This design comes from an exercise in tuning for a short achievable clock period and few clock cycles on the open sky130 flow, not from production work.
Where RTL was checked, it was by simulation tests only, not by an equivalence proof against the original.
Some runs may be left out. An edit can pass the tests and still lose a function that they never use.
The RTL of run 3 was laid out without a check of its function.

[flow/design.v]
module FA(
    output f,cout,
    input x,y,cin
);
    assign f= x ^ y ^ cin;
    assign cout= (x & y) | (x & cin) | (y & cin);
endmodule
/*verilator lint_off UNOPTFLAT*/
module CLU4(
    output [4:1] c,
    input [4:1] p,g,
    input c0
);
    assign c[1]=g[1] | (p[1] & c0);
    genvar i;
    generate
        for (i=2;i<=4;i=i+1) begin
            assign c[i]=g[i] | (p[i] & c[i-1]);
        end
    endgenerate
endmodule
/*verilator lint_off PINMISSING*/
/*verilator lint_off UNOPTFLAT*/
module CLA4(
    output [3:0] f,
    output cout,
    input [3:0] x,y,
    input cin
);
    wire [4:1] p,g;
    wire [4:1] c;
    assign p=x|y;
    assign g=x&y;
    CLU4 gen(
        .c0(cin),
        .p(p),
        .g(g),
        .c(c)
    );
    genvar i;
    FA adder(
        .x(x[0]),
        .y(y[0]),
        .cin(cin),
        .f(f[0])
    );
    generate
        for (i=1;i<=3;i=i+1) begin
            FA adder(
                .x(x[i]),
                .y(y[i]),
                .cin(c[i]),
                .f(f[i])
            );
        end
    endgenerate
    assign cout = c[4];
endmodule
/*verilator lint_off PINMISSING*/
module CLA8(
    output [7:0] f,
    output cout,
    input [7:0] x,y,
    input cin
);
    wire cin2;
    wire [3:0] p,g;
    assign p=x[3:0] | y[3:0];
    assign g=x[3:0] & y[3:0];
    assign cin2=g[3] | (p[3]&g[2]) | (p[3]&p[2]&g[1]) | (p[3]&p[2]&p[1]&g[0]) | (p[3]&p[2]&p[1]&p[0]&cin);
    CLA4 adder_low(
        .x(x[3:0]),
        .y(y[3:0]),
        .cin(cin),
        .f(f[3:0])
    );
    CLA4 adder_high(
        .x(x[7:4]),
        .y(y[7:4]),
        .cin(cin2),
        .f(f[7:4]),
        .cout(cout)
    );
endmodule
module Adder32(
    output [31:0] result,
    output cout,
    input [31:0] x,y,
    input sub
);
    parameter t=32;
    wire [3:0] Gg,Pg;
    wire [7:0] p[3:0],g[3:0];
    wire [4:0] c;
    wire [3:0] cout_temp;
    genvar i;
    generate
        for (i=0;i<=3;i=i+1) begin
            assign p[i]=x[i*8+7:i*8] | y[i*8+7:i*8];
            assign g[i]=x[i*8+7:i*8] & y[i*8+7:i*8];
            assign Pg[i] = (p[i]==8'hff ? 1 : 0);
            assign Gg[i] = g[i][7] | (p[i][7] & g[i][6]) | (p[i][7] & p[i][6] & g[i][5]) | (p[i][7] & p[i][6] & p[i][5] & g[i][4]) 
            | (p[i][7] & p[i][6] & p[i][5] & p[i][4] & g[i][3]) | (p[i][7] & p[i][6] & p[i][5] & p[i][4] & p[i][3] & g[i][2]) | 
            (p[i][7] & p[i][6] & p[i][5] & p[i][4] & p[i][3] & p[i][2] & g[i][1]) | (p[i][7] & p[i][6] & p[i][5] & p[i][4] & p[i][3] & p[i][2] & p[i][1] & p[i][0] & g[i][0]);
        end
    endgenerate
    CLU4 gen(
        .p(Pg),
        .g(Gg),
        .c0(sub),
        .c(c[4:1])
    );
    assign c[0]=sub;
    wire [7:0] ff[3:0];
    generate
        for (i=0;i<=3;i=i+1) begin
            CLA8 adder8(
                .x(x[i*8+7:i*8]),
                .y(y[i*8+7:i*8]),
                .cin(c[i]),
                .cout(cout_temp[i]),
                .f(ff[i])
            );
        end
    endgenerate
    assign result = {ff[3], ff[2], ff[1], ff[0]};
    assign cout = cout_temp[3];
endmodule
module Adder32_p(
    output [31:0] f,
    output OF,SF,CF,ZF,
    output cout,
    input [31:0] x,y,
    input sub
);
    wire [31:0] tmp;
    assign tmp = (sub ? ~y : y);
    Adder32 adder32(
        .x(x),
        .y(tmp),
        .sub(sub),
        .cout(cout),
        .result(f)
    );
    assign OF = (!x[31] & !tmp[31] & f[31]) | (x[31] & tmp[31] & !f[31]);
    assign SF = f[31];
    assign ZF = (f == 32'h00000000 ? 1 : 0);
    assign CF = cout ^ sub;
endmodule
module barrelshift(
    input [31:0] din,
    input [4:0] shamt,
    input AL,
    input LR,
    output reg [31:0] dout
);
    wire sgn; assign sgn = (AL == 1) ? din[31] : 0;
    integer i;
    always @(*) begin
        if (LR == 0) begin  
            for (i = 0; i <= 31; i = i + 1) begin
                if (i >= shamt) dout[i] = din[i - {27'b0, shamt}]; else dout[i] = 0;
            end
        end
        else begin  
            for (i = 0; i <= 31; i= i + 1) begin
                if (i >= 32 - {27'b0, shamt}) dout[i] = sgn; else dout[i] = din[i + {27'b0, shamt}];
            end
        end
    end
endmodule
module mux8(
    input [31:0] a0, a1, a2, a3, a4, a5, a6, a7,
    input [2:0] s,
    output reg [31:0] result
);
    always @(*) begin
        case (s)
            3'b000: result = a0;
            3'b001: result = a1;
            3'b010: result = a2;
            3'b011: result = a3;
            3'b100: result = a4;
            3'b101: result = a5;
            3'b110: result = a6;
            3'b111: result = a7;
        endcase 
    end
endmodule
/*verilator lint_off CASEINCOMPLETE*/
module ALU_signal(
    input [3:0] aluctr,
    output SUBctr,
    output SFTctr,
    output ALctr,
    output reg [2:0] OPctr,
    output SIGctr
);
    assign SUBctr = (aluctr == 4'b0000) ? 0 : 1;
    assign SFTctr = (aluctr == 4'b0001) ? 0 : 1;
    assign ALctr  = (aluctr == 4'b1101) ? 1 : 0;
    assign SIGctr = (aluctr == 4'b0011) ? 0 : 1;
    always @(*) begin
        case(aluctr)
            4'b0000: OPctr = 3'b000;
            4'b0001: OPctr = 3'b100;
            4'b0010: OPctr = 3'b110;
            4'b0011: OPctr = 3'b110;
            4'b0100: OPctr = 3'b011;
            4'b0101: OPctr = 3'b100;
            4'b0110: OPctr = 3'b010;
            4'b0111: OPctr = 3'b001;
            4'b1000: OPctr = 3'b000;
            4'b1101: OPctr = 3'b100;
            4'b1111: OPctr = 3'b101;
            default: OPctr = 3'b000;
        endcase
    end
endmodule
module ALU_RV32(
    input [31:0] da, db,
    input [3:0] aluctr,
    output zero,
    output [31:0] result
);
    wire SUBctr, SFTctr, ALctr, SIGctr; wire [2:0] OPctr;
    ALU_signal sig_generator(
        .aluctr(aluctr),
        .SUBctr(SUBctr),
        .SFTctr(SFTctr),
        .ALctr(ALctr),
        .OPctr(OPctr),
        .SIGctr(SIGctr)
    );
    wire CF, OF, SF, comF, cout;
    wire [31:0] input0, input1, input2, input3, input4, input5, input6, input7;
    Adder32_p adder (
        .sub(SUBctr),
        .x(da),
        .y(db),
        .OF(OF), .SF(SF), .CF(CF), .ZF(zero),
        .f(input0),
        .cout(cout)
    );
    assign input1 = da & db;
    assign input2 = da | db;
    assign input3 = da ^ db;
    barrelshift shift(
        .din(da),
        .shamt(db[4:0]),
        .AL(ALctr),
        .LR(SFTctr),
        .dout(input4)
    );
    assign input5 = db;
    assign comF = (SIGctr == 1) ? (OF ^ SF) : CF;
    assign input6 = (comF == 1) ? 32'h00000001 : 32'h00000000;
    assign input7 = 0;
    mux8 selector (
        .a0(input0), .a1(input1), .a2(input2), .a3(input3),
        .a4(input4), .a5(input5), .a6(input6), .a7(input7),
        .s(OPctr),
        .result(result)
    );
endmodule
/*verilator lint_off CASEINCOMPLETE*/
module CtrSignal(
    input [4:0] op,
    input [2:0] func3,
    input func7,
    input ban,
    output reg [2:0] ExtOp,
    output reg [2:0] Branch,
    output reg [1:0] ALUBSrc,
    output reg [3:0] ALUctr,
    output reg [2:0] MemOp,
    output reg RegWr, MemtoReg, ALUASrc, MemWr
);
    always @(*) begin
        if (ban) begin
            ExtOp = 3'b000;
            Branch = 3'b000;
            ALUBSrc = 2'b00;
            ALUctr = 4'b0000;
            MemOp = 3'b000;
            RegWr = 0;
            MemtoReg = 0;
            ALUASrc = 0;
            MemWr = 0;
        end
        else begin
            ExtOp = 3'b110;
            Branch = 3'b000;
            ALUBSrc = 2'b00;
            ALUctr = 4'b0000;
            MemOp = 3'b000;
            RegWr = 0;
            MemtoReg = 0;
            ALUASrc = 0;
            MemWr = 0;
            case (op)
                5'b01101: begin 
                    ExtOp = 3'b001; RegWr = 1; MemtoReg = 0; MemWr = 0; ALUASrc = 0; ALUBSrc = 2'b01; 
                    Branch = 3'b000; MemOp = 3'b000; ALUctr = 4'b1111;
                end
                5'b00101: begin 
                    ExtOp = 3'b001; RegWr = 1; MemtoReg = 0; MemWr = 0; ALUASrc = 1; ALUBSrc = 2'b01;
                    Branch = 3'b000; MemOp = 3'b000; ALUctr = 4'b0000;
                end
                5'b00100: begin 
                    ExtOp = 3'b000; RegWr = 1; MemtoReg = 0; MemWr = 0; ALUASrc = 0; ALUBSrc = 2'b01;
                    Branch = 3'b000; MemOp = 3'b000;
                    if (func3 != 3'b101) ALUctr = {1'b0, func3}; else ALUctr = {func7, func3};
                end
                5'b01100: begin
                    ExtOp = 3'b101; RegWr = 1; MemtoReg = 0; MemWr = 0; ALUASrc = 0; ALUBSrc = 2'b00;
                    Branch = 3'b000; MemOp = 3'b000; ALUctr = {func7, func3};
                end
                5'b11011: begin 
                    ExtOp = 3'b100; RegWr = 1; MemtoReg = 0; MemWr = 0; ALUASrc = 1; ALUBSrc = 2'b10;
                    Branch = 3'b001; MemOp = 3'b000; ALUctr = 4'b0000;
                end
                5'b11001: begin
                    ExtOp = 3'b000; RegWr = 1; MemtoReg = 0; MemWr = 0; ALUASrc = 1; ALUBSrc = 2'b10;
                    Branch = 3'b010; MemOp = 3'b000; ALUctr = 4'b0000;
                end
                5'b11000: begin
                    ExtOp = 3'b011; RegWr = 0; MemtoReg = 0; MemWr = 0; ALUASrc = 0; ALUBSrc = 2'b00;
                    case (func3)
                        3'b000: Branch = 3'b100;
                        3'b001: Branch = 3'b101;
                        3'b100: Branch = 3'b110;
                        3'b101: Branch = 3'b111;
                        3'b110: Branch = 3'b110;
                        3'b111: Branch = 3'b111;
                    endcase
                    MemOp = 3'b000;
                    if (func3 == 3'b110 || func3 == 3'b111) ALUctr = 4'b0011; else ALUctr = 4'b0010;
                end
                5'b00000: begin
                    ExtOp = 3'b000; RegWr = 1; MemtoReg = 1; MemWr = 0; ALUASrc = 0; ALUBSrc = 2'b01;
                    Branch = 3'b000;
                    case (func3)
                        3'b000: MemOp = 3'b001;
                        3'b001: MemOp = 3'b010;
                        3'b010: MemOp = 3'b000;
                        3'b100: MemOp = 3'b101;
                        3'b101: MemOp = 3'b110;
                    endcase
                    ALUctr = 4'b0000;
                end
                5'b01000: begin
                    ExtOp = 3'b010; RegWr = 0; MemtoReg = 0; MemWr = 1; ALUASrc = 0; ALUBSrc = 2'b01;
                    Branch = 3'b000;
                    case (func3)
                        3'b000: MemOp = 3'b001;
                        3'b001: MemOp = 3'b010;
                        3'b010: MemOp = 3'b000;
                    endcase
                    ALUctr = 4'b0000;
                end
            endcase
        end
    end
endmodule
module InstrToImm(
	input [31:0] instr,
    input [2:0] ExtOp,
    output reg [31:0] imm,
    output reg reada,
    output reg readb,
    output reg protect
);
	always @(*) begin
		case(ExtOp)
			0: begin  
				imm = {{20{instr[31]}}, instr[31:20]};                               
				reada = 1; readb = 0; protect = 1;
			end
			1: begin  
				imm = {instr[31:12], 12'b0};
				reada = 0; readb = 0; protect = 1;
			end
			2: begin  
				imm = {{20{instr[31]}}, instr[31:25], instr[11:7]};                  
				reada = 1; readb = 1; protect = 0;
			end
			3: begin  
				imm = {{20{instr[31]}}, instr[7], instr[30:25], instr[11:8],1'b0};   
				reada = 1; readb = 1; protect = 0;
			end
			4: begin  
				imm = {{12{instr[31]}}, instr[19:12], instr[20], instr[30:21],1'b0}; 
				reada = 0; readb = 0; protect = 0;
			end
			5: begin  
				imm = 0;
				reada = 1; readb = 1; protect = 1;
			end
			default: begin
				imm = 0;
				reada = 0; readb = 0; protect = 0;
			end
		endcase
	end
endmodule
module Regfiles(
    input clk, flush,
    input reada, readb,
    input [4:0] ra,
    input [4:0] rb,
    input we,
    input [4:0] rw,
    input [31:0] busw,
    input protect,
    input [4:0] protectw,
    output reg [31:0] busa,
    output reg [31:0] busb,
    output reg conflict,
    output [31:0] x0 , x1 , x2 , x3 , x4 , x5 , x6 ,  x7,
    output [31:0] x8 , x9 , x10, x11, x12, x13, x14, x15,
    output [31:0] x16, x17, x18, x19, x20, x21, x22, x23,
    output [31:0] x24, x25, x26, x27, x28, x29, x30, x31
);
    reg [31:0] registers[31:0]; integer i;
    reg reg_status[31:0];
    always @(*) begin
        busa = (ra == 5'b00000) ? 32'h00000000 : registers[ra];
        busb = (rb == 5'b00000) ? 32'h00000000 : registers[rb];
    end
    wire write;
    assign write = (we == 1'b1 && rw != 5'b00000);
    always @(posedge clk) begin
        if (write) begin registers[rw] <= busw; reg_status[rw] <= 0; end
        if (flush) begin
            for (i = 0; i <= 31; i = i + 1)
                if (!(write && rw == i[4:0])) reg_status[i] <= 0;
            conflict <= 0;
        end
        else begin
            if (protect && ((!reada || reg_status[ra] == 0) && (!readb || reg_status[rb] == 0)) && reg_status[protectw] == 0 && (!write || (write && protectw != rw)) && protectw != 0) begin
                reg_status[protectw] <= 1;
            end
            conflict <= ((reada && reg_status[ra] == 1) || (readb && reg_status[rb] == 1) || (protect && protectw != 0 && reg_status[protectw] == 1)) ? 1 : 0;
        end
    end
    assign x0 = 32'h00000000; assign x1 = registers[1]; assign x2 = registers[2]; assign x3 = registers[3];
    assign x4 = registers[4]; assign x5 = registers[5]; assign x6 = registers[6]; assign x7 = registers[7];
    assign x8 = registers[8]; assign x9 = registers[9]; assign x10 = registers[10]; assign x11 = registers[11];
    assign x12 = registers[12]; assign x13 = registers[13]; assign x14 = registers[14]; assign x15 = registers[15];
    assign x16 = registers[16]; assign x17 = registers[17]; assign x18 = registers[18]; assign x19 = registers[19];
    assign x20 = registers[20]; assign x21 = registers[21]; assign x22 = registers[22]; assign x23 = registers[23];
    assign x24 = registers[24]; assign x25 = registers[25]; assign x26 = registers[26]; assign x27 = registers[27];
    assign x28 = registers[28]; assign x29 = registers[29]; assign x30 = registers[30]; assign x31 = registers[31];
endmodule
module IF(
    input clk, rst, flush, block,
    input [31:0] inputPC,
    output [31:0] imemaddr,
    input [31:0] imemdataout,
    output [31:0] currentPC,
    output [31:0] snPC,
    output [31:0] currentInstr,
    input in_valid,
    input out_ready,
    output out_valid,
    output in_ready
);
    reg [31:0] PC;
    reg reg_valid_r;
    wire cout, receive_flag, send_flag;
    always @(negedge clk) begin
        reg_valid_r <= 1;
        if (receive_flag) begin
            PC <= inputPC;
        end
    end
    Adder32 snpc_gen (
        .sub(0),
        .x(PC), .y(32'h00000004),
        .result(snPC),
        .cout(cout)
    );
    assign imemaddr = PC;
    assign currentPC = PC;
    assign currentInstr = imemdataout;
    assign send_flag = out_valid & out_ready;
    assign receive_flag = in_valid & in_ready;
    assign out_valid = reg_valid_r & (~block) & (~flush) & (~rst);
    assign in_ready = 1;
endmodule
module ID(
    input clk, flush, block,
    input [31:0] in_instr,
    input [31:0] in_PC,
    input in_RegWr,
    input [31:0] in_busw,
    input [4:0] in_rw,
    output [31:0] currentPC,
    output [31:0] imm,
    output [2:0] Branch,
    output [1:0] ALUBSrc,
    output [3:0] ALUctr,
    output [2:0] MemOp,
    output RegWr, MemtoReg, ALUASrc, MemWr,
    output [31:0] busa, busb,
    output [4:0] rw,
    output blk,
    output done,
    output [31:0] reg00,
    output [31:0] reg01,
    output [31:0] reg02,
    output [31:0] reg03,
    output [31:0] reg04,
    output [31:0] reg05,
    output [31:0] reg06,
    output [31:0] reg07,
    output [31:0] reg08,
    output [31:0] reg09,
    output [31:0] reg10,
    output [31:0] reg11,
    output [31:0] reg12,
    output [31:0] reg13,
    output [31:0] reg14,
    output [31:0] reg15,
    output [31:0] reg16,
    output [31:0] reg17,
    output [31:0] reg18,
    output [31:0] reg19,
    output [31:0] reg20,
    output [31:0] reg21,
    output [31:0] reg22,
    output [31:0] reg23,
    output [31:0] reg24,
    output [31:0] reg25,
    output [31:0] reg26,
    output [31:0] reg27,
    output [31:0] reg28,
    output [31:0] reg29,
    output [31:0] reg30,
    output [31:0] reg31,
    input in_valid,
    input out_ready,
    output out_valid,
    output in_ready
);
    reg reg_valid_r;
    reg [31:0] reg_instr, reg_PC;
    wire receive_flag, send_flag;
    always @(negedge clk) begin
        if (flush) reg_valid_r <= 0;
        else reg_valid_r <= (receive_flag || (reg_valid_r && !send_flag)) ? 1 : 0;
        if (receive_flag) begin
            reg_instr   <= in_instr;
            reg_PC      <= in_PC;
        end
    end
    wire [2:0] ExtOp;
    wire reada, readb, protect;
    CtrSignal CtrSignal(
        .op(reg_instr[6:2]),
        .func3(reg_instr[14:12]),
        .func7(reg_instr[30]),
		.ban(flush),
        .ExtOp(ExtOp),
        .Branch(Branch),
        .ALUBSrc(ALUBSrc),
        .ALUctr(ALUctr),
        .RegWr(RegWr),
        .MemtoReg(MemtoReg),
        .MemOp(MemOp),
        .ALUASrc(ALUASrc),
        .MemWr(MemWr)
    );
    InstrToImm InstrToImm(
        .instr(reg_instr),
        .ExtOp(ExtOp),
        .imm(imm),
        .reada(reada),
        .readb(readb),
        .protect(protect)
    );
    Regfiles Regfiles(
        .clk(clk), .flush(flush),
        .reada(reada), .readb(readb),
        .ra(reg_instr[19:15]),
        .rb(reg_instr[24:20]),
        .we(in_RegWr),
        .busw(in_busw),
        .rw(in_rw),
        .protect(protect & reg_valid_r),
        .protectw(reg_instr[11:7]),
        .busa(busa), .busb(busb),
        .conflict(blk),
        .x0(reg00),
        .x1(reg01),
        .x2(reg02),
        .x3(reg03),
        .x4(reg04),
        .x5(reg05),
        .x6(reg06),
        .x7(reg07),
        .x8(reg08),
        .x9(reg09),
        .x10(reg10),
        .x11(reg11),
        .x12(reg12),
        .x13(reg13),
        .x14(reg14),
        .x15(reg15),
        .x16(reg16),
        .x17(reg17),
        .x18(reg18),
        .x19(reg19),
        .x20(reg20),
        .x21(reg21),
        .x22(reg22),
        .x23(reg23),
        .x24(reg24),
        .x25(reg25),
        .x26(reg26),
        .x27(reg27),
        .x28(reg28),
        .x29(reg29),
        .x30(reg30),
        .x31(reg31)
    );
    assign currentPC = reg_PC;
    assign rw = reg_instr[11:7];
    assign done = (reg_instr == 32'hdead10cc) ? 1 : 0;
    assign send_flag = out_valid & out_ready;
    assign receive_flag = in_valid & in_ready;
    assign out_valid = reg_valid_r & (~block) & (~flush);
    assign in_ready = !reg_valid_r || (reg_valid_r && send_flag);
endmodule
module EX (
    input clk, flush,
    input [31:0] in_busa, in_busb,
    input [4:0] in_rw,
    input [31:0] in_PC,
    input [31:0] in_imm,
    input [2:0] in_Branch,
    input [1:0] in_ALUBSrc,
    input [3:0] in_ALUctr,
    input [2:0] in_MemOp,
    input in_RegWr, in_MemtoReg, in_ALUASrc, in_MemWr,
    input in_done,
    output zero,
    output [31:0] result,
    output [31:0] currentPC,
    output [31:0] imm,
    output [31:0] busa, busb,
    output [4:0] rw,
    output [2:0] Branch,
    output [2:0] MemOp,
    output RegWr, MemtoReg, MemWr,
    output done,
    input in_valid,
    input out_ready,
    output out_valid,
    output in_ready
);
    reg reg_valid_r;
    reg [31:0] reg_PC, reg_imm, reg_busa, reg_busb;
    reg [4:0] reg_rw;
    reg [2:0] reg_Branch;
    reg [1:0] reg_ALUBSrc;
    reg [3:0] reg_ALUctr;
    reg [2:0] reg_MemOp;
    reg reg_RegWr, reg_MemtoReg, reg_ALUASrc, reg_MemWr;
    reg reg_done;
    wire receive_flag, send_flag;
    always @(negedge clk) begin
        if (flush) reg_valid_r <= 0;
        else reg_valid_r <= (receive_flag || (reg_valid_r && !send_flag)) ? 1 : 0;
        if (receive_flag) begin
            reg_PC          <= in_PC;
            reg_imm         <= in_imm;
            reg_busa        <= in_busa;
            reg_busb        <= in_busb;
            reg_rw          <= in_rw;
            reg_Branch      <= in_Branch;
            reg_ALUBSrc     <= in_ALUBSrc;
            reg_ALUctr      <= in_ALUctr;
            reg_MemOp       <= in_MemOp;
            reg_RegWr       <= in_RegWr;
            reg_MemtoReg    <= in_MemtoReg;
            reg_ALUASrc     <= in_ALUASrc;
            reg_MemWr       <= in_MemWr;
            reg_done        <= in_done;
        end
    end
    wire [31:0] ALUa, ALUb;
    assign ALUa = (reg_ALUASrc == 1 ? reg_PC : reg_busa);
    assign ALUb = (reg_ALUBSrc == 2'b00) ? reg_busb : ((reg_ALUBSrc == 2'b01) ? reg_imm : 32'h00000004);
    ALU_RV32 ALU(
        .da(ALUa),
        .db(ALUb),
        .aluctr(reg_ALUctr),
        .result(result),
        .zero(zero)
    );
    assign currentPC = reg_PC;
    assign Branch = reg_Branch;
    assign MemOp = reg_MemOp;
    assign RegWr = reg_RegWr;
    assign MemtoReg = reg_MemtoReg;
    assign MemWr = reg_MemWr;
    assign imm = reg_imm;
    assign busa = reg_busa;
    assign busb = reg_busb;
    assign rw = reg_rw;
    assign done = reg_done;
    assign send_flag = out_valid & out_ready;
    assign receive_flag = in_valid & in_ready;
    assign out_valid = reg_valid_r & (~flush);
    assign in_ready = !reg_valid_r || (reg_valid_r && send_flag);
endmodule
/*verilator lint_off CASEINCOMPLETE*/
module JumpCtr(
    input [2:0] Branch,
    input result0,
    input zero,
    output reg NxtASrc,
    output reg NxtBSrc
);
    always@(*)
        case(Branch)
            3'b000: begin NxtASrc = 0; NxtBSrc = 0; end
            3'b001: begin NxtASrc = 0; NxtBSrc = 1; end
            3'b010: begin NxtASrc = 1; NxtBSrc = 1; end
            3'b100: begin NxtASrc = 0; NxtBSrc = zero; end
            3'b101: begin NxtASrc = 0; NxtBSrc = ~zero; end
            3'b110: begin NxtASrc = 0; NxtBSrc = result0; end
            3'b111: begin NxtASrc = 0; NxtBSrc = zero | (~result0); end
            default: begin NxtASrc = 0; NxtBSrc = 0; end
       endcase
endmodule
/*verilator lint_off PINMISSING*/
module NextAddr(
    input zero,
    input rst,
    input result0,
    input [2:0] Branch,
    input [31:0] imm,
    input [31:0] currentPC,
    input [31:0] busa,
    output [31:0] nextPC
);
    wire NxtASrc, NxtBSrc;
    JumpCtr jumper (
        .zero(zero),
        .result0(result0),
        .Branch(Branch),
        .NxtASrc(NxtASrc),
        .NxtBSrc(NxtBSrc)
    );
    wire [31:0] da, db;
    assign db = (NxtBSrc == 1) ? imm : 32'h00000004;
    assign da = (NxtASrc == 1) ? busa : currentPC;
    Adder32_p adder_jump (
        .x(da),
        .y(db),
        .sub(1'b0),
        .f(nextPC)
    );
endmodule
module M(
    input clk,
    input rst,
    output reg flush,
    input MemWr,
    input [2:0] MemOp,
    input [2:0] Branch,
    input done, 
    input zero,
    input [31:0] Di,
    input [31:0] ALUout,
    input [31:0] imm,
    input [31:0] currentPC,
    input [31:0] busa,
    input MemtoReg,
    input RegWr,
    input [4:0] Rd,
    output reg MemtoReg_o,
    output reg RegWr_o,
    output reg [4:0] Rd_o,
    output reg [31:0] ALUout_o,
	output reg [2:0] Branch_o,
	output reg zero_o,
    output reg done_o,
    output reg [31:0] PC_o,
	output [31:0] dmemaddr,
	input [31:0] dmemdataout,
	output [31:0] dmemdatain,
	output [2:0] dmemop,
	output dmemwe,
    output [31:0] Do,
    input in_valid,
    input out_ready,
    output in_ready,
    output out_valid,
    output [31:0] nextPC
);
    reg reg_valid_r;
    wire send_flag, receive_flag;
    assign send_flag = out_valid & out_ready;
    assign receive_flag = in_valid & in_ready;
    assign out_valid = reg_valid_r & (~rst);
    assign in_ready = !reg_valid_r || (reg_valid_r && send_flag);
    reg we;
    reg [2:0] MemOp_i;
    reg [31:0] Di_i;
    reg [2:0] Branch_i;
    reg [31:0] addr;
    reg zero_i;
    reg [31:0] imm_i;
    reg [31:0] currentPC_i;
    reg [31:0] busa_i;
    always@(negedge clk) begin
        if (rst) reg_valid_r <= 0;
        else reg_valid_r <= (receive_flag || (reg_valid_r && !send_flag)) ? 1 : 0;
        if (receive_flag) begin
            reg_valid_r <= 1'b1;
            MemtoReg_o <= MemtoReg;
            RegWr_o <= RegWr;
            Rd_o <= Rd;
            ALUout_o <= ALUout;
			Branch_o <= Branch;
            we <= MemWr;
            MemOp_i <= MemOp;
            Di_i <= Di;
            Branch_i <= Branch;
            addr <= ALUout;
            zero_i <= zero;
			zero_o <= zero;
            imm_i <= imm;
            currentPC_i <= currentPC;
            busa_i <= busa;
            done_o <= done;
            PC_o <= currentPC;
        end
        else Branch_o <= 0;
        if (rst) begin
            addr <= 32'h00000000;
            MemOp_i <= 3'b000;
        end
        flush <= (receive_flag && Branch != 3'b0) ? 1 : 0;
    end
	assign dmemaddr = addr;
	assign Do = dmemdataout;
	assign dmemdatain = Di_i;
	assign dmemop = MemOp_i;
	assign dmemwe = we & reg_valid_r;
    wire result0 = addr[0];
    NextAddr NextAddr (
		.zero(zero_i),
		.rst(flush),
		.result0(result0),
		.Branch(Branch_i),
		.imm(imm_i),
		.currentPC(currentPC_i),
		.busa(busa_i),
		.nextPC(nextPC)
	);
endmodule
module WB(
    input clk, rst, flush,
    input MemtoReg,
    input RegWr,
    input done,
    input [4:0] Rd,
    input [31:0] Do,
    input [31:0] ALUout,
    input [31:0] currentPC,
    output reg [31:0] Di,
    output reg WE,
    output reg [4:0] Rw,
    output reg wb,
    output reg done_o,
    output reg [31:0] PC_o,
    input in_valid,
    output in_ready
);
    reg reg_valid_r;
    wire receive_flag, send_flag;
    assign send_flag = 1;
    assign receive_flag = in_valid & in_ready;
    assign in_ready = 1'b1;
    always @(negedge clk) begin
        if (rst) reg_valid_r <= 1'b0;
        else reg_valid_r <= (receive_flag || (reg_valid_r && !send_flag)) ? 1 : 0;
        if (receive_flag) begin
            reg_valid_r <= 1'b1;
            Di <= (MemtoReg) ? Do : ALUout;
            WE <= RegWr & (~done);
            Rw <= Rd;
            wb <= 1'b1;
            done_o <= done;
            PC_o <= currentPC;
        end
        else begin
            WE <= 1'b0;
            wb <= 1'b0;
        end
    end
endmodule
module rv32is(
    input 	clk,
	input 	rst,
	output [31:0] imemaddr,		 
	input  [31:0] imemdataout,	 
	output [31:0] dmemaddr,		 
	input  [31:0] dmemdataout,	 
	output [31:0] dmemdatain,	 
	output [2:0] dmemop,		 
	output	dmemwe,				 
	output reg [31:0] dbg_pc,	 
	output done,				 
	output wb,					 
	output [31:0] reg00, reg01, reg02, reg03, reg04, reg05, reg06, reg07,
				  reg08, reg09, reg10, reg11, reg12, reg13, reg14, reg15,
				  reg16, reg17, reg18, reg19, reg20, reg21, reg22, reg23,
				  reg24, reg25, reg26, reg27, reg28, reg29, reg30, reg31
);
	wire flush, block;
	assign flush = rst | M_flush;
	wire [31:0] IF_PC, IF_snPC, IF_instr, inputPC;
	wire IF_valid, IF_ready;
	IF IF(
		.clk(clk), .rst(rst), .flush(flush), .block(block),
		.inputPC(inputPC),
		.imemaddr(imemaddr), .imemdataout(imemdataout),
		.currentPC(IF_PC), .snPC(IF_snPC), .currentInstr(IF_instr),
		.in_valid(1'b1),
		.in_ready(IF_ready),
		.out_valid(IF_valid),
		.out_ready(ID_ready)
	);
	wire PCselect = (M_Branch != 3'b0);
	assign inputPC = (rst ? 32'h80000000 : (block ? IF_PC : (PCselect ? M_nextPC : IF_snPC)));
	wire ID_valid, ID_ready;
	wire [31:0] ID_PC, ID_imm;
	wire [2:0] ID_Branch;
	wire [1:0] ID_ALUBSrc;
	wire [3:0] ID_ALUctr;
	wire [2:0] ID_MemOp;
	wire ID_RegWr, ID_MemtoReg, ID_ALUASrc, ID_MemWr;
	wire [31:0] ID_busa, ID_busb;
	wire [4:0] ID_rw;
	wire ID_done;
	ID ID(
		.clk(clk), .flush(flush | rst), .block(block),
		.in_instr(IF_instr), .in_PC(IF_PC),
		.in_RegWr(W_RegWr), .in_busw(W_busw), .in_rw(W_rw),
		.currentPC(ID_PC),
		.imm(ID_imm),
		.Branch(ID_Branch),
		.ALUBSrc(ID_ALUBSrc),
		.ALUctr(ID_ALUctr),
		.MemOp(ID_MemOp),
		.RegWr(ID_RegWr),
		.MemtoReg(ID_MemtoReg),
		.ALUASrc(ID_ALUASrc),
		.MemWr(ID_MemWr),
		.busa(ID_busa),
		.busb(ID_busb),
		.rw(ID_rw),
		.done(ID_done),
		.blk(block),
		.in_valid(IF_valid),
		.in_ready(ID_ready),
		.out_valid(ID_valid),
		.out_ready(EX_ready),
		.reg00(reg00), .reg01(reg01), .reg02(reg02), .reg03(reg03), .reg04(reg04), .reg05(reg05), .reg06(reg06), .reg07(reg07),
		.reg08(reg08), .reg09(reg09), .reg10(reg10), .reg11(reg11), .reg12(reg12), .reg13(reg13), .reg14(reg14), .reg15(reg15),
		.reg16(reg16), .reg17(reg17), .reg18(reg18), .reg19(reg19), .reg20(reg20), .reg21(reg21), .reg22(reg22), .reg23(reg23),
		.reg24(reg24), .reg25(reg25), .reg26(reg26), .reg27(reg27), .reg28(reg28), .reg29(reg29), .reg30(reg30), .reg31(reg31)
	);
	wire EX_valid, EX_ready;
	wire EX_zero, EX_done;
	wire [31:0] EX_PC, EX_result, EX_imm, EX_busa, EX_busb;
	wire [4:0] EX_rw;
	wire [2:0] EX_Branch, EX_MemOp;
	wire EX_RegWr, EX_MemtoReg, EX_MemWr;
	EX EX(
		.clk(clk), .flush(flush | rst),
		.in_busa(ID_busa),
		.in_busb(ID_busb),
		.in_rw(ID_rw),
		.in_PC(ID_PC),
		.in_imm(ID_imm),
		.in_Branch(ID_Branch),
		.in_ALUBSrc(ID_ALUBSrc),
		.in_ALUctr(ID_ALUctr),
		.in_MemOp(ID_MemOp),
		.in_RegWr(ID_RegWr),
		.in_MemtoReg(ID_MemtoReg),
		.in_ALUASrc(ID_ALUASrc),
		.in_MemWr(ID_MemWr),
		.in_done(ID_done),
		.zero(EX_zero),
		.busa(EX_busa),
		.busb(EX_busb),
		.result(EX_result),
		.currentPC(EX_PC),
		.Branch(EX_Branch),
		.MemOp(EX_MemOp),
		.RegWr(EX_RegWr),
		.MemtoReg(EX_MemtoReg),
		.MemWr(EX_MemWr),
		.imm(EX_imm),
		.rw(EX_rw),
		.done(EX_done),
		.in_valid(ID_valid),
		.in_ready(EX_ready),
		.out_valid(EX_valid),
		.out_ready(M_ready)
	);
	wire M_flush, M_valid, M_ready, M_done;
	wire M_MemToReg, M_RegWr, M_zero;
	wire [31:0] M_result;
	wire [4:0] M_rw;
	wire [31:0] M_Do, M_nextPC, M_PC;
	wire [2:0] M_Branch;
	M M(
		.clk(clk), .rst(rst), .flush(M_flush),
		.MemWr(EX_MemWr),
		.MemOp(EX_MemOp),
		.Branch(EX_Branch),
		.zero(EX_zero),
		.Di(EX_busb),
		.ALUout(EX_result),
		.imm(EX_imm),
		.currentPC(EX_PC),
		.busa(EX_busa),
		.MemtoReg(EX_MemtoReg),
		.RegWr(EX_RegWr),
		.Rd(EX_rw),
		.done(EX_done),
		.MemtoReg_o(M_MemToReg),
		.RegWr_o(M_RegWr),
		.Branch_o(M_Branch),
		.Rd_o(M_rw),
		.ALUout_o(M_result),
		.zero_o(M_zero),
		.Do(M_Do),
		.nextPC(M_nextPC),
		.done_o(M_done),
		.PC_o(M_PC),
		.dmemaddr(dmemaddr),
		.dmemdataout(dmemdataout),
		.dmemdatain(dmemdatain),
		.dmemop(dmemop),
		.dmemwe(dmemwe),
		.in_valid(EX_valid),
		.in_ready(M_ready),
		.out_valid(M_valid),
		.out_ready(W_ready)
	);
	wire W_ready, W_RegWr;
	wire [31:0] W_busw;
	wire [4:0] W_rw;
	WB WB(
		.clk(clk), .rst(rst), .flush(flush),
		.currentPC(M_PC),	
		.MemtoReg(M_MemToReg),
		.RegWr(M_RegWr),
		.done(M_done),
		.Rd(M_rw),
		.Do(M_Do),
		.ALUout(M_result),
		.Di(W_busw),
		.WE(W_RegWr),
		.Rw(W_rw),
		.wb(wb),
		.done_o(done),
		.PC_o(dbg_pc),
		.in_valid(M_valid),
		.in_ready(W_ready)
	);
endmodule
[flow/constraint.sdc]
create_clock -name core_clock -period 9.0 [get_ports {clk}]
set_input_delay 1.8000 -clock core_clock [delete_from_list [all_inputs] [get_ports {clk}]]
set_output_delay 1.8000 -clock core_clock [all_outputs]
set_load 0.01 [all_outputs]
[flow/run.sh]
#!/bin/bash
# synth_recipe.tcl (not shown) runs the flow's synth.tcl, then flattens the netlist and writes it again
# the make line also repeats each setting of config.mk as NAME=value (left out here)
make -C /OpenROAD-flow-scripts/flow DESIGN_CONFIG=/design/flow/config.mk WORK_HOME=/design/flow/orfs CLKGATE_MAP_FILE= SYNTH_SCRIPT=/design/flow/synth_recipe.tcl finish
[flow/config.mk]
export PLATFORM = sky130hd
export DESIGN_NAME = rv32is
export DESIGN_NICKNAME = rv32is
export VERILOG_FILES = /design/flow/design.v
export SDC_FILE = /design/flow/constraint.sdc
export NUM_CORES = 4
export LEC_CHECK = 0
export CAP_MARGIN = 20
export CORE_MARGIN = 2
export CORE_UTILIZATION = 40
export SLEW_MARGIN = 20
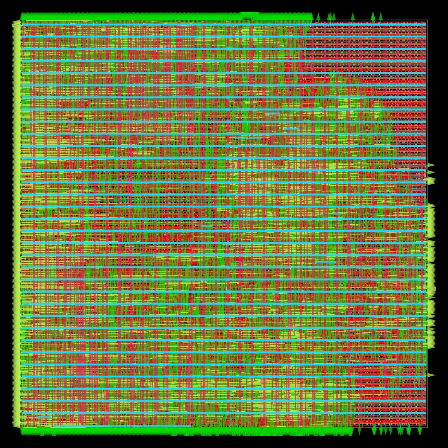
Fig. 1. Finished layout with every layer on (run 1).
die area: 208,000 µm²
Finished Cell Area: 106,000 µm²

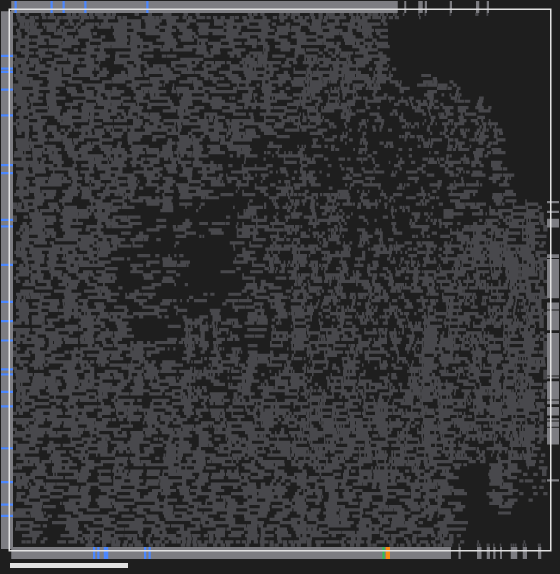
Fig. 2. Pin placement (run 1).
Bar = 100 µm. Pins as bars across the die edge, other pins in gray.
green -> done  # pins 1, direction output, edge south
orange -> dmemop  # pins 3, direction output, edge south
blue -> reg03  # pins 32, direction output, edge 21 west, 6 south, 5 north

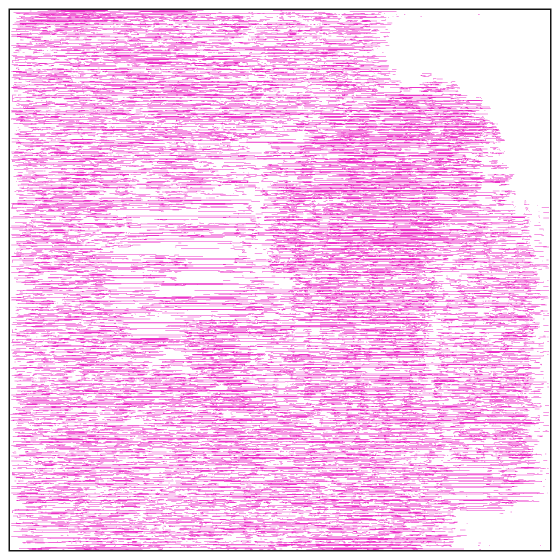
Fig. 3. Met1 routing (run 1).
main direction = horizontal
nets with wire on the layer = 6,799
wire length on this layer = 151 mm
share of all routed wire = 37%
longest straight run = 133 µm

==> flow_metrics.tcl, run 1 <==
set metrics [dict create \
    hp-start "ID.reg_PC[20]" \
    synth_top_area_share_pct 54.3 \
    crit_family "buffers and inverters" \
    largest-register "ID.Regfiles.registers" \
    cp_cell_sequence "clkdlybuf4s50_1" \
    setup_viol 0 \
    cts_hold_buf 0 \
    grt_pass1_vias 60800 \
    seq_area_frac_synth_pct 57.0 \
    crit_buf_inv 1 \
    drtIter0Drc 9282 \
    hold_end "EX.reg_PC[20]" \
    layout_common_cells "edfxtp_1 (1,481), clkdlybuf4s50_1 (1,191), inv_1 (798)" \
    cts_buffers 179 \
    fin_nets 7306 \
    cts_resized 0 \
    synth_top_flop_cell "edfxtp_1" \
    status "timing/DRC/antenna clean" \
    max_stage_delay_ns 0.83 \
    cp.arrival_ns 6.51 \
    synth-async-reset-ratio_pct 0 \
    clk_pin_slew_ns 0.04 \
    io_pins 1224 \
    cts_tree "built" \
    wl_per_cell_um 42.0 \
    path_max_fanout 2 \
    via_per_inst 6.41 \
    cp-start-kind "flop" \
    area_growth_pct 29.2 \
    syn_area_per_cell_um2 15.8 \
    r2r-end "ID.Regfiles.reg_status[6]" \
    fillCellCount 17300 \
    gp_congestion 1.04 \
    antenna_found_initial 45 \
    utilization_pct 51.9 \
    crit_required_ns 7.20 \
    hold-worst-slack_ns 0.401 \
    synth_cell_type_count 91 \
    netlist_area_um2 81900 \
    htree_levels 4 \
]
Testbench counts for the RTL of run 1, summed over its fixed seeds: cycles 56,512.
run 1: layout make-up:
type / count / area share [%]
Sequential cell: 1593 / 44.1
Clock buffer: 220 / 4.62
Antenna cell: 28 / 0.0662
Inverter: 261 / 0.942
Clock inverter: 643 / 2.80
Timing Repair Buffer: 1407 / 13.1
Tap cell: 2688 / 3.18
Multi-Input combinational cell: 2984 / 31.2
run 1: metal layers:
| layer | GRT usage [%] | wire length (µm) |
|---|---|---|
| met1 | 49.4 | 151000 |
| met2 | 56.4 | 180000 |
| met3 | 14.1 | 51700 |
| met4 | 24.0 | 30100 |
| met5 | 0 | 253 |
run 1: how the worst max path moves through the flow:
| stage | from | endpoint | slack (ns) | cells past startpoint |
|---|---|---|---|---|
| 2_1_floorplan | rst | EX.ALU.selector.s[0] | -2.70 | 8 |
| 3_3_place_gp | rst | EX.reg_imm[17] | 0.13 | 7 |
| 3_5_place_dp | rst | EX.reg_imm[15] | 0.009 | 7 |
| 4_1_cts | M.addr[26] | dmemaddr[26] | 0.68 | 1 |
| 5_1_grt | ID.reg_instr[21] | ID.Regfiles.reg_status[1] | 0.47 | 7 |
| 6_report | M.addr[27] | dmemaddr[27] | 0.69 | 1 |
run 1: per-stage QoR:
step                instance area, µm²  std cells  TNS (ns)
CTS                             106000       9793         0
detailed placement               97900       8931         0
global route                    106000       9817         0
global placement                 97800       8927         0
finish                          106000       9824         0
floorplan                        82200       5257   -451.82
run 1: cells by family after synthesis:
kind of cell    share of synthesized area, %
compound gates                          5.66
xor+xnor                               0.780
fa+ha+maj                               4.68
buf+inv                                 3.51
flops                                   57.0
mux                                     23.7
other cells                          0.00458
simple gates                            4.70
Fig. 4: run 1, M2 wires
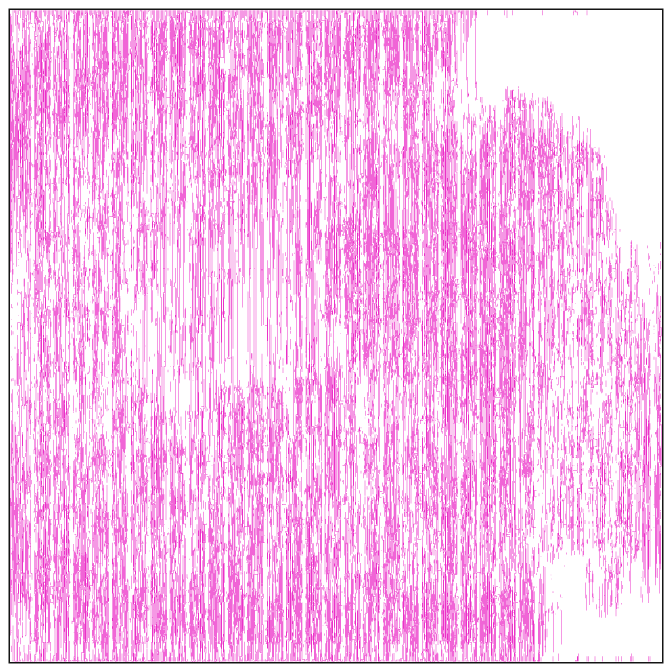

==> inputs of run 2 (changes only) <==
--- a/flow/design.v
+++ b/flow/design.v
@@ -908,175 +908,193 @@
 module rv32is(
     input 	clk,
 	input 	rst,
-	output [31:0] imemaddr,		 
-	input  [31:0] imemdataout,	 
-	output [31:0] dmemaddr,		 
-	input  [31:0] dmemdataout,	 
-	output [31:0] dmemdatain,	 
-	output [2:0] dmemop,		 
-	output	dmemwe,				 
-	output reg [31:0] dbg_pc,	 
-	output done,				 
-	output wb,					 
+	output [31:0] imemaddr,
+	input  [31:0] imemdataout,
+	output [31:0] dmemaddr,
+	input  [31:0] dmemdataout,
+	output [31:0] dmemdatain,
+	output [2:0] dmemop,
+	output	dmemwe,
+	output reg [31:0] dbg_pc,
+	output reg done,
+	output reg wb,
 	output [31:0] reg00, reg01, reg02, reg03, reg04, reg05, reg06, reg07,
 				  reg08, reg09, reg10, reg11, reg12, reg13, reg14, reg15,
 				  reg16, reg17, reg18, reg19, reg20, reg21, reg22, reg23,
 				  reg24, reg25, reg26, reg27, reg28, reg29, reg30, reg31
 );
-	wire flush, block;
-	assign flush = rst | M_flush;
-	wire [31:0] IF_PC, IF_snPC, IF_instr, inputPC;
-	wire IF_valid, IF_ready;
-	IF IF(
-		.clk(clk), .rst(rst), .flush(flush), .block(block),
-		.inputPC(inputPC),
-		.imemaddr(imemaddr), .imemdataout(imemdataout),
-		.currentPC(IF_PC), .snPC(IF_snPC), .currentInstr(IF_instr),
-		.in_valid(1'b1),
-		.in_ready(IF_ready),
-		.out_valid(IF_valid),
-		.out_ready(ID_ready)
-	);
-	wire PCselect = (M_Branch != 3'b0);
-	assign inputPC = (rst ? 32'h80000000 : (block ? IF_PC : (PCselect ? M_nextPC : IF_snPC)));
-	wire ID_valid, ID_ready;
-	wire [31:0] ID_PC, ID_imm;
-	wire [2:0] ID_Branch;
-	wire [1:0] ID_ALUBSrc;
-	wire [3:0] ID_ALUctr;
-	wire [2:0] ID_MemOp;
-	wire ID_RegWr, ID_MemtoReg, ID_ALUASrc, ID_MemWr;
-	wire [31:0] ID_busa, ID_busb;
-	wire [4:0] ID_rw;
-	wire ID_done;
-	ID ID(
-		.clk(clk), .flush(flush | rst), .block(block),
-		.in_instr(IF_instr), .in_PC(IF_PC),
-		.in_RegWr(W_RegWr), .in_busw(W_busw), .in_rw(W_rw),
-		.currentPC(ID_PC),
-		.imm(ID_imm),
-		.Branch(ID_Branch),
-		.ALUBSrc(ID_ALUBSrc),
-		.ALUctr(ID_ALUctr),
-		.MemOp(ID_MemOp),
-		.RegWr(ID_RegWr),
-		.MemtoReg(ID_MemtoReg),
-		.ALUASrc(ID_ALUASrc),
-		.MemWr(ID_MemWr),
-		.busa(ID_busa),
-		.busb(ID_busb),
-		.rw(ID_rw),
-		.done(ID_done),
-		.blk(block),
-		.in_valid(IF_valid),
-		.in_ready(ID_ready),
-		.out_valid(ID_valid),
-		.out_ready(EX_ready),
-		.reg00(reg00), .reg01(reg01), .reg02(reg02), .reg03(reg03), .reg04(reg04), .reg05(reg05), .reg06(reg06), .reg07(reg07),
-		.reg08(reg08), .reg09(reg09), .reg10(reg10), .reg11(reg11), .reg12(reg12), .reg13(reg13), .reg14(reg14), .reg15(reg15),
-		.reg16(reg16), .reg17(reg17), .reg18(reg18), .reg19(reg19), .reg20(reg20), .reg21(reg21), .reg22(reg22), .reg23(reg23),
-		.reg24(reg24), .reg25(reg25), .reg26(reg26), .reg27(reg27), .reg28(reg28), .reg29(reg29), .reg30(reg30), .reg31(reg31)
-	);
-	wire EX_valid, EX_ready;
-	wire EX_zero, EX_done;
-	wire [31:0] EX_PC, EX_result, EX_imm, EX_busa, EX_busb;
-	wire [4:0] EX_rw;
-	wire [2:0] EX_Branch, EX_MemOp;
-	wire EX_RegWr, EX_MemtoReg, EX_MemWr;
-	EX EX(
-		.clk(clk), .flush(flush | rst),
-		.in_busa(ID_busa),
-		.in_busb(ID_busb),
-		.in_rw(ID_rw),
-		.in_PC(ID_PC),
-		.in_imm(ID_imm),
-		.in_Branch(ID_Branch),
-		.in_ALUBSrc(ID_ALUBSrc),
-		.in_ALUctr(ID_ALUctr),
-		.in_MemOp(ID_MemOp),
-		.in_RegWr(ID_RegWr),
-		.in_MemtoReg(ID_MemtoReg),
-		.in_ALUASrc(ID_ALUASrc),
-		.in_MemWr(ID_MemWr),
-		.in_done(ID_done),
-		.zero(EX_zero),
-		.busa(EX_busa),
-		.busb(EX_busb),
-		.result(EX_result),
-		.currentPC(EX_PC),
-		.Branch(EX_Branch),
-		.MemOp(EX_MemOp),
-		.RegWr(EX_RegWr),
-		.MemtoReg(EX_MemtoReg),
-		.MemWr(EX_MemWr),
-		.imm(EX_imm),
-		.rw(EX_rw),
-		.done(EX_done),
-		.in_valid(ID_valid),
-		.in_ready(EX_ready),
-		.out_valid(EX_valid),
-		.out_ready(M_ready)
-	);
-	wire M_flush, M_valid, M_ready, M_done;
-	wire M_MemToReg, M_RegWr, M_zero;
-	wire [31:0] M_result;
-	wire [4:0] M_rw;
-	wire [31:0] M_Do, M_nextPC, M_PC;
-	wire [2:0] M_Branch;
-	M M(
-		.clk(clk), .rst(rst), .flush(M_flush),
-		.MemWr(EX_MemWr),
-		.MemOp(EX_MemOp),
-		.Branch(EX_Branch),
-		.zero(EX_zero),
-		.Di(EX_busb),
-		.ALUout(EX_result),
-		.imm(EX_imm),
-		.currentPC(EX_PC),
-		.busa(EX_busa),
-		.MemtoReg(EX_MemtoReg),
-		.RegWr(EX_RegWr),
-		.Rd(EX_rw),
-		.done(EX_done),
-		.MemtoReg_o(M_MemToReg),
-		.RegWr_o(M_RegWr),
-		.Branch_o(M_Branch),
-		.Rd_o(M_rw),
-		.ALUout_o(M_result),
-		.zero_o(M_zero),
-		.Do(M_Do),
-		.nextPC(M_nextPC),
-		.done_o(M_done),
-		.PC_o(M_PC),
-		.dmemaddr(dmemaddr),
-		.dmemdataout(dmemdataout),
-		.dmemdatain(dmemdatain),
-		.dmemop(dmemop),
-		.dmemwe(dmemwe),
-		.in_valid(EX_valid),
-		.in_ready(M_ready),
-		.out_valid(M_valid),
-		.out_ready(W_ready)
-	);
-	wire W_ready, W_RegWr;
-	wire [31:0] W_busw;
-	wire [4:0] W_rw;
-	WB WB(
-		.clk(clk), .rst(rst), .flush(flush),
-		.currentPC(M_PC),	
-		.MemtoReg(M_MemToReg),
-		.RegWr(M_RegWr),
-		.done(M_done),
-		.Rd(M_rw),
-		.Do(M_Do),
-		.ALUout(M_result),
-		.Di(W_busw),
-		.WE(W_RegWr),
-		.Rw(W_rw),
-		.wb(wb),
-		.done_o(done),
-		.PC_o(dbg_pc),
-		.in_valid(M_valid),
-		.in_ready(W_ready)
-	);
+    reg [31:0] rf [1:31];
+    reg [31:0] bpc;         
+    reg [31:0] bpc4;        
+    reg        dhold;       
+    reg [31:0] hold_ins, hold_pc;
+    reg        e_valid;
+    reg [31:0] e_a, e_b, e_imm, e_target, e_pc, e_pcp4;
+    reg        e_fwda, e_fwdb;
+    reg [2:0]  e_f3;
+    reg        e_alt;       
+    reg        e_br, e_jal, e_jalr, e_ld, e_st, e_link, e_triv, e_halt;
+    reg        e_wen;
+    reg [4:0]  e_rd;
+    reg [2:0]  e_mop;
+    reg        m_valid, m_wen, m_ld, m_we, m_halt;
+    reg [4:0]  m_rd;
+    reg [31:0] m_result, m_addr, m_sdata, m_pc;
+    reg [2:0]  m_mop;
+    wire [31:0] d_ins = dhold ? hold_ins : imemdataout;
+    wire [31:0] d_pc  = dhold ? hold_pc  : bpc;
+    wire [6:0]  d_opc = d_ins[6:0];
+    wire [4:0]  d_rd  = d_ins[11:7];
+    wire [2:0]  d_f3  = d_ins[14:12];
+    wire [4:0]  d_rs1 = d_ins[19:15];
+    wire [4:0]  d_rs2 = d_ins[24:20];
+    wire op_lui   = d_opc == 7'b0110111;
+    wire op_auipc = d_opc == 7'b0010111;
+    wire op_jal   = d_opc == 7'b1101111;
+    wire op_jalr  = d_opc == 7'b1100111;
+    wire op_br    = d_opc == 7'b1100011;
+    wire op_ld    = d_opc == 7'b0000011;
+    wire op_st    = d_opc == 7'b0100011;
+    wire op_alui  = d_opc == 7'b0010011;
+    wire op_alur  = d_opc == 7'b0110011;
+    wire op_halt  = d_ins == 32'hdead10cc;
+    wire use1 = op_jalr | op_br | op_ld | op_st | op_alui | op_alur;
+    wire use2 = op_br | op_st | op_alur;
+    wire d_wen = (op_lui | op_auipc | op_jal | op_jalr | op_ld | op_alui | op_alur) & (d_rd != 5'd0);
+    wire [31:0] immI = {{20{d_ins[31]}}, d_ins[31:20]};
+    wire [31:0] immS = {{20{d_ins[31]}}, d_ins[31:25], d_ins[11:7]};
+    wire [31:0] immB = {{20{d_ins[31]}}, d_ins[7], d_ins[30:25], d_ins[11:8], 1'b0};
+    wire [31:0] immJ = {{12{d_ins[31]}}, d_ins[19:12], d_ins[20], d_ins[30:21], 1'b0};
+    wire [31:0] immU = {d_ins[31:12], 12'b0};
+    wire [31:0] m_wdata = m_ld ? dmemdataout : m_result;
+    wire        m_wr    = m_valid & m_wen;
+    wire [31:0] rf1 = (d_rs1 == 5'd0) ? 32'd0 : rf[d_rs1];
+    wire [31:0] rf2 = (d_rs2 == 5'd0) ? 32'd0 : rf[d_rs2];
+    wire [31:0] rv1 = (m_wr && m_rd == d_rs1) ? m_wdata : rf1;
+    wire [31:0] rv2 = (m_wr && m_rd == d_rs2) ? m_wdata : rf2;
+    wire e_prod  = e_valid & e_wen;
+    wire hit1    = e_prod & (e_rd == d_rs1);
+    wire hit2    = e_prod & (e_rd == d_rs2);
+    wire ld_use  = e_ld & ((use1 & hit1) | (use2 & hit2));
+    wire st_ld   = e_valid & e_st & op_ld;       
+    wire hazard  = ld_use | st_ld;
+    wire [31:0] A = e_fwda ? m_result : e_a;
+    wire [31:0] B = e_fwdb ? m_result : e_b;
+    wire [31:0] agu = A + e_imm;
+    wire        eq  = A == B;
+    wire        ltu = A < B;
+    wire        lt  = (A[31] ^ B[31]) ? A[31] : ltu;
+    wire signed [31:0] As = A;
+    wire [31:0] sra = As >>> B[4:0];
+    reg taken;
+    always @(*) begin
+        case (e_f3)
+            3'b000: taken = eq;
+            3'b001: taken = ~eq;
+            3'b100: taken = lt;
+            3'b101: taken = ~lt;
+            3'b110: taken = ltu;
+            default: taken = ~ltu;
+        endcase
+    end
+    reg [31:0] alu;
+    always @(*) begin
+        case (e_f3)
+            3'b000: alu = e_alt ? (A - B) : (A + B);
+            3'b001: alu = A << B[4:0];
+            3'b010: alu = {31'd0, lt};
+            3'b011: alu = {31'd0, ltu};
+            3'b100: alu = A ^ B;
+            3'b101: alu = e_alt ? sra : (A >> B[4:0]);
+            3'b110: alu = A | B;
+            default: alu = A & B;
+        endcase
+    end
+    wire redirect = e_valid & (e_jalr | ((e_jal | (e_br & taken)) & ~e_triv));
+    wire [31:0] target = e_jalr ? {agu[31:1], 1'b0} : e_target;
+    wire stall = hazard & ~redirect;
+    wire [31:0] npc = redirect ? target : (dhold ? bpc : bpc4);
+    assign imemaddr = rst ? 32'h80000000 : npc;
+    assign dmemaddr   = m_we ? m_addr : agu;
+    assign dmemop     = m_we ? m_mop  : e_mop;
+    assign dmemdatain = m_sdata;
+    assign dmemwe     = m_we;
+    always @(posedge clk) begin
+        if (rst) begin
+            bpc   <= 32'h80000000;
+            bpc4  <= 32'h80000004;
+            dhold <= 1'b0;
+        end else begin
+            bpc   <= npc;
+            bpc4  <= npc + 32'd4;
+            dhold <= stall;
+        end
+        if (stall) begin
+            hold_ins <= d_ins;
+            hold_pc  <= d_pc;
+        end
+    end
+    always @(posedge clk) begin
+        if (rst) e_valid <= 1'b0;
+        else     e_valid <= ~stall & ~redirect;
+        e_pc    <= d_pc;
+        e_pcp4  <= d_pc + 32'd4;
+        e_a     <= op_lui ? 32'd0 : (op_auipc ? d_pc : rv1);
+        e_b     <= (op_br | op_st | op_alur) ? rv2 :
+                   ((op_lui | op_auipc) ? immU : immI);
+        e_imm   <= op_st ? immS : immI;
+        e_target <= d_pc + (op_jal ? immJ : immB);
+        e_triv  <= op_jal ? (immJ == 32'd4) : (immB == 32'd4);
+        e_fwda  <= use1 & hit1;
+        e_fwdb  <= use2 & hit2;
+        e_f3    <= (op_alui | op_alur) ? d_f3 : (op_br ? d_f3 : 3'b000);
+        e_alt   <= (op_alur & d_ins[30] & (d_f3 == 3'b000 || d_f3 == 3'b101)) |
+                   (op_alui & d_ins[30] & (d_f3 == 3'b101));
+        e_br    <= op_br;
+        e_jal   <= op_jal;
+        e_jalr  <= op_jalr;
+        e_ld    <= op_ld;
+        e_st    <= op_st;
+        e_link  <= op_jal | op_jalr;
+        e_halt  <= op_halt;
+        e_wen   <= d_wen;
+        e_rd    <= d_rd;
+        e_mop   <= {op_ld & d_f3[2], (d_f3[1:0] == 2'b01), (d_f3[1:0] == 2'b00)};
+    end
+    always @(posedge clk) begin
+        if (rst) begin
+            m_valid <= 1'b0;
+            m_we    <= 1'b0;
+        end else begin
+            m_valid <= e_valid;
+            m_we    <= e_valid & e_st;
+        end
+        m_wen    <= e_wen;
+        m_ld     <= e_ld;
+        m_rd     <= e_rd;
+        m_halt   <= e_halt;
+        m_pc     <= e_pc;
+        m_result <= e_link ? e_pcp4 : alu;
+        m_addr   <= agu;
+        m_sdata  <= B;
+        m_mop    <= e_mop;
+    end
+    always @(posedge clk) begin
+        if (m_wr) rf[m_rd] <= m_wdata;
+    end
+    always @(posedge clk) begin
+        if (rst) wb <= 1'b0;
+        else     wb <= m_valid;
+        dbg_pc <= m_pc;
+        done   <= m_halt;
+    end
+    assign reg00 = 32'd0;
+    assign reg01 = rf[1];  assign reg02 = rf[2];  assign reg03 = rf[3];
+    assign reg04 = rf[4];  assign reg05 = rf[5];  assign reg06 = rf[6];  assign reg07 = rf[7];
+    assign reg08 = rf[8];  assign reg09 = rf[9];  assign reg10 = rf[10]; assign reg11 = rf[11];
+    assign reg12 = rf[12]; assign reg13 = rf[13]; assign reg14 = rf[14]; assign reg15 = rf[15];
+    assign reg16 = rf[16]; assign reg17 = rf[17]; assign reg18 = rf[18]; assign reg19 = rf[19];
+    assign reg20 = rf[20]; assign reg21 = rf[21]; assign reg22 = rf[22]; assign reg23 = rf[23];
+    assign reg24 = rf[24]; assign reg25 = rf[25]; assign reg26 = rf[26]; assign reg27 = rf[27];
+    assign reg28 = rf[28]; assign reg29 = rf[29]; assign reg30 = rf[30]; assign reg31 = rf[31];
 endmodule
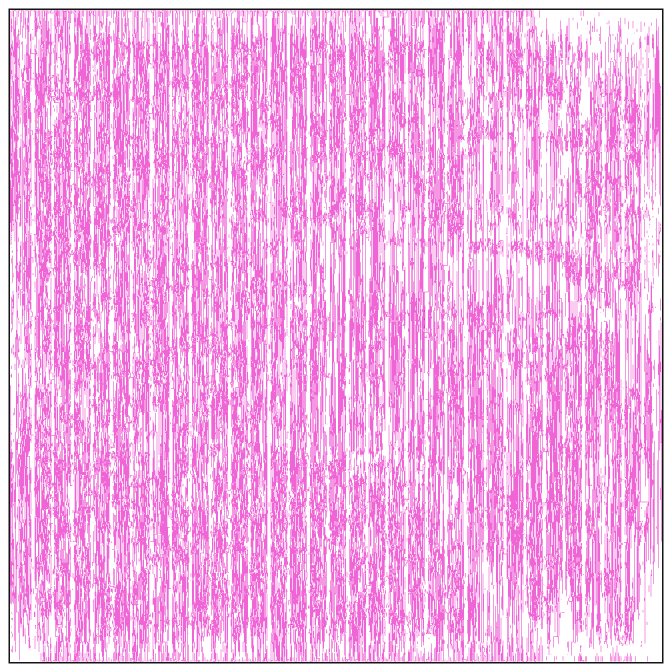
Fig. 5. M2 wires (run 2).
main direction = vertical
share of all routed wire = 43%

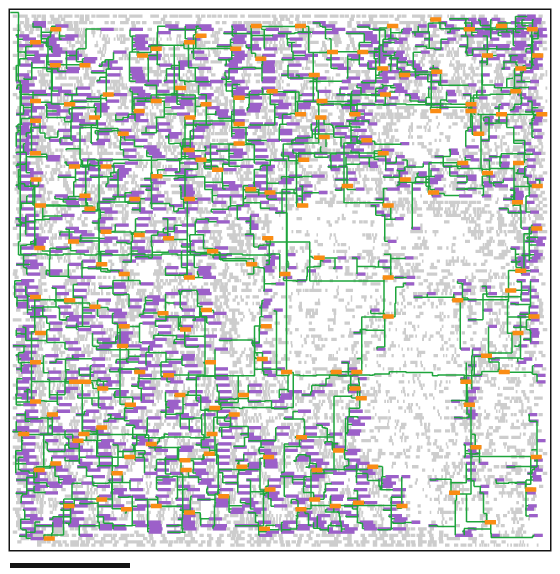
Fig. 6. Clock wires, drivers and flops (run 2).
Bar = 100 µm.
purple -> flip-flops  # count 1,521
orange -> cells driving clock nets  # count 175
green -> clock wires  # length 21.5 mm
routed clock nets = 176

==> flow_metrics.tcl, run 2 <==
set metrics [dict create \
    status "timing/DRC/antenna clean" \
    cap_violations 0 \
    layout_commonest_cell "nand2_1" \
    timing.critical_path.mode_cell "buf_4" \
    maxSlewViolCount 0 \
    via_per_inst 6.57 \
    crit_buf_inv 4 \
    fin_nets 9867 \
    synth_common_cells "nand2_1 (2,363), edfxtp_1 (1,088), nand3_1 (1,080), clkbuf_1 (526), dfxtp_1 (433)" \
    rrSetupSlack_ns 1.83 \
    seq_area_frac_synth_pct 52.0 \
    synth-simple-area-share_pct 22.8 \
    netlist_area_um2 79500 \
    slowest_stage "nor3_1" \
    num_vias 81700 \
    synth_top_area_cell "edfxtp_1" \
    area_growth_pct 27.2 \
    cp-start-kind "flop" \
    worstSetupStartpoint "e_fwda" \
    drtAntennaViolNets 0 \
    r2r-start "e_fwda" \
    synth_compound_area_share_pct 12.9 \
    tightest_slew_ns 1.34 \
    yosysMostFrequentCell "nand2_1" \
    maxSlewHeadroom_pct 10.7 \
    start_util_pct 40.3 \
    rsz0062_at_grt "false" \
    synthMuxAreaShare_pct 3.56 \
    synth_top_area_share_pct 41.1 \
    postCtsSetupBuffers 0 \
    cts_hold_buf 0 \
    ff2ff_path_depth 21 \
    layout_common_cells "nand2_1 (2,363), clkdlybuf4s50_1 (1,190), edfxtp_1 (1,088)" \
    yosys_warnings 1 \
    grt_overflow_total 0 \
    period_minus_slack_ns 8.50 \
    synthXorXnorAreaFrac_pct 1.63 \
    dpl.hpwl_mm 377 \
    clock_latency_ns 0.88 \
    grt.total_usage_pct 49.1 \
    crit_family "simple AND/OR/NAND/NOR gates" \
    hold_violations 0 \
    cts_buffers 175 \
    fmax_mhz 118 \
    htree_levels 4 \
    grt_pass1_vias 75100 \
    grt_max_degree 146 \
    cp.arrival_ns 6.70 \
    syn_area_per_cell_um2 9.14 \
    largest_reg_flops 1024 \
    core_um2 197000 \
    synthCells 8705 \
    cp_cell_sequence "buf_4 -> mux2i_1 -> ha_1 -> nor4_1 -> and2_1 -> and3_1 -> nand3_1 -> a31oi_2 -> nor3_1 -> o32ai_4 -> buf_4 -> nand2_1 -> buf_4 -> mux2i_1 -> and2_1 -> clkdlybuf4s50_1" \
    fin_skew_ns 0.0519 \
    cts_tree "built" \
    io_buffers 1191 \
    die_w_um 450 \
    critPathCaptureType "output port" \
    antenna_found_initial 53 \
    setup_tns_ns 0 \
    grt_pass1_wl_mm 681 \
    cts_sinks 1521 \
    largest-register "rf" \
    clk_pin_slew_ns 0.06 \
    synth_area_leaders "edfxtp_1 (41%), nand2_1 (11%), dfxtp_1 (11%), nand3_1 (6.8%), a311oi_1 (3.5%)" \
    layout-drive-gt1-share_pct 7.75 \
    gp_congestion 1.06 \
    min_path_cells 0 \
    critPathKind "reg2out" \
    drc 0 \
    crit_required_ns 7.20 \
    synth_cell_type_count 95 \
    synth_top_flop_cell "edfxtp_1" \
    hold_end "dbg_pc[5]" \
    drtIter0Drc 12900 \
    synth-async-reset-ratio_pct 0 \
    hold_path.class "reg2reg" \
    root_buffer "clkbuf_16" \
    synth_top_family_by_area "simple AND/OR/NAND/NOR gates" \
    die_h_um 450 \
    wl_per_cell_um 41.3 \
    post_synth_fa_ha_maj_area_fraction_pct 2.62 \
    min_period_over_period_pct 94.4 \
    fp-row-count 163 \
    r2r-end "bpc4[30]" \
    max_stage_delay_ns 0.82 \
    synth_edf_count 1088 \
    path_max_fanout 23 \
    ys_seq_elements 1521 \
    hp-start "m_pc[5]" \
    clock_path_buffers 3 \
    first_pass_iters 7 \
    setup_viol 0 \
]
Testbench counts for the RTL of run 2, summed over its fixed seeds: cycles 27,972.
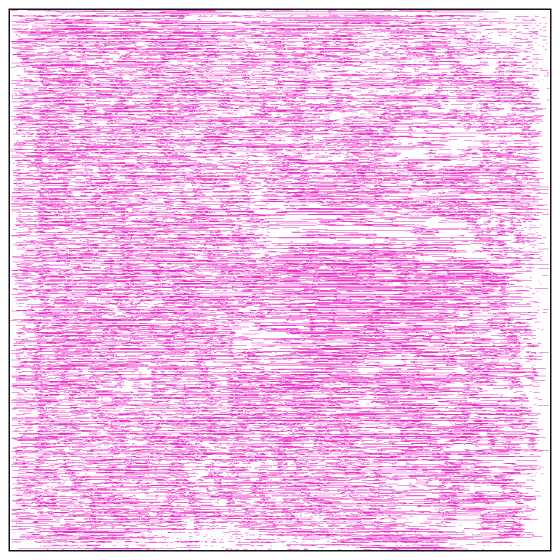
Fig. 7. Met1 routing (run 2).
nets with wire on the layer = 9,081
wire length on this layer = 169 mm

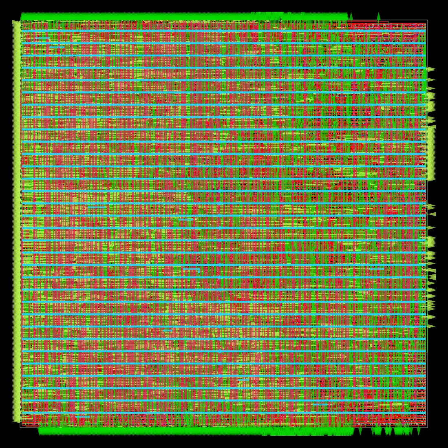
Fig. 8. Finished layout with every layer on (run 2).
die area: 202,000 µm²
fin cells: 12,400
utilization after layout: 51.2%
IO Count: 1,224
total wire length: 513 mm

-- run 2: worst max-delay path by stage --
stage / endpoint / slack [ns] / depth (start not counted)
global route: imemaddr[4] / 0.25 / 16
global placement: imemaddr[4] / 1.45 / 17
detailed placement: imemaddr[4] / 1.30 / 17
finish: imemaddr[4] / 0.50 / 16
CTS: imemaddr[4] / 0.37 / 17
floorplan: hold_ins[0] / 1.50 / 21
-- run 2: routing by layer --
metal  track usage [%]  wire length, µm  part of all wire [%]  vias up
li1                  -                -                     -    33100
met1              54.5           169000                    33    39900
met2              72.9           220000                    43     6854
met3              15.5            59500                    12     1863
met4              49.5            65200                    13       20
met5            0.0710              139                 0.027        -
-- run 2: area by class of cell --
class	count	area [µm²]
Sequential cell	1521	41400
Inverter	211	826
Antenna cell	26	65.1
Tap cell	2640	3300
Timing Repair Buffer	1416	14000
Clock buffer	222	4780
Fill cell	18200	96300
Multi-Input combinational cell	6312	35800
Clock inverter	94	1040
-- run 2: logic make-up (layout without fill, tap and decap cells) --
| kind of cell | Yosys count | after routing |
|---|---|---|
| simple gates | 4195 | 4195 |
| flops | 1521 | 1521 |
| compound gates | 1501 | 1501 |
| buf+inv | 903 | 1943 |
| mux | 272 | 272 |
| fa+ha+maj | 164 | 164 |
| xor+xnor | 148 | 148 |
| other cells | 1 | 58 |
-- run 2: what timing repair did --
item	4_1_cts	5_1_grt
hold endpoints to repair	0	0
resized for setup	0	1
setup endpoints to repair	0	1
-- run 2: through the flow --
step	hold slack [ns]	setup slack (ns)	std cells	cell area [µm²]
floorplan	0.310	1.50	8736	79600
global placement	0.311	1.45	12100	94900
detailed placement	0.312	1.30	12100	95000
CTS	0.320	0.372	12400	101000
global route	0.329	0.246	12400	101000
finish	0.322	0.505	12400	101000
-- run 2: worst register-to-register path: cells and delay by family, from the launching register on --
family	cells	cell delay (ns)
compound gates	4	1.16
fa+ha+maj	2	0.78
buf+inv	4	1.06
simple gates	9	2.49
mux	2	0.90
flops	1	0.66
Fig. 9: run 2, pin placement
Bar = 100 µm. Pins as bars across the die edge, other pins in gray.
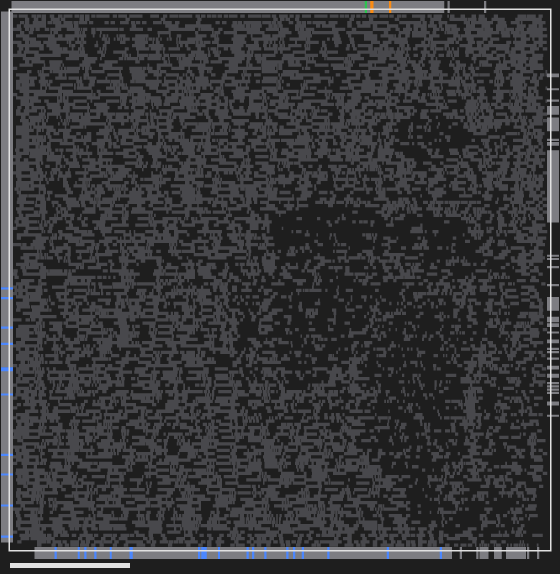

==> inputs of run 3 (changes only) <==
--- a/flow/design.v
+++ b/flow/design.v
@@ -924,25 +924,34 @@
 				  reg24, reg25, reg26, reg27, reg28, reg29, reg30, reg31
 );
     reg [31:0] rf [1:31];
+    reg [31:0] fa;          
     reg [31:0] bpc;         
-    reg [31:0] bpc4;        
+    reg        bvalid;      
+    reg        dspec;       
     reg        dhold;       
     reg [31:0] hold_ins, hold_pc;
     reg        e_valid;
     reg [31:0] e_a, e_b, e_imm, e_target, e_pc, e_pcp4;
-    reg        e_fwda, e_fwdb;
+    reg        e_lda, e_ldb;           
     reg [2:0]  e_f3;
-    reg        e_alt;       
-    reg        e_br, e_jal, e_jalr, e_ld, e_st, e_link, e_triv, e_halt;
-    reg        e_wen;
+    reg        e_alt;                  
+    reg        e_fb;                   
+    reg        e_brr;                  
+    reg        e_jalr, e_jale;         
+    reg        e_ld, e_st, e_link, e_halt, e_wen;
     reg [4:0]  e_rd;
     reg [2:0]  e_mop;
     reg        m_valid, m_wen, m_ld, m_we, m_halt;
     reg [4:0]  m_rd;
     reg [31:0] m_result, m_addr, m_sdata, m_pc;
     reg [2:0]  m_mop;
+    reg        w_valid, w_wen, w_ld, w_halt;
+    reg [4:0]  w_rd;
+    reg [31:0] w_result, w_pc;
     wire [31:0] d_ins = dhold ? hold_ins : imemdataout;
     wire [31:0] d_pc  = dhold ? hold_pc  : bpc;
+    wire        d_valid = dhold | bvalid;
+    wire        d_free  = dhold | ~dspec;      
     wire [6:0]  d_opc = d_ins[6:0];
     wire [4:0]  d_rd  = d_ins[11:7];
     wire [2:0]  d_f3  = d_ins[14:12];
@@ -966,20 +975,10 @@
     wire [31:0] immB = {{20{d_ins[31]}}, d_ins[7], d_ins[30:25], d_ins[11:8], 1'b0};
     wire [31:0] immJ = {{12{d_ins[31]}}, d_ins[19:12], d_ins[20], d_ins[30:21], 1'b0};
     wire [31:0] immU = {d_ins[31:12], 12'b0};
-    wire [31:0] m_wdata = m_ld ? dmemdataout : m_result;
-    wire        m_wr    = m_valid & m_wen;
-    wire [31:0] rf1 = (d_rs1 == 5'd0) ? 32'd0 : rf[d_rs1];
-    wire [31:0] rf2 = (d_rs2 == 5'd0) ? 32'd0 : rf[d_rs2];
-    wire [31:0] rv1 = (m_wr && m_rd == d_rs1) ? m_wdata : rf1;
-    wire [31:0] rv2 = (m_wr && m_rd == d_rs2) ? m_wdata : rf2;
-    wire e_prod  = e_valid & e_wen;
-    wire hit1    = e_prod & (e_rd == d_rs1);
-    wire hit2    = e_prod & (e_rd == d_rs2);
-    wire ld_use  = e_ld & ((use1 & hit1) | (use2 & hit2));
-    wire st_ld   = e_valid & e_st & op_ld;       
-    wire hazard  = ld_use | st_ld;
-    wire [31:0] A = e_fwda ? m_result : e_a;
-    wire [31:0] B = e_fwdb ? m_result : e_b;
+    wire triv     = op_jal ? (immJ == 32'd4) : (immB == 32'd4);
+    wire [31:0] d_target = d_pc + (op_jal ? immJ : immB);
+    wire [31:0] A = e_lda ? dmemdataout : e_a;
+    wire [31:0] B = e_ldb ? dmemdataout : e_b;
     wire [31:0] agu = A + e_imm;
     wire        eq  = A == B;
     wire        ltu = A < B;
@@ -1010,25 +1009,65 @@
             default: alu = A & B;
         endcase
     end
-    wire redirect = e_valid & (e_jalr | ((e_jal | (e_br & taken)) & ~e_triv));
-    wire [31:0] target = e_jalr ? {agu[31:1], 1'b0} : e_target;
-    wire stall = hazard & ~redirect;
-    wire [31:0] npc = redirect ? target : (dhold ? bpc : bpc4);
-    assign imemaddr = rst ? 32'h80000000 : npc;
-    assign dmemaddr   = m_we ? m_addr : agu;
-    assign dmemop     = m_we ? m_mop  : e_mop;
+    wire [31:0] e_res = e_link ? e_pcp4 : alu;
+    wire e_redir = e_valid & (e_jalr | e_jale | (e_brr & taken));
+    wire e_fbt   = e_valid & e_fb & taken;
+    wire e_fbn   = e_valid & e_fb & ~taken;
+    wire killd   = e_redir | e_fbt;
+    wire [31:0] e_rtarget = e_jalr ? {agu[31:1], 1'b0} : e_target;
+    wire [31:0] w_wdata = w_ld ? dmemdataout : w_result;
+    wire e_hit1 = e_valid & e_wen & (e_rd == d_rs1);
+    wire e_hit2 = e_valid & e_wen & (e_rd == d_rs2);
+    wire m_hit1 = m_valid & m_wen & (m_rd == d_rs1);
+    wire m_hit2 = m_valid & m_wen & (m_rd == d_rs2);
+    wire w_hit1 = w_valid & w_wen & (w_rd == d_rs1);
+    wire w_hit2 = w_valid & w_wen & (w_rd == d_rs2);
+    wire [31:0] rf1 = (d_rs1 == 5'd0) ? 32'd0 : rf[d_rs1];
+    wire [31:0] rf2 = (d_rs2 == 5'd0) ? 32'd0 : rf[d_rs2];
+    wire [31:0] rv1 = e_hit1 ? e_res : m_hit1 ? m_result : w_hit1 ? w_wdata : rf1;
+    wire [31:0] rv2 = e_hit2 ? e_res : m_hit2 ? m_result : w_hit2 ? w_wdata : rf2;
+    wire stall = d_valid & e_ld & ((use1 & e_hit1) | (use2 & e_hit2));
+    wire go    = d_valid & ~stall & ~killd;            
+    wire d_jal = op_jal & ~triv & d_free;              
+    wire d_fb  = op_br  & ~triv & d_free;              
+    reg [31:0] fa_n;
+    reg        bvalid_n, dspec_n;
+    always @(*) begin
+        dspec_n = 1'b0;
+        if (e_redir) begin
+            fa_n = e_rtarget; bvalid_n = 1'b0;
+        end else if (e_fbt) begin
+            fa_n = fa + 32'd4; bvalid_n = 1'b1;
+        end else if (e_fbn) begin
+            fa_n = bpc + 32'd4; bvalid_n = 1'b0;
+        end else if (stall) begin
+            fa_n = fa; bvalid_n = 1'b1;
+        end else if (d_valid & d_jal) begin
+            fa_n = d_target; bvalid_n = 1'b0;
+        end else if (d_valid & d_fb) begin
+            fa_n = d_target; bvalid_n = 1'b1; dspec_n = 1'b1;
+        end else begin
+            fa_n = fa + 32'd4; bvalid_n = 1'b1;
+        end
+    end
+    assign imemaddr = fa;
+    assign dmemaddr   = m_addr;
+    assign dmemop     = m_mop;
     assign dmemdatain = m_sdata;
     assign dmemwe     = m_we;
     always @(posedge clk) begin
         if (rst) begin
-            bpc   <= 32'h80000000;
-            bpc4  <= 32'h80000004;
-            dhold <= 1'b0;
+            fa     <= 32'h80000000;
+            bvalid <= 1'b0;
+            dspec  <= 1'b0;
+            dhold  <= 1'b0;
         end else begin
-            bpc   <= npc;
-            bpc4  <= npc + 32'd4;
-            dhold <= stall;
+            fa     <= fa_n;
+            bvalid <= bvalid_n;
+            dspec  <= dspec_n;
+            dhold  <= stall;
         end
+        bpc <= fa;
         if (stall) begin
             hold_ins <= d_ins;
             hold_pc  <= d_pc;
@@ -1036,23 +1075,22 @@
     end
     always @(posedge clk) begin
         if (rst) e_valid <= 1'b0;
-        else     e_valid <= ~stall & ~redirect;
+        else     e_valid <= go;
         e_pc    <= d_pc;
         e_pcp4  <= d_pc + 32'd4;
         e_a     <= op_lui ? 32'd0 : (op_auipc ? d_pc : rv1);
-        e_b     <= (op_br | op_st | op_alur) ? rv2 :
-                   ((op_lui | op_auipc) ? immU : immI);
+        e_b     <= use2 ? rv2 : ((op_lui | op_auipc) ? immU : immI);
+        e_lda   <= use1 & ~e_hit1 & m_hit1 & m_ld;
+        e_ldb   <= use2 & ~e_hit2 & m_hit2 & m_ld;
         e_imm   <= op_st ? immS : immI;
-        e_target <= d_pc + (op_jal ? immJ : immB);
-        e_triv  <= op_jal ? (immJ == 32'd4) : (immB == 32'd4);
-        e_fwda  <= use1 & hit1;
-        e_fwdb  <= use2 & hit2;
-        e_f3    <= (op_alui | op_alur) ? d_f3 : (op_br ? d_f3 : 3'b000);
+        e_target <= d_target;
+        e_f3    <= (op_alui | op_alur | op_br) ? d_f3 : 3'b000;
         e_alt   <= (op_alur & d_ins[30] & (d_f3 == 3'b000 || d_f3 == 3'b101)) |
                    (op_alui & d_ins[30] & (d_f3 == 3'b101));
-        e_br    <= op_br;
-        e_jal   <= op_jal;
+        e_fb    <= d_fb;
+        e_brr   <= op_br & ~triv & ~d_free;
         e_jalr  <= op_jalr;
+        e_jale  <= op_jal & ~triv & ~d_free;
         e_ld    <= op_ld;
         e_st    <= op_st;
         e_link  <= op_jal | op_jalr;
@@ -1065,28 +1103,40 @@
         if (rst) begin
             m_valid <= 1'b0;
             m_we    <= 1'b0;
+            m_addr  <= 32'd0;
+            m_mop   <= 3'b000;
         end else begin
             m_valid <= e_valid;
             m_we    <= e_valid & e_st;
+            m_addr  <= agu;
+            m_mop   <= e_mop;
         end
         m_wen    <= e_wen;
         m_ld     <= e_ld;
         m_rd     <= e_rd;
         m_halt   <= e_halt;
         m_pc     <= e_pc;
-        m_result <= e_link ? e_pcp4 : alu;
-        m_addr   <= agu;
+        m_result <= e_res;
         m_sdata  <= B;
-        m_mop    <= e_mop;
     end
     always @(posedge clk) begin
-        if (m_wr) rf[m_rd] <= m_wdata;
+        if (rst) w_valid <= 1'b0;
+        else     w_valid <= m_valid;
+        w_wen    <= m_wen;
+        w_ld     <= m_ld;
+        w_rd     <= m_rd;
+        w_halt   <= m_halt;
+        w_pc     <= m_pc;
+        w_result <= m_result;
+    end
+    always @(posedge clk) begin
+        if (w_valid & w_wen) rf[w_rd] <= w_wdata;
     end
     always @(posedge clk) begin
         if (rst) wb <= 1'b0;
-        else     wb <= m_valid;
-        dbg_pc <= m_pc;
-        done   <= m_halt;
+        else     wb <= w_valid;
+        dbg_pc <= w_pc;
+        done   <= w_halt;
     end
     assign reg00 = 32'd0;
     assign reg01 = rf[1];  assign reg02 = rf[2];  assign reg03 = rf[3];
--- a/flow/config.mk
+++ b/flow/config.mk
@@ -8,4 +8,6 @@
 export CAP_MARGIN = 20
 export CORE_MARGIN = 2
 export CORE_UTILIZATION = 40
+export SETUP_SLACK_MARGIN = 5
 export SLEW_MARGIN = 20
+export TNS_END_PERCENT = 100
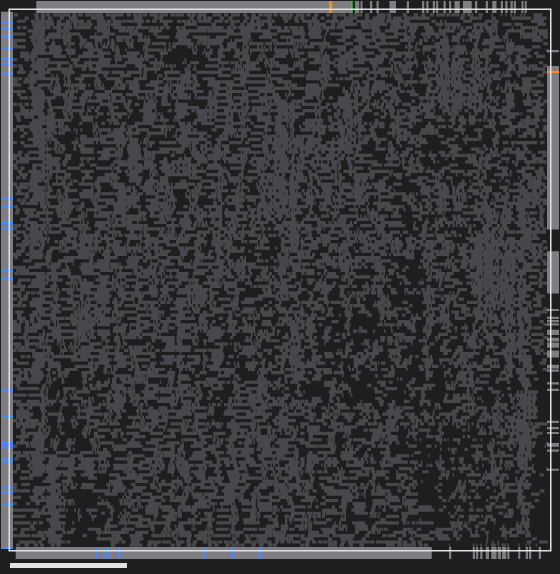
Fig. 10. Pin placement (run 3).
Bar = 100 µm. Pins as bars across the die edge, other pins in gray.
green -> done  # pins 1, direction output, edge north
orange -> dmemop  # pins 3, direction output, edge 2 north, 1 east
blue -> reg03  # pins 32, direction output, edge 25 west, 7 south

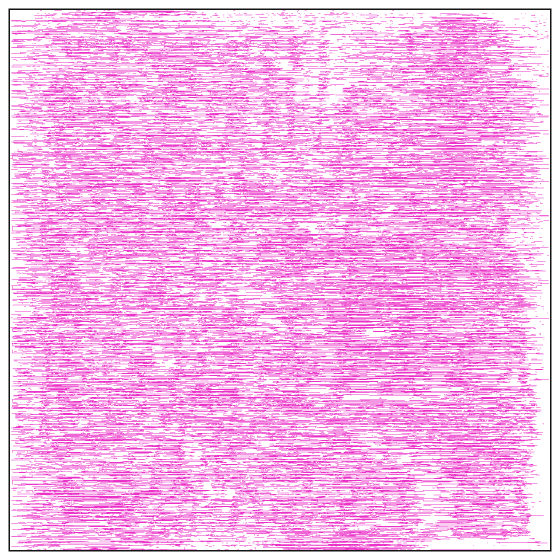
Fig. 11. Met1 routing (run 3).
main direction = horizontal
nets with wire on the layer = 9,776
wire length on this layer = 193 mm
share of all routed wire = 34%

==> flow_metrics.tcl, run 3 <==
set metrics [dict create \
    synth-async-reset-ratio_pct 0 \
    critPathCaptureType "flop" \
    drc 0 \
    hold_path.class "reg2reg" \
    layout_commonest_cell "nand2_1" \
    layout-drive-gt1-share_pct 19.3 \
    cp-start-kind "primary input" \
    via_per_inst 6.85 \
    crit_required_ns 9.80 \
    clk_pin_slew_ns 0.07 \
    fmax_mhz 205 \
    area_growth_pct 42.0 \
    first_pass_iters 9 \
    synth_area_leaders "edfxtp_1 (39%), dfxtp_1 (12%), nand2_1 (11%), nand3_1 (6.6%), a311oi_1 (3.4%)" \
    cp.arrival_ns 5.67 \
    synth_cell_type_count 106 \
    cts_buffers 178 \
    hold_violations 0 \
    htree_levels 4 \
    largest_reg_flops 1024 \
    layout_common_cells "nand2_1 (2,361), clkdlybuf4s50_1 (1,124), edfxtp_1 (1,088)" \
    fin_nets 10700 \
    setup_viol 0 \
    drt_wl_total_mm 567 \
    cts_sinks 1596 \
    drtAntennaViolNets 0 \
    seq_area_frac_synth_pct 51.6 \
    rsz0062_at_grt "true" \
    min_period_over_period_pct 54.1 \
    cts_hold_buf 0 \
    synth_top_area_share_pct 39.3 \
    synth_common_cells "nand2_1 (2,382), nand3_1 (1,093), edfxtp_1 (1,088), dfxtp_1 (508), clkbuf_1 (416)" \
    setup_tns_ns 0 \
    grt_pass1_vias 81900 \
    core_um2 207000 \
    root_buffer "clkbuf_16" \
    synth_top_flop_cell "edfxtp_1" \
    maxSlewHeadroom_pct 8.24 \
    antenna_found_initial 59 \
    start_util_pct 40.2 \
    clock_path_buffers 3 \
    grt.total_usage_pct 51.3 \
    met2_length_mm 226 \
    maxSlewViolCount 0 \
    ff2ff_path_depth 20 \
    fin_skew_ns 0.0335 \
    path_max_fanout 5 \
    yosysMostFrequentCell "nand2_1" \
    gp_congestion 1.09 \
    die_area_um2 211000 \
    largest-register "rf" \
    wl_met3_mm 84.0 \
    post_synth_fa_ha_maj_area_fraction_pct 2.52 \
    synth_edf_count 1088 \
    synthCells 9005 \
    synthMuxAreaShare_pct 3.36 \
    cap_violations 0 \
    drtIter0Drc 16800 \
    yosys_warnings 1 \
    place_inst 12500 \
    tightest_slew_ns 1.37 \
    dpl_cell_area_um2 98700 \
    wl_per_cell_um 42.5 \
    grt_pass1_wl_mm 742 \
    syn_area_per_cell_um2 9.23 \
    synth_top_area_cell "edfxtp_1" \
    netlist_area_um2 83100 \
    min_path_cells 0 \
    grt_max_degree 107 \
    top_layer_used "met5" \
    status "timing/DRC/antenna clean" \
    cts_tree "built" \
    critPathKind "in2reg" \
    dpl.hpwl_mm 378 \
    fp-row-count 167 \
]
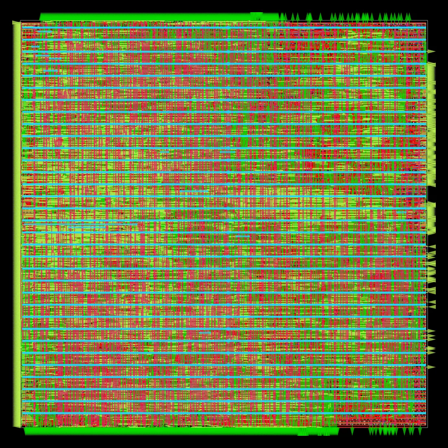
Fig. 12. Finished layout with every layer on (run 3).
fin cells: 13,300
utilization after layout: 57.0%
Finished Cell Area: 118,000 µm²
Die Width: 460 µm

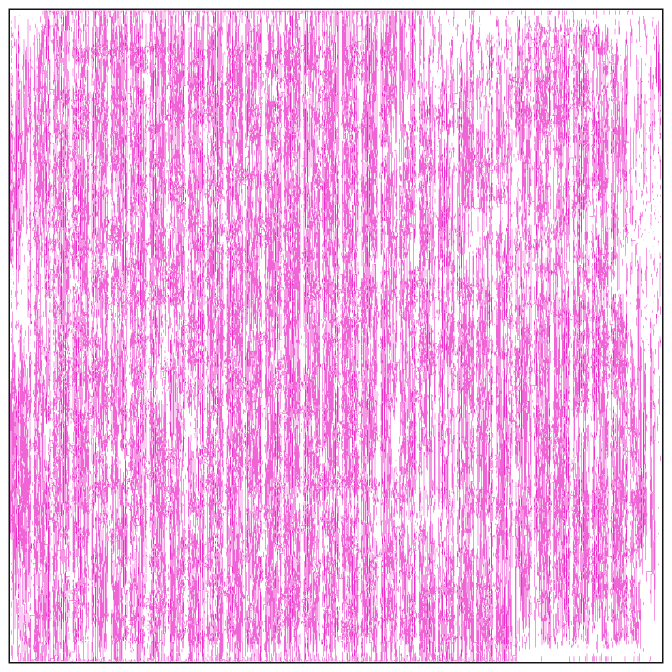
Fig. 13. M2 wires (run 3).
share of all routed wire = 40%
nets with wire on the layer = 8,976
wire length on this layer = 226 mm
longest straight run = 169 µm

## run 3: cell types whose count changed after synthesis, sizes merged, moves of 37 or more
| cell | previous run | this run |
|---|---|---|
| dfxtp | 433 | 508 |
| buf | 166 | 277 |
| mux2 | 82 | 44 |
| o221ai | 16 | 85 |
| mux2i | 190 | 227 |
| clkbuf | 526 | 416 |
| a21oi | 402 | 364 |
## run 3: stage by stage
stage               utilization (%)  setup WS [ns]  hold slack (ns)
floorplan                         -           3.45            0.310
global placement               47.7           1.02            0.310
detailed placement             47.7           1.79            0.312
CTS                            55.7           4.30            0.324
global route                   57.0           4.02            0.325
finish                         57.0           4.13            0.320
## run 3: per-layer routing
layer  global-route usage, %  vias to the layer above
met3                    18.5                     2337
met1                    62.3                    44400
met5                   0.436                        -
met4                    42.8                       26
li1                        -                    35600
met2                    72.4                     9009
## run 3: repair_timing
item / 4_1_cts / 5_1_grt
endpoints found under the setup margin: 260 / 238
pin swaps: 275 / 237
gates resized for setup: 1268 / 301
setup buffers: 335 / 93
gates cloned: 76 / 15
## run 3: path summary, 6_finish.rpt
check / end / slack (ns) / start
setup reg to reg: fa[11] / 4.21 / e_lda
hold / removal: dbg_pc[25] / 0.32 / w_pc[25]
hold reg to reg: dbg_pc[25] / 0.32 / w_pc[25]
setup / recovery: fa[11] / 4.13 / dmemdataout[0]
## run 3: cell type report
class                      count  area, µm²
fill                       17500      88900
multi-input combinational   6536      43400
sequential                  1596      42900
timing repair buffer        1922      21300
clock buffer                 238       5030
tap                         2704       3380
inverter                     213        985
clock inverter                85        753
antenna                       37       92.6
timing repair inverter        10       90.1
## run 3: worst max-delay path, stage by stage
cell,delay (ns)
buf_12,0.11
mux2i_4,0.16
buf_12,0.17
ha_4,0.14
inv_2,0.03
fa_2,0.34
nor2b_4,0.15
o21ai_4,0.21
a31oi_4,0.16
o211ai_4,0.25
a2111oi_4,0.15
or4_4,0.54
o211ai_4,0.18
buf_6,0.19
buf_12,0.12
buf_8,0.12
nor2_1,0.06
o31ai_2,0.41
a32o_1,0.25
a41o_1,0.11
Fig. 14: run 3, clock wires, drivers and flops
Bar = 100 µm.
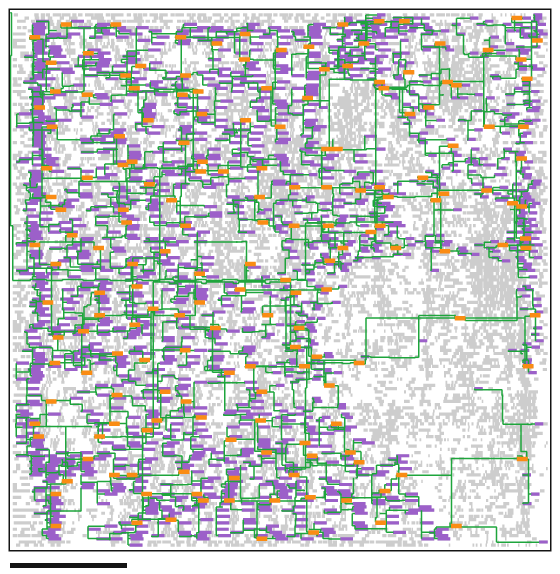

==> inputs of run 4 (changes only) <==
--- a/flow/design.v
+++ b/flow/design.v
@@ -928,17 +928,19 @@
     reg [31:0] bpc;         
     reg        bvalid;      
     reg        dspec;       
-    reg        dhold;       
-    reg [31:0] hold_ins, hold_pc;
+    reg        bpred;       
+    reg        btb_v;
+    reg [31:0] btb_pc, btb_tgt;
     reg        e_valid;
-    reg [31:0] e_a, e_b, e_imm, e_target, e_pc, e_pcp4;
-    reg        e_lda, e_ldb;           
+    reg [31:0] e_a, e_b, e_imm, e_target, e_pc, e_pcp4, e_eval;
     reg [2:0]  e_f3;
     reg        e_alt;                  
-    reg        e_fb;                   
-    reg        e_brr;                  
-    reg        e_jalr, e_jale;         
-    reg        e_ld, e_st, e_link, e_halt, e_wen;
+    reg        k_fb;                   
+    reg        k_brr;                  
+    reg        k_jalr, k_jale;         
+    reg        k_bp;                   
+    reg        e_back;                 
+    reg        e_ld, e_st, e_link, e_halt, e_wen, e_early;
     reg [4:0]  e_rd;
     reg [2:0]  e_mop;
     reg        m_valid, m_wen, m_ld, m_we, m_halt;
@@ -948,10 +950,10 @@
     reg        w_valid, w_wen, w_ld, w_halt;
     reg [4:0]  w_rd;
     reg [31:0] w_result, w_pc;
-    wire [31:0] d_ins = dhold ? hold_ins : imemdataout;
-    wire [31:0] d_pc  = dhold ? hold_pc  : bpc;
-    wire        d_valid = dhold | bvalid;
-    wire        d_free  = dhold | ~dspec;      
+    wire [31:0] d_ins = imemdataout;
+    wire [31:0] d_pc  = bpc;
+    wire        d_valid = bvalid;
+    wire        d_free  = ~dspec;                  
     wire [6:0]  d_opc = d_ins[6:0];
     wire [4:0]  d_rd  = d_ins[11:7];
     wire [2:0]  d_f3  = d_ins[14:12];
@@ -976,9 +978,12 @@
     wire [31:0] immJ = {{12{d_ins[31]}}, d_ins[19:12], d_ins[20], d_ins[30:21], 1'b0};
     wire [31:0] immU = {d_ins[31:12], 12'b0};
     wire triv     = op_jal ? (immJ == 32'd4) : (immB == 32'd4);
-    wire [31:0] d_target = d_pc + (op_jal ? immJ : immB);
-    wire [31:0] A = e_lda ? dmemdataout : e_a;
-    wire [31:0] B = e_ldb ? dmemdataout : e_b;
+    wire [31:0] d_target = d_pc + (op_jal ? immJ : op_br ? immB : immU);
+    wire        j_early  = (d_rs1 == 5'd0) | (e_valid & e_wen & e_early & (e_rd == d_rs1));
+    wire [31:0] j_base   = (d_rs1 == 5'd0) ? 32'd0 : e_eval;
+    wire [31:0] j_target = j_base + immI;
+    wire [31:0] A = e_a;
+    wire [31:0] B = e_b;
     wire [31:0] agu = A + e_imm;
     wire        eq  = A == B;
     wire        ltu = A < B;
@@ -1010,11 +1015,6 @@
         endcase
     end
     wire [31:0] e_res = e_link ? e_pcp4 : alu;
-    wire e_redir = e_valid & (e_jalr | e_jale | (e_brr & taken));
-    wire e_fbt   = e_valid & e_fb & taken;
-    wire e_fbn   = e_valid & e_fb & ~taken;
-    wire killd   = e_redir | e_fbt;
-    wire [31:0] e_rtarget = e_jalr ? {agu[31:1], 1'b0} : e_target;
     wire [31:0] w_wdata = w_ld ? dmemdataout : w_result;
     wire e_hit1 = e_valid & e_wen & (e_rd == d_rs1);
     wire e_hit2 = e_valid & e_wen & (e_rd == d_rs2);
@@ -1026,30 +1026,41 @@
     wire [31:0] rf2 = (d_rs2 == 5'd0) ? 32'd0 : rf[d_rs2];
     wire [31:0] rv1 = e_hit1 ? e_res : m_hit1 ? m_result : w_hit1 ? w_wdata : rf1;
     wire [31:0] rv2 = e_hit2 ? e_res : m_hit2 ? m_result : w_hit2 ? w_wdata : rf2;
-    wire stall = d_valid & e_ld & ((use1 & e_hit1) | (use2 & e_hit2));
-    wire go    = d_valid & ~stall & ~killd;            
-    wire d_jal = op_jal & ~triv & d_free;              
-    wire d_fb  = op_br  & ~triv & d_free;              
-    reg [31:0] fa_n;
-    reg        bvalid_n, dspec_n;
+    wire stall = d_valid & ((use1 & ((e_hit1 & e_ld) | (m_hit1 & m_ld))) |
+                            (use2 & ((e_hit2 & e_ld) | (m_hit2 & m_ld))));
+    wire d_jal = d_valid & op_jal & ~triv & d_free;               
+    wire d_jr  = d_valid & op_jalr & j_early & d_free;            
+    wire d_bp  = d_valid & op_br  & ~triv & d_free & bpred;       
+    wire d_fb  = d_valid & op_br  & ~triv & d_free & ~bpred;      
+    wire kill_nt = k_jalr | k_jale;                      
+    wire kill_t  = kill_nt | k_brr | k_fb;               
+    wire        bhit   = btb_v & (btb_pc == fa);
+    wire [31:0] fa_seq = bhit ? btb_tgt : fa + 32'd4;
+    wire [31:0] bpc4   = bpc + 32'd4;
+    reg [31:0] fa_d; reg bv_d, ds_d, bp_d;
     always @(*) begin
-        dspec_n = 1'b0;
-        if (e_redir) begin
-            fa_n = e_rtarget; bvalid_n = 1'b0;
-        end else if (e_fbt) begin
-            fa_n = fa + 32'd4; bvalid_n = 1'b1;
-        end else if (e_fbn) begin
-            fa_n = bpc + 32'd4; bvalid_n = 1'b0;
-        end else if (stall) begin
-            fa_n = fa; bvalid_n = 1'b1;
-        end else if (d_valid & d_jal) begin
-            fa_n = d_target; bvalid_n = 1'b0;
-        end else if (d_valid & d_fb) begin
-            fa_n = d_target; bvalid_n = 1'b1; dspec_n = 1'b1;
-        end else begin
-            fa_n = fa + 32'd4; bvalid_n = 1'b1;
-        end
+        ds_d = 1'b0; bp_d = 1'b0;
+        if (stall)      begin fa_d = bpc;                      bv_d = 1'b0; end
+        else if (d_jal) begin fa_d = d_target;                 bv_d = 1'b0; end
+        else if (d_jr)  begin fa_d = {j_target[31:1], 1'b0};   bv_d = 1'b0; end
+        else if (d_fb)  begin fa_d = d_target;                 bv_d = 1'b1; ds_d = 1'b1; end
+        else            begin fa_d = fa_seq;                   bv_d = 1'b1; bp_d = bhit; end
     end
+    wire [31:0] fa_e = k_jalr ? {agu[31:1], 1'b0} : e_target;    
+    wire [31:0] fa_t = (kill_nt | k_brr) ? fa_e : k_fb ? fa_seq : fa_d;
+    wire        bv_t = (kill_nt | k_brr) ? 1'b0 : k_fb ? 1'b1 : bv_d;
+    wire        ds_t = kill_t ? 1'b0 : ds_d;
+    wire        bp_t = (kill_nt | k_brr) ? 1'b0 : k_fb ? bhit : bp_d;
+    wire [31:0] fa_nt = kill_nt ? fa_e : k_fb ? (stall ? bpc : bpc4) : k_bp ? e_pcp4 : fa_d;
+    wire        bv_nt = (kill_nt | k_fb | k_bp) ? 1'b0 : bv_d;
+    wire        ds_nt = (kill_nt | k_fb | k_bp) ? 1'b0 : ds_d;
+    wire        bp_nt = (kill_nt | k_fb | k_bp) ? 1'b0 : bp_d;
+    wire [31:0] fa_n   = taken ? fa_t : fa_nt;
+    wire        bv_n   = taken ? bv_t : bv_nt;
+    wire        ds_n   = taken ? ds_t : ds_nt;
+    wire        bp_n   = taken ? bp_t : bp_nt;
+    wire        killd  = taken ? kill_t : (kill_nt | k_bp);
+    wire        go     = d_valid & ~stall & ~killd;       
     assign imemaddr = fa;
     assign dmemaddr   = m_addr;
     assign dmemop     = m_mop;
@@ -1060,37 +1071,46 @@
             fa     <= 32'h80000000;
             bvalid <= 1'b0;
             dspec  <= 1'b0;
-            dhold  <= 1'b0;
+            bpred  <= 1'b0;
+            btb_v  <= 1'b0;
         end else begin
+            bpred  <= bp_n;
+            if ((k_fb | k_brr) & taken & e_back) begin
+                btb_v   <= 1'b1;
+                btb_pc  <= e_pc;
+                btb_tgt <= e_target;
+            end
             fa     <= fa_n;
-            bvalid <= bvalid_n;
-            dspec  <= dspec_n;
-            dhold  <= stall;
+            bvalid <= bv_n;
+            dspec  <= ds_n;
         end
         bpc <= fa;
-        if (stall) begin
-            hold_ins <= d_ins;
-            hold_pc  <= d_pc;
-        end
     end
     always @(posedge clk) begin
-        if (rst) e_valid <= 1'b0;
-        else     e_valid <= go;
+        if (rst) begin
+            e_valid <= 1'b0;
+            k_fb    <= 1'b0;
+            k_brr   <= 1'b0;
+            k_jalr  <= 1'b0;
+            k_jale  <= 1'b0;
+            k_bp    <= 1'b0;
+        end else begin
+            k_bp    <= go & d_bp;
+            e_valid <= go;
+            k_fb    <= go & d_fb;
+            k_brr   <= go & op_br & ~triv & ~d_free;
+            k_jalr  <= go & op_jalr & ~d_jr;
+            k_jale  <= go & op_jal & ~triv & ~d_free;
+        end
         e_pc    <= d_pc;
         e_pcp4  <= d_pc + 32'd4;
         e_a     <= op_lui ? 32'd0 : (op_auipc ? d_pc : rv1);
         e_b     <= use2 ? rv2 : ((op_lui | op_auipc) ? immU : immI);
-        e_lda   <= use1 & ~e_hit1 & m_hit1 & m_ld;
-        e_ldb   <= use2 & ~e_hit2 & m_hit2 & m_ld;
         e_imm   <= op_st ? immS : immI;
         e_target <= d_target;
         e_f3    <= (op_alui | op_alur | op_br) ? d_f3 : 3'b000;
         e_alt   <= (op_alur & d_ins[30] & (d_f3 == 3'b000 || d_f3 == 3'b101)) |
                    (op_alui & d_ins[30] & (d_f3 == 3'b101));
-        e_fb    <= d_fb;
-        e_brr   <= op_br & ~triv & ~d_free;
-        e_jalr  <= op_jalr;
-        e_jale  <= op_jal & ~triv & ~d_free;
         e_ld    <= op_ld;
         e_st    <= op_st;
         e_link  <= op_jal | op_jalr;
@@ -1098,6 +1118,9 @@
         e_wen   <= d_wen;
         e_rd    <= d_rd;
         e_mop   <= {op_ld & d_f3[2], (d_f3[1:0] == 2'b01), (d_f3[1:0] == 2'b00)};
+        e_early <= op_lui | op_auipc;
+        e_eval  <= op_lui ? immU : d_target;
+        e_back  <= immB[31];
     end
     always @(posedge clk) begin
         if (rst) begin
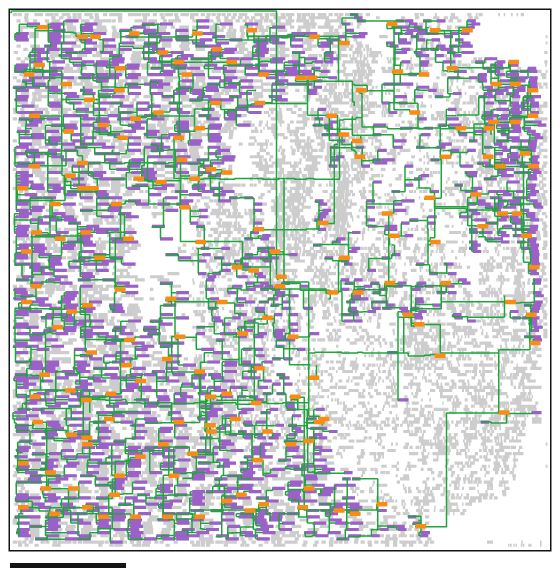
Fig. 15. Clock wires, drivers and flops (run 4).
Bar = 100 µm.
purple -> flip-flops  # count 1,628
orange -> cells driving clock nets  # count 180
green -> clock wires  # length 22.2 mm
flops lie = widely spread

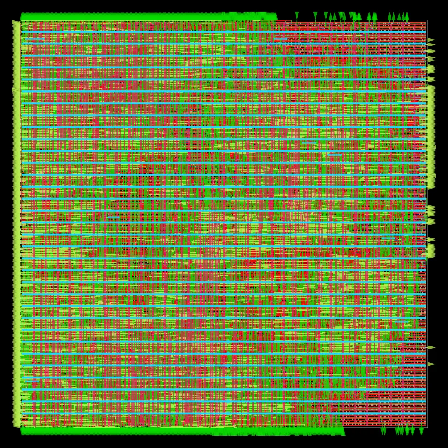
Fig. 16. Finished layout with every layer on (run 4).
Die Height: 465 µm
Rows: 169
fin cells: 11,000
total wire length: 497 mm

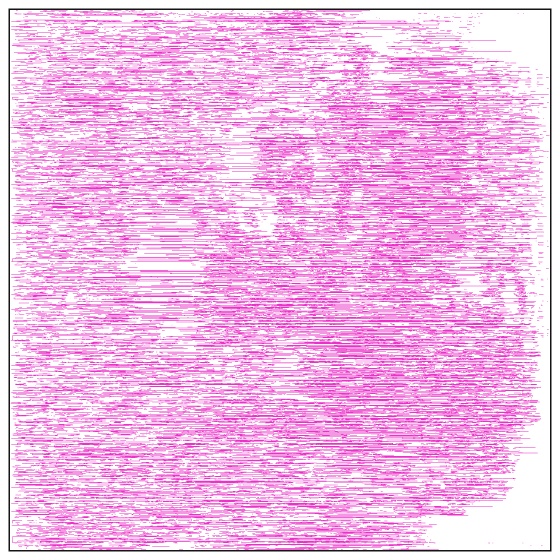
Fig. 17. Met1 routing (run 4).
main direction = horizontal
share of all routed wire = 35%
longest straight run = 145 µm

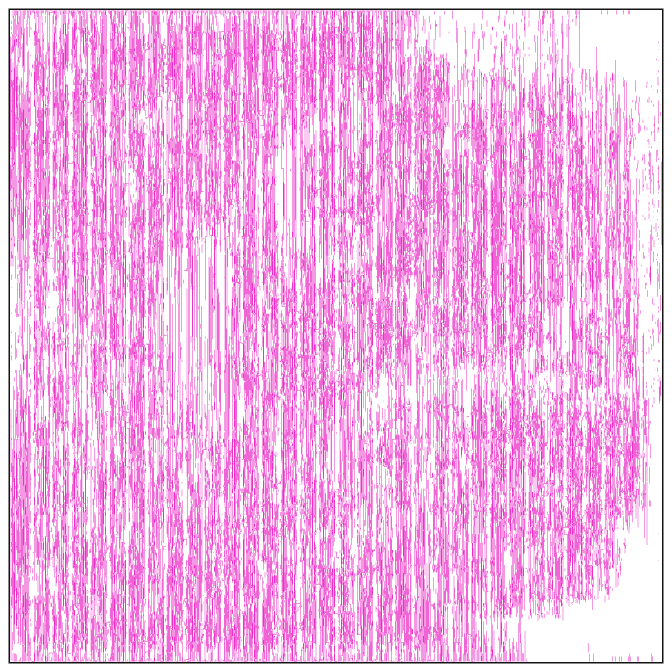
Fig. 18. M2 wires (run 4).
share of all routed wire = 43%
wire length on this layer = 213 mm
main direction = vertical
longest straight run = 174 µm

==> flow_metrics.tcl, run 4 <==
set metrics [dict create \
    ff2ff_path_depth 11 \
    via_per_inst 6.76 \
    start_util_pct 40.2 \
    dpl.hpwl_mm 348 \
    grt_pass1_vias 68800 \
    multi_input_area_um2 42400 \
    met1_length_mm 176 \
    cts_tree "built" \
    path_max_fanout 7 \
    cp.arrival_ns 5.46 \
    ys_seq_elements 1628 \
    syn_area_per_cell_um2 13.0 \
    die_area_um2 216000 \
    drtIter0Drc 12200 \
    synth_top_area_cell "edfxtp_1" \
    maxSlewViolCount 0 \
    fillCellCount 17700 \
    cts_buffers 180 \
    num_vias 74300 \
    clock_latency_ns 0.91 \
    gp_congestion 1.04 \
    synth_edf_count 1087 \
    met2_length_mm 213 \
    status "timing/DRC/antenna clean" \
    seqCellArea_um2 43600 \
    cts_hold_buf 0 \
    fin_nets 8229 \
    io_pins 1224 \
    grt_max_degree 78 \
    fmax_mhz 212 \
    clock_path_buffers 3 \
    synth_area_leaders "edfxtp_1 (38%), mux4_2 (19%), dfxtp_1 (13%), ha_1 (2.8%), a21oi_1 (2.1%)" \
    critPathKind "reg2reg" \
    synthXorXnorAreaFrac_pct 2.35 \
    synthMuxAreaShare_pct 21.3 \
    hold_path.class "reg2reg" \
    wl_per_cell_um 45.3 \
    synth_top_family_by_area "multiplexers" \
    synth-simple-area-share_pct 8.49 \
    use_met3_pct 14.7 \
    synth_top_area_share_pct 38.4 \
    yosys_warnings 1 \
    post_synth_fa_ha_maj_area_fraction_pct 2.96 \
    min_path_cells 0 \
    dpl_cell_area_um2 101000 \
    grt.total_usage_pct 44.1 \
    min_period_over_period_pct 52.4 \
    place_inst 10300 \
    root_buffer "clkbuf_16" \
    hold_violations 0 \
    die_w_um 465 \
    final_cell_area_um2 114000 \
    cap_violations 0 \
    grt_busiest_layer "met2" \
    first_pass_iters 6 \
    rsz0062_at_grt "true" \
    core_um2 212000 \
    drc 0 \
    synth_top_flop_cell "edfxtp_1" \
    clk_pin_slew_ns 0.07 \
    top_layer_used "met5" \
    htree_levels 4 \
    layout_commonest_cell "clkdlybuf4s50_1" \
    area_growth_pct 34.0 \
    grt_pass1_wl_mm 646 \
    cp-start-kind "flop" \
    period_minus_slack_ns 4.71 \
    maxSlewHeadroom_pct 14.0 \
    synth_cell_type_count 96 \
    antenna_found_initial 64 \
    critPathCaptureType "flop" \
    synth_common_cells "edfxtp_1 (1,087), mux4_2 (702), dfxtp_1 (541), nor2_1 (440), nand2_1 (384)" \
    layout_common_cells "clkdlybuf4s50_1 (1,138), edfxtp_1 (1,087), mux4_2 (702)" \
    synth_compound_area_share_pct 10.4 \
    io_buffers 1191 \
    gr-usage-met2_pct 64.5 \
    largest_reg_flops 1024 \
    crit_required_ns 9.75 \
    setup_tns_ns 0 \
    setup_viol 0 \
    wl_met3_mm 66.4 \
    fin_skew_ns 0.0858 \
    drtAntennaViolNets 0 \
    largest-register "rf" \
    grt_overflow_total 0 \
    synthCells 6542 \
    cts_sinks 1628 \
    seq_area_frac_synth_pct 51.1 \
    synth-async-reset-ratio_pct 0 \
    yosysMostFrequentCell "edfxtp_1" \
    use_met1_pct 55.7 \
    netlist_area_um2 85000 \
    tightest_slew_ns 1.28 \
    layout-drive-gt1-share_pct 26.6 \
]
Testbench counts for the RTL of run 4, summed over its fixed seeds: cycles 28,977.
run 4: changes by cell type after synthesis, sizes merged, moves of 64 or more:
| cell | delta |
|---|---|
| mux4 | +702 |
| and3 | -129 |
| a21o | +64 |
| mux2i | -71 |
| o21ai | +102 |
| clkbuf | -71 |
| nand2 | -1998 |
| buf | -122 |
| nor2 | +75 |
| a31oi | -65 |
| a311oi | -307 |
| nand3 | -963 |
run 4: path summary, 6_finish.rpt:
check | from | to | slack [ns]
hold / removal | w_pc[22] | dbg_pc[22] | 0.32
setup reg to reg | bpc[2] | fa[28] | 4.29
setup / recovery | bpc[2] | fa[28] | 4.29
hold reg to reg | w_pc[22] | dbg_pc[22] | 0.32
run 4: area by class of cell:
type | instances | share of cell area, %
diodes | 45 | 0.0988
multi-input cells | 4246 | 37.2
clock inverters | 92 | 0.868
repair buffers | 1699 | 15.4
inverters | 210 | 0.739
flip-flops and latches | 1628 | 38.3
well taps | 2821 | 3.10
clock buffers | 239 | 4.29
run 4: kinds of logic after synthesis:
kind of cell | count (synthesis)
DFF | 1628
muxes | 920
and+or+nand+nor | 1501
adders and majority gates | 198
AOI/OAI and AO/OA | 1356
xor gates and xnor gates | 228
other | 1
buffers and inverters | 710
run 4: timing repair:
action                     in CTS  in global routing
setup endpoints to repair     278                203
cloned                         32                 15
pin swaps                     146                113
setup buffers                 191                 93
resized for setup             618                264
run 4: through the flow:
step                      utilization (%)  setup slack (ns)  hold WS, ns
after CTS                            52.7              4.40        0.325
after global placement               47.6              2.31        0.311
after global routing                 53.8              4.26        0.329
after detailed placement             47.7              2.31        0.312
final                                53.8              4.29        0.324
after floorplan                         -              3.61        0.310
run 4: worst max-delay path, cell delays in order (launching register included):
cell and delay [ns]:
dfxtp_1 0.86, ha_1 0.38, nand3_1 0.24, nor4_1 0.62, and3_1 0.47, nand3_1 0.35, or2_2 0.44, o21ai_0 0.17
nand2_1 0.06, a21oi_1 0.47, o21ai_0 0.18, a32o_1 0.30
Fig. 19: run 4, pin placement
Bar = 100 µm. Pins as bars across the die edge, other pins in gray.
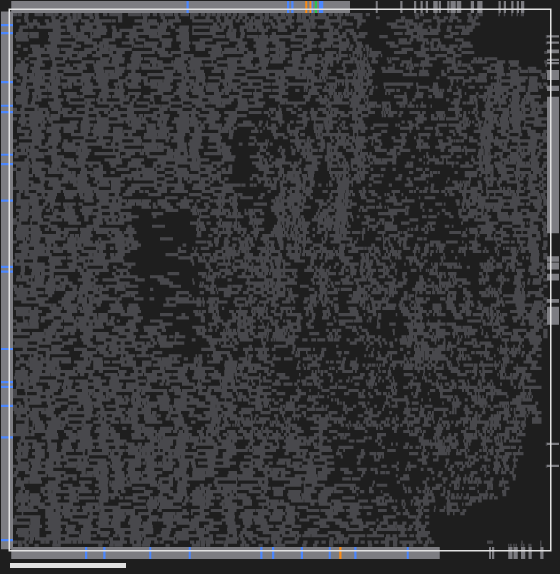

==> inputs of run 5 (changes only) <==
==> flow/flow/run.sh (new file) <==
#!/bin/bash
set -euo pipefail
MARGIN=$(cat flow/margin.txt)
sed -e "s|\"\${@:-finish}\"|SETUP_SLACK_MARGIN=${MARGIN} \"\${@:-finish}\"|" standard.sh > standard_margin.sh
bash standard_margin.sh > flow_make.log 2>&1
==> flow/flow/margin.txt (new file) <==
6
==> flow/standard.sh (new file) <==
#!/bin/bash
# synth_recipe.tcl (not shown) runs the flow's synth.tcl, then flattens the netlist and writes it again
# the make line also repeats each setting of config.mk as NAME=value (left out here)
make -C /OpenROAD-flow-scripts/flow DESIGN_CONFIG=/design/flow/config.mk WORK_HOME=/design/flow/orfs CLKGATE_MAP_FILE= SYNTH_SCRIPT=/design/flow/synth_recipe.tcl "${@:-finish}"
--- a/flow/config.mk
+++ b/flow/config.mk
@@ -8,6 +8,5 @@
 export CAP_MARGIN = 20
 export CORE_MARGIN = 2
 export CORE_UTILIZATION = 40
-export SETUP_SLACK_MARGIN = 5
 export SLEW_MARGIN = 20
 export TNS_END_PERCENT = 100
removed: flow/run.sh
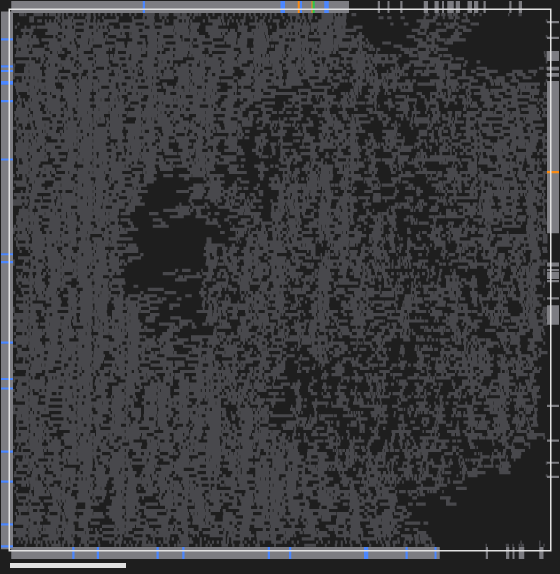
Fig. 20. Pin placement (run 5).
Bar = 100 µm. Pins as bars across the die edge, other pins in gray.
orange -> dmemop  # pins 3, direction output, edge 2 north, 1 east
blue -> reg03  # pins 32, direction output, edge 16 west, 10 south, 6 north
green -> done  # pins 1, direction output, edge north
all pins by edge = 411 south, 340 west, 340 north, 133 east

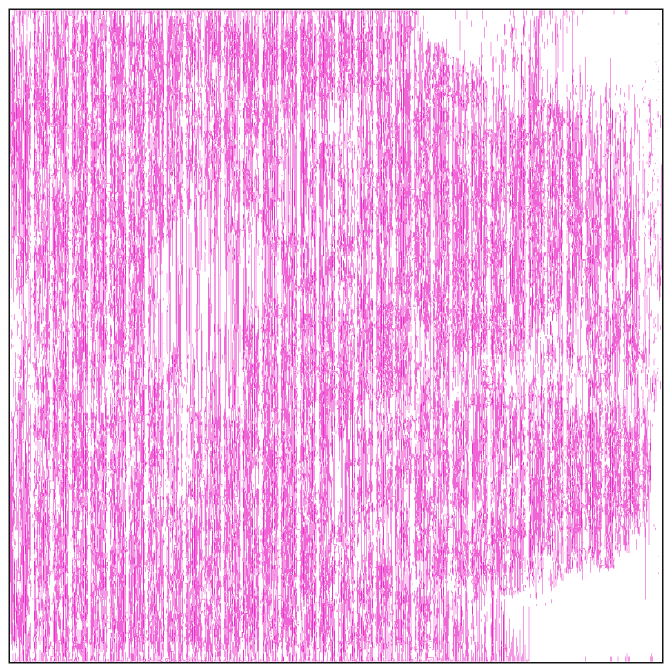
Fig. 21. M2 wires (run 5).
share of all routed wire = 42%
wire length on this layer = 218 mm

==> flow_metrics.tcl, run 5 <==
set metrics [dict create \
    status "timing/DRC/antenna clean" \
    hold_end "w_pc[0]" \
    grt_pass1_wl_mm 672 \
    cap_violations 0 \
    netlist_area_um2 85000 \
    clock_latency_ns 0.90 \
    io_buffers 1191 \
    maxSlewViolCount 0 \
    first_pass_iters 7 \
    fp-row-count 169 \
    antenna_found_initial 53 \
    hp-start "m_pc[0]" \
    largest-register "rf" \
    wl_per_cell_um 42.1 \
    largest_reg_flops 1024 \
    fmax_mhz 215 \
    gp_congestion 1.06 \
    cts_sinks 1628 \
    syn_area_per_cell_um2 13.0 \
    hold_path.class "reg2reg" \
    cts_tree "built" \
    final_cell_area_um2 129000 \
    crit_required_ns 9.75 \
    r2r-end "fa[26]" \
    cts_buffers 182 \
    synth_area_leaders "edfxtp_1 (38%), mux4_2 (19%), dfxtp_1 (13%), ha_1 (2.8%), a21oi_1 (2.1%)" \
    rsz0062_at_grt "true" \
    layout_commonest_cell "buf_4" \
    rrSetupSlack_ns 4.81 \
    cp-start-kind "primary input" \
    synth_top_area_share_pct 38.4 \
    period_minus_slack_ns 4.64 \
    root_buffer "clkbuf_16" \
    cp_cell_sequence "buf_16 -> or3_4 -> or2_4 -> and2_1 -> ha_2 -> a21o_1 -> o21bai_1 -> a21o_1 -> a211oi_2 -> o21bai_2 -> a31o_2 -> mux2i_2 -> a221oi_2 -> buf_4 -> o21bai_1 -> a32o_1" \
    grt_max_degree 61 \
    synth_top_area_cell "edfxtp_1" \
    synth-async-reset-ratio_pct 0 \
    drtIter0Drc 12300 \
    htree_levels 4 \
    min_path_cells 0 \
    max_stage_delay_ns 0.46 \
    hold_violations 0 \
    drc 0 \
    ff2ff_path_depth 14 \
    path_max_fanout 8 \
    yosys_warnings 1 \
    setup_viol 0 \
    io_pins 1224 \
    critPathCaptureType "flop" \
    clock_path_buffers 3 \
    tightest_slew_ns 1.30 \
    hold-worst-slack_ns 0.314 \
    grt_pass1_vias 75000 \
    slowest_stage "or3_4" \
    core_um2 212000 \
    area_growth_pct 51.3 \
    cts_hold_buf 0 \
    fin_nets 9609 \
    fillCellCount 16600 \
    num_vias 81200 \
    synth_common_cells "edfxtp_1 (1,087), mux4_2 (702), dfxtp_1 (541), nor2_1 (440), nand2_1 (384)" \
    critPathKind "in2reg" \
    min_period_over_period_pct 51.6 \
    synth_edf_count 1087 \
    dpl_cell_area_um2 101000 \
    layout-drive-gt1-share_pct 53.8 \
    synth_top_flop_cell "edfxtp_1" \
    cp.arrival_ns 5.39 \
    fin_skew_ns 0.0971 \
    ys_seq_elements 1628 \
    yosysMostFrequentCell "edfxtp_1" \
    synth_cell_type_count 96 \
    drtAntennaViolNets 0 \
    setup_tns_ns 0 \
    via_per_inst 6.57 \
    grt_overflow_total 0 \
    clk_pin_slew_ns 0.06 \
    r2r-start "e_b[18]" \
    maxSlewHeadroom_pct 13.3 \
    dpl.hpwl_mm 343 \
    seq_area_frac_synth_pct 51.1 \
    synthCells 6542 \
    start_util_pct 40.2 \
    layout_common_cells "buf_4 (1,510), edfxtp_1 (1,087), buf_6 (848)" \
    grt.total_usage_pct 45.8 \
]
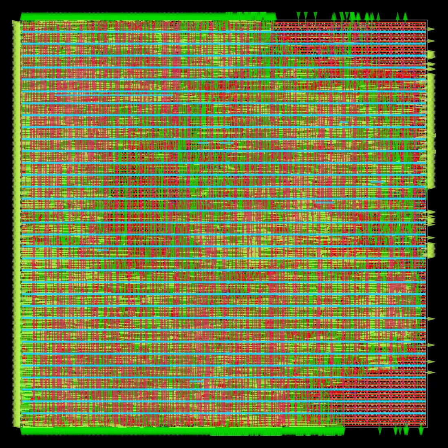
Fig. 22. Finished layout with every layer on (run 5).
total wire length: 520 mm
Die Width: 465 µm
fin cells: 12,400
utilization after layout: 60.8%
die area: 216,000 µm²

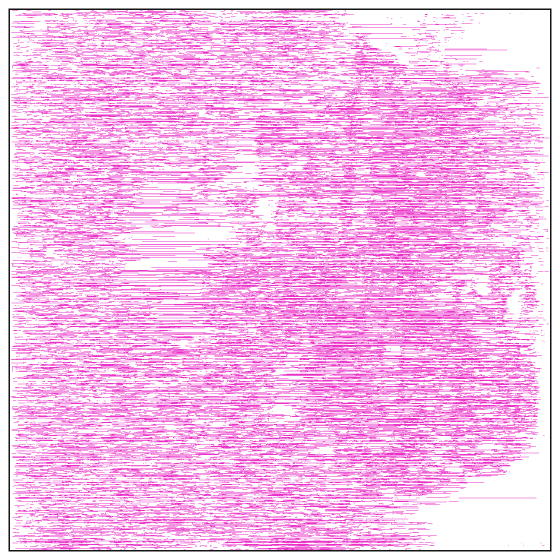
Fig. 23. Met1 routing (run 5).
longest straight run = 119 µm
main direction = horizontal
nets with wire on the layer = 8,962
share of all routed wire = 33%
wire length on this layer = 171 mm

[run 5: cell counts after synthesis]
No cell type changed its count.
[run 5: layer usage]
metal | global-route usage [%] | wire, µm
met5 | 0.0659 | 220
met4 | 36.9 | 57200
met3 | 16.9 | 74100
met2 | 66.8 | 218000
met1 | 54.4 | 171000
[run 5: how the worst max path moves through the flow]
stage	startpoint	end	cells past startpoint
after CTS	imemdataout[19]	fa[26]	15
after global routing	imemdataout[4]	fa[25]	17
after global placement	imemdataout[24]	fa[28]	16
after detailed placement	imemdataout[24]	fa[28]	16
after floorplan	imemdataout[18]	fa[29]	18
final	imemdataout[16]	fa[28]	16
[run 5: layout make-up]
cell class	instances	area, µm²	share of cell area, %
Multi-Input combinational cell	4245	45100	35.0
Sequential cell	1628	43800	34.1
Timing Repair Buffer	3076	29000	22.5
Clock buffer	232	5040	3.92
Tap cell	2821	3530	2.74
Clock inverter	106	1170	0.911
Inverter	210	845	0.657
Antenna cell	36	90.1	0.0701
Timing Repair inverter	2	17.5	0.0136
[run 5: logic make-up (layout without fill, tap and decap cells)]
kind of cell	after synthesis	after routing	synth area share (%)
xor gates and xnor gates	228	228	2.35
and+or+nand+nor	1501	1510	8.49
adders and majority gates	198	198	2.96
DFF	1628	1628	51.1
other	1	68	0.00441
AOI/OAI and AO/OA	1356	1357	10.4
buffers and inverters	710	3626	3.35
muxes	920	920	21.3
[run 5: through the flow]
stage	worst slack (ns)	cells
final	4.36	12400
after global routing	4.32	12300
after CTS	4.47	11800
after detailed placement	2.34	10300
after global placement	2.44	10300
after floorplan	3.61	6573
[run 5: what timing repair did]
| action | 4_1_cts | 5_1_grt |
|---|---|---|
| pin swaps | 232 | 246 |
| cloned | 77 | 23 |
| setup endpoints to repair | 1676 | 1420 |
| setup buffers | 1115 | 509 |
| gates resized for setup | 6946 | 745 |
[run 5: worst max-delay path: cells and delay by family]
kind / cells / cell delay (ns)
AOI/OAI and AO/OA: 9 / 1.78
adders and majority gates: 1 / 0.33
buffers and inverters: 2 / 0.28
muxes: 1 / 0.18
and+or+nand+nor: 3 / 1.02
Fig. 24: run 5, clock wires, drivers and flops
Bar = 100 µm.
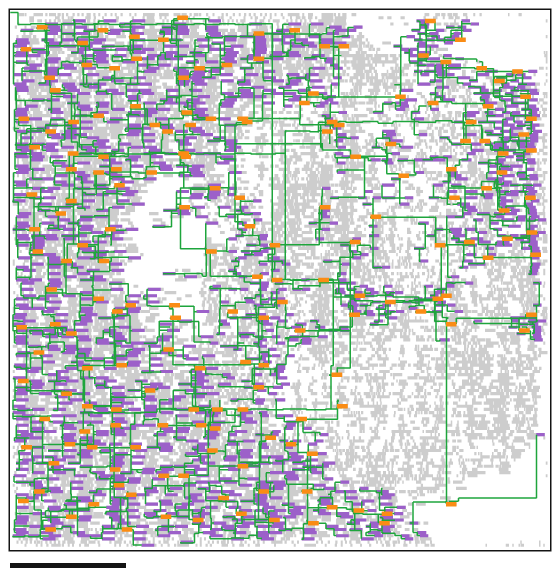

==> inputs of run 6 (changes only) <==
--- a/flow/design.v
+++ b/flow/design.v
@@ -931,10 +931,12 @@
     reg        bpred;       
     reg        btb_v;
     reg [31:0] btb_pc, btb_tgt;
+    reg        bi_v;                
+    reg [31:0] bi_pc, bi_tgt;
     reg        e_valid;
     reg [31:0] e_a, e_b, e_imm, e_target, e_pc, e_pcp4, e_eval;
-    reg [2:0]  e_f3;
-    reg        e_alt;                  
+    reg        s_add, s_sub, s_sll, s_slt, s_sltu, s_xor, s_srl, s_sra, s_or, s_and;
+    reg        c_eq, c_ne, c_lt, c_ge, c_ltu, c_geu;
     reg        k_fb;                   
     reg        k_brr;                  
     reg        k_jalr, k_jale;         
@@ -978,10 +980,22 @@
     wire [31:0] immJ = {{12{d_ins[31]}}, d_ins[19:12], d_ins[20], d_ins[30:21], 1'b0};
     wire [31:0] immU = {d_ins[31:12], 12'b0};
     wire triv     = op_jal ? (immJ == 32'd4) : (immB == 32'd4);
-    wire [31:0] d_target = d_pc + (op_jal ? immJ : op_br ? immB : immU);
-    wire        j_early  = (d_rs1 == 5'd0) | (e_valid & e_wen & e_early & (e_rd == d_rs1));
-    wire [31:0] j_base   = (d_rs1 == 5'd0) ? 32'd0 : e_eval;
-    wire [31:0] j_target = j_base + immI;
+    wire [19:0] pc_hi   = d_pc[31:12];
+    wire [19:0] pc_hip  = d_pc[31:12] + 20'd1;
+    wire [19:0] pc_him  = d_pc[31:12] - 20'd1;
+    wire [12:0] tb_lo   = {1'b0, d_pc[11:0]} + {1'b0, immB[11:0]};
+    wire [31:0] tgtB    = {immB[31] ? (tb_lo[12] ? pc_hi : pc_him) : (tb_lo[12] ? pc_hip : pc_hi), tb_lo[11:0]};
+    wire [11:0] pc_hjp  = d_pc[31:20] + 12'd1;
+    wire [11:0] pc_hjm  = d_pc[31:20] - 12'd1;
+    wire [20:0] tj_lo   = {1'b0, d_pc[19:0]} + {1'b0, immJ[19:0]};
+    wire [31:0] tgtJ    = {immJ[31] ? (tj_lo[20] ? d_pc[31:20] : pc_hjm) : (tj_lo[20] ? pc_hjp : d_pc[31:20]), tj_lo[19:0]};
+    wire [31:0] tgtU    = {d_pc[31:12] + d_ins[31:12], d_pc[11:0]};
+    wire [31:0] d_target = op_jal ? tgtJ : tgtB;
+    wire        j_early  = e_valid & e_wen & e_early & (e_rd == d_rs1);
+    wire [19:0] ev_hip   = e_eval[31:12] + 20'd1;
+    wire [19:0] ev_him   = e_eval[31:12] - 20'd1;
+    wire [12:0] tr_lo    = {1'b0, e_eval[11:0]} + {1'b0, immI[11:0]};
+    wire [31:0] j_target = {immI[31] ? (tr_lo[12] ? e_eval[31:12] : ev_him) : (tr_lo[12] ? ev_hip : e_eval[31:12]), tr_lo[11:0]};
     wire [31:0] A = e_a;
     wire [31:0] B = e_b;
     wire [31:0] agu = A + e_imm;
@@ -990,31 +1004,19 @@
     wire        lt  = (A[31] ^ B[31]) ? A[31] : ltu;
     wire signed [31:0] As = A;
     wire [31:0] sra = As >>> B[4:0];
-    reg taken;
-    always @(*) begin
-        case (e_f3)
-            3'b000: taken = eq;
-            3'b001: taken = ~eq;
-            3'b100: taken = lt;
-            3'b101: taken = ~lt;
-            3'b110: taken = ltu;
-            default: taken = ~ltu;
-        endcase
-    end
-    reg [31:0] alu;
-    always @(*) begin
-        case (e_f3)
-            3'b000: alu = e_alt ? (A - B) : (A + B);
-            3'b001: alu = A << B[4:0];
-            3'b010: alu = {31'd0, lt};
-            3'b011: alu = {31'd0, ltu};
-            3'b100: alu = A ^ B;
-            3'b101: alu = e_alt ? sra : (A >> B[4:0]);
-            3'b110: alu = A | B;
-            default: alu = A & B;
-        endcase
-    end
-    wire [31:0] e_res = e_link ? e_pcp4 : alu;
+    wire taken = (c_eq & eq) | (c_ne & ~eq) | (c_lt & lt) | (c_ge & ~lt) |
+                 (c_ltu & ltu) | (c_geu & ~ltu);
+    wire [31:0] e_res = ({32{s_add}}  & (A + B)) |
+                        ({32{s_sub}}  & (A - B)) |
+                        ({32{s_sll}}  & (A << B[4:0])) |
+                        ({32{s_slt}}  & {31'd0, lt}) |
+                        ({32{s_sltu}} & {31'd0, ltu}) |
+                        ({32{s_xor}}  & (A ^ B)) |
+                        ({32{s_srl}}  & (A >> B[4:0])) |
+                        ({32{s_sra}}  & sra) |
+                        ({32{s_or}}   & (A | B)) |
+                        ({32{s_and}}  & (A & B)) |
+                        ({32{e_link}} & e_pcp4);
     wire [31:0] w_wdata = w_ld ? dmemdataout : w_result;
     wire e_hit1 = e_valid & e_wen & (e_rd == d_rs1);
     wire e_hit2 = e_valid & e_wen & (e_rd == d_rs2);
@@ -1024,8 +1026,10 @@
     wire w_hit2 = w_valid & w_wen & (w_rd == d_rs2);
     wire [31:0] rf1 = (d_rs1 == 5'd0) ? 32'd0 : rf[d_rs1];
     wire [31:0] rf2 = (d_rs2 == 5'd0) ? 32'd0 : rf[d_rs2];
-    wire [31:0] rv1 = e_hit1 ? e_res : m_hit1 ? m_result : w_hit1 ? w_wdata : rf1;
-    wire [31:0] rv2 = e_hit2 ? e_res : m_hit2 ? m_result : w_hit2 ? w_wdata : rf2;
+    wire [31:0] ro1 = m_hit1 ? m_result : w_hit1 ? w_wdata : rf1;
+    wire [31:0] ro2 = m_hit2 ? m_result : w_hit2 ? w_wdata : rf2;
+    wire [31:0] a_other = op_lui ? 32'd0 : (op_auipc ? d_pc : ro1);
+    wire [31:0] b_other = use2 ? ro2 : ((op_lui | op_auipc) ? immU : immI);
     wire stall = d_valid & ((use1 & ((e_hit1 & e_ld) | (m_hit1 & m_ld))) |
                             (use2 & ((e_hit2 & e_ld) | (m_hit2 & m_ld))));
     wire d_jal = d_valid & op_jal & ~triv & d_free;               
@@ -1041,9 +1045,9 @@
     always @(*) begin
         ds_d = 1'b0; bp_d = 1'b0;
         if (stall)      begin fa_d = bpc;                      bv_d = 1'b0; end
-        else if (d_jal) begin fa_d = d_target;                 bv_d = 1'b0; end
+        else if (d_jal) begin fa_d = tgtJ;                     bv_d = 1'b0; end
         else if (d_jr)  begin fa_d = {j_target[31:1], 1'b0};   bv_d = 1'b0; end
-        else if (d_fb)  begin fa_d = d_target;                 bv_d = 1'b1; ds_d = 1'b1; end
+        else if (d_fb)  begin fa_d = tgtB;                     bv_d = 1'b1; ds_d = 1'b1; end
         else            begin fa_d = fa_seq;                   bv_d = 1'b1; bp_d = bhit; end
     end
     wire [31:0] fa_e = k_jalr ? {agu[31:1], 1'b0} : e_target;    
@@ -1073,18 +1077,22 @@
             dspec  <= 1'b0;
             bpred  <= 1'b0;
             btb_v  <= 1'b0;
+            bi_v   <= 1'b0;
         end else begin
             bpred  <= bp_n;
-            if ((k_fb | k_brr) & taken & e_back) begin
+            bi_v   <= (k_fb | k_brr) & taken & e_back;
+            if (bi_v) begin
                 btb_v   <= 1'b1;
-                btb_pc  <= e_pc;
-                btb_tgt <= e_target;
+                btb_pc  <= bi_pc;
+                btb_tgt <= bi_tgt;
             end
             fa     <= fa_n;
             bvalid <= bv_n;
             dspec  <= ds_n;
         end
         bpc <= fa;
+        bi_pc  <= e_pc;
+        bi_tgt <= e_target;
     end
     always @(posedge clk) begin
         if (rst) begin
@@ -1104,13 +1112,26 @@
         end
         e_pc    <= d_pc;
         e_pcp4  <= d_pc + 32'd4;
-        e_a     <= op_lui ? 32'd0 : (op_auipc ? d_pc : rv1);
-        e_b     <= use2 ? rv2 : ((op_lui | op_auipc) ? immU : immI);
+        e_a     <= (use1 & e_hit1) ? e_res : a_other;
+        e_b     <= (use2 & e_hit2) ? e_res : b_other;
         e_imm   <= op_st ? immS : immI;
         e_target <= d_target;
-        e_f3    <= (op_alui | op_alur | op_br) ? d_f3 : 3'b000;
-        e_alt   <= (op_alur & d_ins[30] & (d_f3 == 3'b000 || d_f3 == 3'b101)) |
-                   (op_alui & d_ins[30] & (d_f3 == 3'b101));
+        s_add   <= op_lui | op_auipc | ((op_alui | op_alur) & (d_f3 == 3'b000) & ~(op_alur & d_ins[30]));
+        s_sub   <= op_alur & (d_f3 == 3'b000) & d_ins[30];
+        s_sll   <= (op_alui | op_alur) & (d_f3 == 3'b001);
+        s_slt   <= (op_alui | op_alur) & (d_f3 == 3'b010);
+        s_sltu  <= (op_alui | op_alur) & (d_f3 == 3'b011);
+        s_xor   <= (op_alui | op_alur) & (d_f3 == 3'b100);
+        s_srl   <= (op_alui | op_alur) & (d_f3 == 3'b101) & ~d_ins[30];
+        s_sra   <= (op_alui | op_alur) & (d_f3 == 3'b101) & d_ins[30];
+        s_or    <= (op_alui | op_alur) & (d_f3 == 3'b110);
+        s_and   <= (op_alui | op_alur) & (d_f3 == 3'b111);
+        c_eq    <= op_br & (d_f3 == 3'b000);
+        c_ne    <= op_br & (d_f3 == 3'b001);
+        c_lt    <= op_br & (d_f3 == 3'b100);
+        c_ge    <= op_br & (d_f3 == 3'b101);
+        c_ltu   <= op_br & (d_f3 == 3'b110);
+        c_geu   <= op_br & (d_f3 == 3'b111);
         e_ld    <= op_ld;
         e_st    <= op_st;
         e_link  <= op_jal | op_jalr;
@@ -1119,7 +1140,7 @@
         e_rd    <= d_rd;
         e_mop   <= {op_ld & d_f3[2], (d_f3[1:0] == 2'b01), (d_f3[1:0] == 2'b00)};
         e_early <= op_lui | op_auipc;
-        e_eval  <= op_lui ? immU : d_target;
+        e_eval  <= op_lui ? immU : tgtU;
         e_back  <= immB[31];
     end
     always @(posedge clk) begin
==> flow/flow/run.sh (replaced) <==
#!/bin/bash
set -euo pipefail
export SETUP_SLACK_MARGIN=$(cat flow/margin.txt)
export BUFFER_PORTS_ARGS="-buffer_cell sky130_fd_sc_hd__buf_4"
bash standard.sh > flow_make.log 2>&1
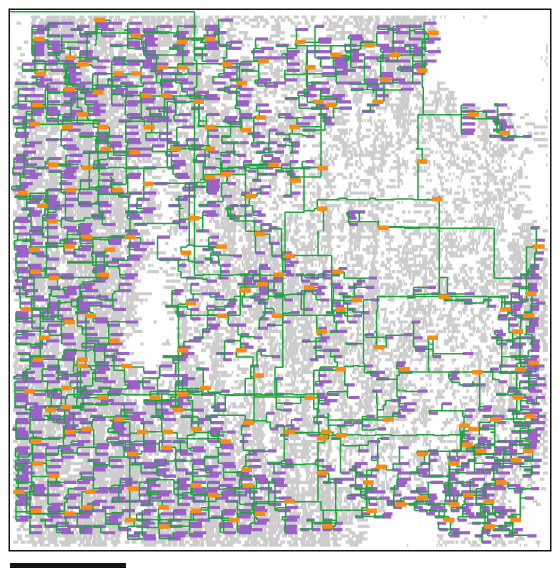
Fig. 25. Clock wires, drivers and flops (run 6).
Bar = 100 µm.
orange -> cells driving clock nets  # count 184
green -> clock wires  # length 23.2 mm
purple -> flip-flops  # count 1,672
flops lie = widely spread

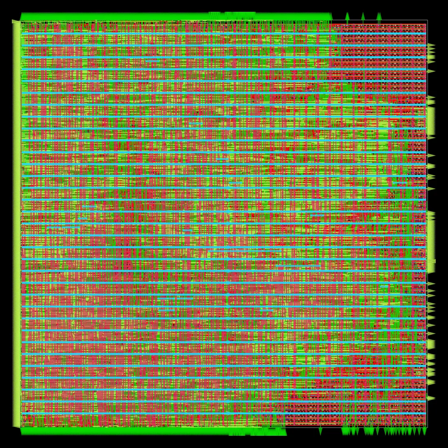
Fig. 26. Finished layout with every layer on (run 6).
utilization after layout: 63.2%
fin cells: 12,700
Finished Cell Area: 134,000 µm²
Die Width: 467 µm

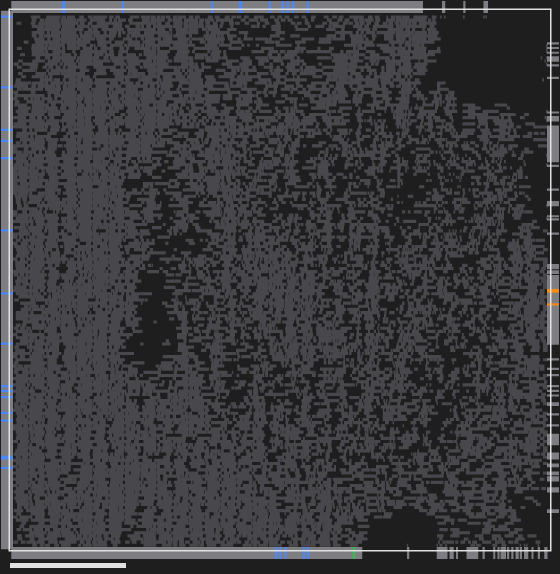
Fig. 27. Pin placement (run 6).
Bar = 100 µm. Pins as bars across the die edge, other pins in gray.
green -> done  # pins 1, direction output, edge south
blue -> reg03  # pins 32, direction output, edge 16 west, 11 north, 5 south
orange -> dmemop  # pins 3, direction output, edge east
all pins by edge = 390 north, 367 south, 342 west, 125 east

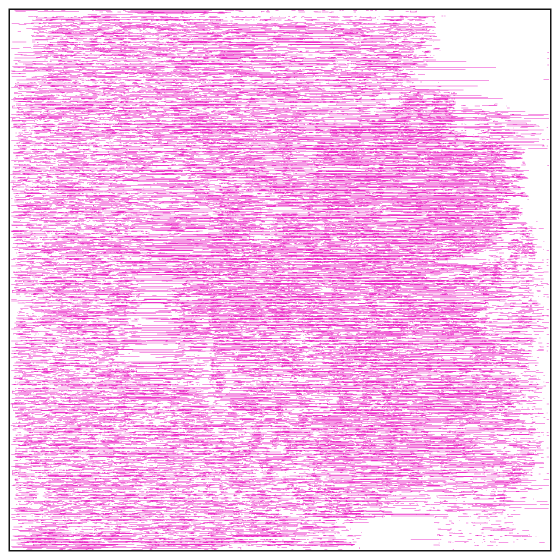
Fig. 28. Met1 routing (run 6).
longest straight run = 115 µm
share of all routed wire = 32%
wire length on this layer = 183 mm

==> flow_metrics.tcl, run 6 <==
set metrics [dict create \
    status "timing/DRC/antenna clean" \
    drc 0 \
    cts_sinks 1672 \
    netlist_area_um2 85800 \
    hold-worst-slack_ns 0.322 \
    cp-start-kind "primary input" \
    hold_end "dbg_pc[30]" \
    hold_path.class "reg2reg" \
    io_buffers 1191 \
    critPathKind "in2reg" \
    fillCellCount 16100 \
    r2r-start "e_a[20]" \
    maxSlewViolCount 0 \
    wl_per_cell_um 44.4 \
    yosysMostFrequentCell "edfxtp_1" \
    num_vias 85800 \
    rrSetupSlack_ns 4.98 \
    seq_area_frac_synth_pct 51.7 \
    cp.arrival_ns 4.92 \
    layout_commonest_cell "buf_4" \
    rsz0062_at_grt "true" \
    r2r-end "fa[19]" \
    clock_latency_ns 0.90 \
    largest_reg_flops 1024 \
    setup_tns_ns 0 \
    synthCells 6726 \
    hp-start "w_pc[30]" \
    root_buffer "clkbuf_16" \
    grt.total_usage_pct 49.2 \
    cts_tree "built" \
    tightest_slew_ns 1.32 \
    io_pins 1224 \
    place_inst 10400 \
    ff2ff_path_depth 16 \
    cap_violations 0 \
    die_area_um2 218000 \
    grt_max_degree 53 \
    drtIter0Drc 14700 \
    layout-drive-gt1-share_pct 53.6 \
    synth_area_leaders "edfxtp_1 (38%), mux4_2 (16%), dfxtp_1 (14%), ha_1 (2.7%), mux2i_1 (2.6%)" \
    layout_common_cells "buf_4 (1,686), buf_6 (1,276), edfxtp_1 (1,087)" \
    min_period_over_period_pct 45.6 \
    first_pass_iters 10 \
    clk_pin_slew_ns 0.06 \
    start_util_pct 40.3 \
    largest-register "rf" \
    synth_cell_type_count 99 \
    critPathCaptureType "flop" \
    core_um2 213000 \
    fin_nets 9940 \
    clock_path_buffers 3 \
    dpl_cell_area_um2 99100 \
    crit_required_ns 9.82 \
    maxSlewHeadroom_pct 11.9 \
    layout_setup_ws_ns 4.89 \
    htree_levels 4 \
    synth-async-reset-ratio_pct 0 \
    area_growth_pct 56.6 \
    synth_edf_count 1087 \
    synth_top_flop_cell "edfxtp_1" \
    synth_common_cells "edfxtp_1 (1,087), mux4_2 (598), dfxtp_1 (585), nor2_1 (450), nand2_1 (389)" \
    min_path_cells 0 \
    drt_wl_total_mm 563 \
    via_per_inst 6.76 \
    path_max_fanout 10 \
    hold_violations 0 \
    synth_top_area_share_pct 38.1 \
    fin_skew_ns 0.0634 \
    grt_pass1_wl_mm 722 \
    setup_viol 0 \
    grt_pass1_vias 78000 \
    fp-row-count 169 \
    fmax_mhz 243 \
    dpl.hpwl_mm 365 \
    gp_congestion 1.03 \
    syn_area_per_cell_um2 12.8 \
    ys_seq_elements 1672 \
    synth_top_area_cell "edfxtp_1" \
    grt_overflow_total 0 \
    period_minus_slack_ns 4.11 \
    drtAntennaViolNets 0 \
    pre_cts_slack_ns 2.69 \
    yosys_warnings 1 \
    cts_buffers 184 \
    antenna_found_initial 76 \
]
Testbench counts for the RTL of run 6, summed over its fixed seeds: cycles 28,977.
## run 6: changes by cell type after synthesis, sizes merged, moves of 37 or more
cell and delta:
dfxtp +44, mux4 -104, a21o -43, o211ai +37, a211oi +43, a221oi +46, mux2i +63, xnor2 +72
## run 6: layout make-up
class	instances	area (µm²)	share of cell area (%)
Antenna cell	34	85.1	0.0633
Clock buffer	258	5310	3.95
Clock inverter	83	1040	0.774
Inverter	206	861	0.641
Multi-Input combinational cell	4369	45000	33.5
Sequential cell	1672	44800	33.3
Tap cell	2821	3530	2.63
Timing Repair Buffer	3251	33700	25.1
Timing Repair inverter	1	8.76	0.00652
## run 6: worst max-delay path by stage
stage | start | to | slack [ns] | cells past startpoint
5_1_grt | imemdataout[30] | fa[20] | 4.90 | 12
3_5_place_dp | imemdataout[17] | e_a[17] | 2.69 | 12
4_1_cts | imemdataout[18] | fa[13] | 5.01 | 13
6_report | imemdataout[30] | fa[25] | 4.89 | 13
2_1_floorplan | imemdataout[20] | fa[28] | 3.98 | 18
3_3_place_gp | imemdataout[17] | e_a[17] | 2.72 | 12
## run 6: cell families after synthesis
group / synth area share, %
XOR/XNOR: 2.92
AND/OR/NAND/NOR: 8.30
adder cells (fa/ha/maj): 2.82
multiplexers: 19.1
AO/OA/AOI/OAI: 11.6
other: 0.00437
buffers and inverters: 3.50
flip-flops: 51.7
## run 6: repair_timing
item                                     CTS  global route
endpoints found under the setup margin  1840          1593
setup buffers                           1238           556
hold buffers                               0             0
pin swaps                                344           334
cloned                                    88             9
gates resized for setup                 2382           474
## run 6: critical path: stages
cell	delay, ns
buf_12	0.16
ha_2	0.35
and4_4	0.24
a221oi_4	0.30
nand2_4	0.17
a21o_4	0.26
mux2i_1	0.18
xor2_1	0.37
nor2_2	0.13
o31ai_2	0.30
o21ai_1	0.12
a221o_1	0.40
a21oi_2	0.10
## run 6: layer usage
| layer | vias to the layer above | share of wire (%) | global-route usage, % |
|---|---|---|---|
| met5 | - | 0.061 | 0 |
| met4 | 36 | 12 | 42.2 |
| met3 | 2506 | 16 | 21.6 |
| met2 | 8508 | 40 | 68.1 |
| met1 | 42500 | 32 | 58.0 |
| li1 | 32200 | - | - |
Fig. 29: run 6, M2 wires
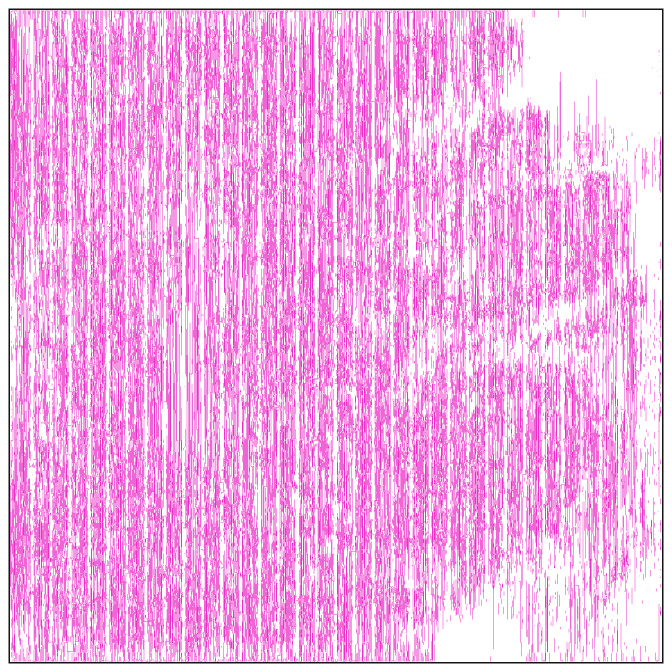

==> inputs of run 7 (changes only) <==
==> flow/flow/margin.txt (replaced) <==
7
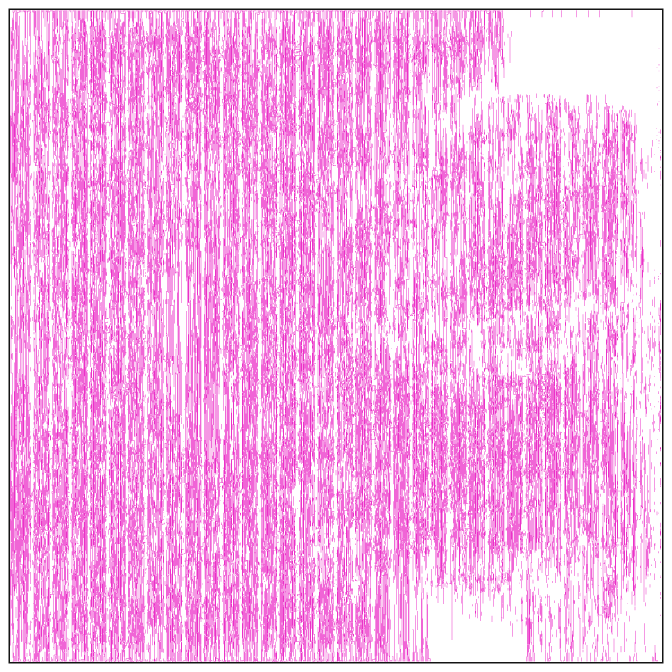
Fig. 30. M2 wires (run 7).
main direction = vertical
longest straight run = 170 µm

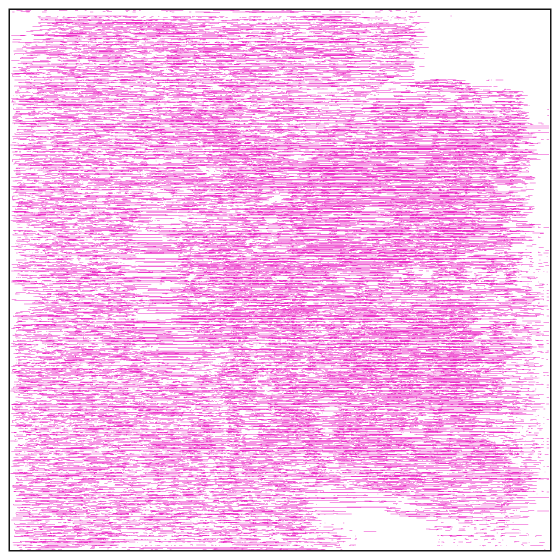
Fig. 31. Met1 routing (run 7).
longest straight run = 136 µm
nets with wire on the layer = 9,334

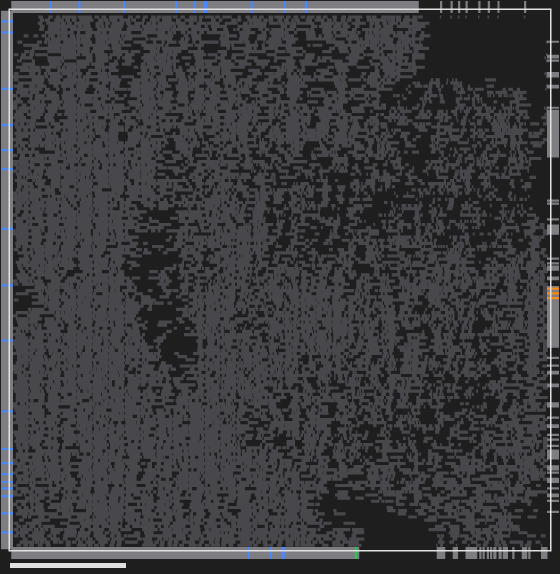
Fig. 32. Pin placement (run 7).
Bar = 100 µm. Pins as bars across the die edge, other pins in gray.
blue -> reg03  # pins 32, direction output, edge 18 west, 10 north, 4 south
orange -> dmemop  # pins 3, direction output, edge east
green -> done  # pins 1, direction output, edge south

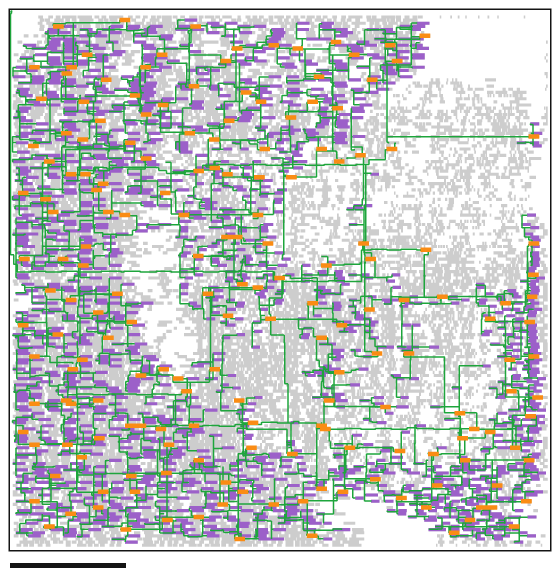
Fig. 33. Clock wires, drivers and flops (run 7).
Bar = 100 µm.
orange -> cells driving clock nets  # count 184
purple -> flip-flops  # count 1,672
green -> clock wires  # length 22.9 mm
routed clock nets = 185
flops lie = widely spread

==> flow_metrics.tcl, run 7 <==
set metrics [dict create \
    clk_pin_slew_ns 0.08 \
    ys_seq_elements 1672 \
    cap_violations 0 \
    cp_cell_sequence "buf_16 -> nand2_4 -> fa_2 -> nor2b_4 -> o31a_1 -> o41a_1 -> buf_6 -> a21o_4 -> buf_4 -> nand2_1 -> o31a_1 -> xnor2_2 -> a211oi_2 -> or3_1 -> a311o_1 -> a21oi_1" \
    synth_area_leaders "edfxtp_1 (38%), mux4_2 (16%), dfxtp_1 (14%), ha_1 (2.7%), mux2i_1 (2.6%)" \
    cts_sinks 1672 \
    setup_viol 0 \
    io_pins 1224 \
    path_max_fanout 5 \
    hold_path.class "reg2reg" \
    seqCellArea_um2 44800 \
    num_vias 86800 \
    synth_top_flop_cell "edfxtp_1" \
    clock_buffers 239 \
    area_growth_pct 60.7 \
    dpl.hpwl_mm 361 \
    fp-row-count 169 \
    largest_reg_flops 1024 \
    layout-drive-gt1-share_pct 56.4 \
    synthCells 6726 \
    antenna_found_initial 78 \
    die_h_um 467 \
    core_um2 213000 \
    crit_buf_inv 3 \
    crit_required_ns 9.84 \
    drtIter0Drc 14500 \
    design.seq.count 1672 \
    fin_skew_ns 0.108 \
    synth_edf_count 1087 \
    netlist_area_um2 85800 \
    first_pass_iters 10 \
    grt_pass1_wl_mm 725 \
    grt_pass1_vias 78600 \
    num-nonclk-buffers 3305 \
    setup_tns_ns 0 \
    utilization_pct 64.8 \
    largest-register "rf" \
    rsz0062_at_grt "true" \
    htree_levels 4 \
    min_period_over_period_pct 47.0 \
    maxSlewHeadroom_pct 8.29 \
    hold_violations 0 \
    place_inst 10400 \
    sh_seq_area_pct 32.5 \
    inv_count 212 \
    dpl_cell_area_um2 100000 \
    seq_area_frac_synth_pct 51.7 \
    syn_area_per_cell_um2 12.8 \
    synth_top_area_share_pct 38.1 \
    multi_input_area_um2 47000 \
    clk_share_pct 4.52 \
    nonClkBufAreaFrac_pct 25.5 \
    tightest_slew_ns 1.36 \
    fin_cells 12800 \
    cp.arrival_ns 5.06 \
    die_area_um2 218000 \
    max_stage_delay_ns 0.41 \
    crit_family "compound AO/OA/AOI/OAI gates" \
    drtAntennaViolNets 0 \
    synth_top_area_cell "edfxtp_1" \
    layout_commonest_cell "buf_4" \
    cp-start-kind "primary input" \
    status "timing/DRC/antenna clean" \
    grt_max_degree 69 \
    slowest_stage "fa_2" \
    start_util_pct 40.3 \
    io_buffers 1191 \
    largest_class "multi-input combinational cells" \
    clock_latency_ns 0.91 \
    yosysMostFrequentCell "edfxtp_1" \
    final_cell_area_um2 138000 \
    wl_per_cell_um 44.6 \
    die_w_um 467 \
    via_per_inst 6.79 \
    hold-worst-slack_ns 0.324 \
    synth_cell_type_count 99 \
    timing.critical_path.mode_cell "o31a_1" \
    multi_input_area_share_pct 34.1 \
    critPathKind "in2reg" \
    layout_common_cells "buf_4 (1,664), buf_6 (1,286), edfxtp_1 (1,087)" \
    drt_wl_total_mm 570 \
    root_buffer "clkbuf_16" \
    synth_common_cells "edfxtp_1 (1,087), mux4_2 (598), dfxtp_1 (585), nor2_1 (450), nand2_1 (389)" \
    grt_overflow_total 0 \
    fillCellCount 15400 \
    cts_tree "built" \
    yosys_warnings 1 \
    taps 2821 \
    critPathCaptureType "flop" \
    grt.total_usage_pct 49.5 \
    layout_setup_ws_ns 4.77 \
    diodes 48 \
    period_minus_slack_ns 4.23 \
    cts_buffers 184 \
    cts_hold_buf 0 \
    drc 0 \
    synth-async-reset-ratio_pct 0 \
    maxSlewViolCount 0 \
]
[run 7: cell types whose count changed in the layout (fill, tap and decap cells not counted), sizes merged, moves of 2 or more]
cell,before,now
diode,34,48
bufinv,15,11
or3,31,33
clkbuf,268,252
clkinv,59,81
buf,3209,3261
nor2,454,456
clkinvlp,17,9
nand2,390,400
inv,199,214
nand3,114,112
[run 7: path summary, 6_finish.rpt]
kind | start | end | slack [ns] | cells past startpoint
worst min register to register | w_pc[6] | dbg_pc[6] | 0.32 | 0
worst max register to register | e_a[11] | k_jale | 4.93 | 16
worst min-delay path | w_pc[6] | dbg_pc[6] | 0.32 | 0
worst max-delay path | imemdataout[20] | fa[20] | 4.77 | 16
[run 7: repair_timing]
item / 4_1_cts / 5_1_grt
pin swaps: 422 / 369
cloned: 119 / 17
resized for setup: 2449 / 545
buffers inserted: 1239 / 602
setup endpoints to repair: 2697 / 1797
[run 7: cells by family (layout without fill, tap and decap cells)]
kind of cell / after synthesis / after routing / synth area share (%)
other: 1 / 80 / 0.00437
AO/OA/AOI/OAI: 1477 / 1479 / 11.6
AND/OR/NAND/NOR: 1490 / 1509 / 8.30
adder cells (fa/ha/maj): 189 / 189 / 2.82
flip-flops: 1672 / 1672 / 51.7
multiplexers: 883 / 883 / 19.1
XOR/XNOR: 286 / 286 / 2.92
buffers and inverters: 728 / 3859 / 3.50
[run 7: per-layer routing]
layer  GRT usage [%]  part of all wire, %  vias up
li1                -                    -    32400
met4            44.6                   12       56
met1            56.9                   32    42900
met3            22.8                   16     2754
met2            68.5                   40     8589
met5           0.176                 0.14        -
[run 7: worst reg2reg max path, cell delays in order (launching register included)]
cell and delay [ns]:
dfxtp_4 0.44, inv_2 0.11, ha_4 0.23, or4_4 0.50, nor4_4 0.23, nor4b_4 0.30, a21oi_4 0.14, buf_6 0.14
buf_6 0.12, nand2_8 0.09, a21oi_4 0.08, o211ai_4 0.40, or2_4 0.33, buf_12 0.13, mux2i_4 0.25, and4_4 0.31
and3_1 0.19
Fig. 34: run 7, finished layout with every layer on
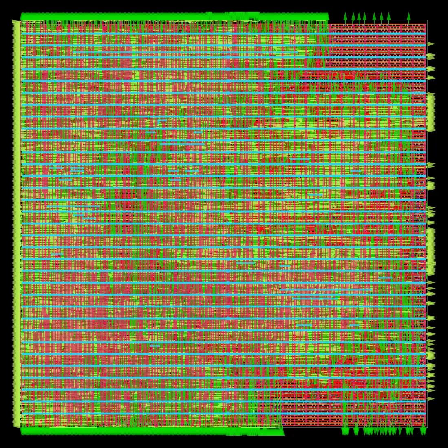

==> inputs of run 8 (changes only) <==
--- a/flow/design.v
+++ b/flow/design.v
@@ -942,6 +942,9 @@
     reg        k_jalr, k_jale;         
     reg        k_bp;                   
     reg        e_back;                 
+    reg        e_zaddi;                
+    reg [31:0] e_nimm;
+    reg        k_ebi;                  
     reg        e_ld, e_st, e_link, e_halt, e_wen, e_early;
     reg [4:0]  e_rd;
     reg [2:0]  e_mop;
@@ -1024,18 +1027,42 @@
     wire m_hit2 = m_valid & m_wen & (m_rd == d_rs2);
     wire w_hit1 = w_valid & w_wen & (w_rd == d_rs1);
     wire w_hit2 = w_valid & w_wen & (w_rd == d_rs2);
-    wire [31:0] rf1 = (d_rs1 == 5'd0) ? 32'd0 : rf[d_rs1];
-    wire [31:0] rf2 = (d_rs2 == 5'd0) ? 32'd0 : rf[d_rs2];
-    wire [31:0] ro1 = m_hit1 ? m_result : w_hit1 ? w_wdata : rf1;
-    wire [31:0] ro2 = m_hit2 ? m_result : w_hit2 ? w_wdata : rf2;
-    wire [31:0] a_other = op_lui ? 32'd0 : (op_auipc ? d_pc : ro1);
-    wire [31:0] b_other = use2 ? ro2 : ((op_lui | op_auipc) ? immU : immI);
+    wire [1023:0] rfv;
+    assign rfv[31:0] = 32'd0;
+    genvar gi;
+    generate for (gi = 1; gi < 32; gi = gi + 1) begin : rfr
+        assign rfv[gi*32 +: 32] = rf[gi];
+    end endgenerate
+    wire [31:0] rf1 = rfv[d_rs1*32 +: 32];
+    wire [31:0] rf2 = rfv[d_rs2*32 +: 32];
+    wire sa_e = use1 & e_hit1;
+    wire sa_m = use1 & ~e_hit1 & m_hit1;
+    wire sa_w = use1 & ~e_hit1 & ~m_hit1 & w_hit1;
+    wire sa_r = use1 & ~e_hit1 & ~m_hit1 & ~w_hit1;
+    wire sa_p = op_auipc;
+    wire sb_e = use2 & e_hit2;
+    wire sb_m = use2 & ~e_hit2 & m_hit2;
+    wire sb_w = use2 & ~e_hit2 & ~m_hit2 & w_hit2;
+    wire sb_r = use2 & ~e_hit2 & ~m_hit2 & ~w_hit2;
+    wire sb_u = op_lui | op_auipc;
+    wire sb_i = ~use2 & ~sb_u;
+    wire [31:0] a_next = ({32{sa_e}} & e_res) | ({32{sa_m}} & m_result) | ({32{sa_w}} & w_wdata) |
+                         ({32{sa_r}} & rf1)   | ({32{sa_p}} & d_pc);
+    wire [31:0] b_next = ({32{sb_e}} & e_res) | ({32{sb_m}} & m_result) | ({32{sb_w}} & w_wdata) |
+                         ({32{sb_r}} & rf2)   | ({32{sb_u}} & immU)     | ({32{sb_i}} & immI);
     wire stall = d_valid & ((use1 & ((e_hit1 & e_ld) | (m_hit1 & m_ld))) |
                             (use2 & ((e_hit2 & e_ld) | (m_hit2 & m_ld))));
     wire d_jal = d_valid & op_jal & ~triv & d_free;               
     wire d_jr  = d_valid & op_jalr & j_early & d_free;            
-    wire d_bp  = d_valid & op_br  & ~triv & d_free & bpred;       
-    wire d_fb  = d_valid & op_br  & ~triv & d_free & ~bpred;      
+    wire e_zero = e_a == e_nimm;
+    wire eb_c   = op_br & (d_f3[2:1] == 2'b00) & e_valid & e_wen & e_zaddi &
+                  (((d_rs2 == 5'd0) & (d_rs1 == e_rd)) | ((d_rs1 == 5'd0) & (d_rs2 == e_rd)));
+    wire eb_tk  = d_f3[0] ? ~e_zero : e_zero;
+    wire d_eb   = d_valid & op_br & ~triv & d_free & eb_c;
+    wire d_ebt  = d_eb & eb_tk & ~bpred;                           
+    wire d_ebn  = d_eb & ~eb_tk & bpred;                           
+    wire d_bp  = d_valid & op_br  & ~triv & d_free & bpred & ~eb_c;    
+    wire d_fb  = d_valid & op_br  & ~triv & d_free & ~bpred & ~eb_c;   
     wire kill_nt = k_jalr | k_jale;                      
     wire kill_t  = kill_nt | k_brr | k_fb;               
     wire        bhit   = btb_v & (btb_pc == fa);
@@ -1047,6 +1074,8 @@
         if (stall)      begin fa_d = bpc;                      bv_d = 1'b0; end
         else if (d_jal) begin fa_d = tgtJ;                     bv_d = 1'b0; end
         else if (d_jr)  begin fa_d = {j_target[31:1], 1'b0};   bv_d = 1'b0; end
+        else if (d_ebt) begin fa_d = tgtB;                     bv_d = 1'b0; end
+        else if (d_ebn) begin fa_d = bpc4;                     bv_d = 1'b0; end
         else if (d_fb)  begin fa_d = tgtB;                     bv_d = 1'b1; ds_d = 1'b1; end
         else            begin fa_d = fa_seq;                   bv_d = 1'b1; bp_d = bhit; end
     end
@@ -1080,7 +1109,7 @@
             bi_v   <= 1'b0;
         end else begin
             bpred  <= bp_n;
-            bi_v   <= (k_fb | k_brr) & taken & e_back;
+            bi_v   <= ((k_fb | k_brr) & taken & e_back) | k_ebi;
             if (bi_v) begin
                 btb_v   <= 1'b1;
                 btb_pc  <= bi_pc;
@@ -1102,7 +1131,9 @@
             k_jalr  <= 1'b0;
             k_jale  <= 1'b0;
             k_bp    <= 1'b0;
+            k_ebi   <= 1'b0;
         end else begin
+            k_ebi   <= go & d_eb & eb_tk & immB[31];
             k_bp    <= go & d_bp;
             e_valid <= go;
             k_fb    <= go & d_fb;
@@ -1112,8 +1143,8 @@
         end
         e_pc    <= d_pc;
         e_pcp4  <= d_pc + 32'd4;
-        e_a     <= (use1 & e_hit1) ? e_res : a_other;
-        e_b     <= (use2 & e_hit2) ? e_res : b_other;
+        e_a     <= a_next;
+        e_b     <= b_next;
         e_imm   <= op_st ? immS : immI;
         e_target <= d_target;
         s_add   <= op_lui | op_auipc | ((op_alui | op_alur) & (d_f3 == 3'b000) & ~(op_alur & d_ins[30]));
@@ -1142,6 +1173,8 @@
         e_early <= op_lui | op_auipc;
         e_eval  <= op_lui ? immU : tgtU;
         e_back  <= immB[31];
+        e_zaddi <= op_alui & (d_f3 == 3'b000);
+        e_nimm  <= 32'd0 - immI;
     end
     always @(posedge clk) begin
         if (rst) begin
==> flow/flow/margin.txt (replaced) <==
6
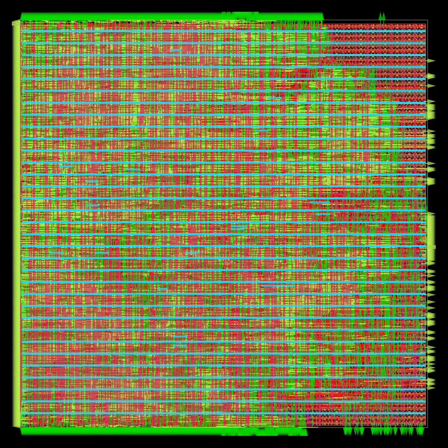
Fig. 35. Finished layout with every layer on (run 8).
total wire length: 571 mm
Die Width: 464 µm

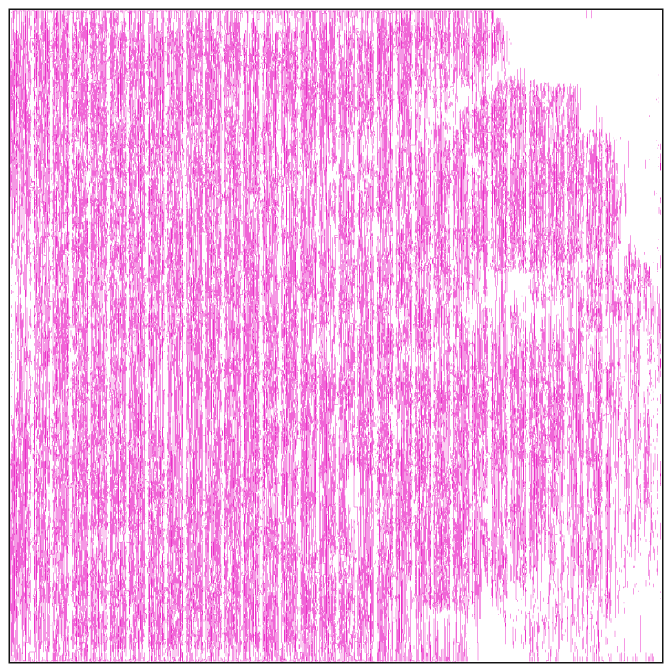
Fig. 36. M2 wires (run 8).
main direction = vertical
share of all routed wire = 39%
longest straight run = 205 µm

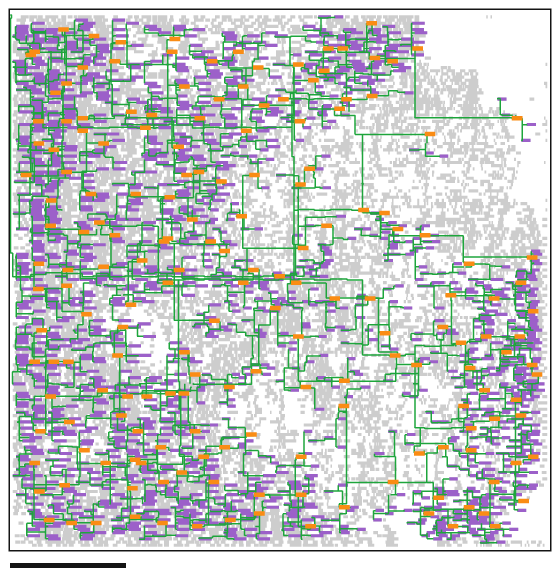
Fig. 37. Clock wires, drivers and flops (run 8).
Bar = 100 µm.
orange -> cells driving clock nets  # count 183
green -> clock wires  # length 22.8 mm
purple -> flip-flops  # count 1,655
routed clock nets = 184
flops lie = widely spread

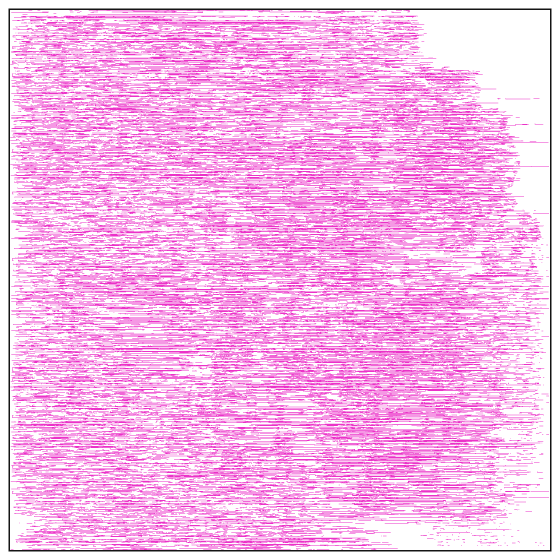
Fig. 38. Met1 routing (run 8).
wire length on this layer = 185 mm
longest straight run = 166 µm
share of all routed wire = 32%

==> flow_metrics.tcl, run 8 <==
set metrics [dict create \
    status "timing/DRC/antenna clean" \
    hold_path.class "reg2reg" \
    first_pass_iters 8 \
    tightest_slew_ns 1.29 \
    largest_reg_flops 992 \
    ff2ff_path_depth 19 \
    met2_length_mm 223 \
    cp_cell_sequence "buf_12 -> inv_1 -> ha_4 -> nor4_4 -> nand4_1 -> nor4_4 -> mux2i_1 -> buf_4 -> nand2_8 -> mux2i_4 -> buf_12 -> buf_6 -> buf_8 -> buf_8 -> nor2_4 -> o22ai_2 -> a31oi_1 -> a221o_1 -> o31ai_1" \
    grt_pass1_vias 77200 \
    htree_levels 4 \
    use_met3_pct 24.0 \
    cp-start-kind "flop" \
    slowest_stage "nor4_4" \
    io_buffers 1191 \
    die_area_um2 216000 \
    dpl.hpwl_mm 383 \
    synth_edf_count 1055 \
    wl_met3_mm 93.9 \
    layout_commonest_cell "buf_4" \
    gp_congestion 1.04 \
    layout-drive-gt1-share_pct 53.3 \
    fillCellCount 15800 \
    drtAntennaViolNets 0 \
    core_um2 210000 \
    min_period_over_period_pct 46.0 \
    synth_top_flop_cell "edfxtp_1" \
    min_path_cells 0 \
    wl_per_cell_um 45.4 \
    clock_latency_ns 0.92 \
    netlist_area_um2 84700 \
    layout_common_cells "buf_4 (1,662), buf_6 (1,271), edfxtp_1 (1,055)" \
    yosysMostFrequentCell "edfxtp_1" \
    cts_sinks 1655 \
    fp-row-count 168 \
    drc 0 \
    clk_pin_slew_ns 0.06 \
    root_buffer "clkbuf_16" \
    seq_area_frac_synth_pct 51.6 \
    hold-worst-slack_ns 0.321 \
    path_max_fanout 14 \
    max_stage_delay_ns 0.40 \
    maxSlewViolCount 0 \
    crit_required_ns 9.79 \
    via_per_inst 6.82 \
    grt_pass1_wl_mm 729 \
    cp.arrival_ns 4.93 \
    cts_tree "built" \
    num_vias 85700 \
    critPathKind "reg2reg" \
    area_growth_pct 55.2 \
    cts_hold_buf 0 \
    drtIter0Drc 14700 \
    grt_busiest_layer "met2" \
    synth-async-reset-ratio_pct 0 \
    fmax_mhz 241 \
    synth_area_leaders "edfxtp_1 (37%), mux4_2 (17%), dfxtp_1 (14%), ha_1 (2.9%), nor2_1 (2.1%)" \
    rsz0062_at_grt "true" \
    cap_violations 0 \
    synth_top_area_share_pct 37.4 \
    grt_overflow_total 0 \
    largest-register "rf" \
    top_layer_used "met5" \
    synth_common_cells "edfxtp_1 (1,055), mux4_2 (623), dfxtp_1 (600), nor2_1 (474), nand2_1 (464)" \
    synth_top_area_cell "edfxtp_1" \
    ys_seq_elements 1655 \
    yosys_warnings 1 \
    met1_length_mm 185 \
    grt.total_usage_pct 50.4 \
    syn_area_per_cell_um2 12.7 \
    critPathCaptureType "flop" \
    setup_tns_ns 0 \
    setup_viol 0 \
    io_pins 1224 \
    antenna_found_initial 74 \
    period_minus_slack_ns 4.14 \
    synthCells 6676 \
    use_met1_pct 59.1 \
    synth_cell_type_count 94 \
    clock_path_buffers 3 \
    grt_max_degree 64 \
    maxSlewHeadroom_pct 13.9 \
    start_util_pct 40.4 \
    fin_skew_ns 0.0679 \
    cts_buffers 183 \
    gr-usage-met2_pct 68.2 \
    fin_nets 9822 \
    hold_violations 0 \
]
Testbench counts for the RTL of run 8, summed over its fixed seeds: cycles 28,424.
run 8: path summary, 6_finish.rpt:
kind | from | to | slack (ns)
worst min-delay path | e_pc[13] | m_pc[13] | 0.32
worst max-delay path | e_a[25] | fa[28] | 4.86
worst max register to register | e_a[25] | fa[28] | 4.86
worst min register to register | e_pc[13] | m_pc[13] | 0.32
run 8: repair_timing:
item / in CTS / in global routing
setup buffers: 1233 / 450
pin swaps: 248 / 227
endpoints found under the setup margin: 1568 / 1427
resized for setup: 2294 / 470
gates cloned: 81 / 8
run 8: cells by family after synthesis:
group / count (synthesis) / synth area share (%)
other: 1 / 0.00442
muxes: 861 / 19.5
and+or+nand+nor: 1553 / 8.54
AOI/OAI and AO/OA: 1424 / 11.1
DFF: 1655 / 51.6
buffers and inverters: 687 / 3.24
xor gates and xnor gates: 293 / 3.03
adders and majority gates: 202 / 3.04
run 8: per-stage QoR:
step                      util (%)  worst slack [ns]  cell area [µm²]  cells
after floorplan                  -              4.42            87300   6707
after global placement        46.8              3.12            98300  10400
after detailed placement      46.9              3.12            98400  10400
after CTS                     59.8              5.04           126000  12100
after global routing          62.6              4.85           131000  12500
final                         62.6              4.86           132000  12600
run 8: final cells by class:
cell class / count / area [µm²] / share of cell area (%)
Antenna cell: 43 / 108 / 0.0818
Clock buffer: 237 / 4980 / 3.79
Clock inverter: 111 / 1290 / 0.984
Inverter: 183 / 782 / 0.595
Multi-Input combinational cell: 4369 / 44600 / 33.9
Sequential cell: 1655 / 44000 / 33.5
Tap cell: 2805 / 3510 / 2.67
Timing Repair Buffer: 3160 / 32200 / 24.5
Timing Repair inverter: 2 / 17.5 / 0.0133
run 8: critical path: cells and delay by family, from the launching register on:
| kind | cells | cell delay [ns] |
|---|---|---|
| and+or+nand+nor | 5 | 1.18 |
| buffers and inverters | 7 | 1.01 |
| AOI/OAI and AO/OA | 4 | 0.69 |
| muxes | 2 | 0.49 |
| DFF | 1 | 0.37 |
| adders and majority gates | 1 | 0.32 |
==> inputs of run 9 (changes only) <==
--- a/flow/config.mk
+++ b/flow/config.mk
@@ -7,6 +7,6 @@
 export LEC_CHECK = 0
 export CAP_MARGIN = 20
 export CORE_MARGIN = 2
-export CORE_UTILIZATION = 40
+export CORE_UTILIZATION = 50
 export SLEW_MARGIN = 20
 export TNS_END_PERCENT = 100
==> flow_metrics.tcl, run 9 <==
set metrics [dict create \
    fp-row-count 151 \
    yosys_warnings 1 \
    cts_hold_buf 0 \
    yosysMostFrequentCell "edfxtp_1" \
    synth_edf_count 1055 \
    synth_top_flop_cell "edfxtp_1" \
    io_pins 1224 \
    gp_congestion 1.16 \
    synth-async-reset-ratio_pct 0 \
    dpl.hpwl_mm 385 \
    die_h_um 416 \
    syn_area_per_cell_um2 12.7 \
    synthCells 6676 \
    cts_sinks 1655 \
    clock_path_buffers 3 \
    netlist_area_um2 84700 \
    synth_cell_type_count 94 \
    grt_overflow_total 177 \
    synth_common_cells "edfxtp_1 (1,055), mux4_2 (623), dfxtp_1 (600), nor2_1 (474), nand2_1 (464)" \
    grt.total_usage_pct 79.5 \
    synth_area_leaders "edfxtp_1 (37%), mux4_2 (17%), dfxtp_1 (14%), ha_1 (2.9%), nor2_1 (2.1%)" \
    haltStage "global routing" \
    grt_max_degree 56 \
    seq_area_frac_synth_pct 51.6 \
    ys_seq_elements 1655 \
    synth_top_area_cell "edfxtp_1" \
    root_buffer "clkbuf_16" \
    cts_buffers 175 \
    status "did not finish" \
    error_message "[ERROR GRT-0232] Routing congestion too high. Check the congestion heatmap in the GUI." \
    start_util_pct 50.2 \
    die_w_um 416 \
    synth_top_area_share_pct 37.4 \
    htree_levels 4 \
    io_buffers 1191 \
]
## run 9: through the flow
| stage | worst slack, ns | util (%) | instances | cell area, µm² |
|---|---|---|---|---|
| 2_1_floorplan | 4.42 | - | 6707 | 87300 |
| 3_3_place_gp | 2.84 | 57.8 | 9829 | 97700 |
| 3_5_place_dp | 2.86 | 57.8 | 9831 | 97700 |
| 4_1_cts | 5.06 | 74.3 | 11600 | 125000 |
## run 9: worst max-delay path by stage
stage	start	endpoint	slack (ns)	depth (start not counted)
global placement	imemdataout[15]	e_a[10]	2.84	8
detailed placement	imemdataout[15]	e_a[10]	2.86	8
floorplan	imemdataout[20]	fa[28]	4.42	17
CTS	e_a[1]	fa[6]	5.06	14
## run 9: cells by family after synthesis
group                      count (synthesis)  synth area share [%]
xor gates and xnor gates                 293                  3.03
buffers and inverters                    687                  3.24
DFF                                     1655                  51.6
muxes                                    861                  19.5
AOI/OAI and AO/OA                       1424                  11.1
and+or+nand+nor                         1553                  8.54
adders and majority gates                202                  3.04
other                                      1               0.00442
## run 9: metal layers
layer / GRT overflow / GRT usage, %
met4: 78 / 75.3
met3: 10 / 69.7
met5: 1 / 41.4
met1: 8 / 80.8
met2: 80 / 91.4
## run 9: what timing repair did
item | in CTS
resized for setup | 2346
buffers inserted | 1312
cloned | 84
hold endpoints to repair | 0
pin swaps | 252
setup endpoints to repair | 1506
==> inputs of run 10 (changes only) <==
--- a/flow/config.mk
+++ b/flow/config.mk
@@ -7,6 +7,6 @@
 export LEC_CHECK = 0
 export CAP_MARGIN = 20
 export CORE_MARGIN = 2
-export CORE_UTILIZATION = 50
+export CORE_UTILIZATION = 33
 export SLEW_MARGIN = 20
 export TNS_END_PERCENT = 100
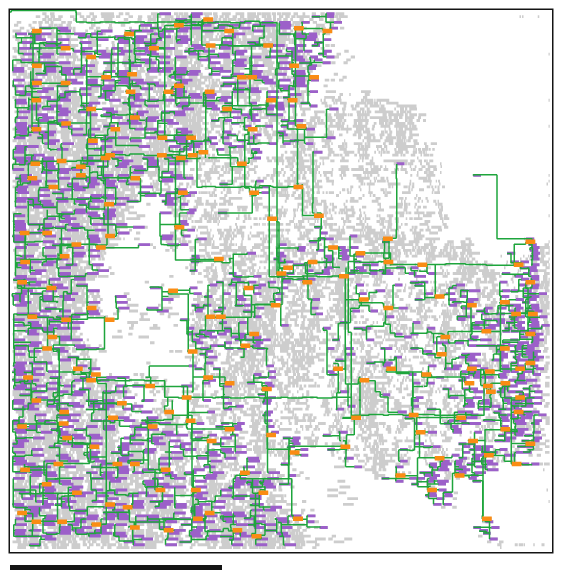
Fig. 39. Clock wires, drivers and flops (run 10).
Bar = 200 µm.
green -> clock wires  # length 23.3 mm
purple -> flip-flops  # count 1,655
orange -> cells driving clock nets  # count 186
flops lie = widely spread

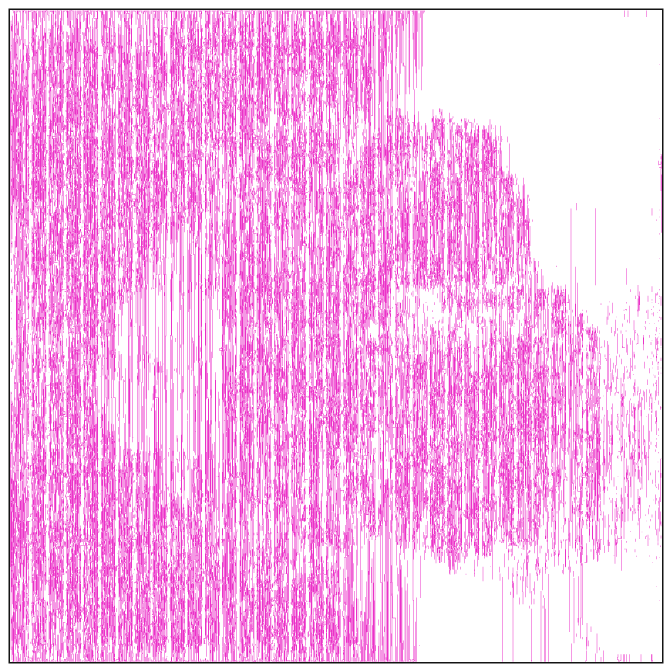
Fig. 40. M2 wires (run 10).
wire length on this layer = 227 mm
main direction = vertical
nets with wire on the layer = 8,803
share of all routed wire = 41%

==> flow_metrics.tcl, run 10 <==
set metrics [dict create \
    grt_max_degree 73 \
    yosysMostFrequentCell "edfxtp_1" \
    cts_buffers 186 \
    final_cell_area_um2 132000 \
    layout-drive-gt1-share_pct 52.7 \
    netlist_area_um2 84700 \
    cts_tree "built" \
    crit_buf_inv 7 \
    min_period_over_period_pct 45.8 \
    layout_commonest_cell "buf_4" \
    max_stage_delay_ns 0.56 \
    io_buffers 1191 \
    fp-row-count 186 \
    hold_path.class "reg2reg" \
    maxSlewHeadroom_pct 10.4 \
    synth_area_leaders "edfxtp_1 (37%), mux4_2 (17%), dfxtp_1 (14%), ha_1 (2.9%), nor2_1 (2.1%)" \
    syn_area_per_cell_um2 12.7 \
    cap_violations 0 \
    hold_violations 0 \
    seq_area_frac_synth_pct 51.6 \
    core_um2 256000 \
    dpl_cell_area_um2 99000 \
    grt.total_usage_pct 40.5 \
    clk_pin_slew_ns 0.06 \
    via_per_inst 6.36 \
    r2r-start "e_a[4]" \
    cp_cell_sequence "buf_12 -> buf_6 -> ha_4 -> or3_4 -> a211o_4 -> a311oi_4 -> o21ai_2 -> a2111o_2 -> mux2i_4 -> buf_6 -> buf_4 -> buf_6 -> buf_8 -> buf_16 -> a21o_1 -> a32oi_1 -> o211ai_1" \
    io_pins 1224 \
    synth_cell_type_count 94 \
    cp-start-kind "flop" \
    area_growth_pct 55.6 \
    crit_required_ns 9.71 \
    synth-async-reset-ratio_pct 0 \
    grt_overflow_total 0 \
    worstSetupStartpoint "e_a[4]" \
    antenna_found_initial 72 \
    layout_common_cells "buf_4 (1,615), buf_6 (1,255), edfxtp_1 (1,055)" \
    pre_cts_slack_ns 2.75 \
    synth_top_area_share_pct 37.4 \
    maxSlewViolCount 0 \
    drtIter0Drc 13800 \
    synthCells 6676 \
    layout_setup_ws_ns 4.88 \
    synth_top_flop_cell "edfxtp_1" \
    tightest_slew_ns 1.34 \
    num_vias 83400 \
    clock_path_buffers 3 \
    wl_per_cell_um 42.3 \
    critPathKind "reg2reg" \
    multi_input_area_um2 44200 \
    drc 0 \
    rsz0062_at_grt "true" \
    fin_nets 9773 \
    largest-register "rf" \
    start_util_pct 33.1 \
    synth_edf_count 1055 \
    status "timing/DRC/antenna clean" \
    clock_latency_ns 0.93 \
    ys_seq_elements 1655 \
    period_minus_slack_ns 4.12 \
    slowest_stage "a2111o_2" \
    synth_top_area_cell "edfxtp_1" \
    setup_tns_ns 0 \
    yosys_warnings 1 \
    fmax_mhz 243 \
    die_w_um 511 \
    seqCellArea_um2 44000 \
    hp-start "e_target[5]" \
    synth_common_cells "edfxtp_1 (1,055), mux4_2 (623), dfxtp_1 (600), nor2_1 (474), nand2_1 (464)" \
    dpl.hpwl_mm 373 \
    grt_pass1_wl_mm 715 \
    hold-worst-slack_ns 0.288 \
    path_max_fanout 8 \
    cp.arrival_ns 4.83 \
    gp_congestion 1.05 \
    largest_reg_flops 992 \
    first_pass_iters 10 \
    cts_hold_buf 0 \
    fin_skew_ns 0.116 \
    critPathCaptureType "flop" \
    die_area_um2 261000 \
]
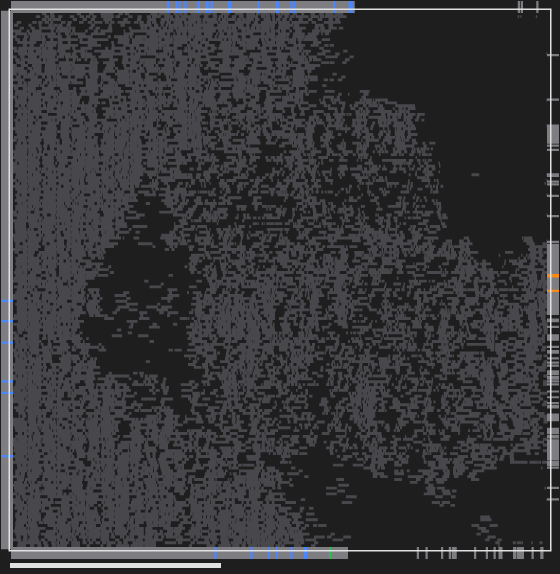
Fig. 41. Pin placement (run 10).
Bar = 200 µm. Pins as bars across the die edge, other pins in gray.
orange -> dmemop  # pins 3, direction output, edge east
green -> done  # pins 1, direction output, edge south
blue -> reg03  # pins 32, direction output, edge 19 north, 7 south, 6 west
all pins by edge = 374 west, 366 south, 355 north, 129 east

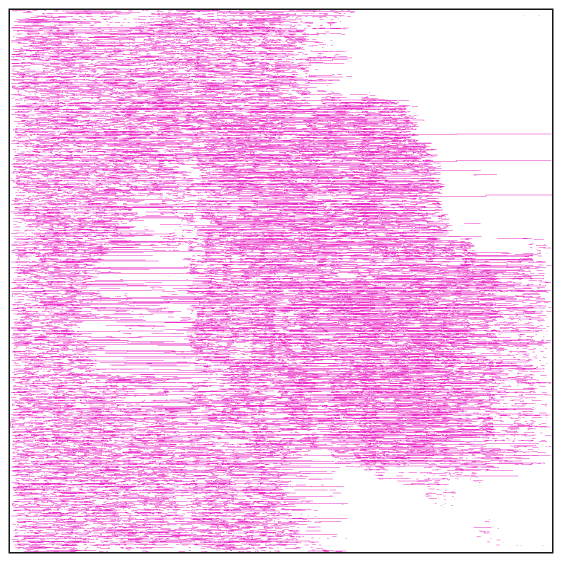
Fig. 42. Met1 routing (run 10).
nets with wire on the layer = 9,087
main direction = horizontal
longest straight run = 121 µm
share of all routed wire = 32%

-- run 10: cell counts after synthesis --
No cell type changed its count.
-- run 10: repair_timing --
item                        CTS  global route
pin swaps                   234           249
setup endpoints to repair  1596          1323
resized for setup          2341           434
gates cloned                 86             7
hold endpoints to repair      0             0
setup buffers              1174           454
-- run 10: worst paths after layout --
path               end  slack [ns]  depth (start not counted)
min          bi_tgt[5]        0.29                          0
max reg2reg     fa[23]        4.88                         17
max             fa[23]        4.88                         17
min reg2reg  bi_tgt[5]        0.29                          0
-- run 10: layer usage --
metal | up-vias | global-route usage, % | routed length, µm
met3 | 2276 | 16.4 | 79900
li1 | 31700 | - | -
met4 | 26 | 37.4 | 68500
met2 | 8029 | 57.9 | 227000
met1 | 41400 | 46.0 | 179000
met5 | - | 0 | 157
-- run 10: kinds of logic (layout without fill, tap and decap cells) --
| group | after synthesis | count (layout) | synth area share (%) |
|---|---|---|---|
| buffers and inverters | 687 | 3642 | 3.24 |
| adder cells (fa/ha/maj) | 202 | 202 | 3.04 |
| multiplexers | 861 | 862 | 19.5 |
| AO/OA/AOI/OAI | 1424 | 1424 | 11.1 |
| other | 1 | 94 | 0.00442 |
| AND/OR/NAND/NOR | 1553 | 1554 | 8.54 |
| XOR/XNOR | 293 | 293 | 3.03 |
| flip-flops | 1655 | 1655 | 51.6 |
-- run 10: per-stage QoR --
step,std cells,util [%]
final,13100,51.5
after global routing,13100,51.4
after CTS,12600,49.3
after detailed placement,11000,38.6
after global placement,11000,38.6
after floorplan,6707,-
-- run 10: cell type report --
class                      instances  area share (%)
antenna                           62           0.118
clock buffer                     231            3.74
clock inverter                   116            1.13
inverter                         183           0.582
multi-input combinational       4367            33.5
sequential                      1655            33.4
tap                             3384            3.21
timing repair buffer            3111            24.3
timing repair inverter             1         0.00664
-- run 10: worst reg2reg max path: cells and delay by family (launching register included) --
kind,cells,cell delay [ns]
compound gates,7,1.92
buf+inv,7,0.95
simple gates,1,0.36
flops,1,0.33
mux,1,0.25
fa+ha+maj,1,0.16
Fig. 43: run 10, finished layout with every layer on
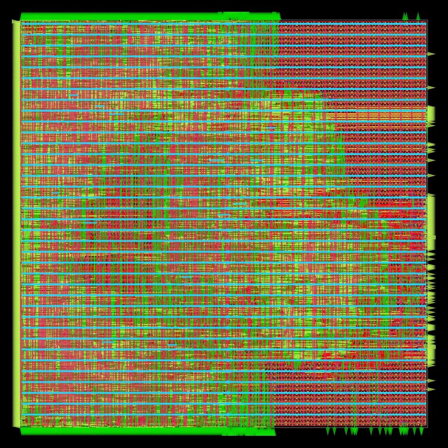

==> inputs of run 11 (changes only) <==
--- a/flow/design.v
+++ b/flow/design.v
@@ -924,27 +924,34 @@
 				  reg24, reg25, reg26, reg27, reg28, reg29, reg30, reg31
 );
     reg [31:0] rf [1:31];
-    reg [31:0] fa;          
+    reg        tk_r;
+    reg [31:0] fa_tr, fa_ntr;
+    reg        bv_tr, bv_ntr, ds_tr, ds_ntr, bp_tr, bp_ntr;
+    wire [31:0] fa = tk_r ? fa_tr : fa_ntr;    
     reg [31:0] bpc;         
-    reg        bvalid;      
-    reg        dspec;       
-    reg        bpred;       
+    wire       bvalid = tk_r ? bv_tr : bv_ntr;   
+    wire       dspec  = tk_r ? ds_tr : ds_ntr;   
+    wire       bpred  = tk_r ? bp_tr : bp_ntr;   
     reg        btb_v;
     reg [31:0] btb_pc, btb_tgt;
     reg        bi_v;                
     reg [31:0] bi_pc, bi_tgt;
-    reg        e_valid;
+    reg        e_vp, e_kl;             
+    wire       e_valid = e_vp & ~e_kl;
     reg [31:0] e_a, e_b, e_imm, e_target, e_pc, e_pcp4, e_eval;
     reg        s_add, s_sub, s_sll, s_slt, s_sltu, s_xor, s_srl, s_sra, s_or, s_and;
     reg        c_eq, c_ne, c_lt, c_ge, c_ltu, c_geu;
-    reg        k_fb;                   
-    reg        k_brr;                  
-    reg        k_jalr, k_jale;         
-    reg        k_bp;                   
+    reg        kp_fb, kp_brr, kp_jalr, kp_jale, kp_bp;
+    wire       k_fb   = kp_fb   & ~e_kl;   
+    wire       k_brr  = kp_brr  & ~e_kl;   
+    wire       k_jalr = kp_jalr & ~e_kl;   
+    wire       k_jale = kp_jale & ~e_kl;   
+    wire       k_bp   = kp_bp   & ~e_kl;   
     reg        e_back;                 
     reg        e_zaddi;                
     reg [31:0] e_nimm;
-    reg        k_ebi;                  
+    reg        kp_ebi;
+    wire       k_ebi  = kp_ebi  & ~e_kl;   
     reg        e_ld, e_st, e_link, e_halt, e_wen, e_early;
     reg [4:0]  e_rd;
     reg [2:0]  e_mop;
@@ -1088,12 +1095,8 @@
     wire        bv_nt = (kill_nt | k_fb | k_bp) ? 1'b0 : bv_d;
     wire        ds_nt = (kill_nt | k_fb | k_bp) ? 1'b0 : ds_d;
     wire        bp_nt = (kill_nt | k_fb | k_bp) ? 1'b0 : bp_d;
-    wire [31:0] fa_n   = taken ? fa_t : fa_nt;
-    wire        bv_n   = taken ? bv_t : bv_nt;
-    wire        ds_n   = taken ? ds_t : ds_nt;
-    wire        bp_n   = taken ? bp_t : bp_nt;
     wire        killd  = taken ? kill_t : (kill_nt | k_bp);
-    wire        go     = d_valid & ~stall & ~killd;       
+    wire        dgo    = d_valid & ~stall;                
     assign imemaddr = fa;
     assign dmemaddr   = m_addr;
     assign dmemop     = m_mop;
@@ -1101,23 +1104,33 @@
     assign dmemwe     = m_we;
     always @(posedge clk) begin
         if (rst) begin
-            fa     <= 32'h80000000;
-            bvalid <= 1'b0;
-            dspec  <= 1'b0;
-            bpred  <= 1'b0;
+            tk_r   <= 1'b0;
+            fa_tr  <= 32'h80000000;
+            fa_ntr <= 32'h80000000;
+            bv_tr  <= 1'b0;
+            bv_ntr <= 1'b0;
+            ds_tr  <= 1'b0;
+            ds_ntr <= 1'b0;
+            bp_tr  <= 1'b0;
+            bp_ntr <= 1'b0;
             btb_v  <= 1'b0;
             bi_v   <= 1'b0;
         end else begin
-            bpred  <= bp_n;
+            tk_r   <= taken;
+            fa_tr  <= fa_t;
+            fa_ntr <= fa_nt;
+            bv_tr  <= bv_t;
+            bv_ntr <= bv_nt;
+            ds_tr  <= ds_t;
+            ds_ntr <= ds_nt;
+            bp_tr  <= bp_t;
+            bp_ntr <= bp_nt;
             bi_v   <= ((k_fb | k_brr) & taken & e_back) | k_ebi;
             if (bi_v) begin
                 btb_v   <= 1'b1;
                 btb_pc  <= bi_pc;
                 btb_tgt <= bi_tgt;
             end
-            fa     <= fa_n;
-            bvalid <= bv_n;
-            dspec  <= ds_n;
         end
         bpc <= fa;
         bi_pc  <= e_pc;
@@ -1125,21 +1138,23 @@
     end
     always @(posedge clk) begin
         if (rst) begin
-            e_valid <= 1'b0;
-            k_fb    <= 1'b0;
-            k_brr   <= 1'b0;
-            k_jalr  <= 1'b0;
-            k_jale  <= 1'b0;
-            k_bp    <= 1'b0;
-            k_ebi   <= 1'b0;
+            e_vp    <= 1'b0;
+            e_kl    <= 1'b0;
+            kp_fb   <= 1'b0;
+            kp_brr  <= 1'b0;
+            kp_jalr <= 1'b0;
+            kp_jale <= 1'b0;
+            kp_bp   <= 1'b0;
+            kp_ebi  <= 1'b0;
         end else begin
-            k_ebi   <= go & d_eb & eb_tk & immB[31];
-            k_bp    <= go & d_bp;
-            e_valid <= go;
-            k_fb    <= go & d_fb;
-            k_brr   <= go & op_br & ~triv & ~d_free;
-            k_jalr  <= go & op_jalr & ~d_jr;
-            k_jale  <= go & op_jal & ~triv & ~d_free;
+            e_vp    <= dgo;
+            e_kl    <= killd;
+            kp_ebi  <= dgo & d_eb & eb_tk & immB[31];
+            kp_bp   <= dgo & d_bp;
+            kp_fb   <= dgo & d_fb;
+            kp_brr  <= dgo & op_br & ~triv & ~d_free;
+            kp_jalr <= dgo & op_jalr & ~d_jr;
+            kp_jale <= dgo & op_jal & ~triv & ~d_free;
         end
         e_pc    <= d_pc;
         e_pcp4  <= d_pc + 32'd4;
--- a/flow/config.mk
+++ b/flow/config.mk
@@ -7,6 +7,6 @@
 export LEC_CHECK = 0
 export CAP_MARGIN = 20
 export CORE_MARGIN = 2
-export CORE_UTILIZATION = 33
+export CORE_UTILIZATION = 40
 export SLEW_MARGIN = 20
 export TNS_END_PERCENT = 100
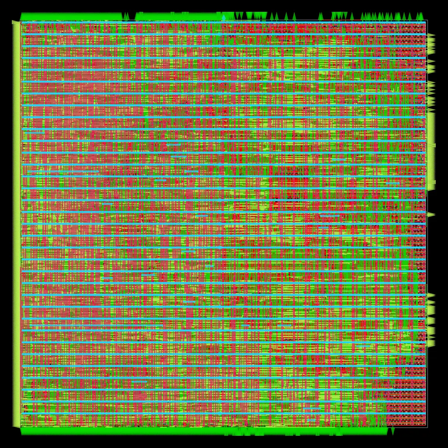
Fig. 44. Finished layout with every layer on (run 11).
utilization after layout: 63.4%
Die Height: 468 µm

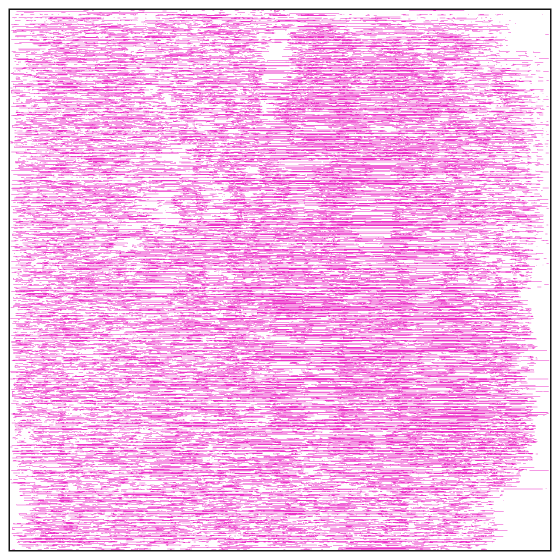
Fig. 45. Met1 routing (run 11).
nets with wire on the layer = 9,397
main direction = horizontal
longest straight run = 166 µm
wire length on this layer = 194 mm

==> flow_metrics.tcl, run 11 <==
set metrics [dict create \
    fin_cells 12900 \
    cts_sinks 1692 \
    critPathKind "reg2reg" \
    gp_congestion 1.06 \
    synth_cell_type_count 109 \
    wl_per_cell_um 45.8 \
    area_growth_pct 57.7 \
    layout-drive-gt1-share_pct 54.8 \
    use_met1_pct 60.3 \
    clk_pin_slew_ns 0.06 \
    use_met3_pct 23.3 \
    synthMuxAreaShare_pct 19.5 \
    synth_top_area_cell "edfxtp_1" \
    drtIter0Drc 15900 \
    tightest_slew_ns 1.33 \
    ys_seq_elements 1692 \
    grt.total_usage_pct 51.6 \
    synth_top_family_by_area "multiplexers" \
    core_um2 214000 \
    netlist_area_um2 86100 \
    synthCells 6783 \
    synth_compound_area_share_pct 11.1 \
    fin_nets 10100 \
    io_buffers 1191 \
    root_buffer "clkbuf_16" \
    seq_area_frac_synth_pct 51.6 \
    hold_violations 0 \
    layout_common_cells "buf_4 (1,733), buf_6 (1,309), edfxtp_1 (1,055)" \
    synth-async-reset-ratio_pct 0 \
    slowest_stage "dfxtp_1" \
    crit_family "simple AND/OR/NAND/NOR gates" \
    drt_wl_total_mm 589 \
    cp.arrival_ns 4.87 \
    synth_edf_count 1055 \
    setup_tns_ns 0 \
    drtAntennaViolNets 0 \
    status "timing/DRC/antenna clean" \
    num_vias 86900 \
    first_pass_iters 9 \
    setup_viol 0 \
    largest-register "rf" \
    cap_violations 0 \
    fp-row-count 170 \
    clock_latency_ns 0.93 \
    cts_tree "built" \
    synthXorXnorAreaFrac_pct 3.05 \
    cp-start-kind "flop" \
    layout_commonest_cell "buf_4" \
    crit_buf_inv 1 \
    htree_levels 4 \
    hold_path.class "reg2reg" \
    grt_overflow_total 0 \
    grt_pass1_vias 79000 \
    synth_common_cells "edfxtp_1 (1,055), dfxtp_1 (637), mux4_2 (615), nand2_1 (517), nor2_1 (425)" \
    clock_path_buffers 3 \
    rsz0062_at_grt "true" \
    post_synth_fa_ha_maj_area_fraction_pct 2.87 \
    yosys_warnings 1 \
    maxSlewHeadroom_pct 11.1 \
    crit_required_ns 9.81 \
    fmax_mhz 246 \
    cp_cell_sequence "and3_1 -> nand3_1 -> nor2_1 -> nand2_1 -> xnor2_1 -> o21a_1 -> a31oi_4 -> a221oi_2 -> buf_4 -> nor2_2 -> o31ai_2" \
    place_inst 10500 \
]
Testbench counts for the RTL of run 11, summed over its fixed seeds: cycles 28,424.
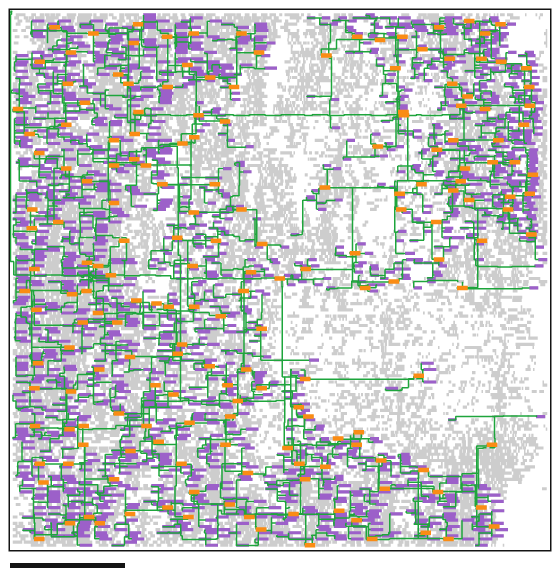
Fig. 46. Clock wires, drivers and flops (run 11).
Bar = 100 µm.
orange -> cells driving clock nets  # count 185
green -> clock wires  # length 22.8 mm
purple -> flip-flops  # count 1,692
flops lie = widely spread

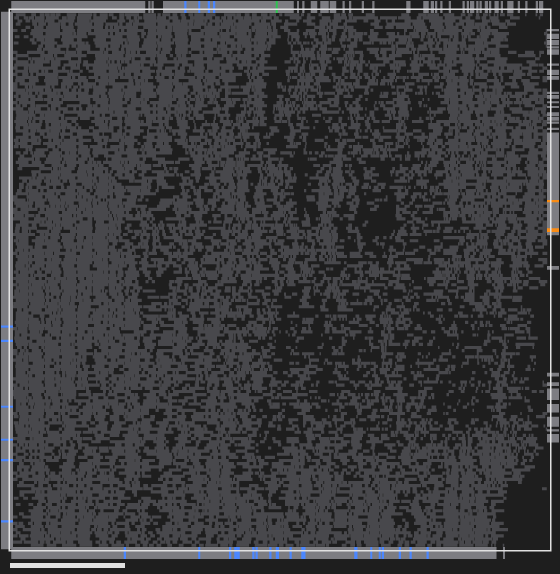
Fig. 47. Pin placement (run 11).
Bar = 100 µm. Pins as bars across the die edge, other pins in gray.
blue -> reg03  # pins 32, direction output, edge 22 south, 6 west, 4 north
green -> done  # pins 1, direction output, edge north
orange -> dmemop  # pins 3, direction output, edge east

## run 11: layer usage
metal  wire, µm  vias up
met5        518        -
met4      68600       48
met3      89500     2504
met2     236000     8623
met1     194000    43300
li1           -    32500
## run 11: per-stage QoR
step	util (%)	setup slack [ns]
3_3_place_gp	46.5	3.05
2_1_floorplan	-	4.41
4_1_cts	60.5	4.95
6_report	63.4	4.94
3_5_place_dp	46.5	2.98
5_1_grt	63.3	4.86
## run 11: what timing repair did
item                       in CTS  in global routing
gates resized for setup      2532                408
gates cloned                  102                  7
setup endpoints to repair    1615               1352
pin swaps                     425                287
buffers inserted             1313                519
## run 11: logic make-up after synthesis
group | after synthesis
AOI/OAI and AO/OA | 1436
xor gates and xnor gates | 300
adders and majority gates | 193
buffers and inverters | 704
DFF | 1692
muxes | 896
other | 1
and+or+nand+nor | 1561
## run 11: cell type report
cell class	count	share of cell area, %
antenna	51	0.0940
sequential	1692	32.9
timing repair inverter	2	0.0129
multi-input combinational	4423	33.8
inverter	207	0.632
tap	2838	2.62
clock buffer	223	3.66
timing repair buffer	3310	25.2
clock inverter	125	1.13
## run 11: final timing paths
| path | startpoint | end | slack, ns | cells after the start |
|---|---|---|---|---|
| worst min-delay path | e_pc[18] | m_pc[18] | 0.32 | 0 |
| worst max-delay path | bpc[11] | fa_ntr[31] | 4.94 | 11 |
| worst min register to register | e_pc[18] | m_pc[18] | 0.32 | 0 |
| worst max register to register | bpc[11] | fa_ntr[31] | 4.94 | 11 |
## run 11: worst register-to-register path, stage by stage (launching register included)
cell      delay (ns)
dfxtp_1         1.02
and3_1          0.54
nand3_1         0.18
nor2_1          0.65
nand2_1         0.19
xnor2_1         0.35
o21a_1          0.23
a31oi_4         0.09
a221oi_2        0.24
buf_4           0.20
nor2_2          0.06
o31ai_2         0.23
Fig. 48: run 11, M2 wires
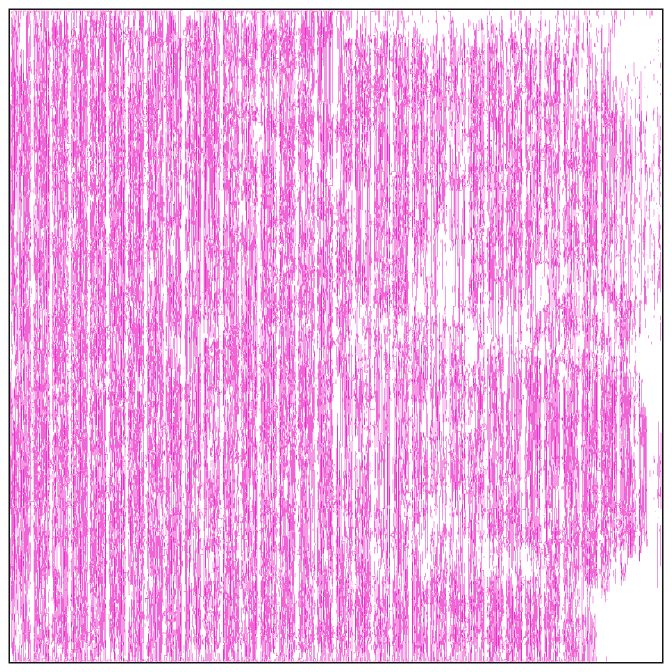

==> inputs of run 12 (changes only) <==
--- a/flow/design.v
+++ b/flow/design.v
@@ -925,6 +925,7 @@
 );
     reg [31:0] rf [1:31];
     reg        tk_r;
+    reg        tk_o;           
     reg [31:0] fa_tr, fa_ntr;
     reg        bv_tr, bv_ntr, ds_tr, ds_ntr, bp_tr, bp_ntr;
     wire [31:0] fa = tk_r ? fa_tr : fa_ntr;    
@@ -1097,7 +1098,7 @@
     wire        bp_nt = (kill_nt | k_fb | k_bp) ? 1'b0 : bp_d;
     wire        killd  = taken ? kill_t : (kill_nt | k_bp);
     wire        dgo    = d_valid & ~stall;                
-    assign imemaddr = fa;
+    assign imemaddr = tk_o ? fa_tr : fa_ntr;
     assign dmemaddr   = m_addr;
     assign dmemop     = m_mop;
     assign dmemdatain = m_sdata;
@@ -1133,6 +1134,7 @@
             end
         end
         bpc <= fa;
+        tk_o <= taken;             
         bi_pc  <= e_pc;
         bi_tgt <= e_target;
     end
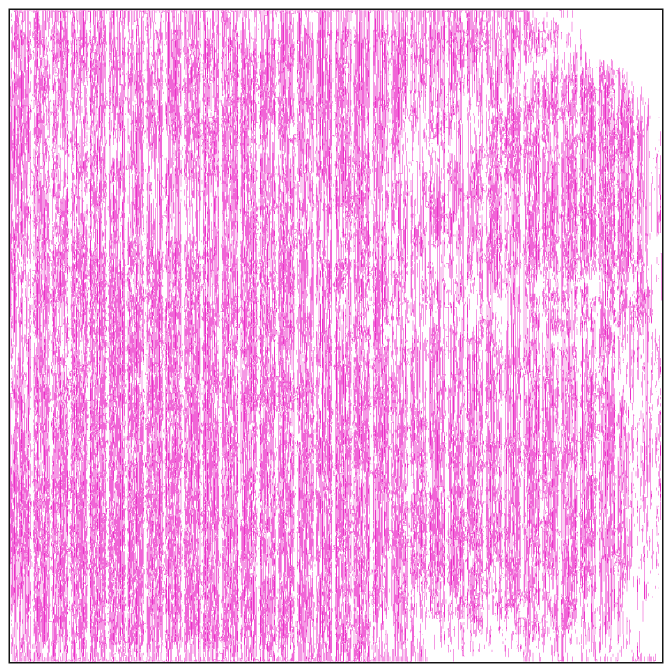
Fig. 49. M2 wires (run 12).
share of all routed wire = 40%
longest straight run = 181 µm
main direction = vertical
wire length on this layer = 238 mm
nets with wire on the layer = 9,130

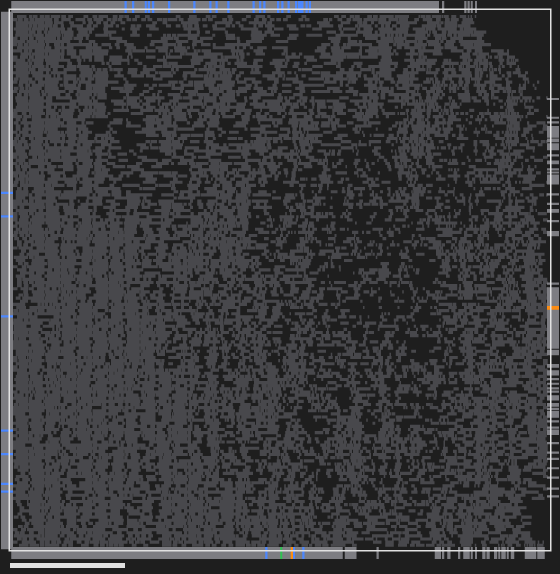
Fig. 50. Pin placement (run 12).
Bar = 100 µm. Pins as bars across the die edge, other pins in gray.
green -> done  # pins 1, direction output, edge south
orange -> dmemop  # pins 3, direction output, edge 2 east, 1 south
blue -> reg03  # pins 32, direction output, edge 22 north, 7 west, 3 south
all pins by edge = 408 north, 364 south, 343 west, 109 east

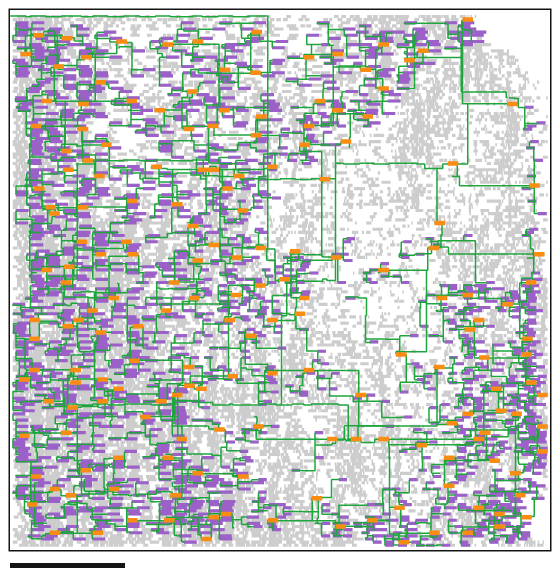
Fig. 51. Clock wires, drivers and flops (run 12).
Bar = 100 µm.
purple -> flip-flops  # count 1,693
orange -> cells driving clock nets  # count 183
green -> clock wires  # length 23.8 mm
routed clock nets = 184

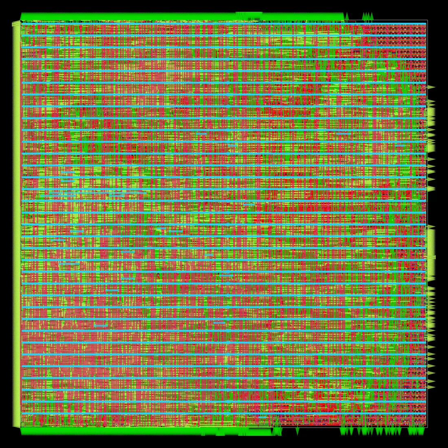
Fig. 52. Finished layout with every layer on (run 12).
Die Height: 469 µm
total wire length: 598 mm

==> flow_metrics.tcl, run 12 <==
set metrics [dict create \
    status "timing/DRC/antenna clean" \
    place_inst 10600 \
    synthMuxAreaShare_pct 20.0 \
    start_util_pct 40.3 \
    maxSlewViolCount 0 \
    grt_overflow_total 0 \
    synth_common_cells "edfxtp_1 (1,055), dfxtp_1 (638), mux4_2 (616), nor2_1 (488), nand2_1 (426)" \
    synth_cell_type_count 96 \
    clock_path_buffers 3 \
    max_stage_delay_ns 0.41 \
    critPathCaptureType "flop" \
    synth_edf_count 1055 \
    largest_reg_flops 992 \
    largest-register "rf" \
    maxSlewHeadroom_pct 19.1 \
    crit_family "compound AO/OA/AOI/OAI gates" \
    die_area_um2 220000 \
    synth_top_area_share_pct 36.6 \
    setup_viol 0 \
    period_minus_slack_ns 4.17 \
    synth_top_area_cell "edfxtp_1" \
    layout_common_cells "buf_4 (1,659), buf_6 (1,311), edfxtp_1 (1,055)" \
    hold_violations 0 \
    synth_top_flop_cell "edfxtp_1" \
    fin_skew_ns 0.0824 \
    grt_pass1_wl_mm 752 \
    seqCellArea_um2 44700 \
    min_period_over_period_pct 46.3 \
    hold_path.class "reg2reg" \
    synth_top_family_by_area "multiplexers" \
    crit_buf_inv 4 \
    yosysMostFrequentCell "edfxtp_1" \
    cp_cell_sequence "buf_16 -> clkinvlp_4 -> fa_2 -> nand2b_4 -> a21oi_4 -> o211ai_1 -> buf_4 -> o21a_4 -> buf_6 -> nor3_2 -> a41oi_2 -> xor2_2 -> o221a_2 -> o21ai_2 -> o21ai_0 -> a211oi_1" \
    grt_pass1_vias 78000 \
    cts_hold_buf 0 \
    ff2ff_path_depth 13 \
    htree_levels 4 \
    slowest_stage "fa_2" \
    synth-simple-area-share_pct 8.45 \
    gp_congestion 1.07 \
    seq_area_frac_synth_pct 51.3 \
    cts_buffers 183 \
    hp-start "w_pc[20]" \
    path_max_fanout 4 \
    post_synth_fa_ha_maj_area_fraction_pct 2.85 \
    synth_compound_area_share_pct 10.7 \
    core_um2 215000 \
    r2r-start "e_a[13]" \
    die_w_um 469 \
    grt.total_usage_pct 51.1 \
    num_vias 87700 \
    rrSetupSlack_ns 4.97 \
    drtAntennaViolNets 0 \
    hold_end "dbg_pc[20]" \
    crit_required_ns 9.77 \
    synthXorXnorAreaFrac_pct 3.18 \
    synthCells 6851 \
    tightest_slew_ns 1.21 \
    fin_nets 10000 \
    cap_violations 0 \
    rsz0062_at_grt "true" \
    drc 0 \
    drtIter0Drc 15200 \
    first_pass_iters 10 \
    io_buffers 1191 \
    fmax_mhz 240 \
    dpl.hpwl_mm 411 \
    clk_pin_slew_ns 0.06 \
    ys_seq_elements 1693 \
    root_buffer "clkbuf_16" \
    r2r-end "fa_tr[28]" \
    wl_per_cell_um 46.7 \
    fp-row-count 170 \
    layout_commonest_cell "buf_4" \
    min_path_cells 0 \
    yosys_warnings 1 \
    syn_area_per_cell_um2 12.6 \
    area_growth_pct 55.2 \
    critPathKind "in2reg" \
    synth_area_leaders "edfxtp_1 (37%), mux4_2 (16%), dfxtp_1 (15%), ha_1 (2.7%), mux2i_1 (2.6%)" \
    grt_max_degree 71 \
    setup_tns_ns 0 \
    netlist_area_um2 86600 \
    cts_tree "built" \
]
Testbench counts for the RTL of run 12, summed over its fixed seeds: cycles 28,424.
-- run 12: cell count changes in the layout (fill, tap and decap cells not counted), sizes merged, moves of 20 or more --
cell,before,now
a21oi,337,400
nor2,425,490
mux2,63,90
mux2i,218,238
nand2,517,426
buf,3262,3173
clkbuf,229,249
-- run 12: worst max-delay path by stage --
stage | startpoint | endpoint | slack, ns | cells past startpoint
final | imemdataout[21] | fa_ntr[21] | 4.83 | 16
after global routing | imemdataout[21] | fa_tr[31] | 4.81 | 17
after CTS | imemdataout[21] | fa_ntr[26] | 4.95 | 16
after detailed placement | imemdataout[0] | fa_tr[28] | 2.73 | 11
after global placement | imemdataout[0] | fa_tr[28] | 2.77 | 11
after floorplan | imemdataout[20] | fa_ntr[22] | 4.33 | 16
-- run 12: cell type report --
type	count	area share, %
tap	2838	2.64
inverter	201	0.649
clock inverter	118	1.12
clock buffer	229	3.68
multi-input combinational	4466	34.1
timing repair inverter	3	0.0363
antenna	37	0.0689
timing repair buffer	3217	24.5
sequential	1693	33.3
-- run 12: worst reg2reg max path: cells and delay by family, from the launching register on --
family                 cells  cell delay (ns)
buffers and inverters      2             0.34
AND/OR/NAND/NOR            4             1.23
multiplexers               3             1.14
flip-flops                 1             0.38
AO/OA/AOI/OAI              4             0.87
-- run 12: routing by layer --
metal	GRT usage (%)	wire length, µm	vias up
li1	-	-	32500
met1	61.2	199000	43900
met2	71.1	238000	8772
met3	19.5	88900	2468
met4	45.9	71100	48
met5	0	408	-
-- run 12: metrics by stage --
step | instance area, µm² | util, % | hold slack, ns | setup WS [ns]
2_1_floorplan | 89000 | - | 0.310 | 4.33
3_3_place_gp | 99800 | 46.4 | 0.310 | 2.77
3_5_place_dp | 99800 | 46.4 | 0.312 | 2.73
4_1_cts | 127000 | 59.2 | 0.321 | 4.95
5_1_grt | 134000 | 62.5 | 0.329 | 4.81
6_report | 134000 | 62.5 | 0.318 | 4.83
-- run 12: what timing repair did --
item / CTS / global route
pin swaps: 298 / 255
resized for setup: 2372 / 522
buffers inserted: 1233 / 514
gates cloned: 67 / 22
setup endpoints to repair: 1514 / 1365
Fig. 53: run 12, met1 routing
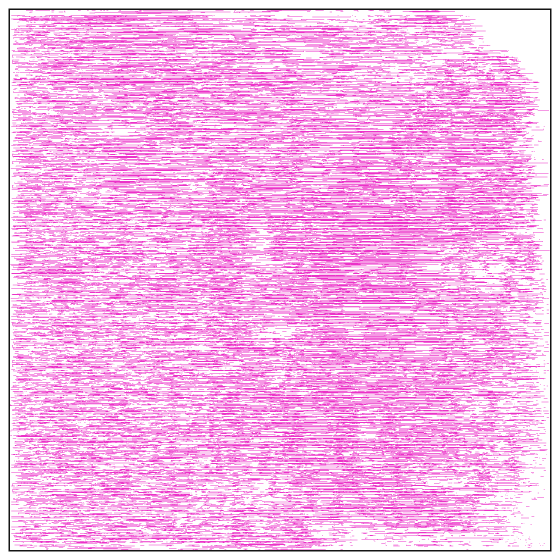

==> inputs of run 13 (changes only) <==
--- a/flow/config.mk
+++ b/flow/config.mk
@@ -7,6 +7,6 @@
 export LEC_CHECK = 0
 export CAP_MARGIN = 20
 export CORE_MARGIN = 2
-export CORE_UTILIZATION = 40
+export CORE_UTILIZATION = 33
 export SLEW_MARGIN = 20
 export TNS_END_PERCENT = 100
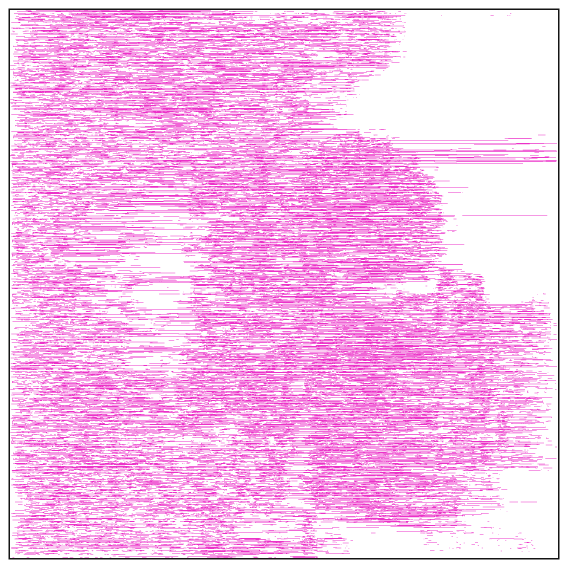
Fig. 54. Met1 routing (run 13).
longest straight run = 189 µm
nets with wire on the layer = 9,391

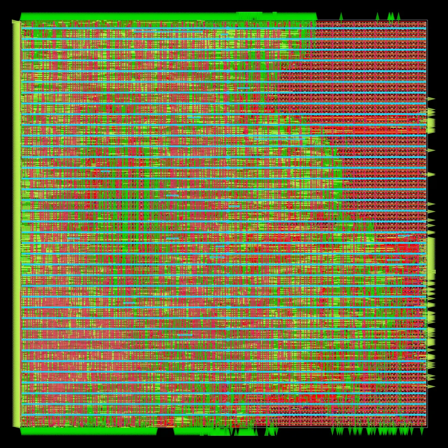
Fig. 55. Finished layout with every layer on (run 13).
die area: 267,000 µm²
utilization after layout: 52.1%
Finished Cell Area: 136,000 µm²

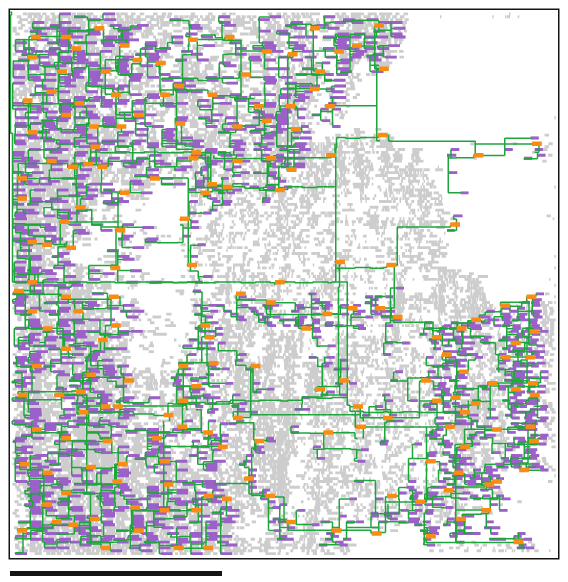
Fig. 56. Clock wires, drivers and flops (run 13).
Bar = 200 µm.
purple -> flip-flops  # count 1,693
green -> clock wires  # length 23.8 mm
orange -> cells driving clock nets  # count 189
flops lie = widely spread

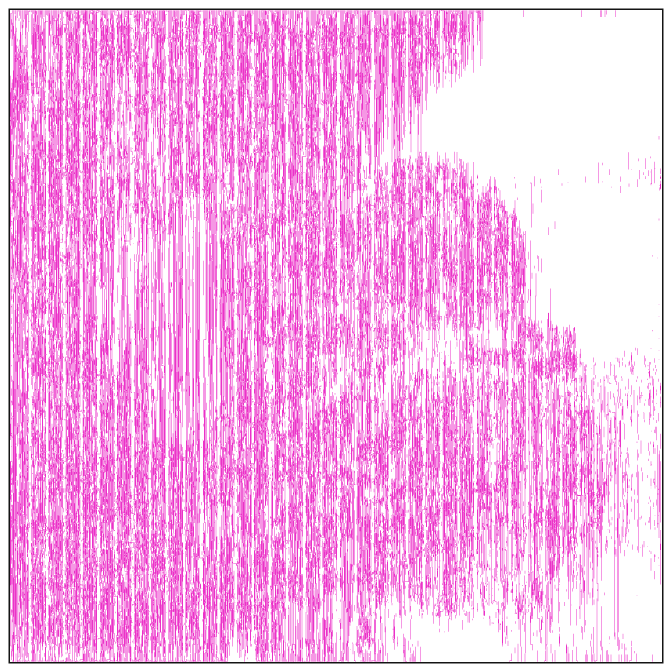
Fig. 57. M2 wires (run 13).
main direction = vertical
wire length on this layer = 243 mm

==> flow_metrics.tcl, run 13 <==
set metrics [dict create \
    status "timing/DRC/antenna clean" \
    synth_top_area_cell "edfxtp_1" \
    synth_area_leaders "edfxtp_1 (37%), mux4_2 (16%), dfxtp_1 (15%), ha_1 (2.7%), mux2i_1 (2.6%)" \
    grt.total_usage_pct 42.2 \
    layout_common_cells "buf_4 (1,669), buf_6 (1,294), edfxtp_1 (1,055)" \
    synth_top_flop_cell "edfxtp_1" \
    drc 0 \
    maxSlewViolCount 0 \
    hold_violations 0 \
    synth_cell_type_count 96 \
    multi_input_area_um2 46100 \
    synth-async-reset-ratio_pct 0 \
    cts_buffers 189 \
    gp_congestion 1.06 \
    fin_cells 13500 \
    largest-register "rf" \
    cp-start-kind "primary input" \
    first_pass_iters 9 \
    clock_path_buffers 3 \
    crit_required_ns 9.63 \
    die_h_um 516 \
    clock_latency_ns 0.97 \
    setup_tns_ns 0 \
    critPathKind "in2reg" \
    seqCellArea_um2 44700 \
    cp.arrival_ns 4.84 \
    die_w_um 516 \
    clk_pin_slew_ns 0.06 \
    antenna_found_initial 61 \
    wl_per_cell_um 43.6 \
    critPathCaptureType "flop" \
    grt_max_degree 67 \
    synth_edf_count 1055 \
    layout-drive-gt1-share_pct 53.7 \
    ys_seq_elements 1693 \
    cts_hold_buf 0 \
    root_buffer "clkbuf_16" \
    grt_pass1_wl_mm 749 \
    hold-worst-slack_ns 0.311 \
    tightest_slew_ns 1.33 \
    via_per_inst 6.38 \
    htree_levels 4 \
]
-- run 13: cell counts after synthesis --
Identical to the previous run, type by type.
-- run 13: area by class of cell --
cell class | count | area share [%]
multi-input cells | 4463 | 33.8
well taps | 3515 | 3.22
clock inverters | 114 | 1.07
repair buffers | 3245 | 24.6
repair inverters | 2 | 0.0128
flip-flops and latches | 1693 | 32.8
clock buffers | 243 | 3.80
diodes | 45 | 0.0826
inverters | 201 | 0.620
-- run 13: per-stage QoR --
stage | setup slack (ns) | utilization [%]
after floorplan | 4.33 | -
after global placement | 2.45 | 38.4
after detailed placement | 3.02 | 38.4
after CTS | 4.95 | 49.6
after global routing | 4.85 | 52.1
final | 4.79 | 52.1
-- run 13: path summary, 6_finish.rpt --
check | slack (ns) | depth (start not counted) | end | from
min reg2reg | 0.31 | 0 | bi_tgt[13] | e_target[13]
min | 0.31 | 0 | bi_tgt[13] | e_target[13]
max | 4.79 | 12 | e_b[8] | imemdataout[20]
max reg2reg | 4.95 | 17 | fa_ntr[22] | tk_r
-- run 13: worst max-delay path: stages --
cell,delay (ns)
buf_16,0.13
buf_6,0.12
buf_6,0.11
buf_6,0.12
xnor2_2,0.11
nand4_1,0.21
or2_4,0.33
nor3b_4,0.17
and2_4,0.17
buf_12,0.13
a222oi_1,1.05
o221ai_1,0.37
-- run 13: per-layer routing --
layer  track usage [%]  wire (µm)  vias to the layer above
met1              48.9     194000                    43000
met3              15.1      80900                     2343
met4              40.0      72000                       32
met2              60.3     243000                     8356
met5             0.270        327                        -
li1                  -          -                    32500
-- run 13: kinds of logic after synthesis --
group,count (synthesis),share of synthesized area [%]
AND/OR/NAND/NOR,1548,8.45
multiplexers,944,20.0
AO/OA/AOI/OAI,1429,10.7
XOR/XNOR,315,3.18
flip-flops,1693,51.3
adder cells (fa/ha/maj),193,2.85
other,1,0.00433
buffers and inverters,728,3.44
-- run 13: repair_timing --
item	4_1_cts	5_1_grt
gates resized for setup	2485	479
endpoints found under the setup margin	1401	1425
gates cloned	89	11
buffers inserted	1261	497
pin swaps	358	302
Fig. 58: run 13, pin placement
Bar = 200 µm. Pins as bars across the die edge, other pins in gray.
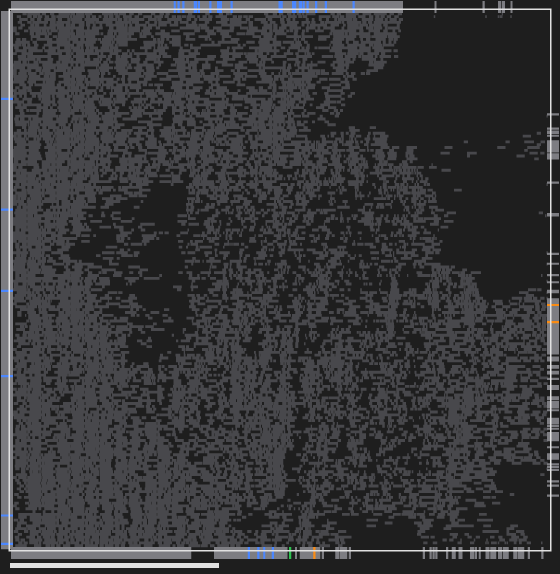

==> inputs of run 14 (changes only) <==
--- a/flow/design.v
+++ b/flow/design.v
@@ -925,7 +925,6 @@
 );
     reg [31:0] rf [1:31];
     reg        tk_r;
-    reg        tk_o;           
     reg [31:0] fa_tr, fa_ntr;
     reg        bv_tr, bv_ntr, ds_tr, ds_ntr, bp_tr, bp_ntr;
     wire [31:0] fa = tk_r ? fa_tr : fa_ntr;    
@@ -1098,7 +1097,7 @@
     wire        bp_nt = (kill_nt | k_fb | k_bp) ? 1'b0 : bp_d;
     wire        killd  = taken ? kill_t : (kill_nt | k_bp);
     wire        dgo    = d_valid & ~stall;                
-    assign imemaddr = tk_o ? fa_tr : fa_ntr;
+    assign imemaddr = fa;
     assign dmemaddr   = m_addr;
     assign dmemop     = m_mop;
     assign dmemdatain = m_sdata;
@@ -1134,7 +1133,6 @@
             end
         end
         bpc <= fa;
-        tk_o <= taken;             
         bi_pc  <= e_pc;
         bi_tgt <= e_target;
     end
==> flow/config.mk (replaced) <==
export PLATFORM = sky130hd
export DESIGN_NAME = rv32is
export DESIGN_NICKNAME = rv32is
export VERILOG_FILES = /design/flow/design.v
export SDC_FILE = /design/flow/constraint.sdc
export NUM_CORES = 4
export LEC_CHECK = 0
export CAP_MARGIN = 40
export CORE_MARGIN = 2
export CORE_UTILIZATION = 40
export SLEW_MARGIN = 40
export TNS_END_PERCENT = 100
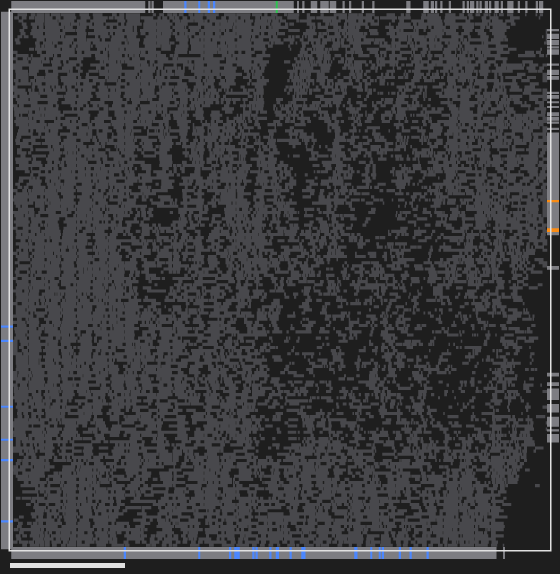
Fig. 59. Pin placement (run 14).
Bar = 100 µm. Pins as bars across the die edge, other pins in gray.
blue -> reg03  # pins 32, direction output, edge 22 south, 6 west, 4 north
green -> done  # pins 1, direction output, edge north
orange -> dmemop  # pins 3, direction output, edge east
all pins by edge = 457 south, 342 west, 302 north, 123 east

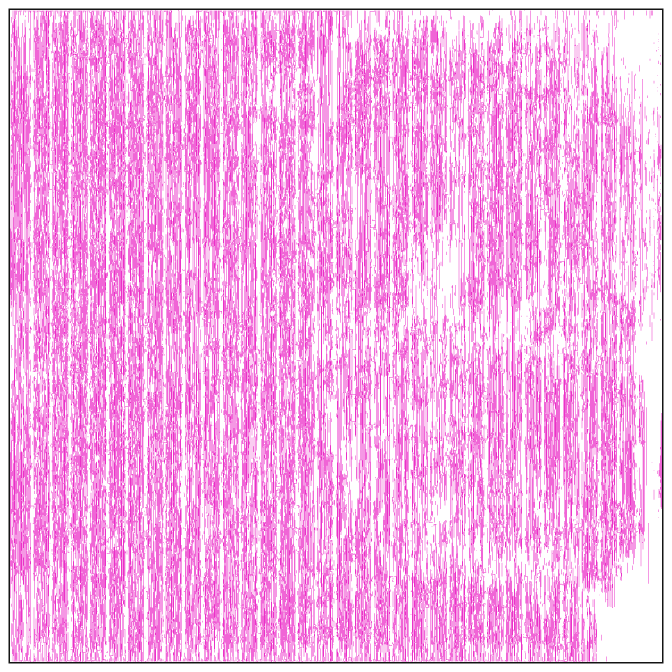
Fig. 60. M2 wires (run 14).
wire length on this layer = 235 mm
nets with wire on the layer = 9,036

==> flow_metrics.tcl, run 14 <==
set metrics [dict create \
    status "timing/DRC/antenna clean" \
    drtAntennaViolNets 0 \
    fmax_mhz 238 \
    clock_latency_ns 0.92 \
    cap_violations 0 \
    gp_congestion 1.06 \
    dpl_cell_area_um2 100000 \
    fin_cells 12800 \
    yosysMostFrequentCell "edfxtp_1" \
    maxSlewViolCount 0 \
    yosys_warnings 1 \
    io_buffers 1191 \
    setup_viol 0 \
    hold_path.class "reg2reg" \
    fillCellCount 16100 \
    critPathKind "in2reg" \
    fin_skew_ns 0.0795 \
    largest-register "rf" \
    root_buffer "clkbuf_16" \
    tightest_slew_ns 1.01 \
    die_w_um 468 \
    htree_levels 4 \
    place_inst 10500 \
    drtIter0Drc 15400 \
    drt_wl_total_mm 586 \
    fin_nets 10000 \
    num_vias 86400 \
    synth_top_area_cell "edfxtp_1" \
    min_period_over_period_pct 46.7 \
    fp-row-count 170 \
    grt_pass1_wl_mm 742 \
    die_area_um2 219000 \
    wl_per_cell_um 45.8 \
    via_per_inst 6.76 \
    area_growth_pct 56.6 \
    first_pass_iters 10 \
    cts_sinks 1692 \
    path_max_fanout 12 \
    rsz0062_at_grt "true" \
    dpl.hpwl_mm 398 \
    ys_seq_elements 1692 \
    layout_commonest_cell "buf_4" \
    antenna_found_initial 78 \
    hold_violations 0 \
    synth_top_flop_cell "edfxtp_1" \
    start_util_pct 40.2 \
    final_cell_area_um2 135000 \
    synth_cell_type_count 109 \
    cp-start-kind "primary input" \
    crit_required_ns 9.78 \
    synth_edf_count 1055 \
    clock_path_buffers 3 \
    cp_cell_sequence "buf_16 -> or4_4 -> or3_4 -> a21oi_4 -> buf_6 -> buf_6 -> a211oi_4 -> and3_4 -> a21oi_4 -> buf_12 -> buf_12 -> a211o_1 -> a21oi_2 -> a211oi_2 -> o31ai_1 -> a221o_1" \
    critPathCaptureType "flop" \
    synthCells 6783 \
    clk_pin_slew_ns 0.06 \
    maxSlewHeadroom_pct 32.5 \
    layout_common_cells "buf_4 (1,636), buf_6 (1,312), edfxtp_1 (1,055)" \
    largest_reg_flops 992 \
    cts_tree "built" \
    grt_overflow_total 0 \
    netlist_area_um2 86100 \
    layout-drive-gt1-share_pct 53.9 \
    synth_top_area_share_pct 36.8 \
    seq_area_frac_synth_pct 51.6 \
]
Testbench counts for the RTL of run 14, summed over its fixed seeds: cycles 28,424.
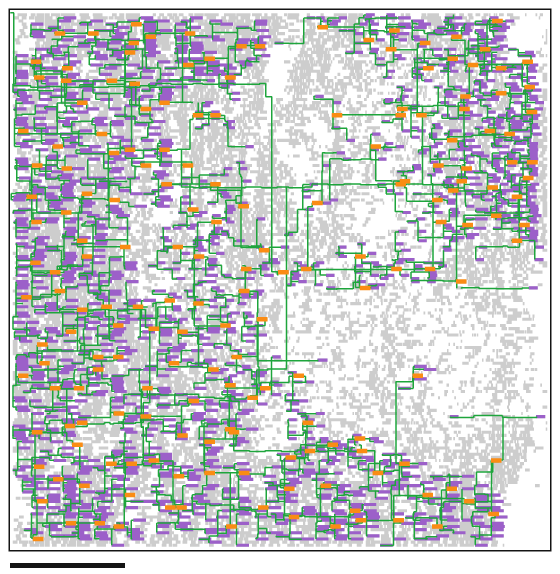
Fig. 61. Clock wires, drivers and flops (run 14).
Bar = 100 µm.
orange -> cells driving clock nets  # count 185
green -> clock wires  # length 22.9 mm
purple -> flip-flops  # count 1,692
routed clock nets = 186

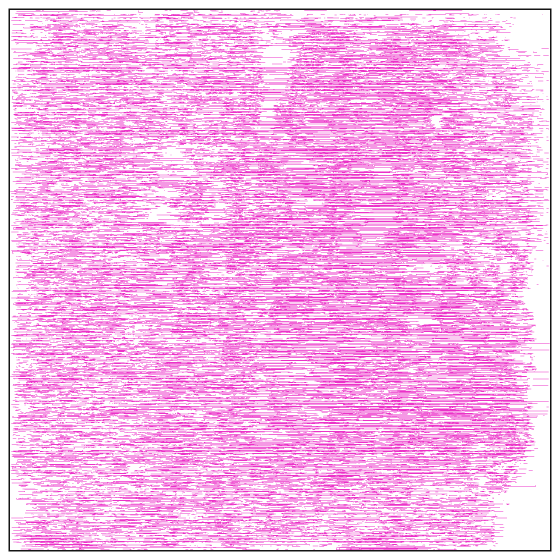
Fig. 62. Met1 routing (run 14).
wire length on this layer = 194 mm
share of all routed wire = 33%
nets with wire on the layer = 9,331
longest straight run = 179 µm

-- run 14: kinds of logic (layout without fill, tap and decap cells) --
| family | count (synthesis) | after routing | synth area share (%) |
|---|---|---|---|
| simple gates | 1561 | 1563 | 8.49 |
| other cells | 1 | 83 | 0.00436 |
| buf+inv | 704 | 3787 | 3.38 |
| flops | 1692 | 1692 | 51.6 |
| xor+xnor | 300 | 300 | 3.05 |
| fa+ha+maj | 193 | 193 | 2.87 |
| mux | 896 | 896 | 19.5 |
| compound gates | 1436 | 1437 | 11.1 |
-- run 14: layer usage --
layer | vias up | GRT usage [%] | routed length [µm] | part of all wire (%)
met5 | - | 0.0220 | 294 | 0.050
met3 | 2529 | 20.8 | 88600 | 15
met2 | 8584 | 71.3 | 235000 | 40
li1 | 32300 | - | - | -
met1 | 42900 | 60.8 | 194000 | 33
met4 | 32 | 43.4 | 68400 | 12
-- run 14: path summary, 6_finish.rpt --
kind / startpoint / to / slack (ns) / cells after the start
max: imemdataout[27] / fa_ntr[9] / 4.79 / 16
min: w_pc[23] / dbg_pc[23] / 0.33 / 0
max reg2reg: tk_r / fa_tr[11] / 4.83 / 16
min reg2reg: w_pc[23] / dbg_pc[23] / 0.33 / 0
-- run 14: repair_timing --
item	CTS	global route
hold endpoints to repair	0	0
pin swaps	371	270
endpoints found under the setup margin	1369	1381
resized for setup	2440	445
cloned	92	15
setup buffers	1243	504
-- run 14: stage by stage --
step	util [%]	hold slack [ns]
2_1_floorplan	-	0.310
3_3_place_gp	46.5	0.310
3_5_place_dp	46.7	0.312
4_1_cts	60.0	0.326
5_1_grt	62.9	0.328
6_report	62.9	0.326
-- run 14: cell type report --
type,instances,area share [%]
Clock buffer,244,3.77
Tap cell,2838,2.63
Multi-Input combinational cell,4421,33.7
Clock inverter,102,0.855
Sequential cell,1692,33.2
Timing Repair Buffer,3234,25.1
Antenna cell,51,0.0947
Inverter,207,0.624
-- run 14: critical path, delay by kind of cell --
kind	cells	cell delay [ns]
and+or+nand+nor	3	1.10
AOI/OAI and AO/OA	8	1.38
buffers and inverters	5	0.64
Fig. 63: run 14, finished layout with every layer on
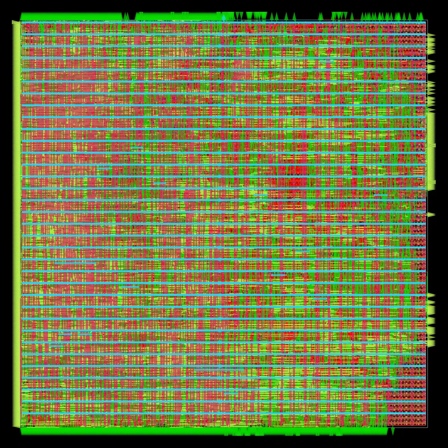

==> inputs of run 15 (changes only) <==
--- a/flow/design.v
+++ b/flow/design.v
@@ -925,6 +925,7 @@
 );
     reg [31:0] rf [1:31];
     reg        tk_r;
+    reg        tk_o;           
     reg [31:0] fa_tr, fa_ntr;
     reg        bv_tr, bv_ntr, ds_tr, ds_ntr, bp_tr, bp_ntr;
     wire [31:0] fa = tk_r ? fa_tr : fa_ntr;    
@@ -934,7 +935,7 @@
     wire       bpred  = tk_r ? bp_tr : bp_ntr;   
     reg        btb_v;
     reg [31:0] btb_pc, btb_tgt;
-    reg        bi_v;                
+    reg        bi_v, bi_b, bi_tk;   
     reg [31:0] bi_pc, bi_tgt;
     reg        e_vp, e_kl;             
     wire       e_valid = e_vp & ~e_kl;
@@ -991,12 +992,11 @@
     wire [31:0] immU = {d_ins[31:12], 12'b0};
     wire triv     = op_jal ? (immJ == 32'd4) : (immB == 32'd4);
     wire [19:0] pc_hi   = d_pc[31:12];
-    wire [19:0] pc_hip  = d_pc[31:12] + 20'd1;
-    wire [19:0] pc_him  = d_pc[31:12] - 20'd1;
+    reg  [19:0] pc_hip, pc_him;
+    reg  [11:0] pc_hjp, pc_hjm;
+    reg  [31:0] bpc4;
     wire [12:0] tb_lo   = {1'b0, d_pc[11:0]} + {1'b0, immB[11:0]};
     wire [31:0] tgtB    = {immB[31] ? (tb_lo[12] ? pc_hi : pc_him) : (tb_lo[12] ? pc_hip : pc_hi), tb_lo[11:0]};
-    wire [11:0] pc_hjp  = d_pc[31:20] + 12'd1;
-    wire [11:0] pc_hjm  = d_pc[31:20] - 12'd1;
     wire [20:0] tj_lo   = {1'b0, d_pc[19:0]} + {1'b0, immJ[19:0]};
     wire [31:0] tgtJ    = {immJ[31] ? (tj_lo[20] ? d_pc[31:20] : pc_hjm) : (tj_lo[20] ? pc_hjp : d_pc[31:20]), tj_lo[19:0]};
     wire [31:0] tgtU    = {d_pc[31:12] + d_ins[31:12], d_pc[11:0]};
@@ -1072,9 +1072,12 @@
     wire d_fb  = d_valid & op_br  & ~triv & d_free & ~bpred & ~eb_c;   
     wire kill_nt = k_jalr | k_jale;                      
     wire kill_t  = kill_nt | k_brr | k_fb;               
-    wire        bhit   = btb_v & (btb_pc == fa);
-    wire [31:0] fa_seq = bhit ? btb_tgt : fa + 32'd4;
-    wire [31:0] bpc4   = bpc + 32'd4;
+    wire        bhit_t  = btb_v & (btb_pc == fa_tr);
+    wire        bhit_nt = btb_v & (btb_pc == fa_ntr);
+    wire [31:0] seq_t   = bhit_t  ? btb_tgt : fa_tr  + 32'd4;
+    wire [31:0] seq_nt  = bhit_nt ? btb_tgt : fa_ntr + 32'd4;
+    wire        bhit   = tk_r ? bhit_t : bhit_nt;
+    wire [31:0] fa_seq = tk_r ? seq_t : seq_nt;
     reg [31:0] fa_d; reg bv_d, ds_d, bp_d;
     always @(*) begin
         ds_d = 1'b0; bp_d = 1'b0;
@@ -1097,7 +1100,7 @@
     wire        bp_nt = (kill_nt | k_fb | k_bp) ? 1'b0 : bp_d;
     wire        killd  = taken ? kill_t : (kill_nt | k_bp);
     wire        dgo    = d_valid & ~stall;                
-    assign imemaddr = fa;
+    assign imemaddr = tk_o ? fa_tr : fa_ntr;
     assign dmemaddr   = m_addr;
     assign dmemop     = m_mop;
     assign dmemdatain = m_sdata;
@@ -1115,6 +1118,7 @@
             bp_ntr <= 1'b0;
             btb_v  <= 1'b0;
             bi_v   <= 1'b0;
+            bi_b   <= 1'b0;
         end else begin
             tk_r   <= taken;
             fa_tr  <= fa_t;
@@ -1125,14 +1129,22 @@
             ds_ntr <= ds_nt;
             bp_tr  <= bp_t;
             bp_ntr <= bp_nt;
-            bi_v   <= ((k_fb | k_brr) & taken & e_back) | k_ebi;
-            if (bi_v) begin
+            bi_b   <= (k_fb | k_brr) & e_back;
+            bi_v   <= k_ebi;
+            if (bi_v | (bi_b & bi_tk)) begin
                 btb_v   <= 1'b1;
                 btb_pc  <= bi_pc;
                 btb_tgt <= bi_tgt;
             end
         end
         bpc <= fa;
+        bpc4   <= fa + 32'd4;
+        pc_hip <= fa[31:12] + 20'd1;
+        pc_him <= fa[31:12] - 20'd1;
+        pc_hjp <= fa[31:20] + 12'd1;
+        pc_hjm <= fa[31:20] - 12'd1;
+        tk_o <= taken;             
+        bi_tk  <= taken;
         bi_pc  <= e_pc;
         bi_tgt <= e_target;
     end
@@ -1157,7 +1169,7 @@
             kp_jale <= dgo & op_jal & ~triv & ~d_free;
         end
         e_pc    <= d_pc;
-        e_pcp4  <= d_pc + 32'd4;
+        e_pcp4  <= bpc4;
         e_a     <= a_next;
         e_b     <= b_next;
         e_imm   <= op_st ? immS : immI;
--- a/flow/config.mk
+++ b/flow/config.mk
@@ -5,8 +5,8 @@
 export SDC_FILE = /design/flow/constraint.sdc
 export NUM_CORES = 4
 export LEC_CHECK = 0
-export CAP_MARGIN = 40
+export CAP_MARGIN = 20
 export CORE_MARGIN = 2
 export CORE_UTILIZATION = 40
-export SLEW_MARGIN = 40
+export SLEW_MARGIN = 20
 export TNS_END_PERCENT = 100
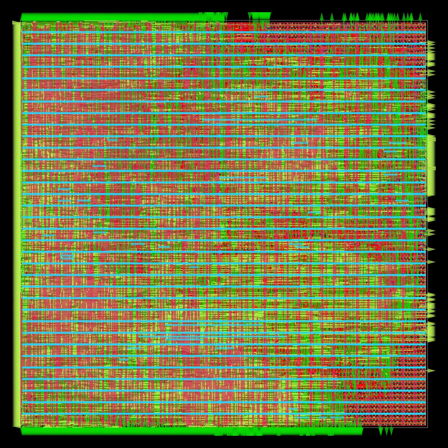
Fig. 64. Finished layout with every layer on (run 15).
total wire length: 614 mm
fin cells: 13,400
Finished Cell Area: 140,000 µm²

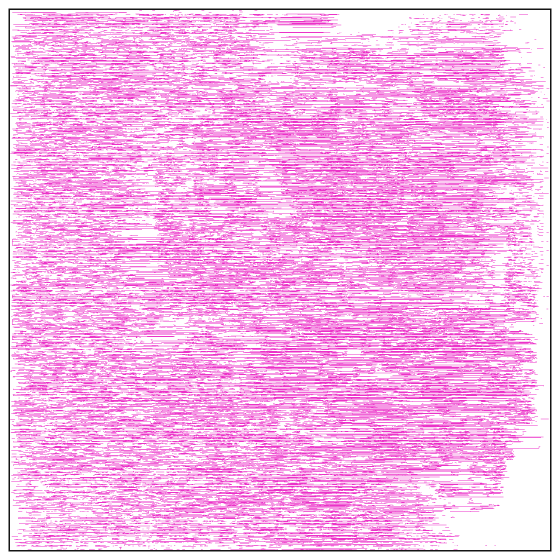
Fig. 65. Met1 routing (run 15).
share of all routed wire = 32%
wire length on this layer = 198 mm
longest straight run = 155 µm

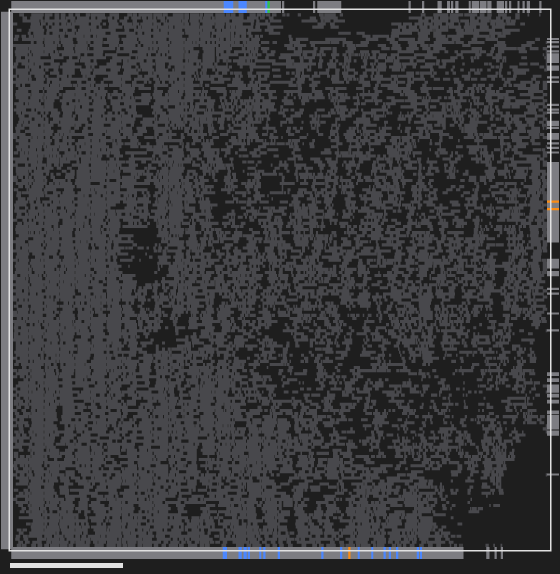
Fig. 66. Pin placement (run 15).
Bar = 100 µm. Pins as bars across the die edge, other pins in gray.
green -> done  # pins 1, direction output, edge north
blue -> reg03  # pins 32, direction output, edge 19 south, 13 north
orange -> dmemop  # pins 3, direction output, edge 2 east, 1 south
all pins by edge = 439 south, 350 west, 313 north, 122 east

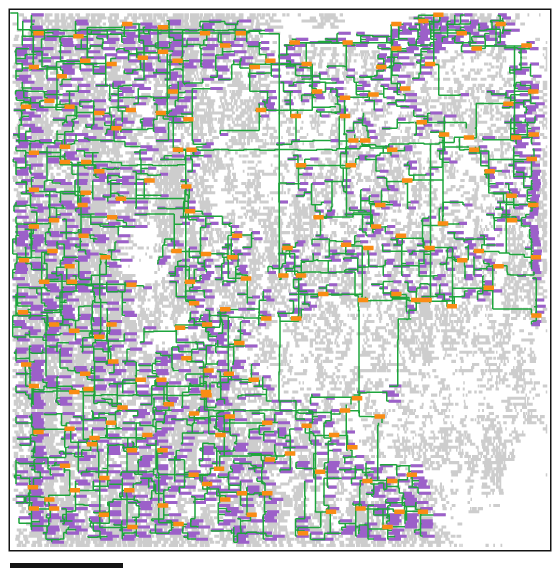
Fig. 67. Clock wires, drivers and flops (run 15).
Bar = 100 µm.
green -> clock wires  # length 24.1 mm
purple -> flip-flops  # count 1,786
orange -> cells driving clock nets  # count 195
routed clock nets = 196
flops lie = widely spread

==> flow_metrics.tcl, run 15 <==
set metrics [dict create \
    fp-row-count 174 \
    start_util_pct 40.2 \
    cp-start-kind "primary input" \
    fillCellCount 17200 \
    period_minus_slack_ns 4.13 \
    largest-register "rf" \
    num_vias 90800 \
    syn_area_per_cell_um2 12.7 \
    fin_skew_ns 0.123 \
    synth_top_flop_cell "edfxtp_1" \
    ff2ff_path_depth 15 \
    layout_common_cells "buf_4 (1,719), buf_6 (1,314), edfxtp_1 (1,055)" \
    ys_seq_elements 1786 \
    synth-async-reset-ratio_pct 0 \
    die_w_um 479 \
    synth_top_area_cell "edfxtp_1" \
    synth_edf_count 1055 \
    die_h_um 479 \
    first_pass_iters 11 \
    drtAntennaViolNets 0 \
    seq_area_frac_synth_pct 51.3 \
    setup_tns_ns 0 \
    antenna_found_initial 102 \
    grt_max_degree 64 \
    htree_levels 4 \
    via_per_inst 6.78 \
    dpl.hpwl_mm 414 \
    hold_violations 0 \
    wl_per_cell_um 45.9 \
    grt_pass1_vias 81600 \
    postCtsSetupBuffers 1237 \
    synth_top_area_share_pct 35.1 \
    crit_required_ns 9.80 \
    core_um2 224000 \
    tightest_slew_ns 1.40 \
    clock_path_buffers 3 \
    min_period_over_period_pct 45.9 \
    synth_area_leaders "edfxtp_1 (35%), dfxtp_1 (16%), mux4_2 (15%), mux2i_1 (3.3%), ha_1 (2.6%)" \
    cts_tree "built" \
    clock_latency_ns 0.95 \
    io_pins 1224 \
    grt_pass1_wl_mm 774 \
    synthCells 7129 \
    root_buffer "clkbuf_16" \
    setup_viol 0 \
    maxSlewViolCount 0 \
    gp_congestion 1.04 \
    drc 0 \
    cts_hold_buf 0 \
    yosysMostFrequentCell "edfxtp_1" \
    fmax_mhz 242 \
    grt.total_usage_pct 50.7 \
    min_path_cells 0 \
    path_max_fanout 7 \
    fin_nets 10400 \
    critPathKind "in2reg" \
    maxSlewHeadroom_pct 6.75 \
    status "timing/DRC/antenna clean" \
    cts_buffers 195 \
    die_area_um2 229000 \
    grt_overflow_total 0 \
    dpl_cell_area_um2 104000 \
]
Testbench counts for the RTL of run 15, summed over its fixed seeds: cycles 28,424.
run 15: path summary, 6_finish.rpt:
kind / start / end / slack, ns
min: w_pc[20] / dbg_pc[20] / 0.33
min reg2reg: w_pc[20] / dbg_pc[20] / 0.33
max reg2reg: bpc[4] / fa_ntr[21] / 4.92
max: imemdataout[22] / fa_tr[25] / 4.87
run 15: area by class of cell:
class                           count  area [µm²]  share of cell area, %
Antenna cell                       66         165                  0.118
Clock buffer                      243        5340                   3.82
Clock inverter                    125        1440                   1.03
Inverter                          212         903                  0.646
Multi-Input combinational cell   4649       47300                   33.8
Sequential cell                  1786       46600                   33.3
Tap cell                         2992        3740                   2.68
Timing Repair Buffer             3310       34400                   24.6
Timing Repair inverter              3        26.3                 0.0188
run 15: cells by family after synthesis:
family | synth area share [%]
buffers and inverters | 3.56
DFF | 51.3
other | 0.00416
xor gates and xnor gates | 3.54
AOI/OAI and AO/OA | 10.4
muxes | 19.9
adders and majority gates | 2.75
and+or+nand+nor | 8.49
run 15: layer usage:
| metal | share of wire [%] | up-vias | global-route usage, % |
|---|---|---|---|
| met5 | 0.14 | - | 0.559 |
| met4 | 12 | 66 | 43.9 |
| met3 | 16 | 2785 | 25.1 |
| met2 | 40 | 9220 | 70.0 |
| met1 | 32 | 45100 | 57.9 |
| li1 | - | 33700 | - |
run 15: critical path, stage by stage:
cell and delay (ns):
buf_16 0.12, buf_12 0.15, ha_4 0.22, nor2b_4 0.12
o31a_1 0.31, o311ai_4 0.29, buf_4 0.19, nand2_2 0.08
nor3b_2 0.21, a41oi_2 0.10, xor2_4 0.40, a211oi_2 0.17
a2111oi_4 0.42, a21oi_1 0.13, a21o_1 0.19
run 15: through the flow:
step | util (%) | hold slack, ns | setup WS [ns] | cells
floorplan | - | 0.310 | 4.34 | 7160
global placement | 46.2 | 0.312 | 2.81 | 11000
detailed placement | 46.2 | 0.312 | 2.85 | 11000
CTS | 59.0 | 0.323 | 4.99 | 12700
global route | 62.3 | 0.330 | 4.85 | 13300
finish | 62.3 | 0.326 | 4.87 | 13400
Fig. 68: run 15, M2 wires
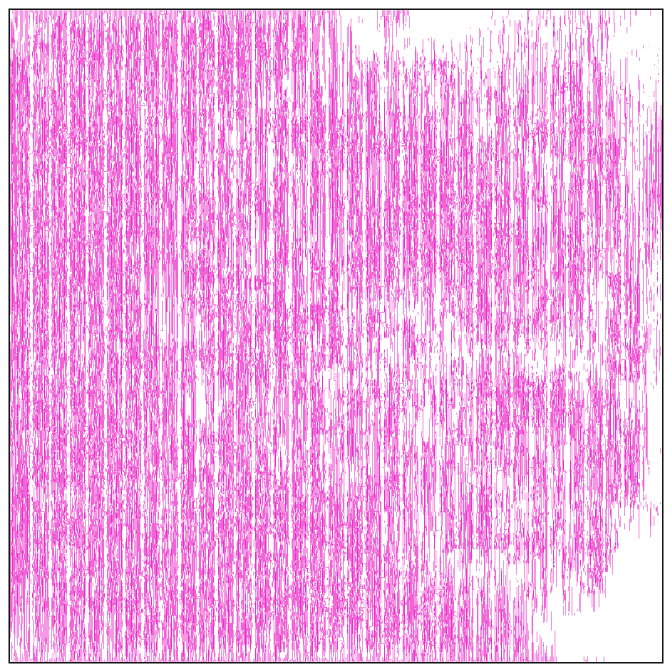

==> inputs of run 16 (changes only) <==
==> flow/flow/margin.txt (replaced) <==
5.5
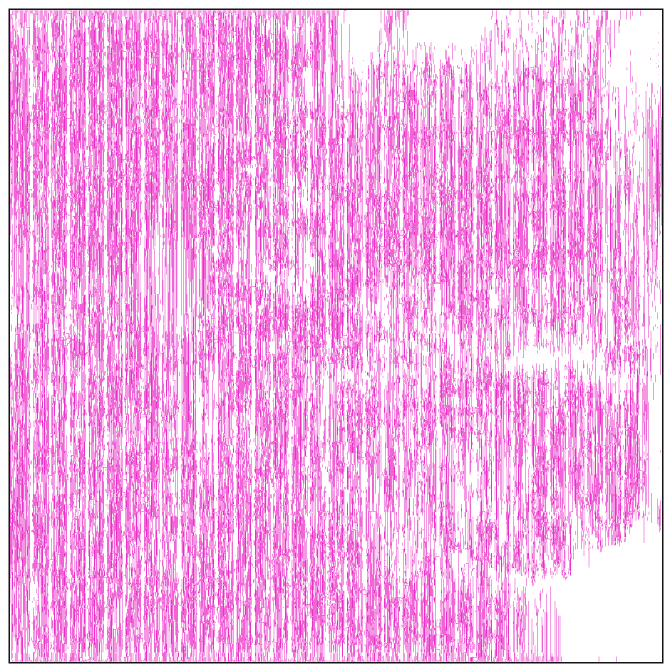
Fig. 69. M2 wires (run 16).
share of all routed wire = 41%
nets with wire on the layer = 8,106
main direction = vertical
longest straight run = 175 µm
wire length on this layer = 233 mm

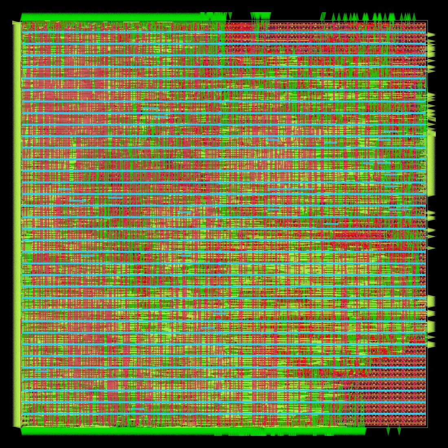
Fig. 70. Finished layout with every layer on (run 16).
fin cells: 12,000
die area: 229,000 µm²

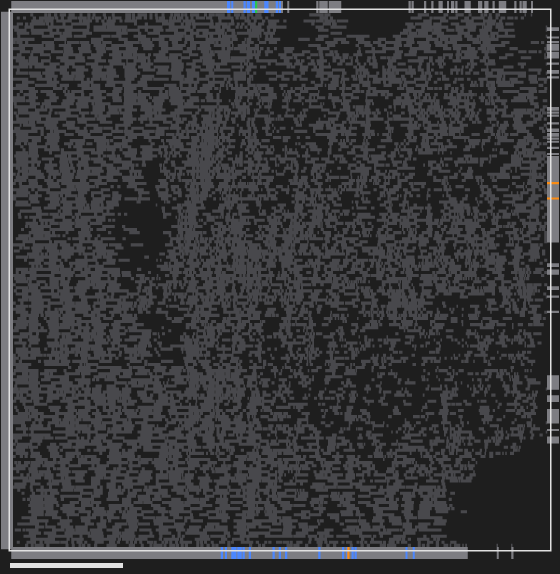
Fig. 71. Pin placement (run 16).
Bar = 100 µm. Pins as bars across the die edge, other pins in gray.
orange -> dmemop  # pins 3, direction output, edge 2 east, 1 south
green -> done  # pins 1, direction output, edge north
blue -> reg03  # pins 32, direction output, edge 19 south, 13 north
all pins by edge = 441 south, 350 west, 312 north, 121 east

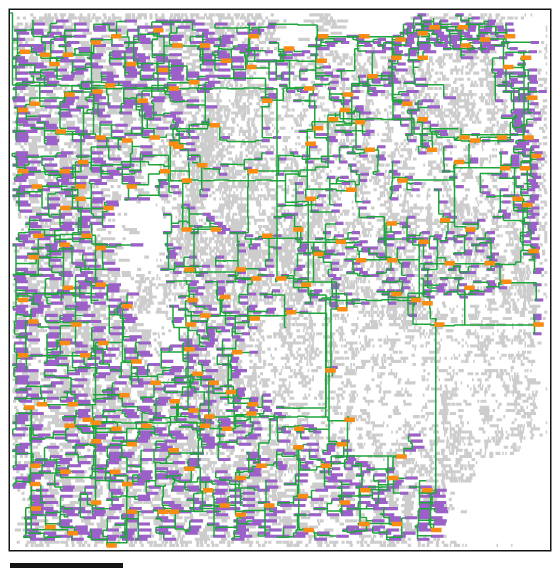
Fig. 72. Clock wires, drivers and flops (run 16).
Bar = 100 µm.
orange -> cells driving clock nets  # count 195
purple -> flip-flops  # count 1,786
green -> clock wires  # length 24.1 mm
routed clock nets = 196
flops lie = widely spread

==> flow_metrics.tcl, run 16 <==
set metrics [dict create \
    crit_family "compound AO/OA/AOI/OAI gates" \
    cts_tree "built" \
    crit_required_ns 9.78 \
    pre_cts_slack_ns 2.86 \
    cap_violations 0 \
    ys_seq_elements 1786 \
    wl_met3_mm 86.4 \
    synthCells 7129 \
    critPathCaptureType "flop" \
    netlist_area_um2 90200 \
    clk_pin_slew_ns 0.06 \
    io_buffers 1191 \
    path_max_fanout 5 \
    first_pass_iters 10 \
    grt.total_usage_pct 48.0 \
    synth_top_area_cell "edfxtp_1" \
    synth_cell_type_count 125 \
    period_minus_slack_ns 4.02 \
    die_h_um 479 \
    synth_common_cells "edfxtp_1 (1,055), dfxtp_1 (731), mux4_2 (603), nand2_1 (527), nor2_1 (474)" \
    dpl.hpwl_mm 405 \
    layout_setup_ws_ns 4.98 \
    crit_buf_inv 5 \
    setup_tns_ns 0 \
    largest_reg_flops 992 \
    clock_path_buffers 3 \
    layout_commonest_cell "buf_4" \
    grt_pass1_vias 75300 \
    fin_nets 9077 \
    cts_buffers 195 \
    layout_common_cells "buf_4 (1,599), edfxtp_1 (1,055), dfxtp_1 (693)" \
    cp-start-kind "primary input" \
    max_stage_delay_ns 0.47 \
    synth_top_flop_cell "edfxtp_1" \
    grt_max_degree 71 \
    tightest_slew_ns 1.32 \
    synth_edf_count 1055 \
    fp-row-count 174 \
    met2_length_mm 233 \
    multi_input_area_um2 46200 \
    hold_violations 0 \
    fillCellCount 18800 \
    timing.critical_path.mode_cell "buf_6" \
    drc 0 \
    layout-drive-gt1-share_pct 42.7 \
    seq_area_frac_synth_pct 51.3 \
    drtIter0Drc 13800 \
    drtAntennaViolNets 0 \
    cts_hold_buf 0 \
    largest-register "rf" \
    grt_pass1_wl_mm 733 \
    cts_resized 908 \
    fin_skew_ns 0.0776 \
    area_growth_pct 36.4 \
    met1_length_mm 192 \
    rsz0062_at_grt "true" \
    via_per_inst 6.84 \
    yosysMostFrequentCell "edfxtp_1" \
    setup_viol 0 \
    wl_per_cell_um 47.7 \
    start_util_pct 40.2 \
    num_vias 82200 \
    die_w_um 479 \
    htree_levels 4 \
    grt_overflow_total 0 \
    hold-worst-slack_ns 0.324 \
    root_buffer "clkbuf_16" \
    drt_wl_total_mm 573 \
    seqCellArea_um2 46400 \
    core_um2 224000 \
    fmax_mhz 249 \
    synth_area_leaders "edfxtp_1 (35%), dfxtp_1 (16%), mux4_2 (15%), mux2i_1 (3.3%), ha_1 (2.6%)" \
    syn_area_per_cell_um2 12.7 \
    yosys_warnings 1 \
    critPathKind "in2reg" \
    top_layer_used "met5" \
    postCtsSetupBuffers 348 \
    maxSlewHeadroom_pct 11.7 \
    status "timing/DRC/antenna clean" \
    slowest_stage "mux2i_4" \
    gp_congestion 1.06 \
    cts_sinks 1786 \
    synth_top_area_share_pct 35.1 \
    synth-async-reset-ratio_pct 0 \
    io_pins 1224 \
    cp.arrival_ns 4.80 \
    antenna_found_initial 81 \
    maxSlewViolCount 0 \
    min_period_over_period_pct 44.7 \
    cp_cell_sequence "buf_16 -> inv_12 -> fa_2 -> nor2b_4 -> o31a_1 -> o311ai_4 -> buf_6 -> buf_6 -> a21oi_4 -> a32oi_2 -> mux2i_4 -> o21ai_4 -> a2111oi_4 -> nor3b_4 -> buf_4 -> o21ai_2 -> nand2_1" \
    hold_path.class "reg2reg" \
    clock_latency_ns 0.93 \
]
-- run 16: changes by cell type in the layout (fill, tap and decap cells not counted), moves of 25 or more --
cell     before   now
buf_6      1314   156
buf_4      1719  1599
dfxtp_1     573   693
dfxtp_2     136    23
diode_2      66    36
buf_12      107    82
-- run 16: worst paths after layout --
| kind | end | slack, ns | start | cells past startpoint |
|---|---|---|---|---|
| max | fa_ntr[29] | 4.98 | imemdataout[21] | 17 |
| max reg2reg | fa_tr[29] | 5.00 | bpc[3] | 14 |
| min reg2reg | m_pc[2] | 0.32 | e_pc[2] | 0 |
| min | m_pc[2] | 0.32 | e_pc[2] | 0 |
-- run 16: layer usage --
layer / vias up / GRT usage, %
li1: 31000 / -
met1: 41500 / 57.0
met2: 7676 / 66.9
met3: 2010 / 21.0
met4: 48 / 39.3
met5: - / 0
-- run 16: layout make-up --
class | count | share of cell area [%]
repair inverters | 3 | 0.0213
well taps | 2992 | 3.04
multi-input cells | 4651 | 37.5
diodes | 36 | 0.0732
inverters | 212 | 0.715
flip-flops and latches | 1786 | 37.7
clock inverters | 132 | 1.39
repair buffers | 1968 | 15.3
clock buffers | 232 | 4.22
-- run 16: cell families (layout without fill, tap and decap cells) --
logic type	after synthesis	after routing	synth area share [%]
AO/OA/AOI/OAI	1394	1399	10.4
XOR/XNOR	365	365	3.54
flip-flops	1786	1786	51.3
multiplexers	1025	1025	19.9
adder cells (fa/ha/maj)	194	194	2.75
AND/OR/NAND/NOR	1632	1636	8.49
buffers and inverters	732	2547	3.56
other	1	68	0.00416
-- run 16: stage by stage --
stage	instance area (µm²)	util (%)	cells
after floorplan	92500	-	7160
after global placement	103000	46.0	11000
after detailed placement	103000	46.1	11000
after CTS	119000	53.2	11800
after global routing	123000	54.8	12000
final	123000	54.8	12000

[what the ideal ports hide]
The results above use ideal ports. As a check the final layouts listed here were re-extracted and re-timed, cells and wires unchanged. Step 1: set_driving_cell puts a clkbuf_16 on clk and a buf_2 on each other input, an assumption about the parent block. Step 2 moves the port delays by t, midway between the first and last clock arrival at a register: inputs arrive t later, outputs are due t later. That takes back most of the time a late clock gives input paths. a / b / c = ideal ports / drivers / drivers and shift; a / b = the first two.
| run | t (ns) | slack for setup (ns) | hold WS [ns] | latest minus earliest clock arrival (ns) | cell pins on the clock port's net |
|---|---|---|---|---|---|
| run 2 | 0.946 | 0.505 / 0.410 / 1.299 | 0.322 / 0.322 / 0.322 | 0.053 / 0.052 | 1 |
| run 3 | 0.976 | 4.129 / 3.991 / 3.015 | 0.320 / 0.320 / 0.320 | 0.041 / 0.041 | 1 |
| run 4 | 0.969 | 4.287 / 4.262 / 3.294 | 0.324 / 0.324 / 0.324 | 0.088 / 0.087 | 1 |
| run 5 | 0.968 | 4.359 / 4.204 / 3.236 | 0.314 / 0.314 / 0.314 | 0.106 / 0.105 | 1 |
| run 6 | 0.978 | 4.892 / 4.588 / 3.611 | 0.322 / 0.322 / 0.322 | 0.065 / 0.065 | 1 |
| run 7 | 0.965 | 4.773 / 4.534 / 3.569 | 0.324 / 0.324 / 0.324 | 0.116 / 0.115 | 1 |
| run 8 | 0.998 | 4.856 / 4.668 / 3.670 | 0.321 / 0.321 / 0.321 | 0.070 / 0.070 | 1 |
| run 10 | 0.977 | 4.879 / 4.733 / 3.756 | 0.288 / 0.288 / 0.288 | 0.134 / 0.134 | 1 |
| run 11 | 0.977 | 4.939 / 4.628 / 3.651 | 0.320 / 0.320 / 0.320 | 0.124 / 0.124 | 1 |
| run 12 | 0.991 | 4.835 / 4.523 / 3.532 | 0.318 / 0.318 / 0.318 | 0.088 / 0.088 | 1 |
| run 13 | 1.016 | 4.786 / 4.531 / 3.515 | 0.311 / 0.311 / 0.311 | 0.148 / 0.148 | 1 |
| run 14 | 0.991 | 4.795 / 4.590 / 3.599 | 0.326 / 0.326 / 0.326 | 0.090 / 0.091 | 1 |
| run 15 | 1.020 | 4.872 / 4.663 / 3.642 | 0.326 / 0.326 / 0.326 | 0.153 / 0.153 | 1 |
| run 16 | 0.998 | 4.979 / 4.841 / 3.843 | 0.324 / 0.324 / 0.324 | 0.098 / 0.098 | 1 |
After both steps setup and hold are still met in every run listed. For run 12, which loses most, drivers alone change the setup slack by -0.312 ns; drivers and shift together by -1.303 ns.
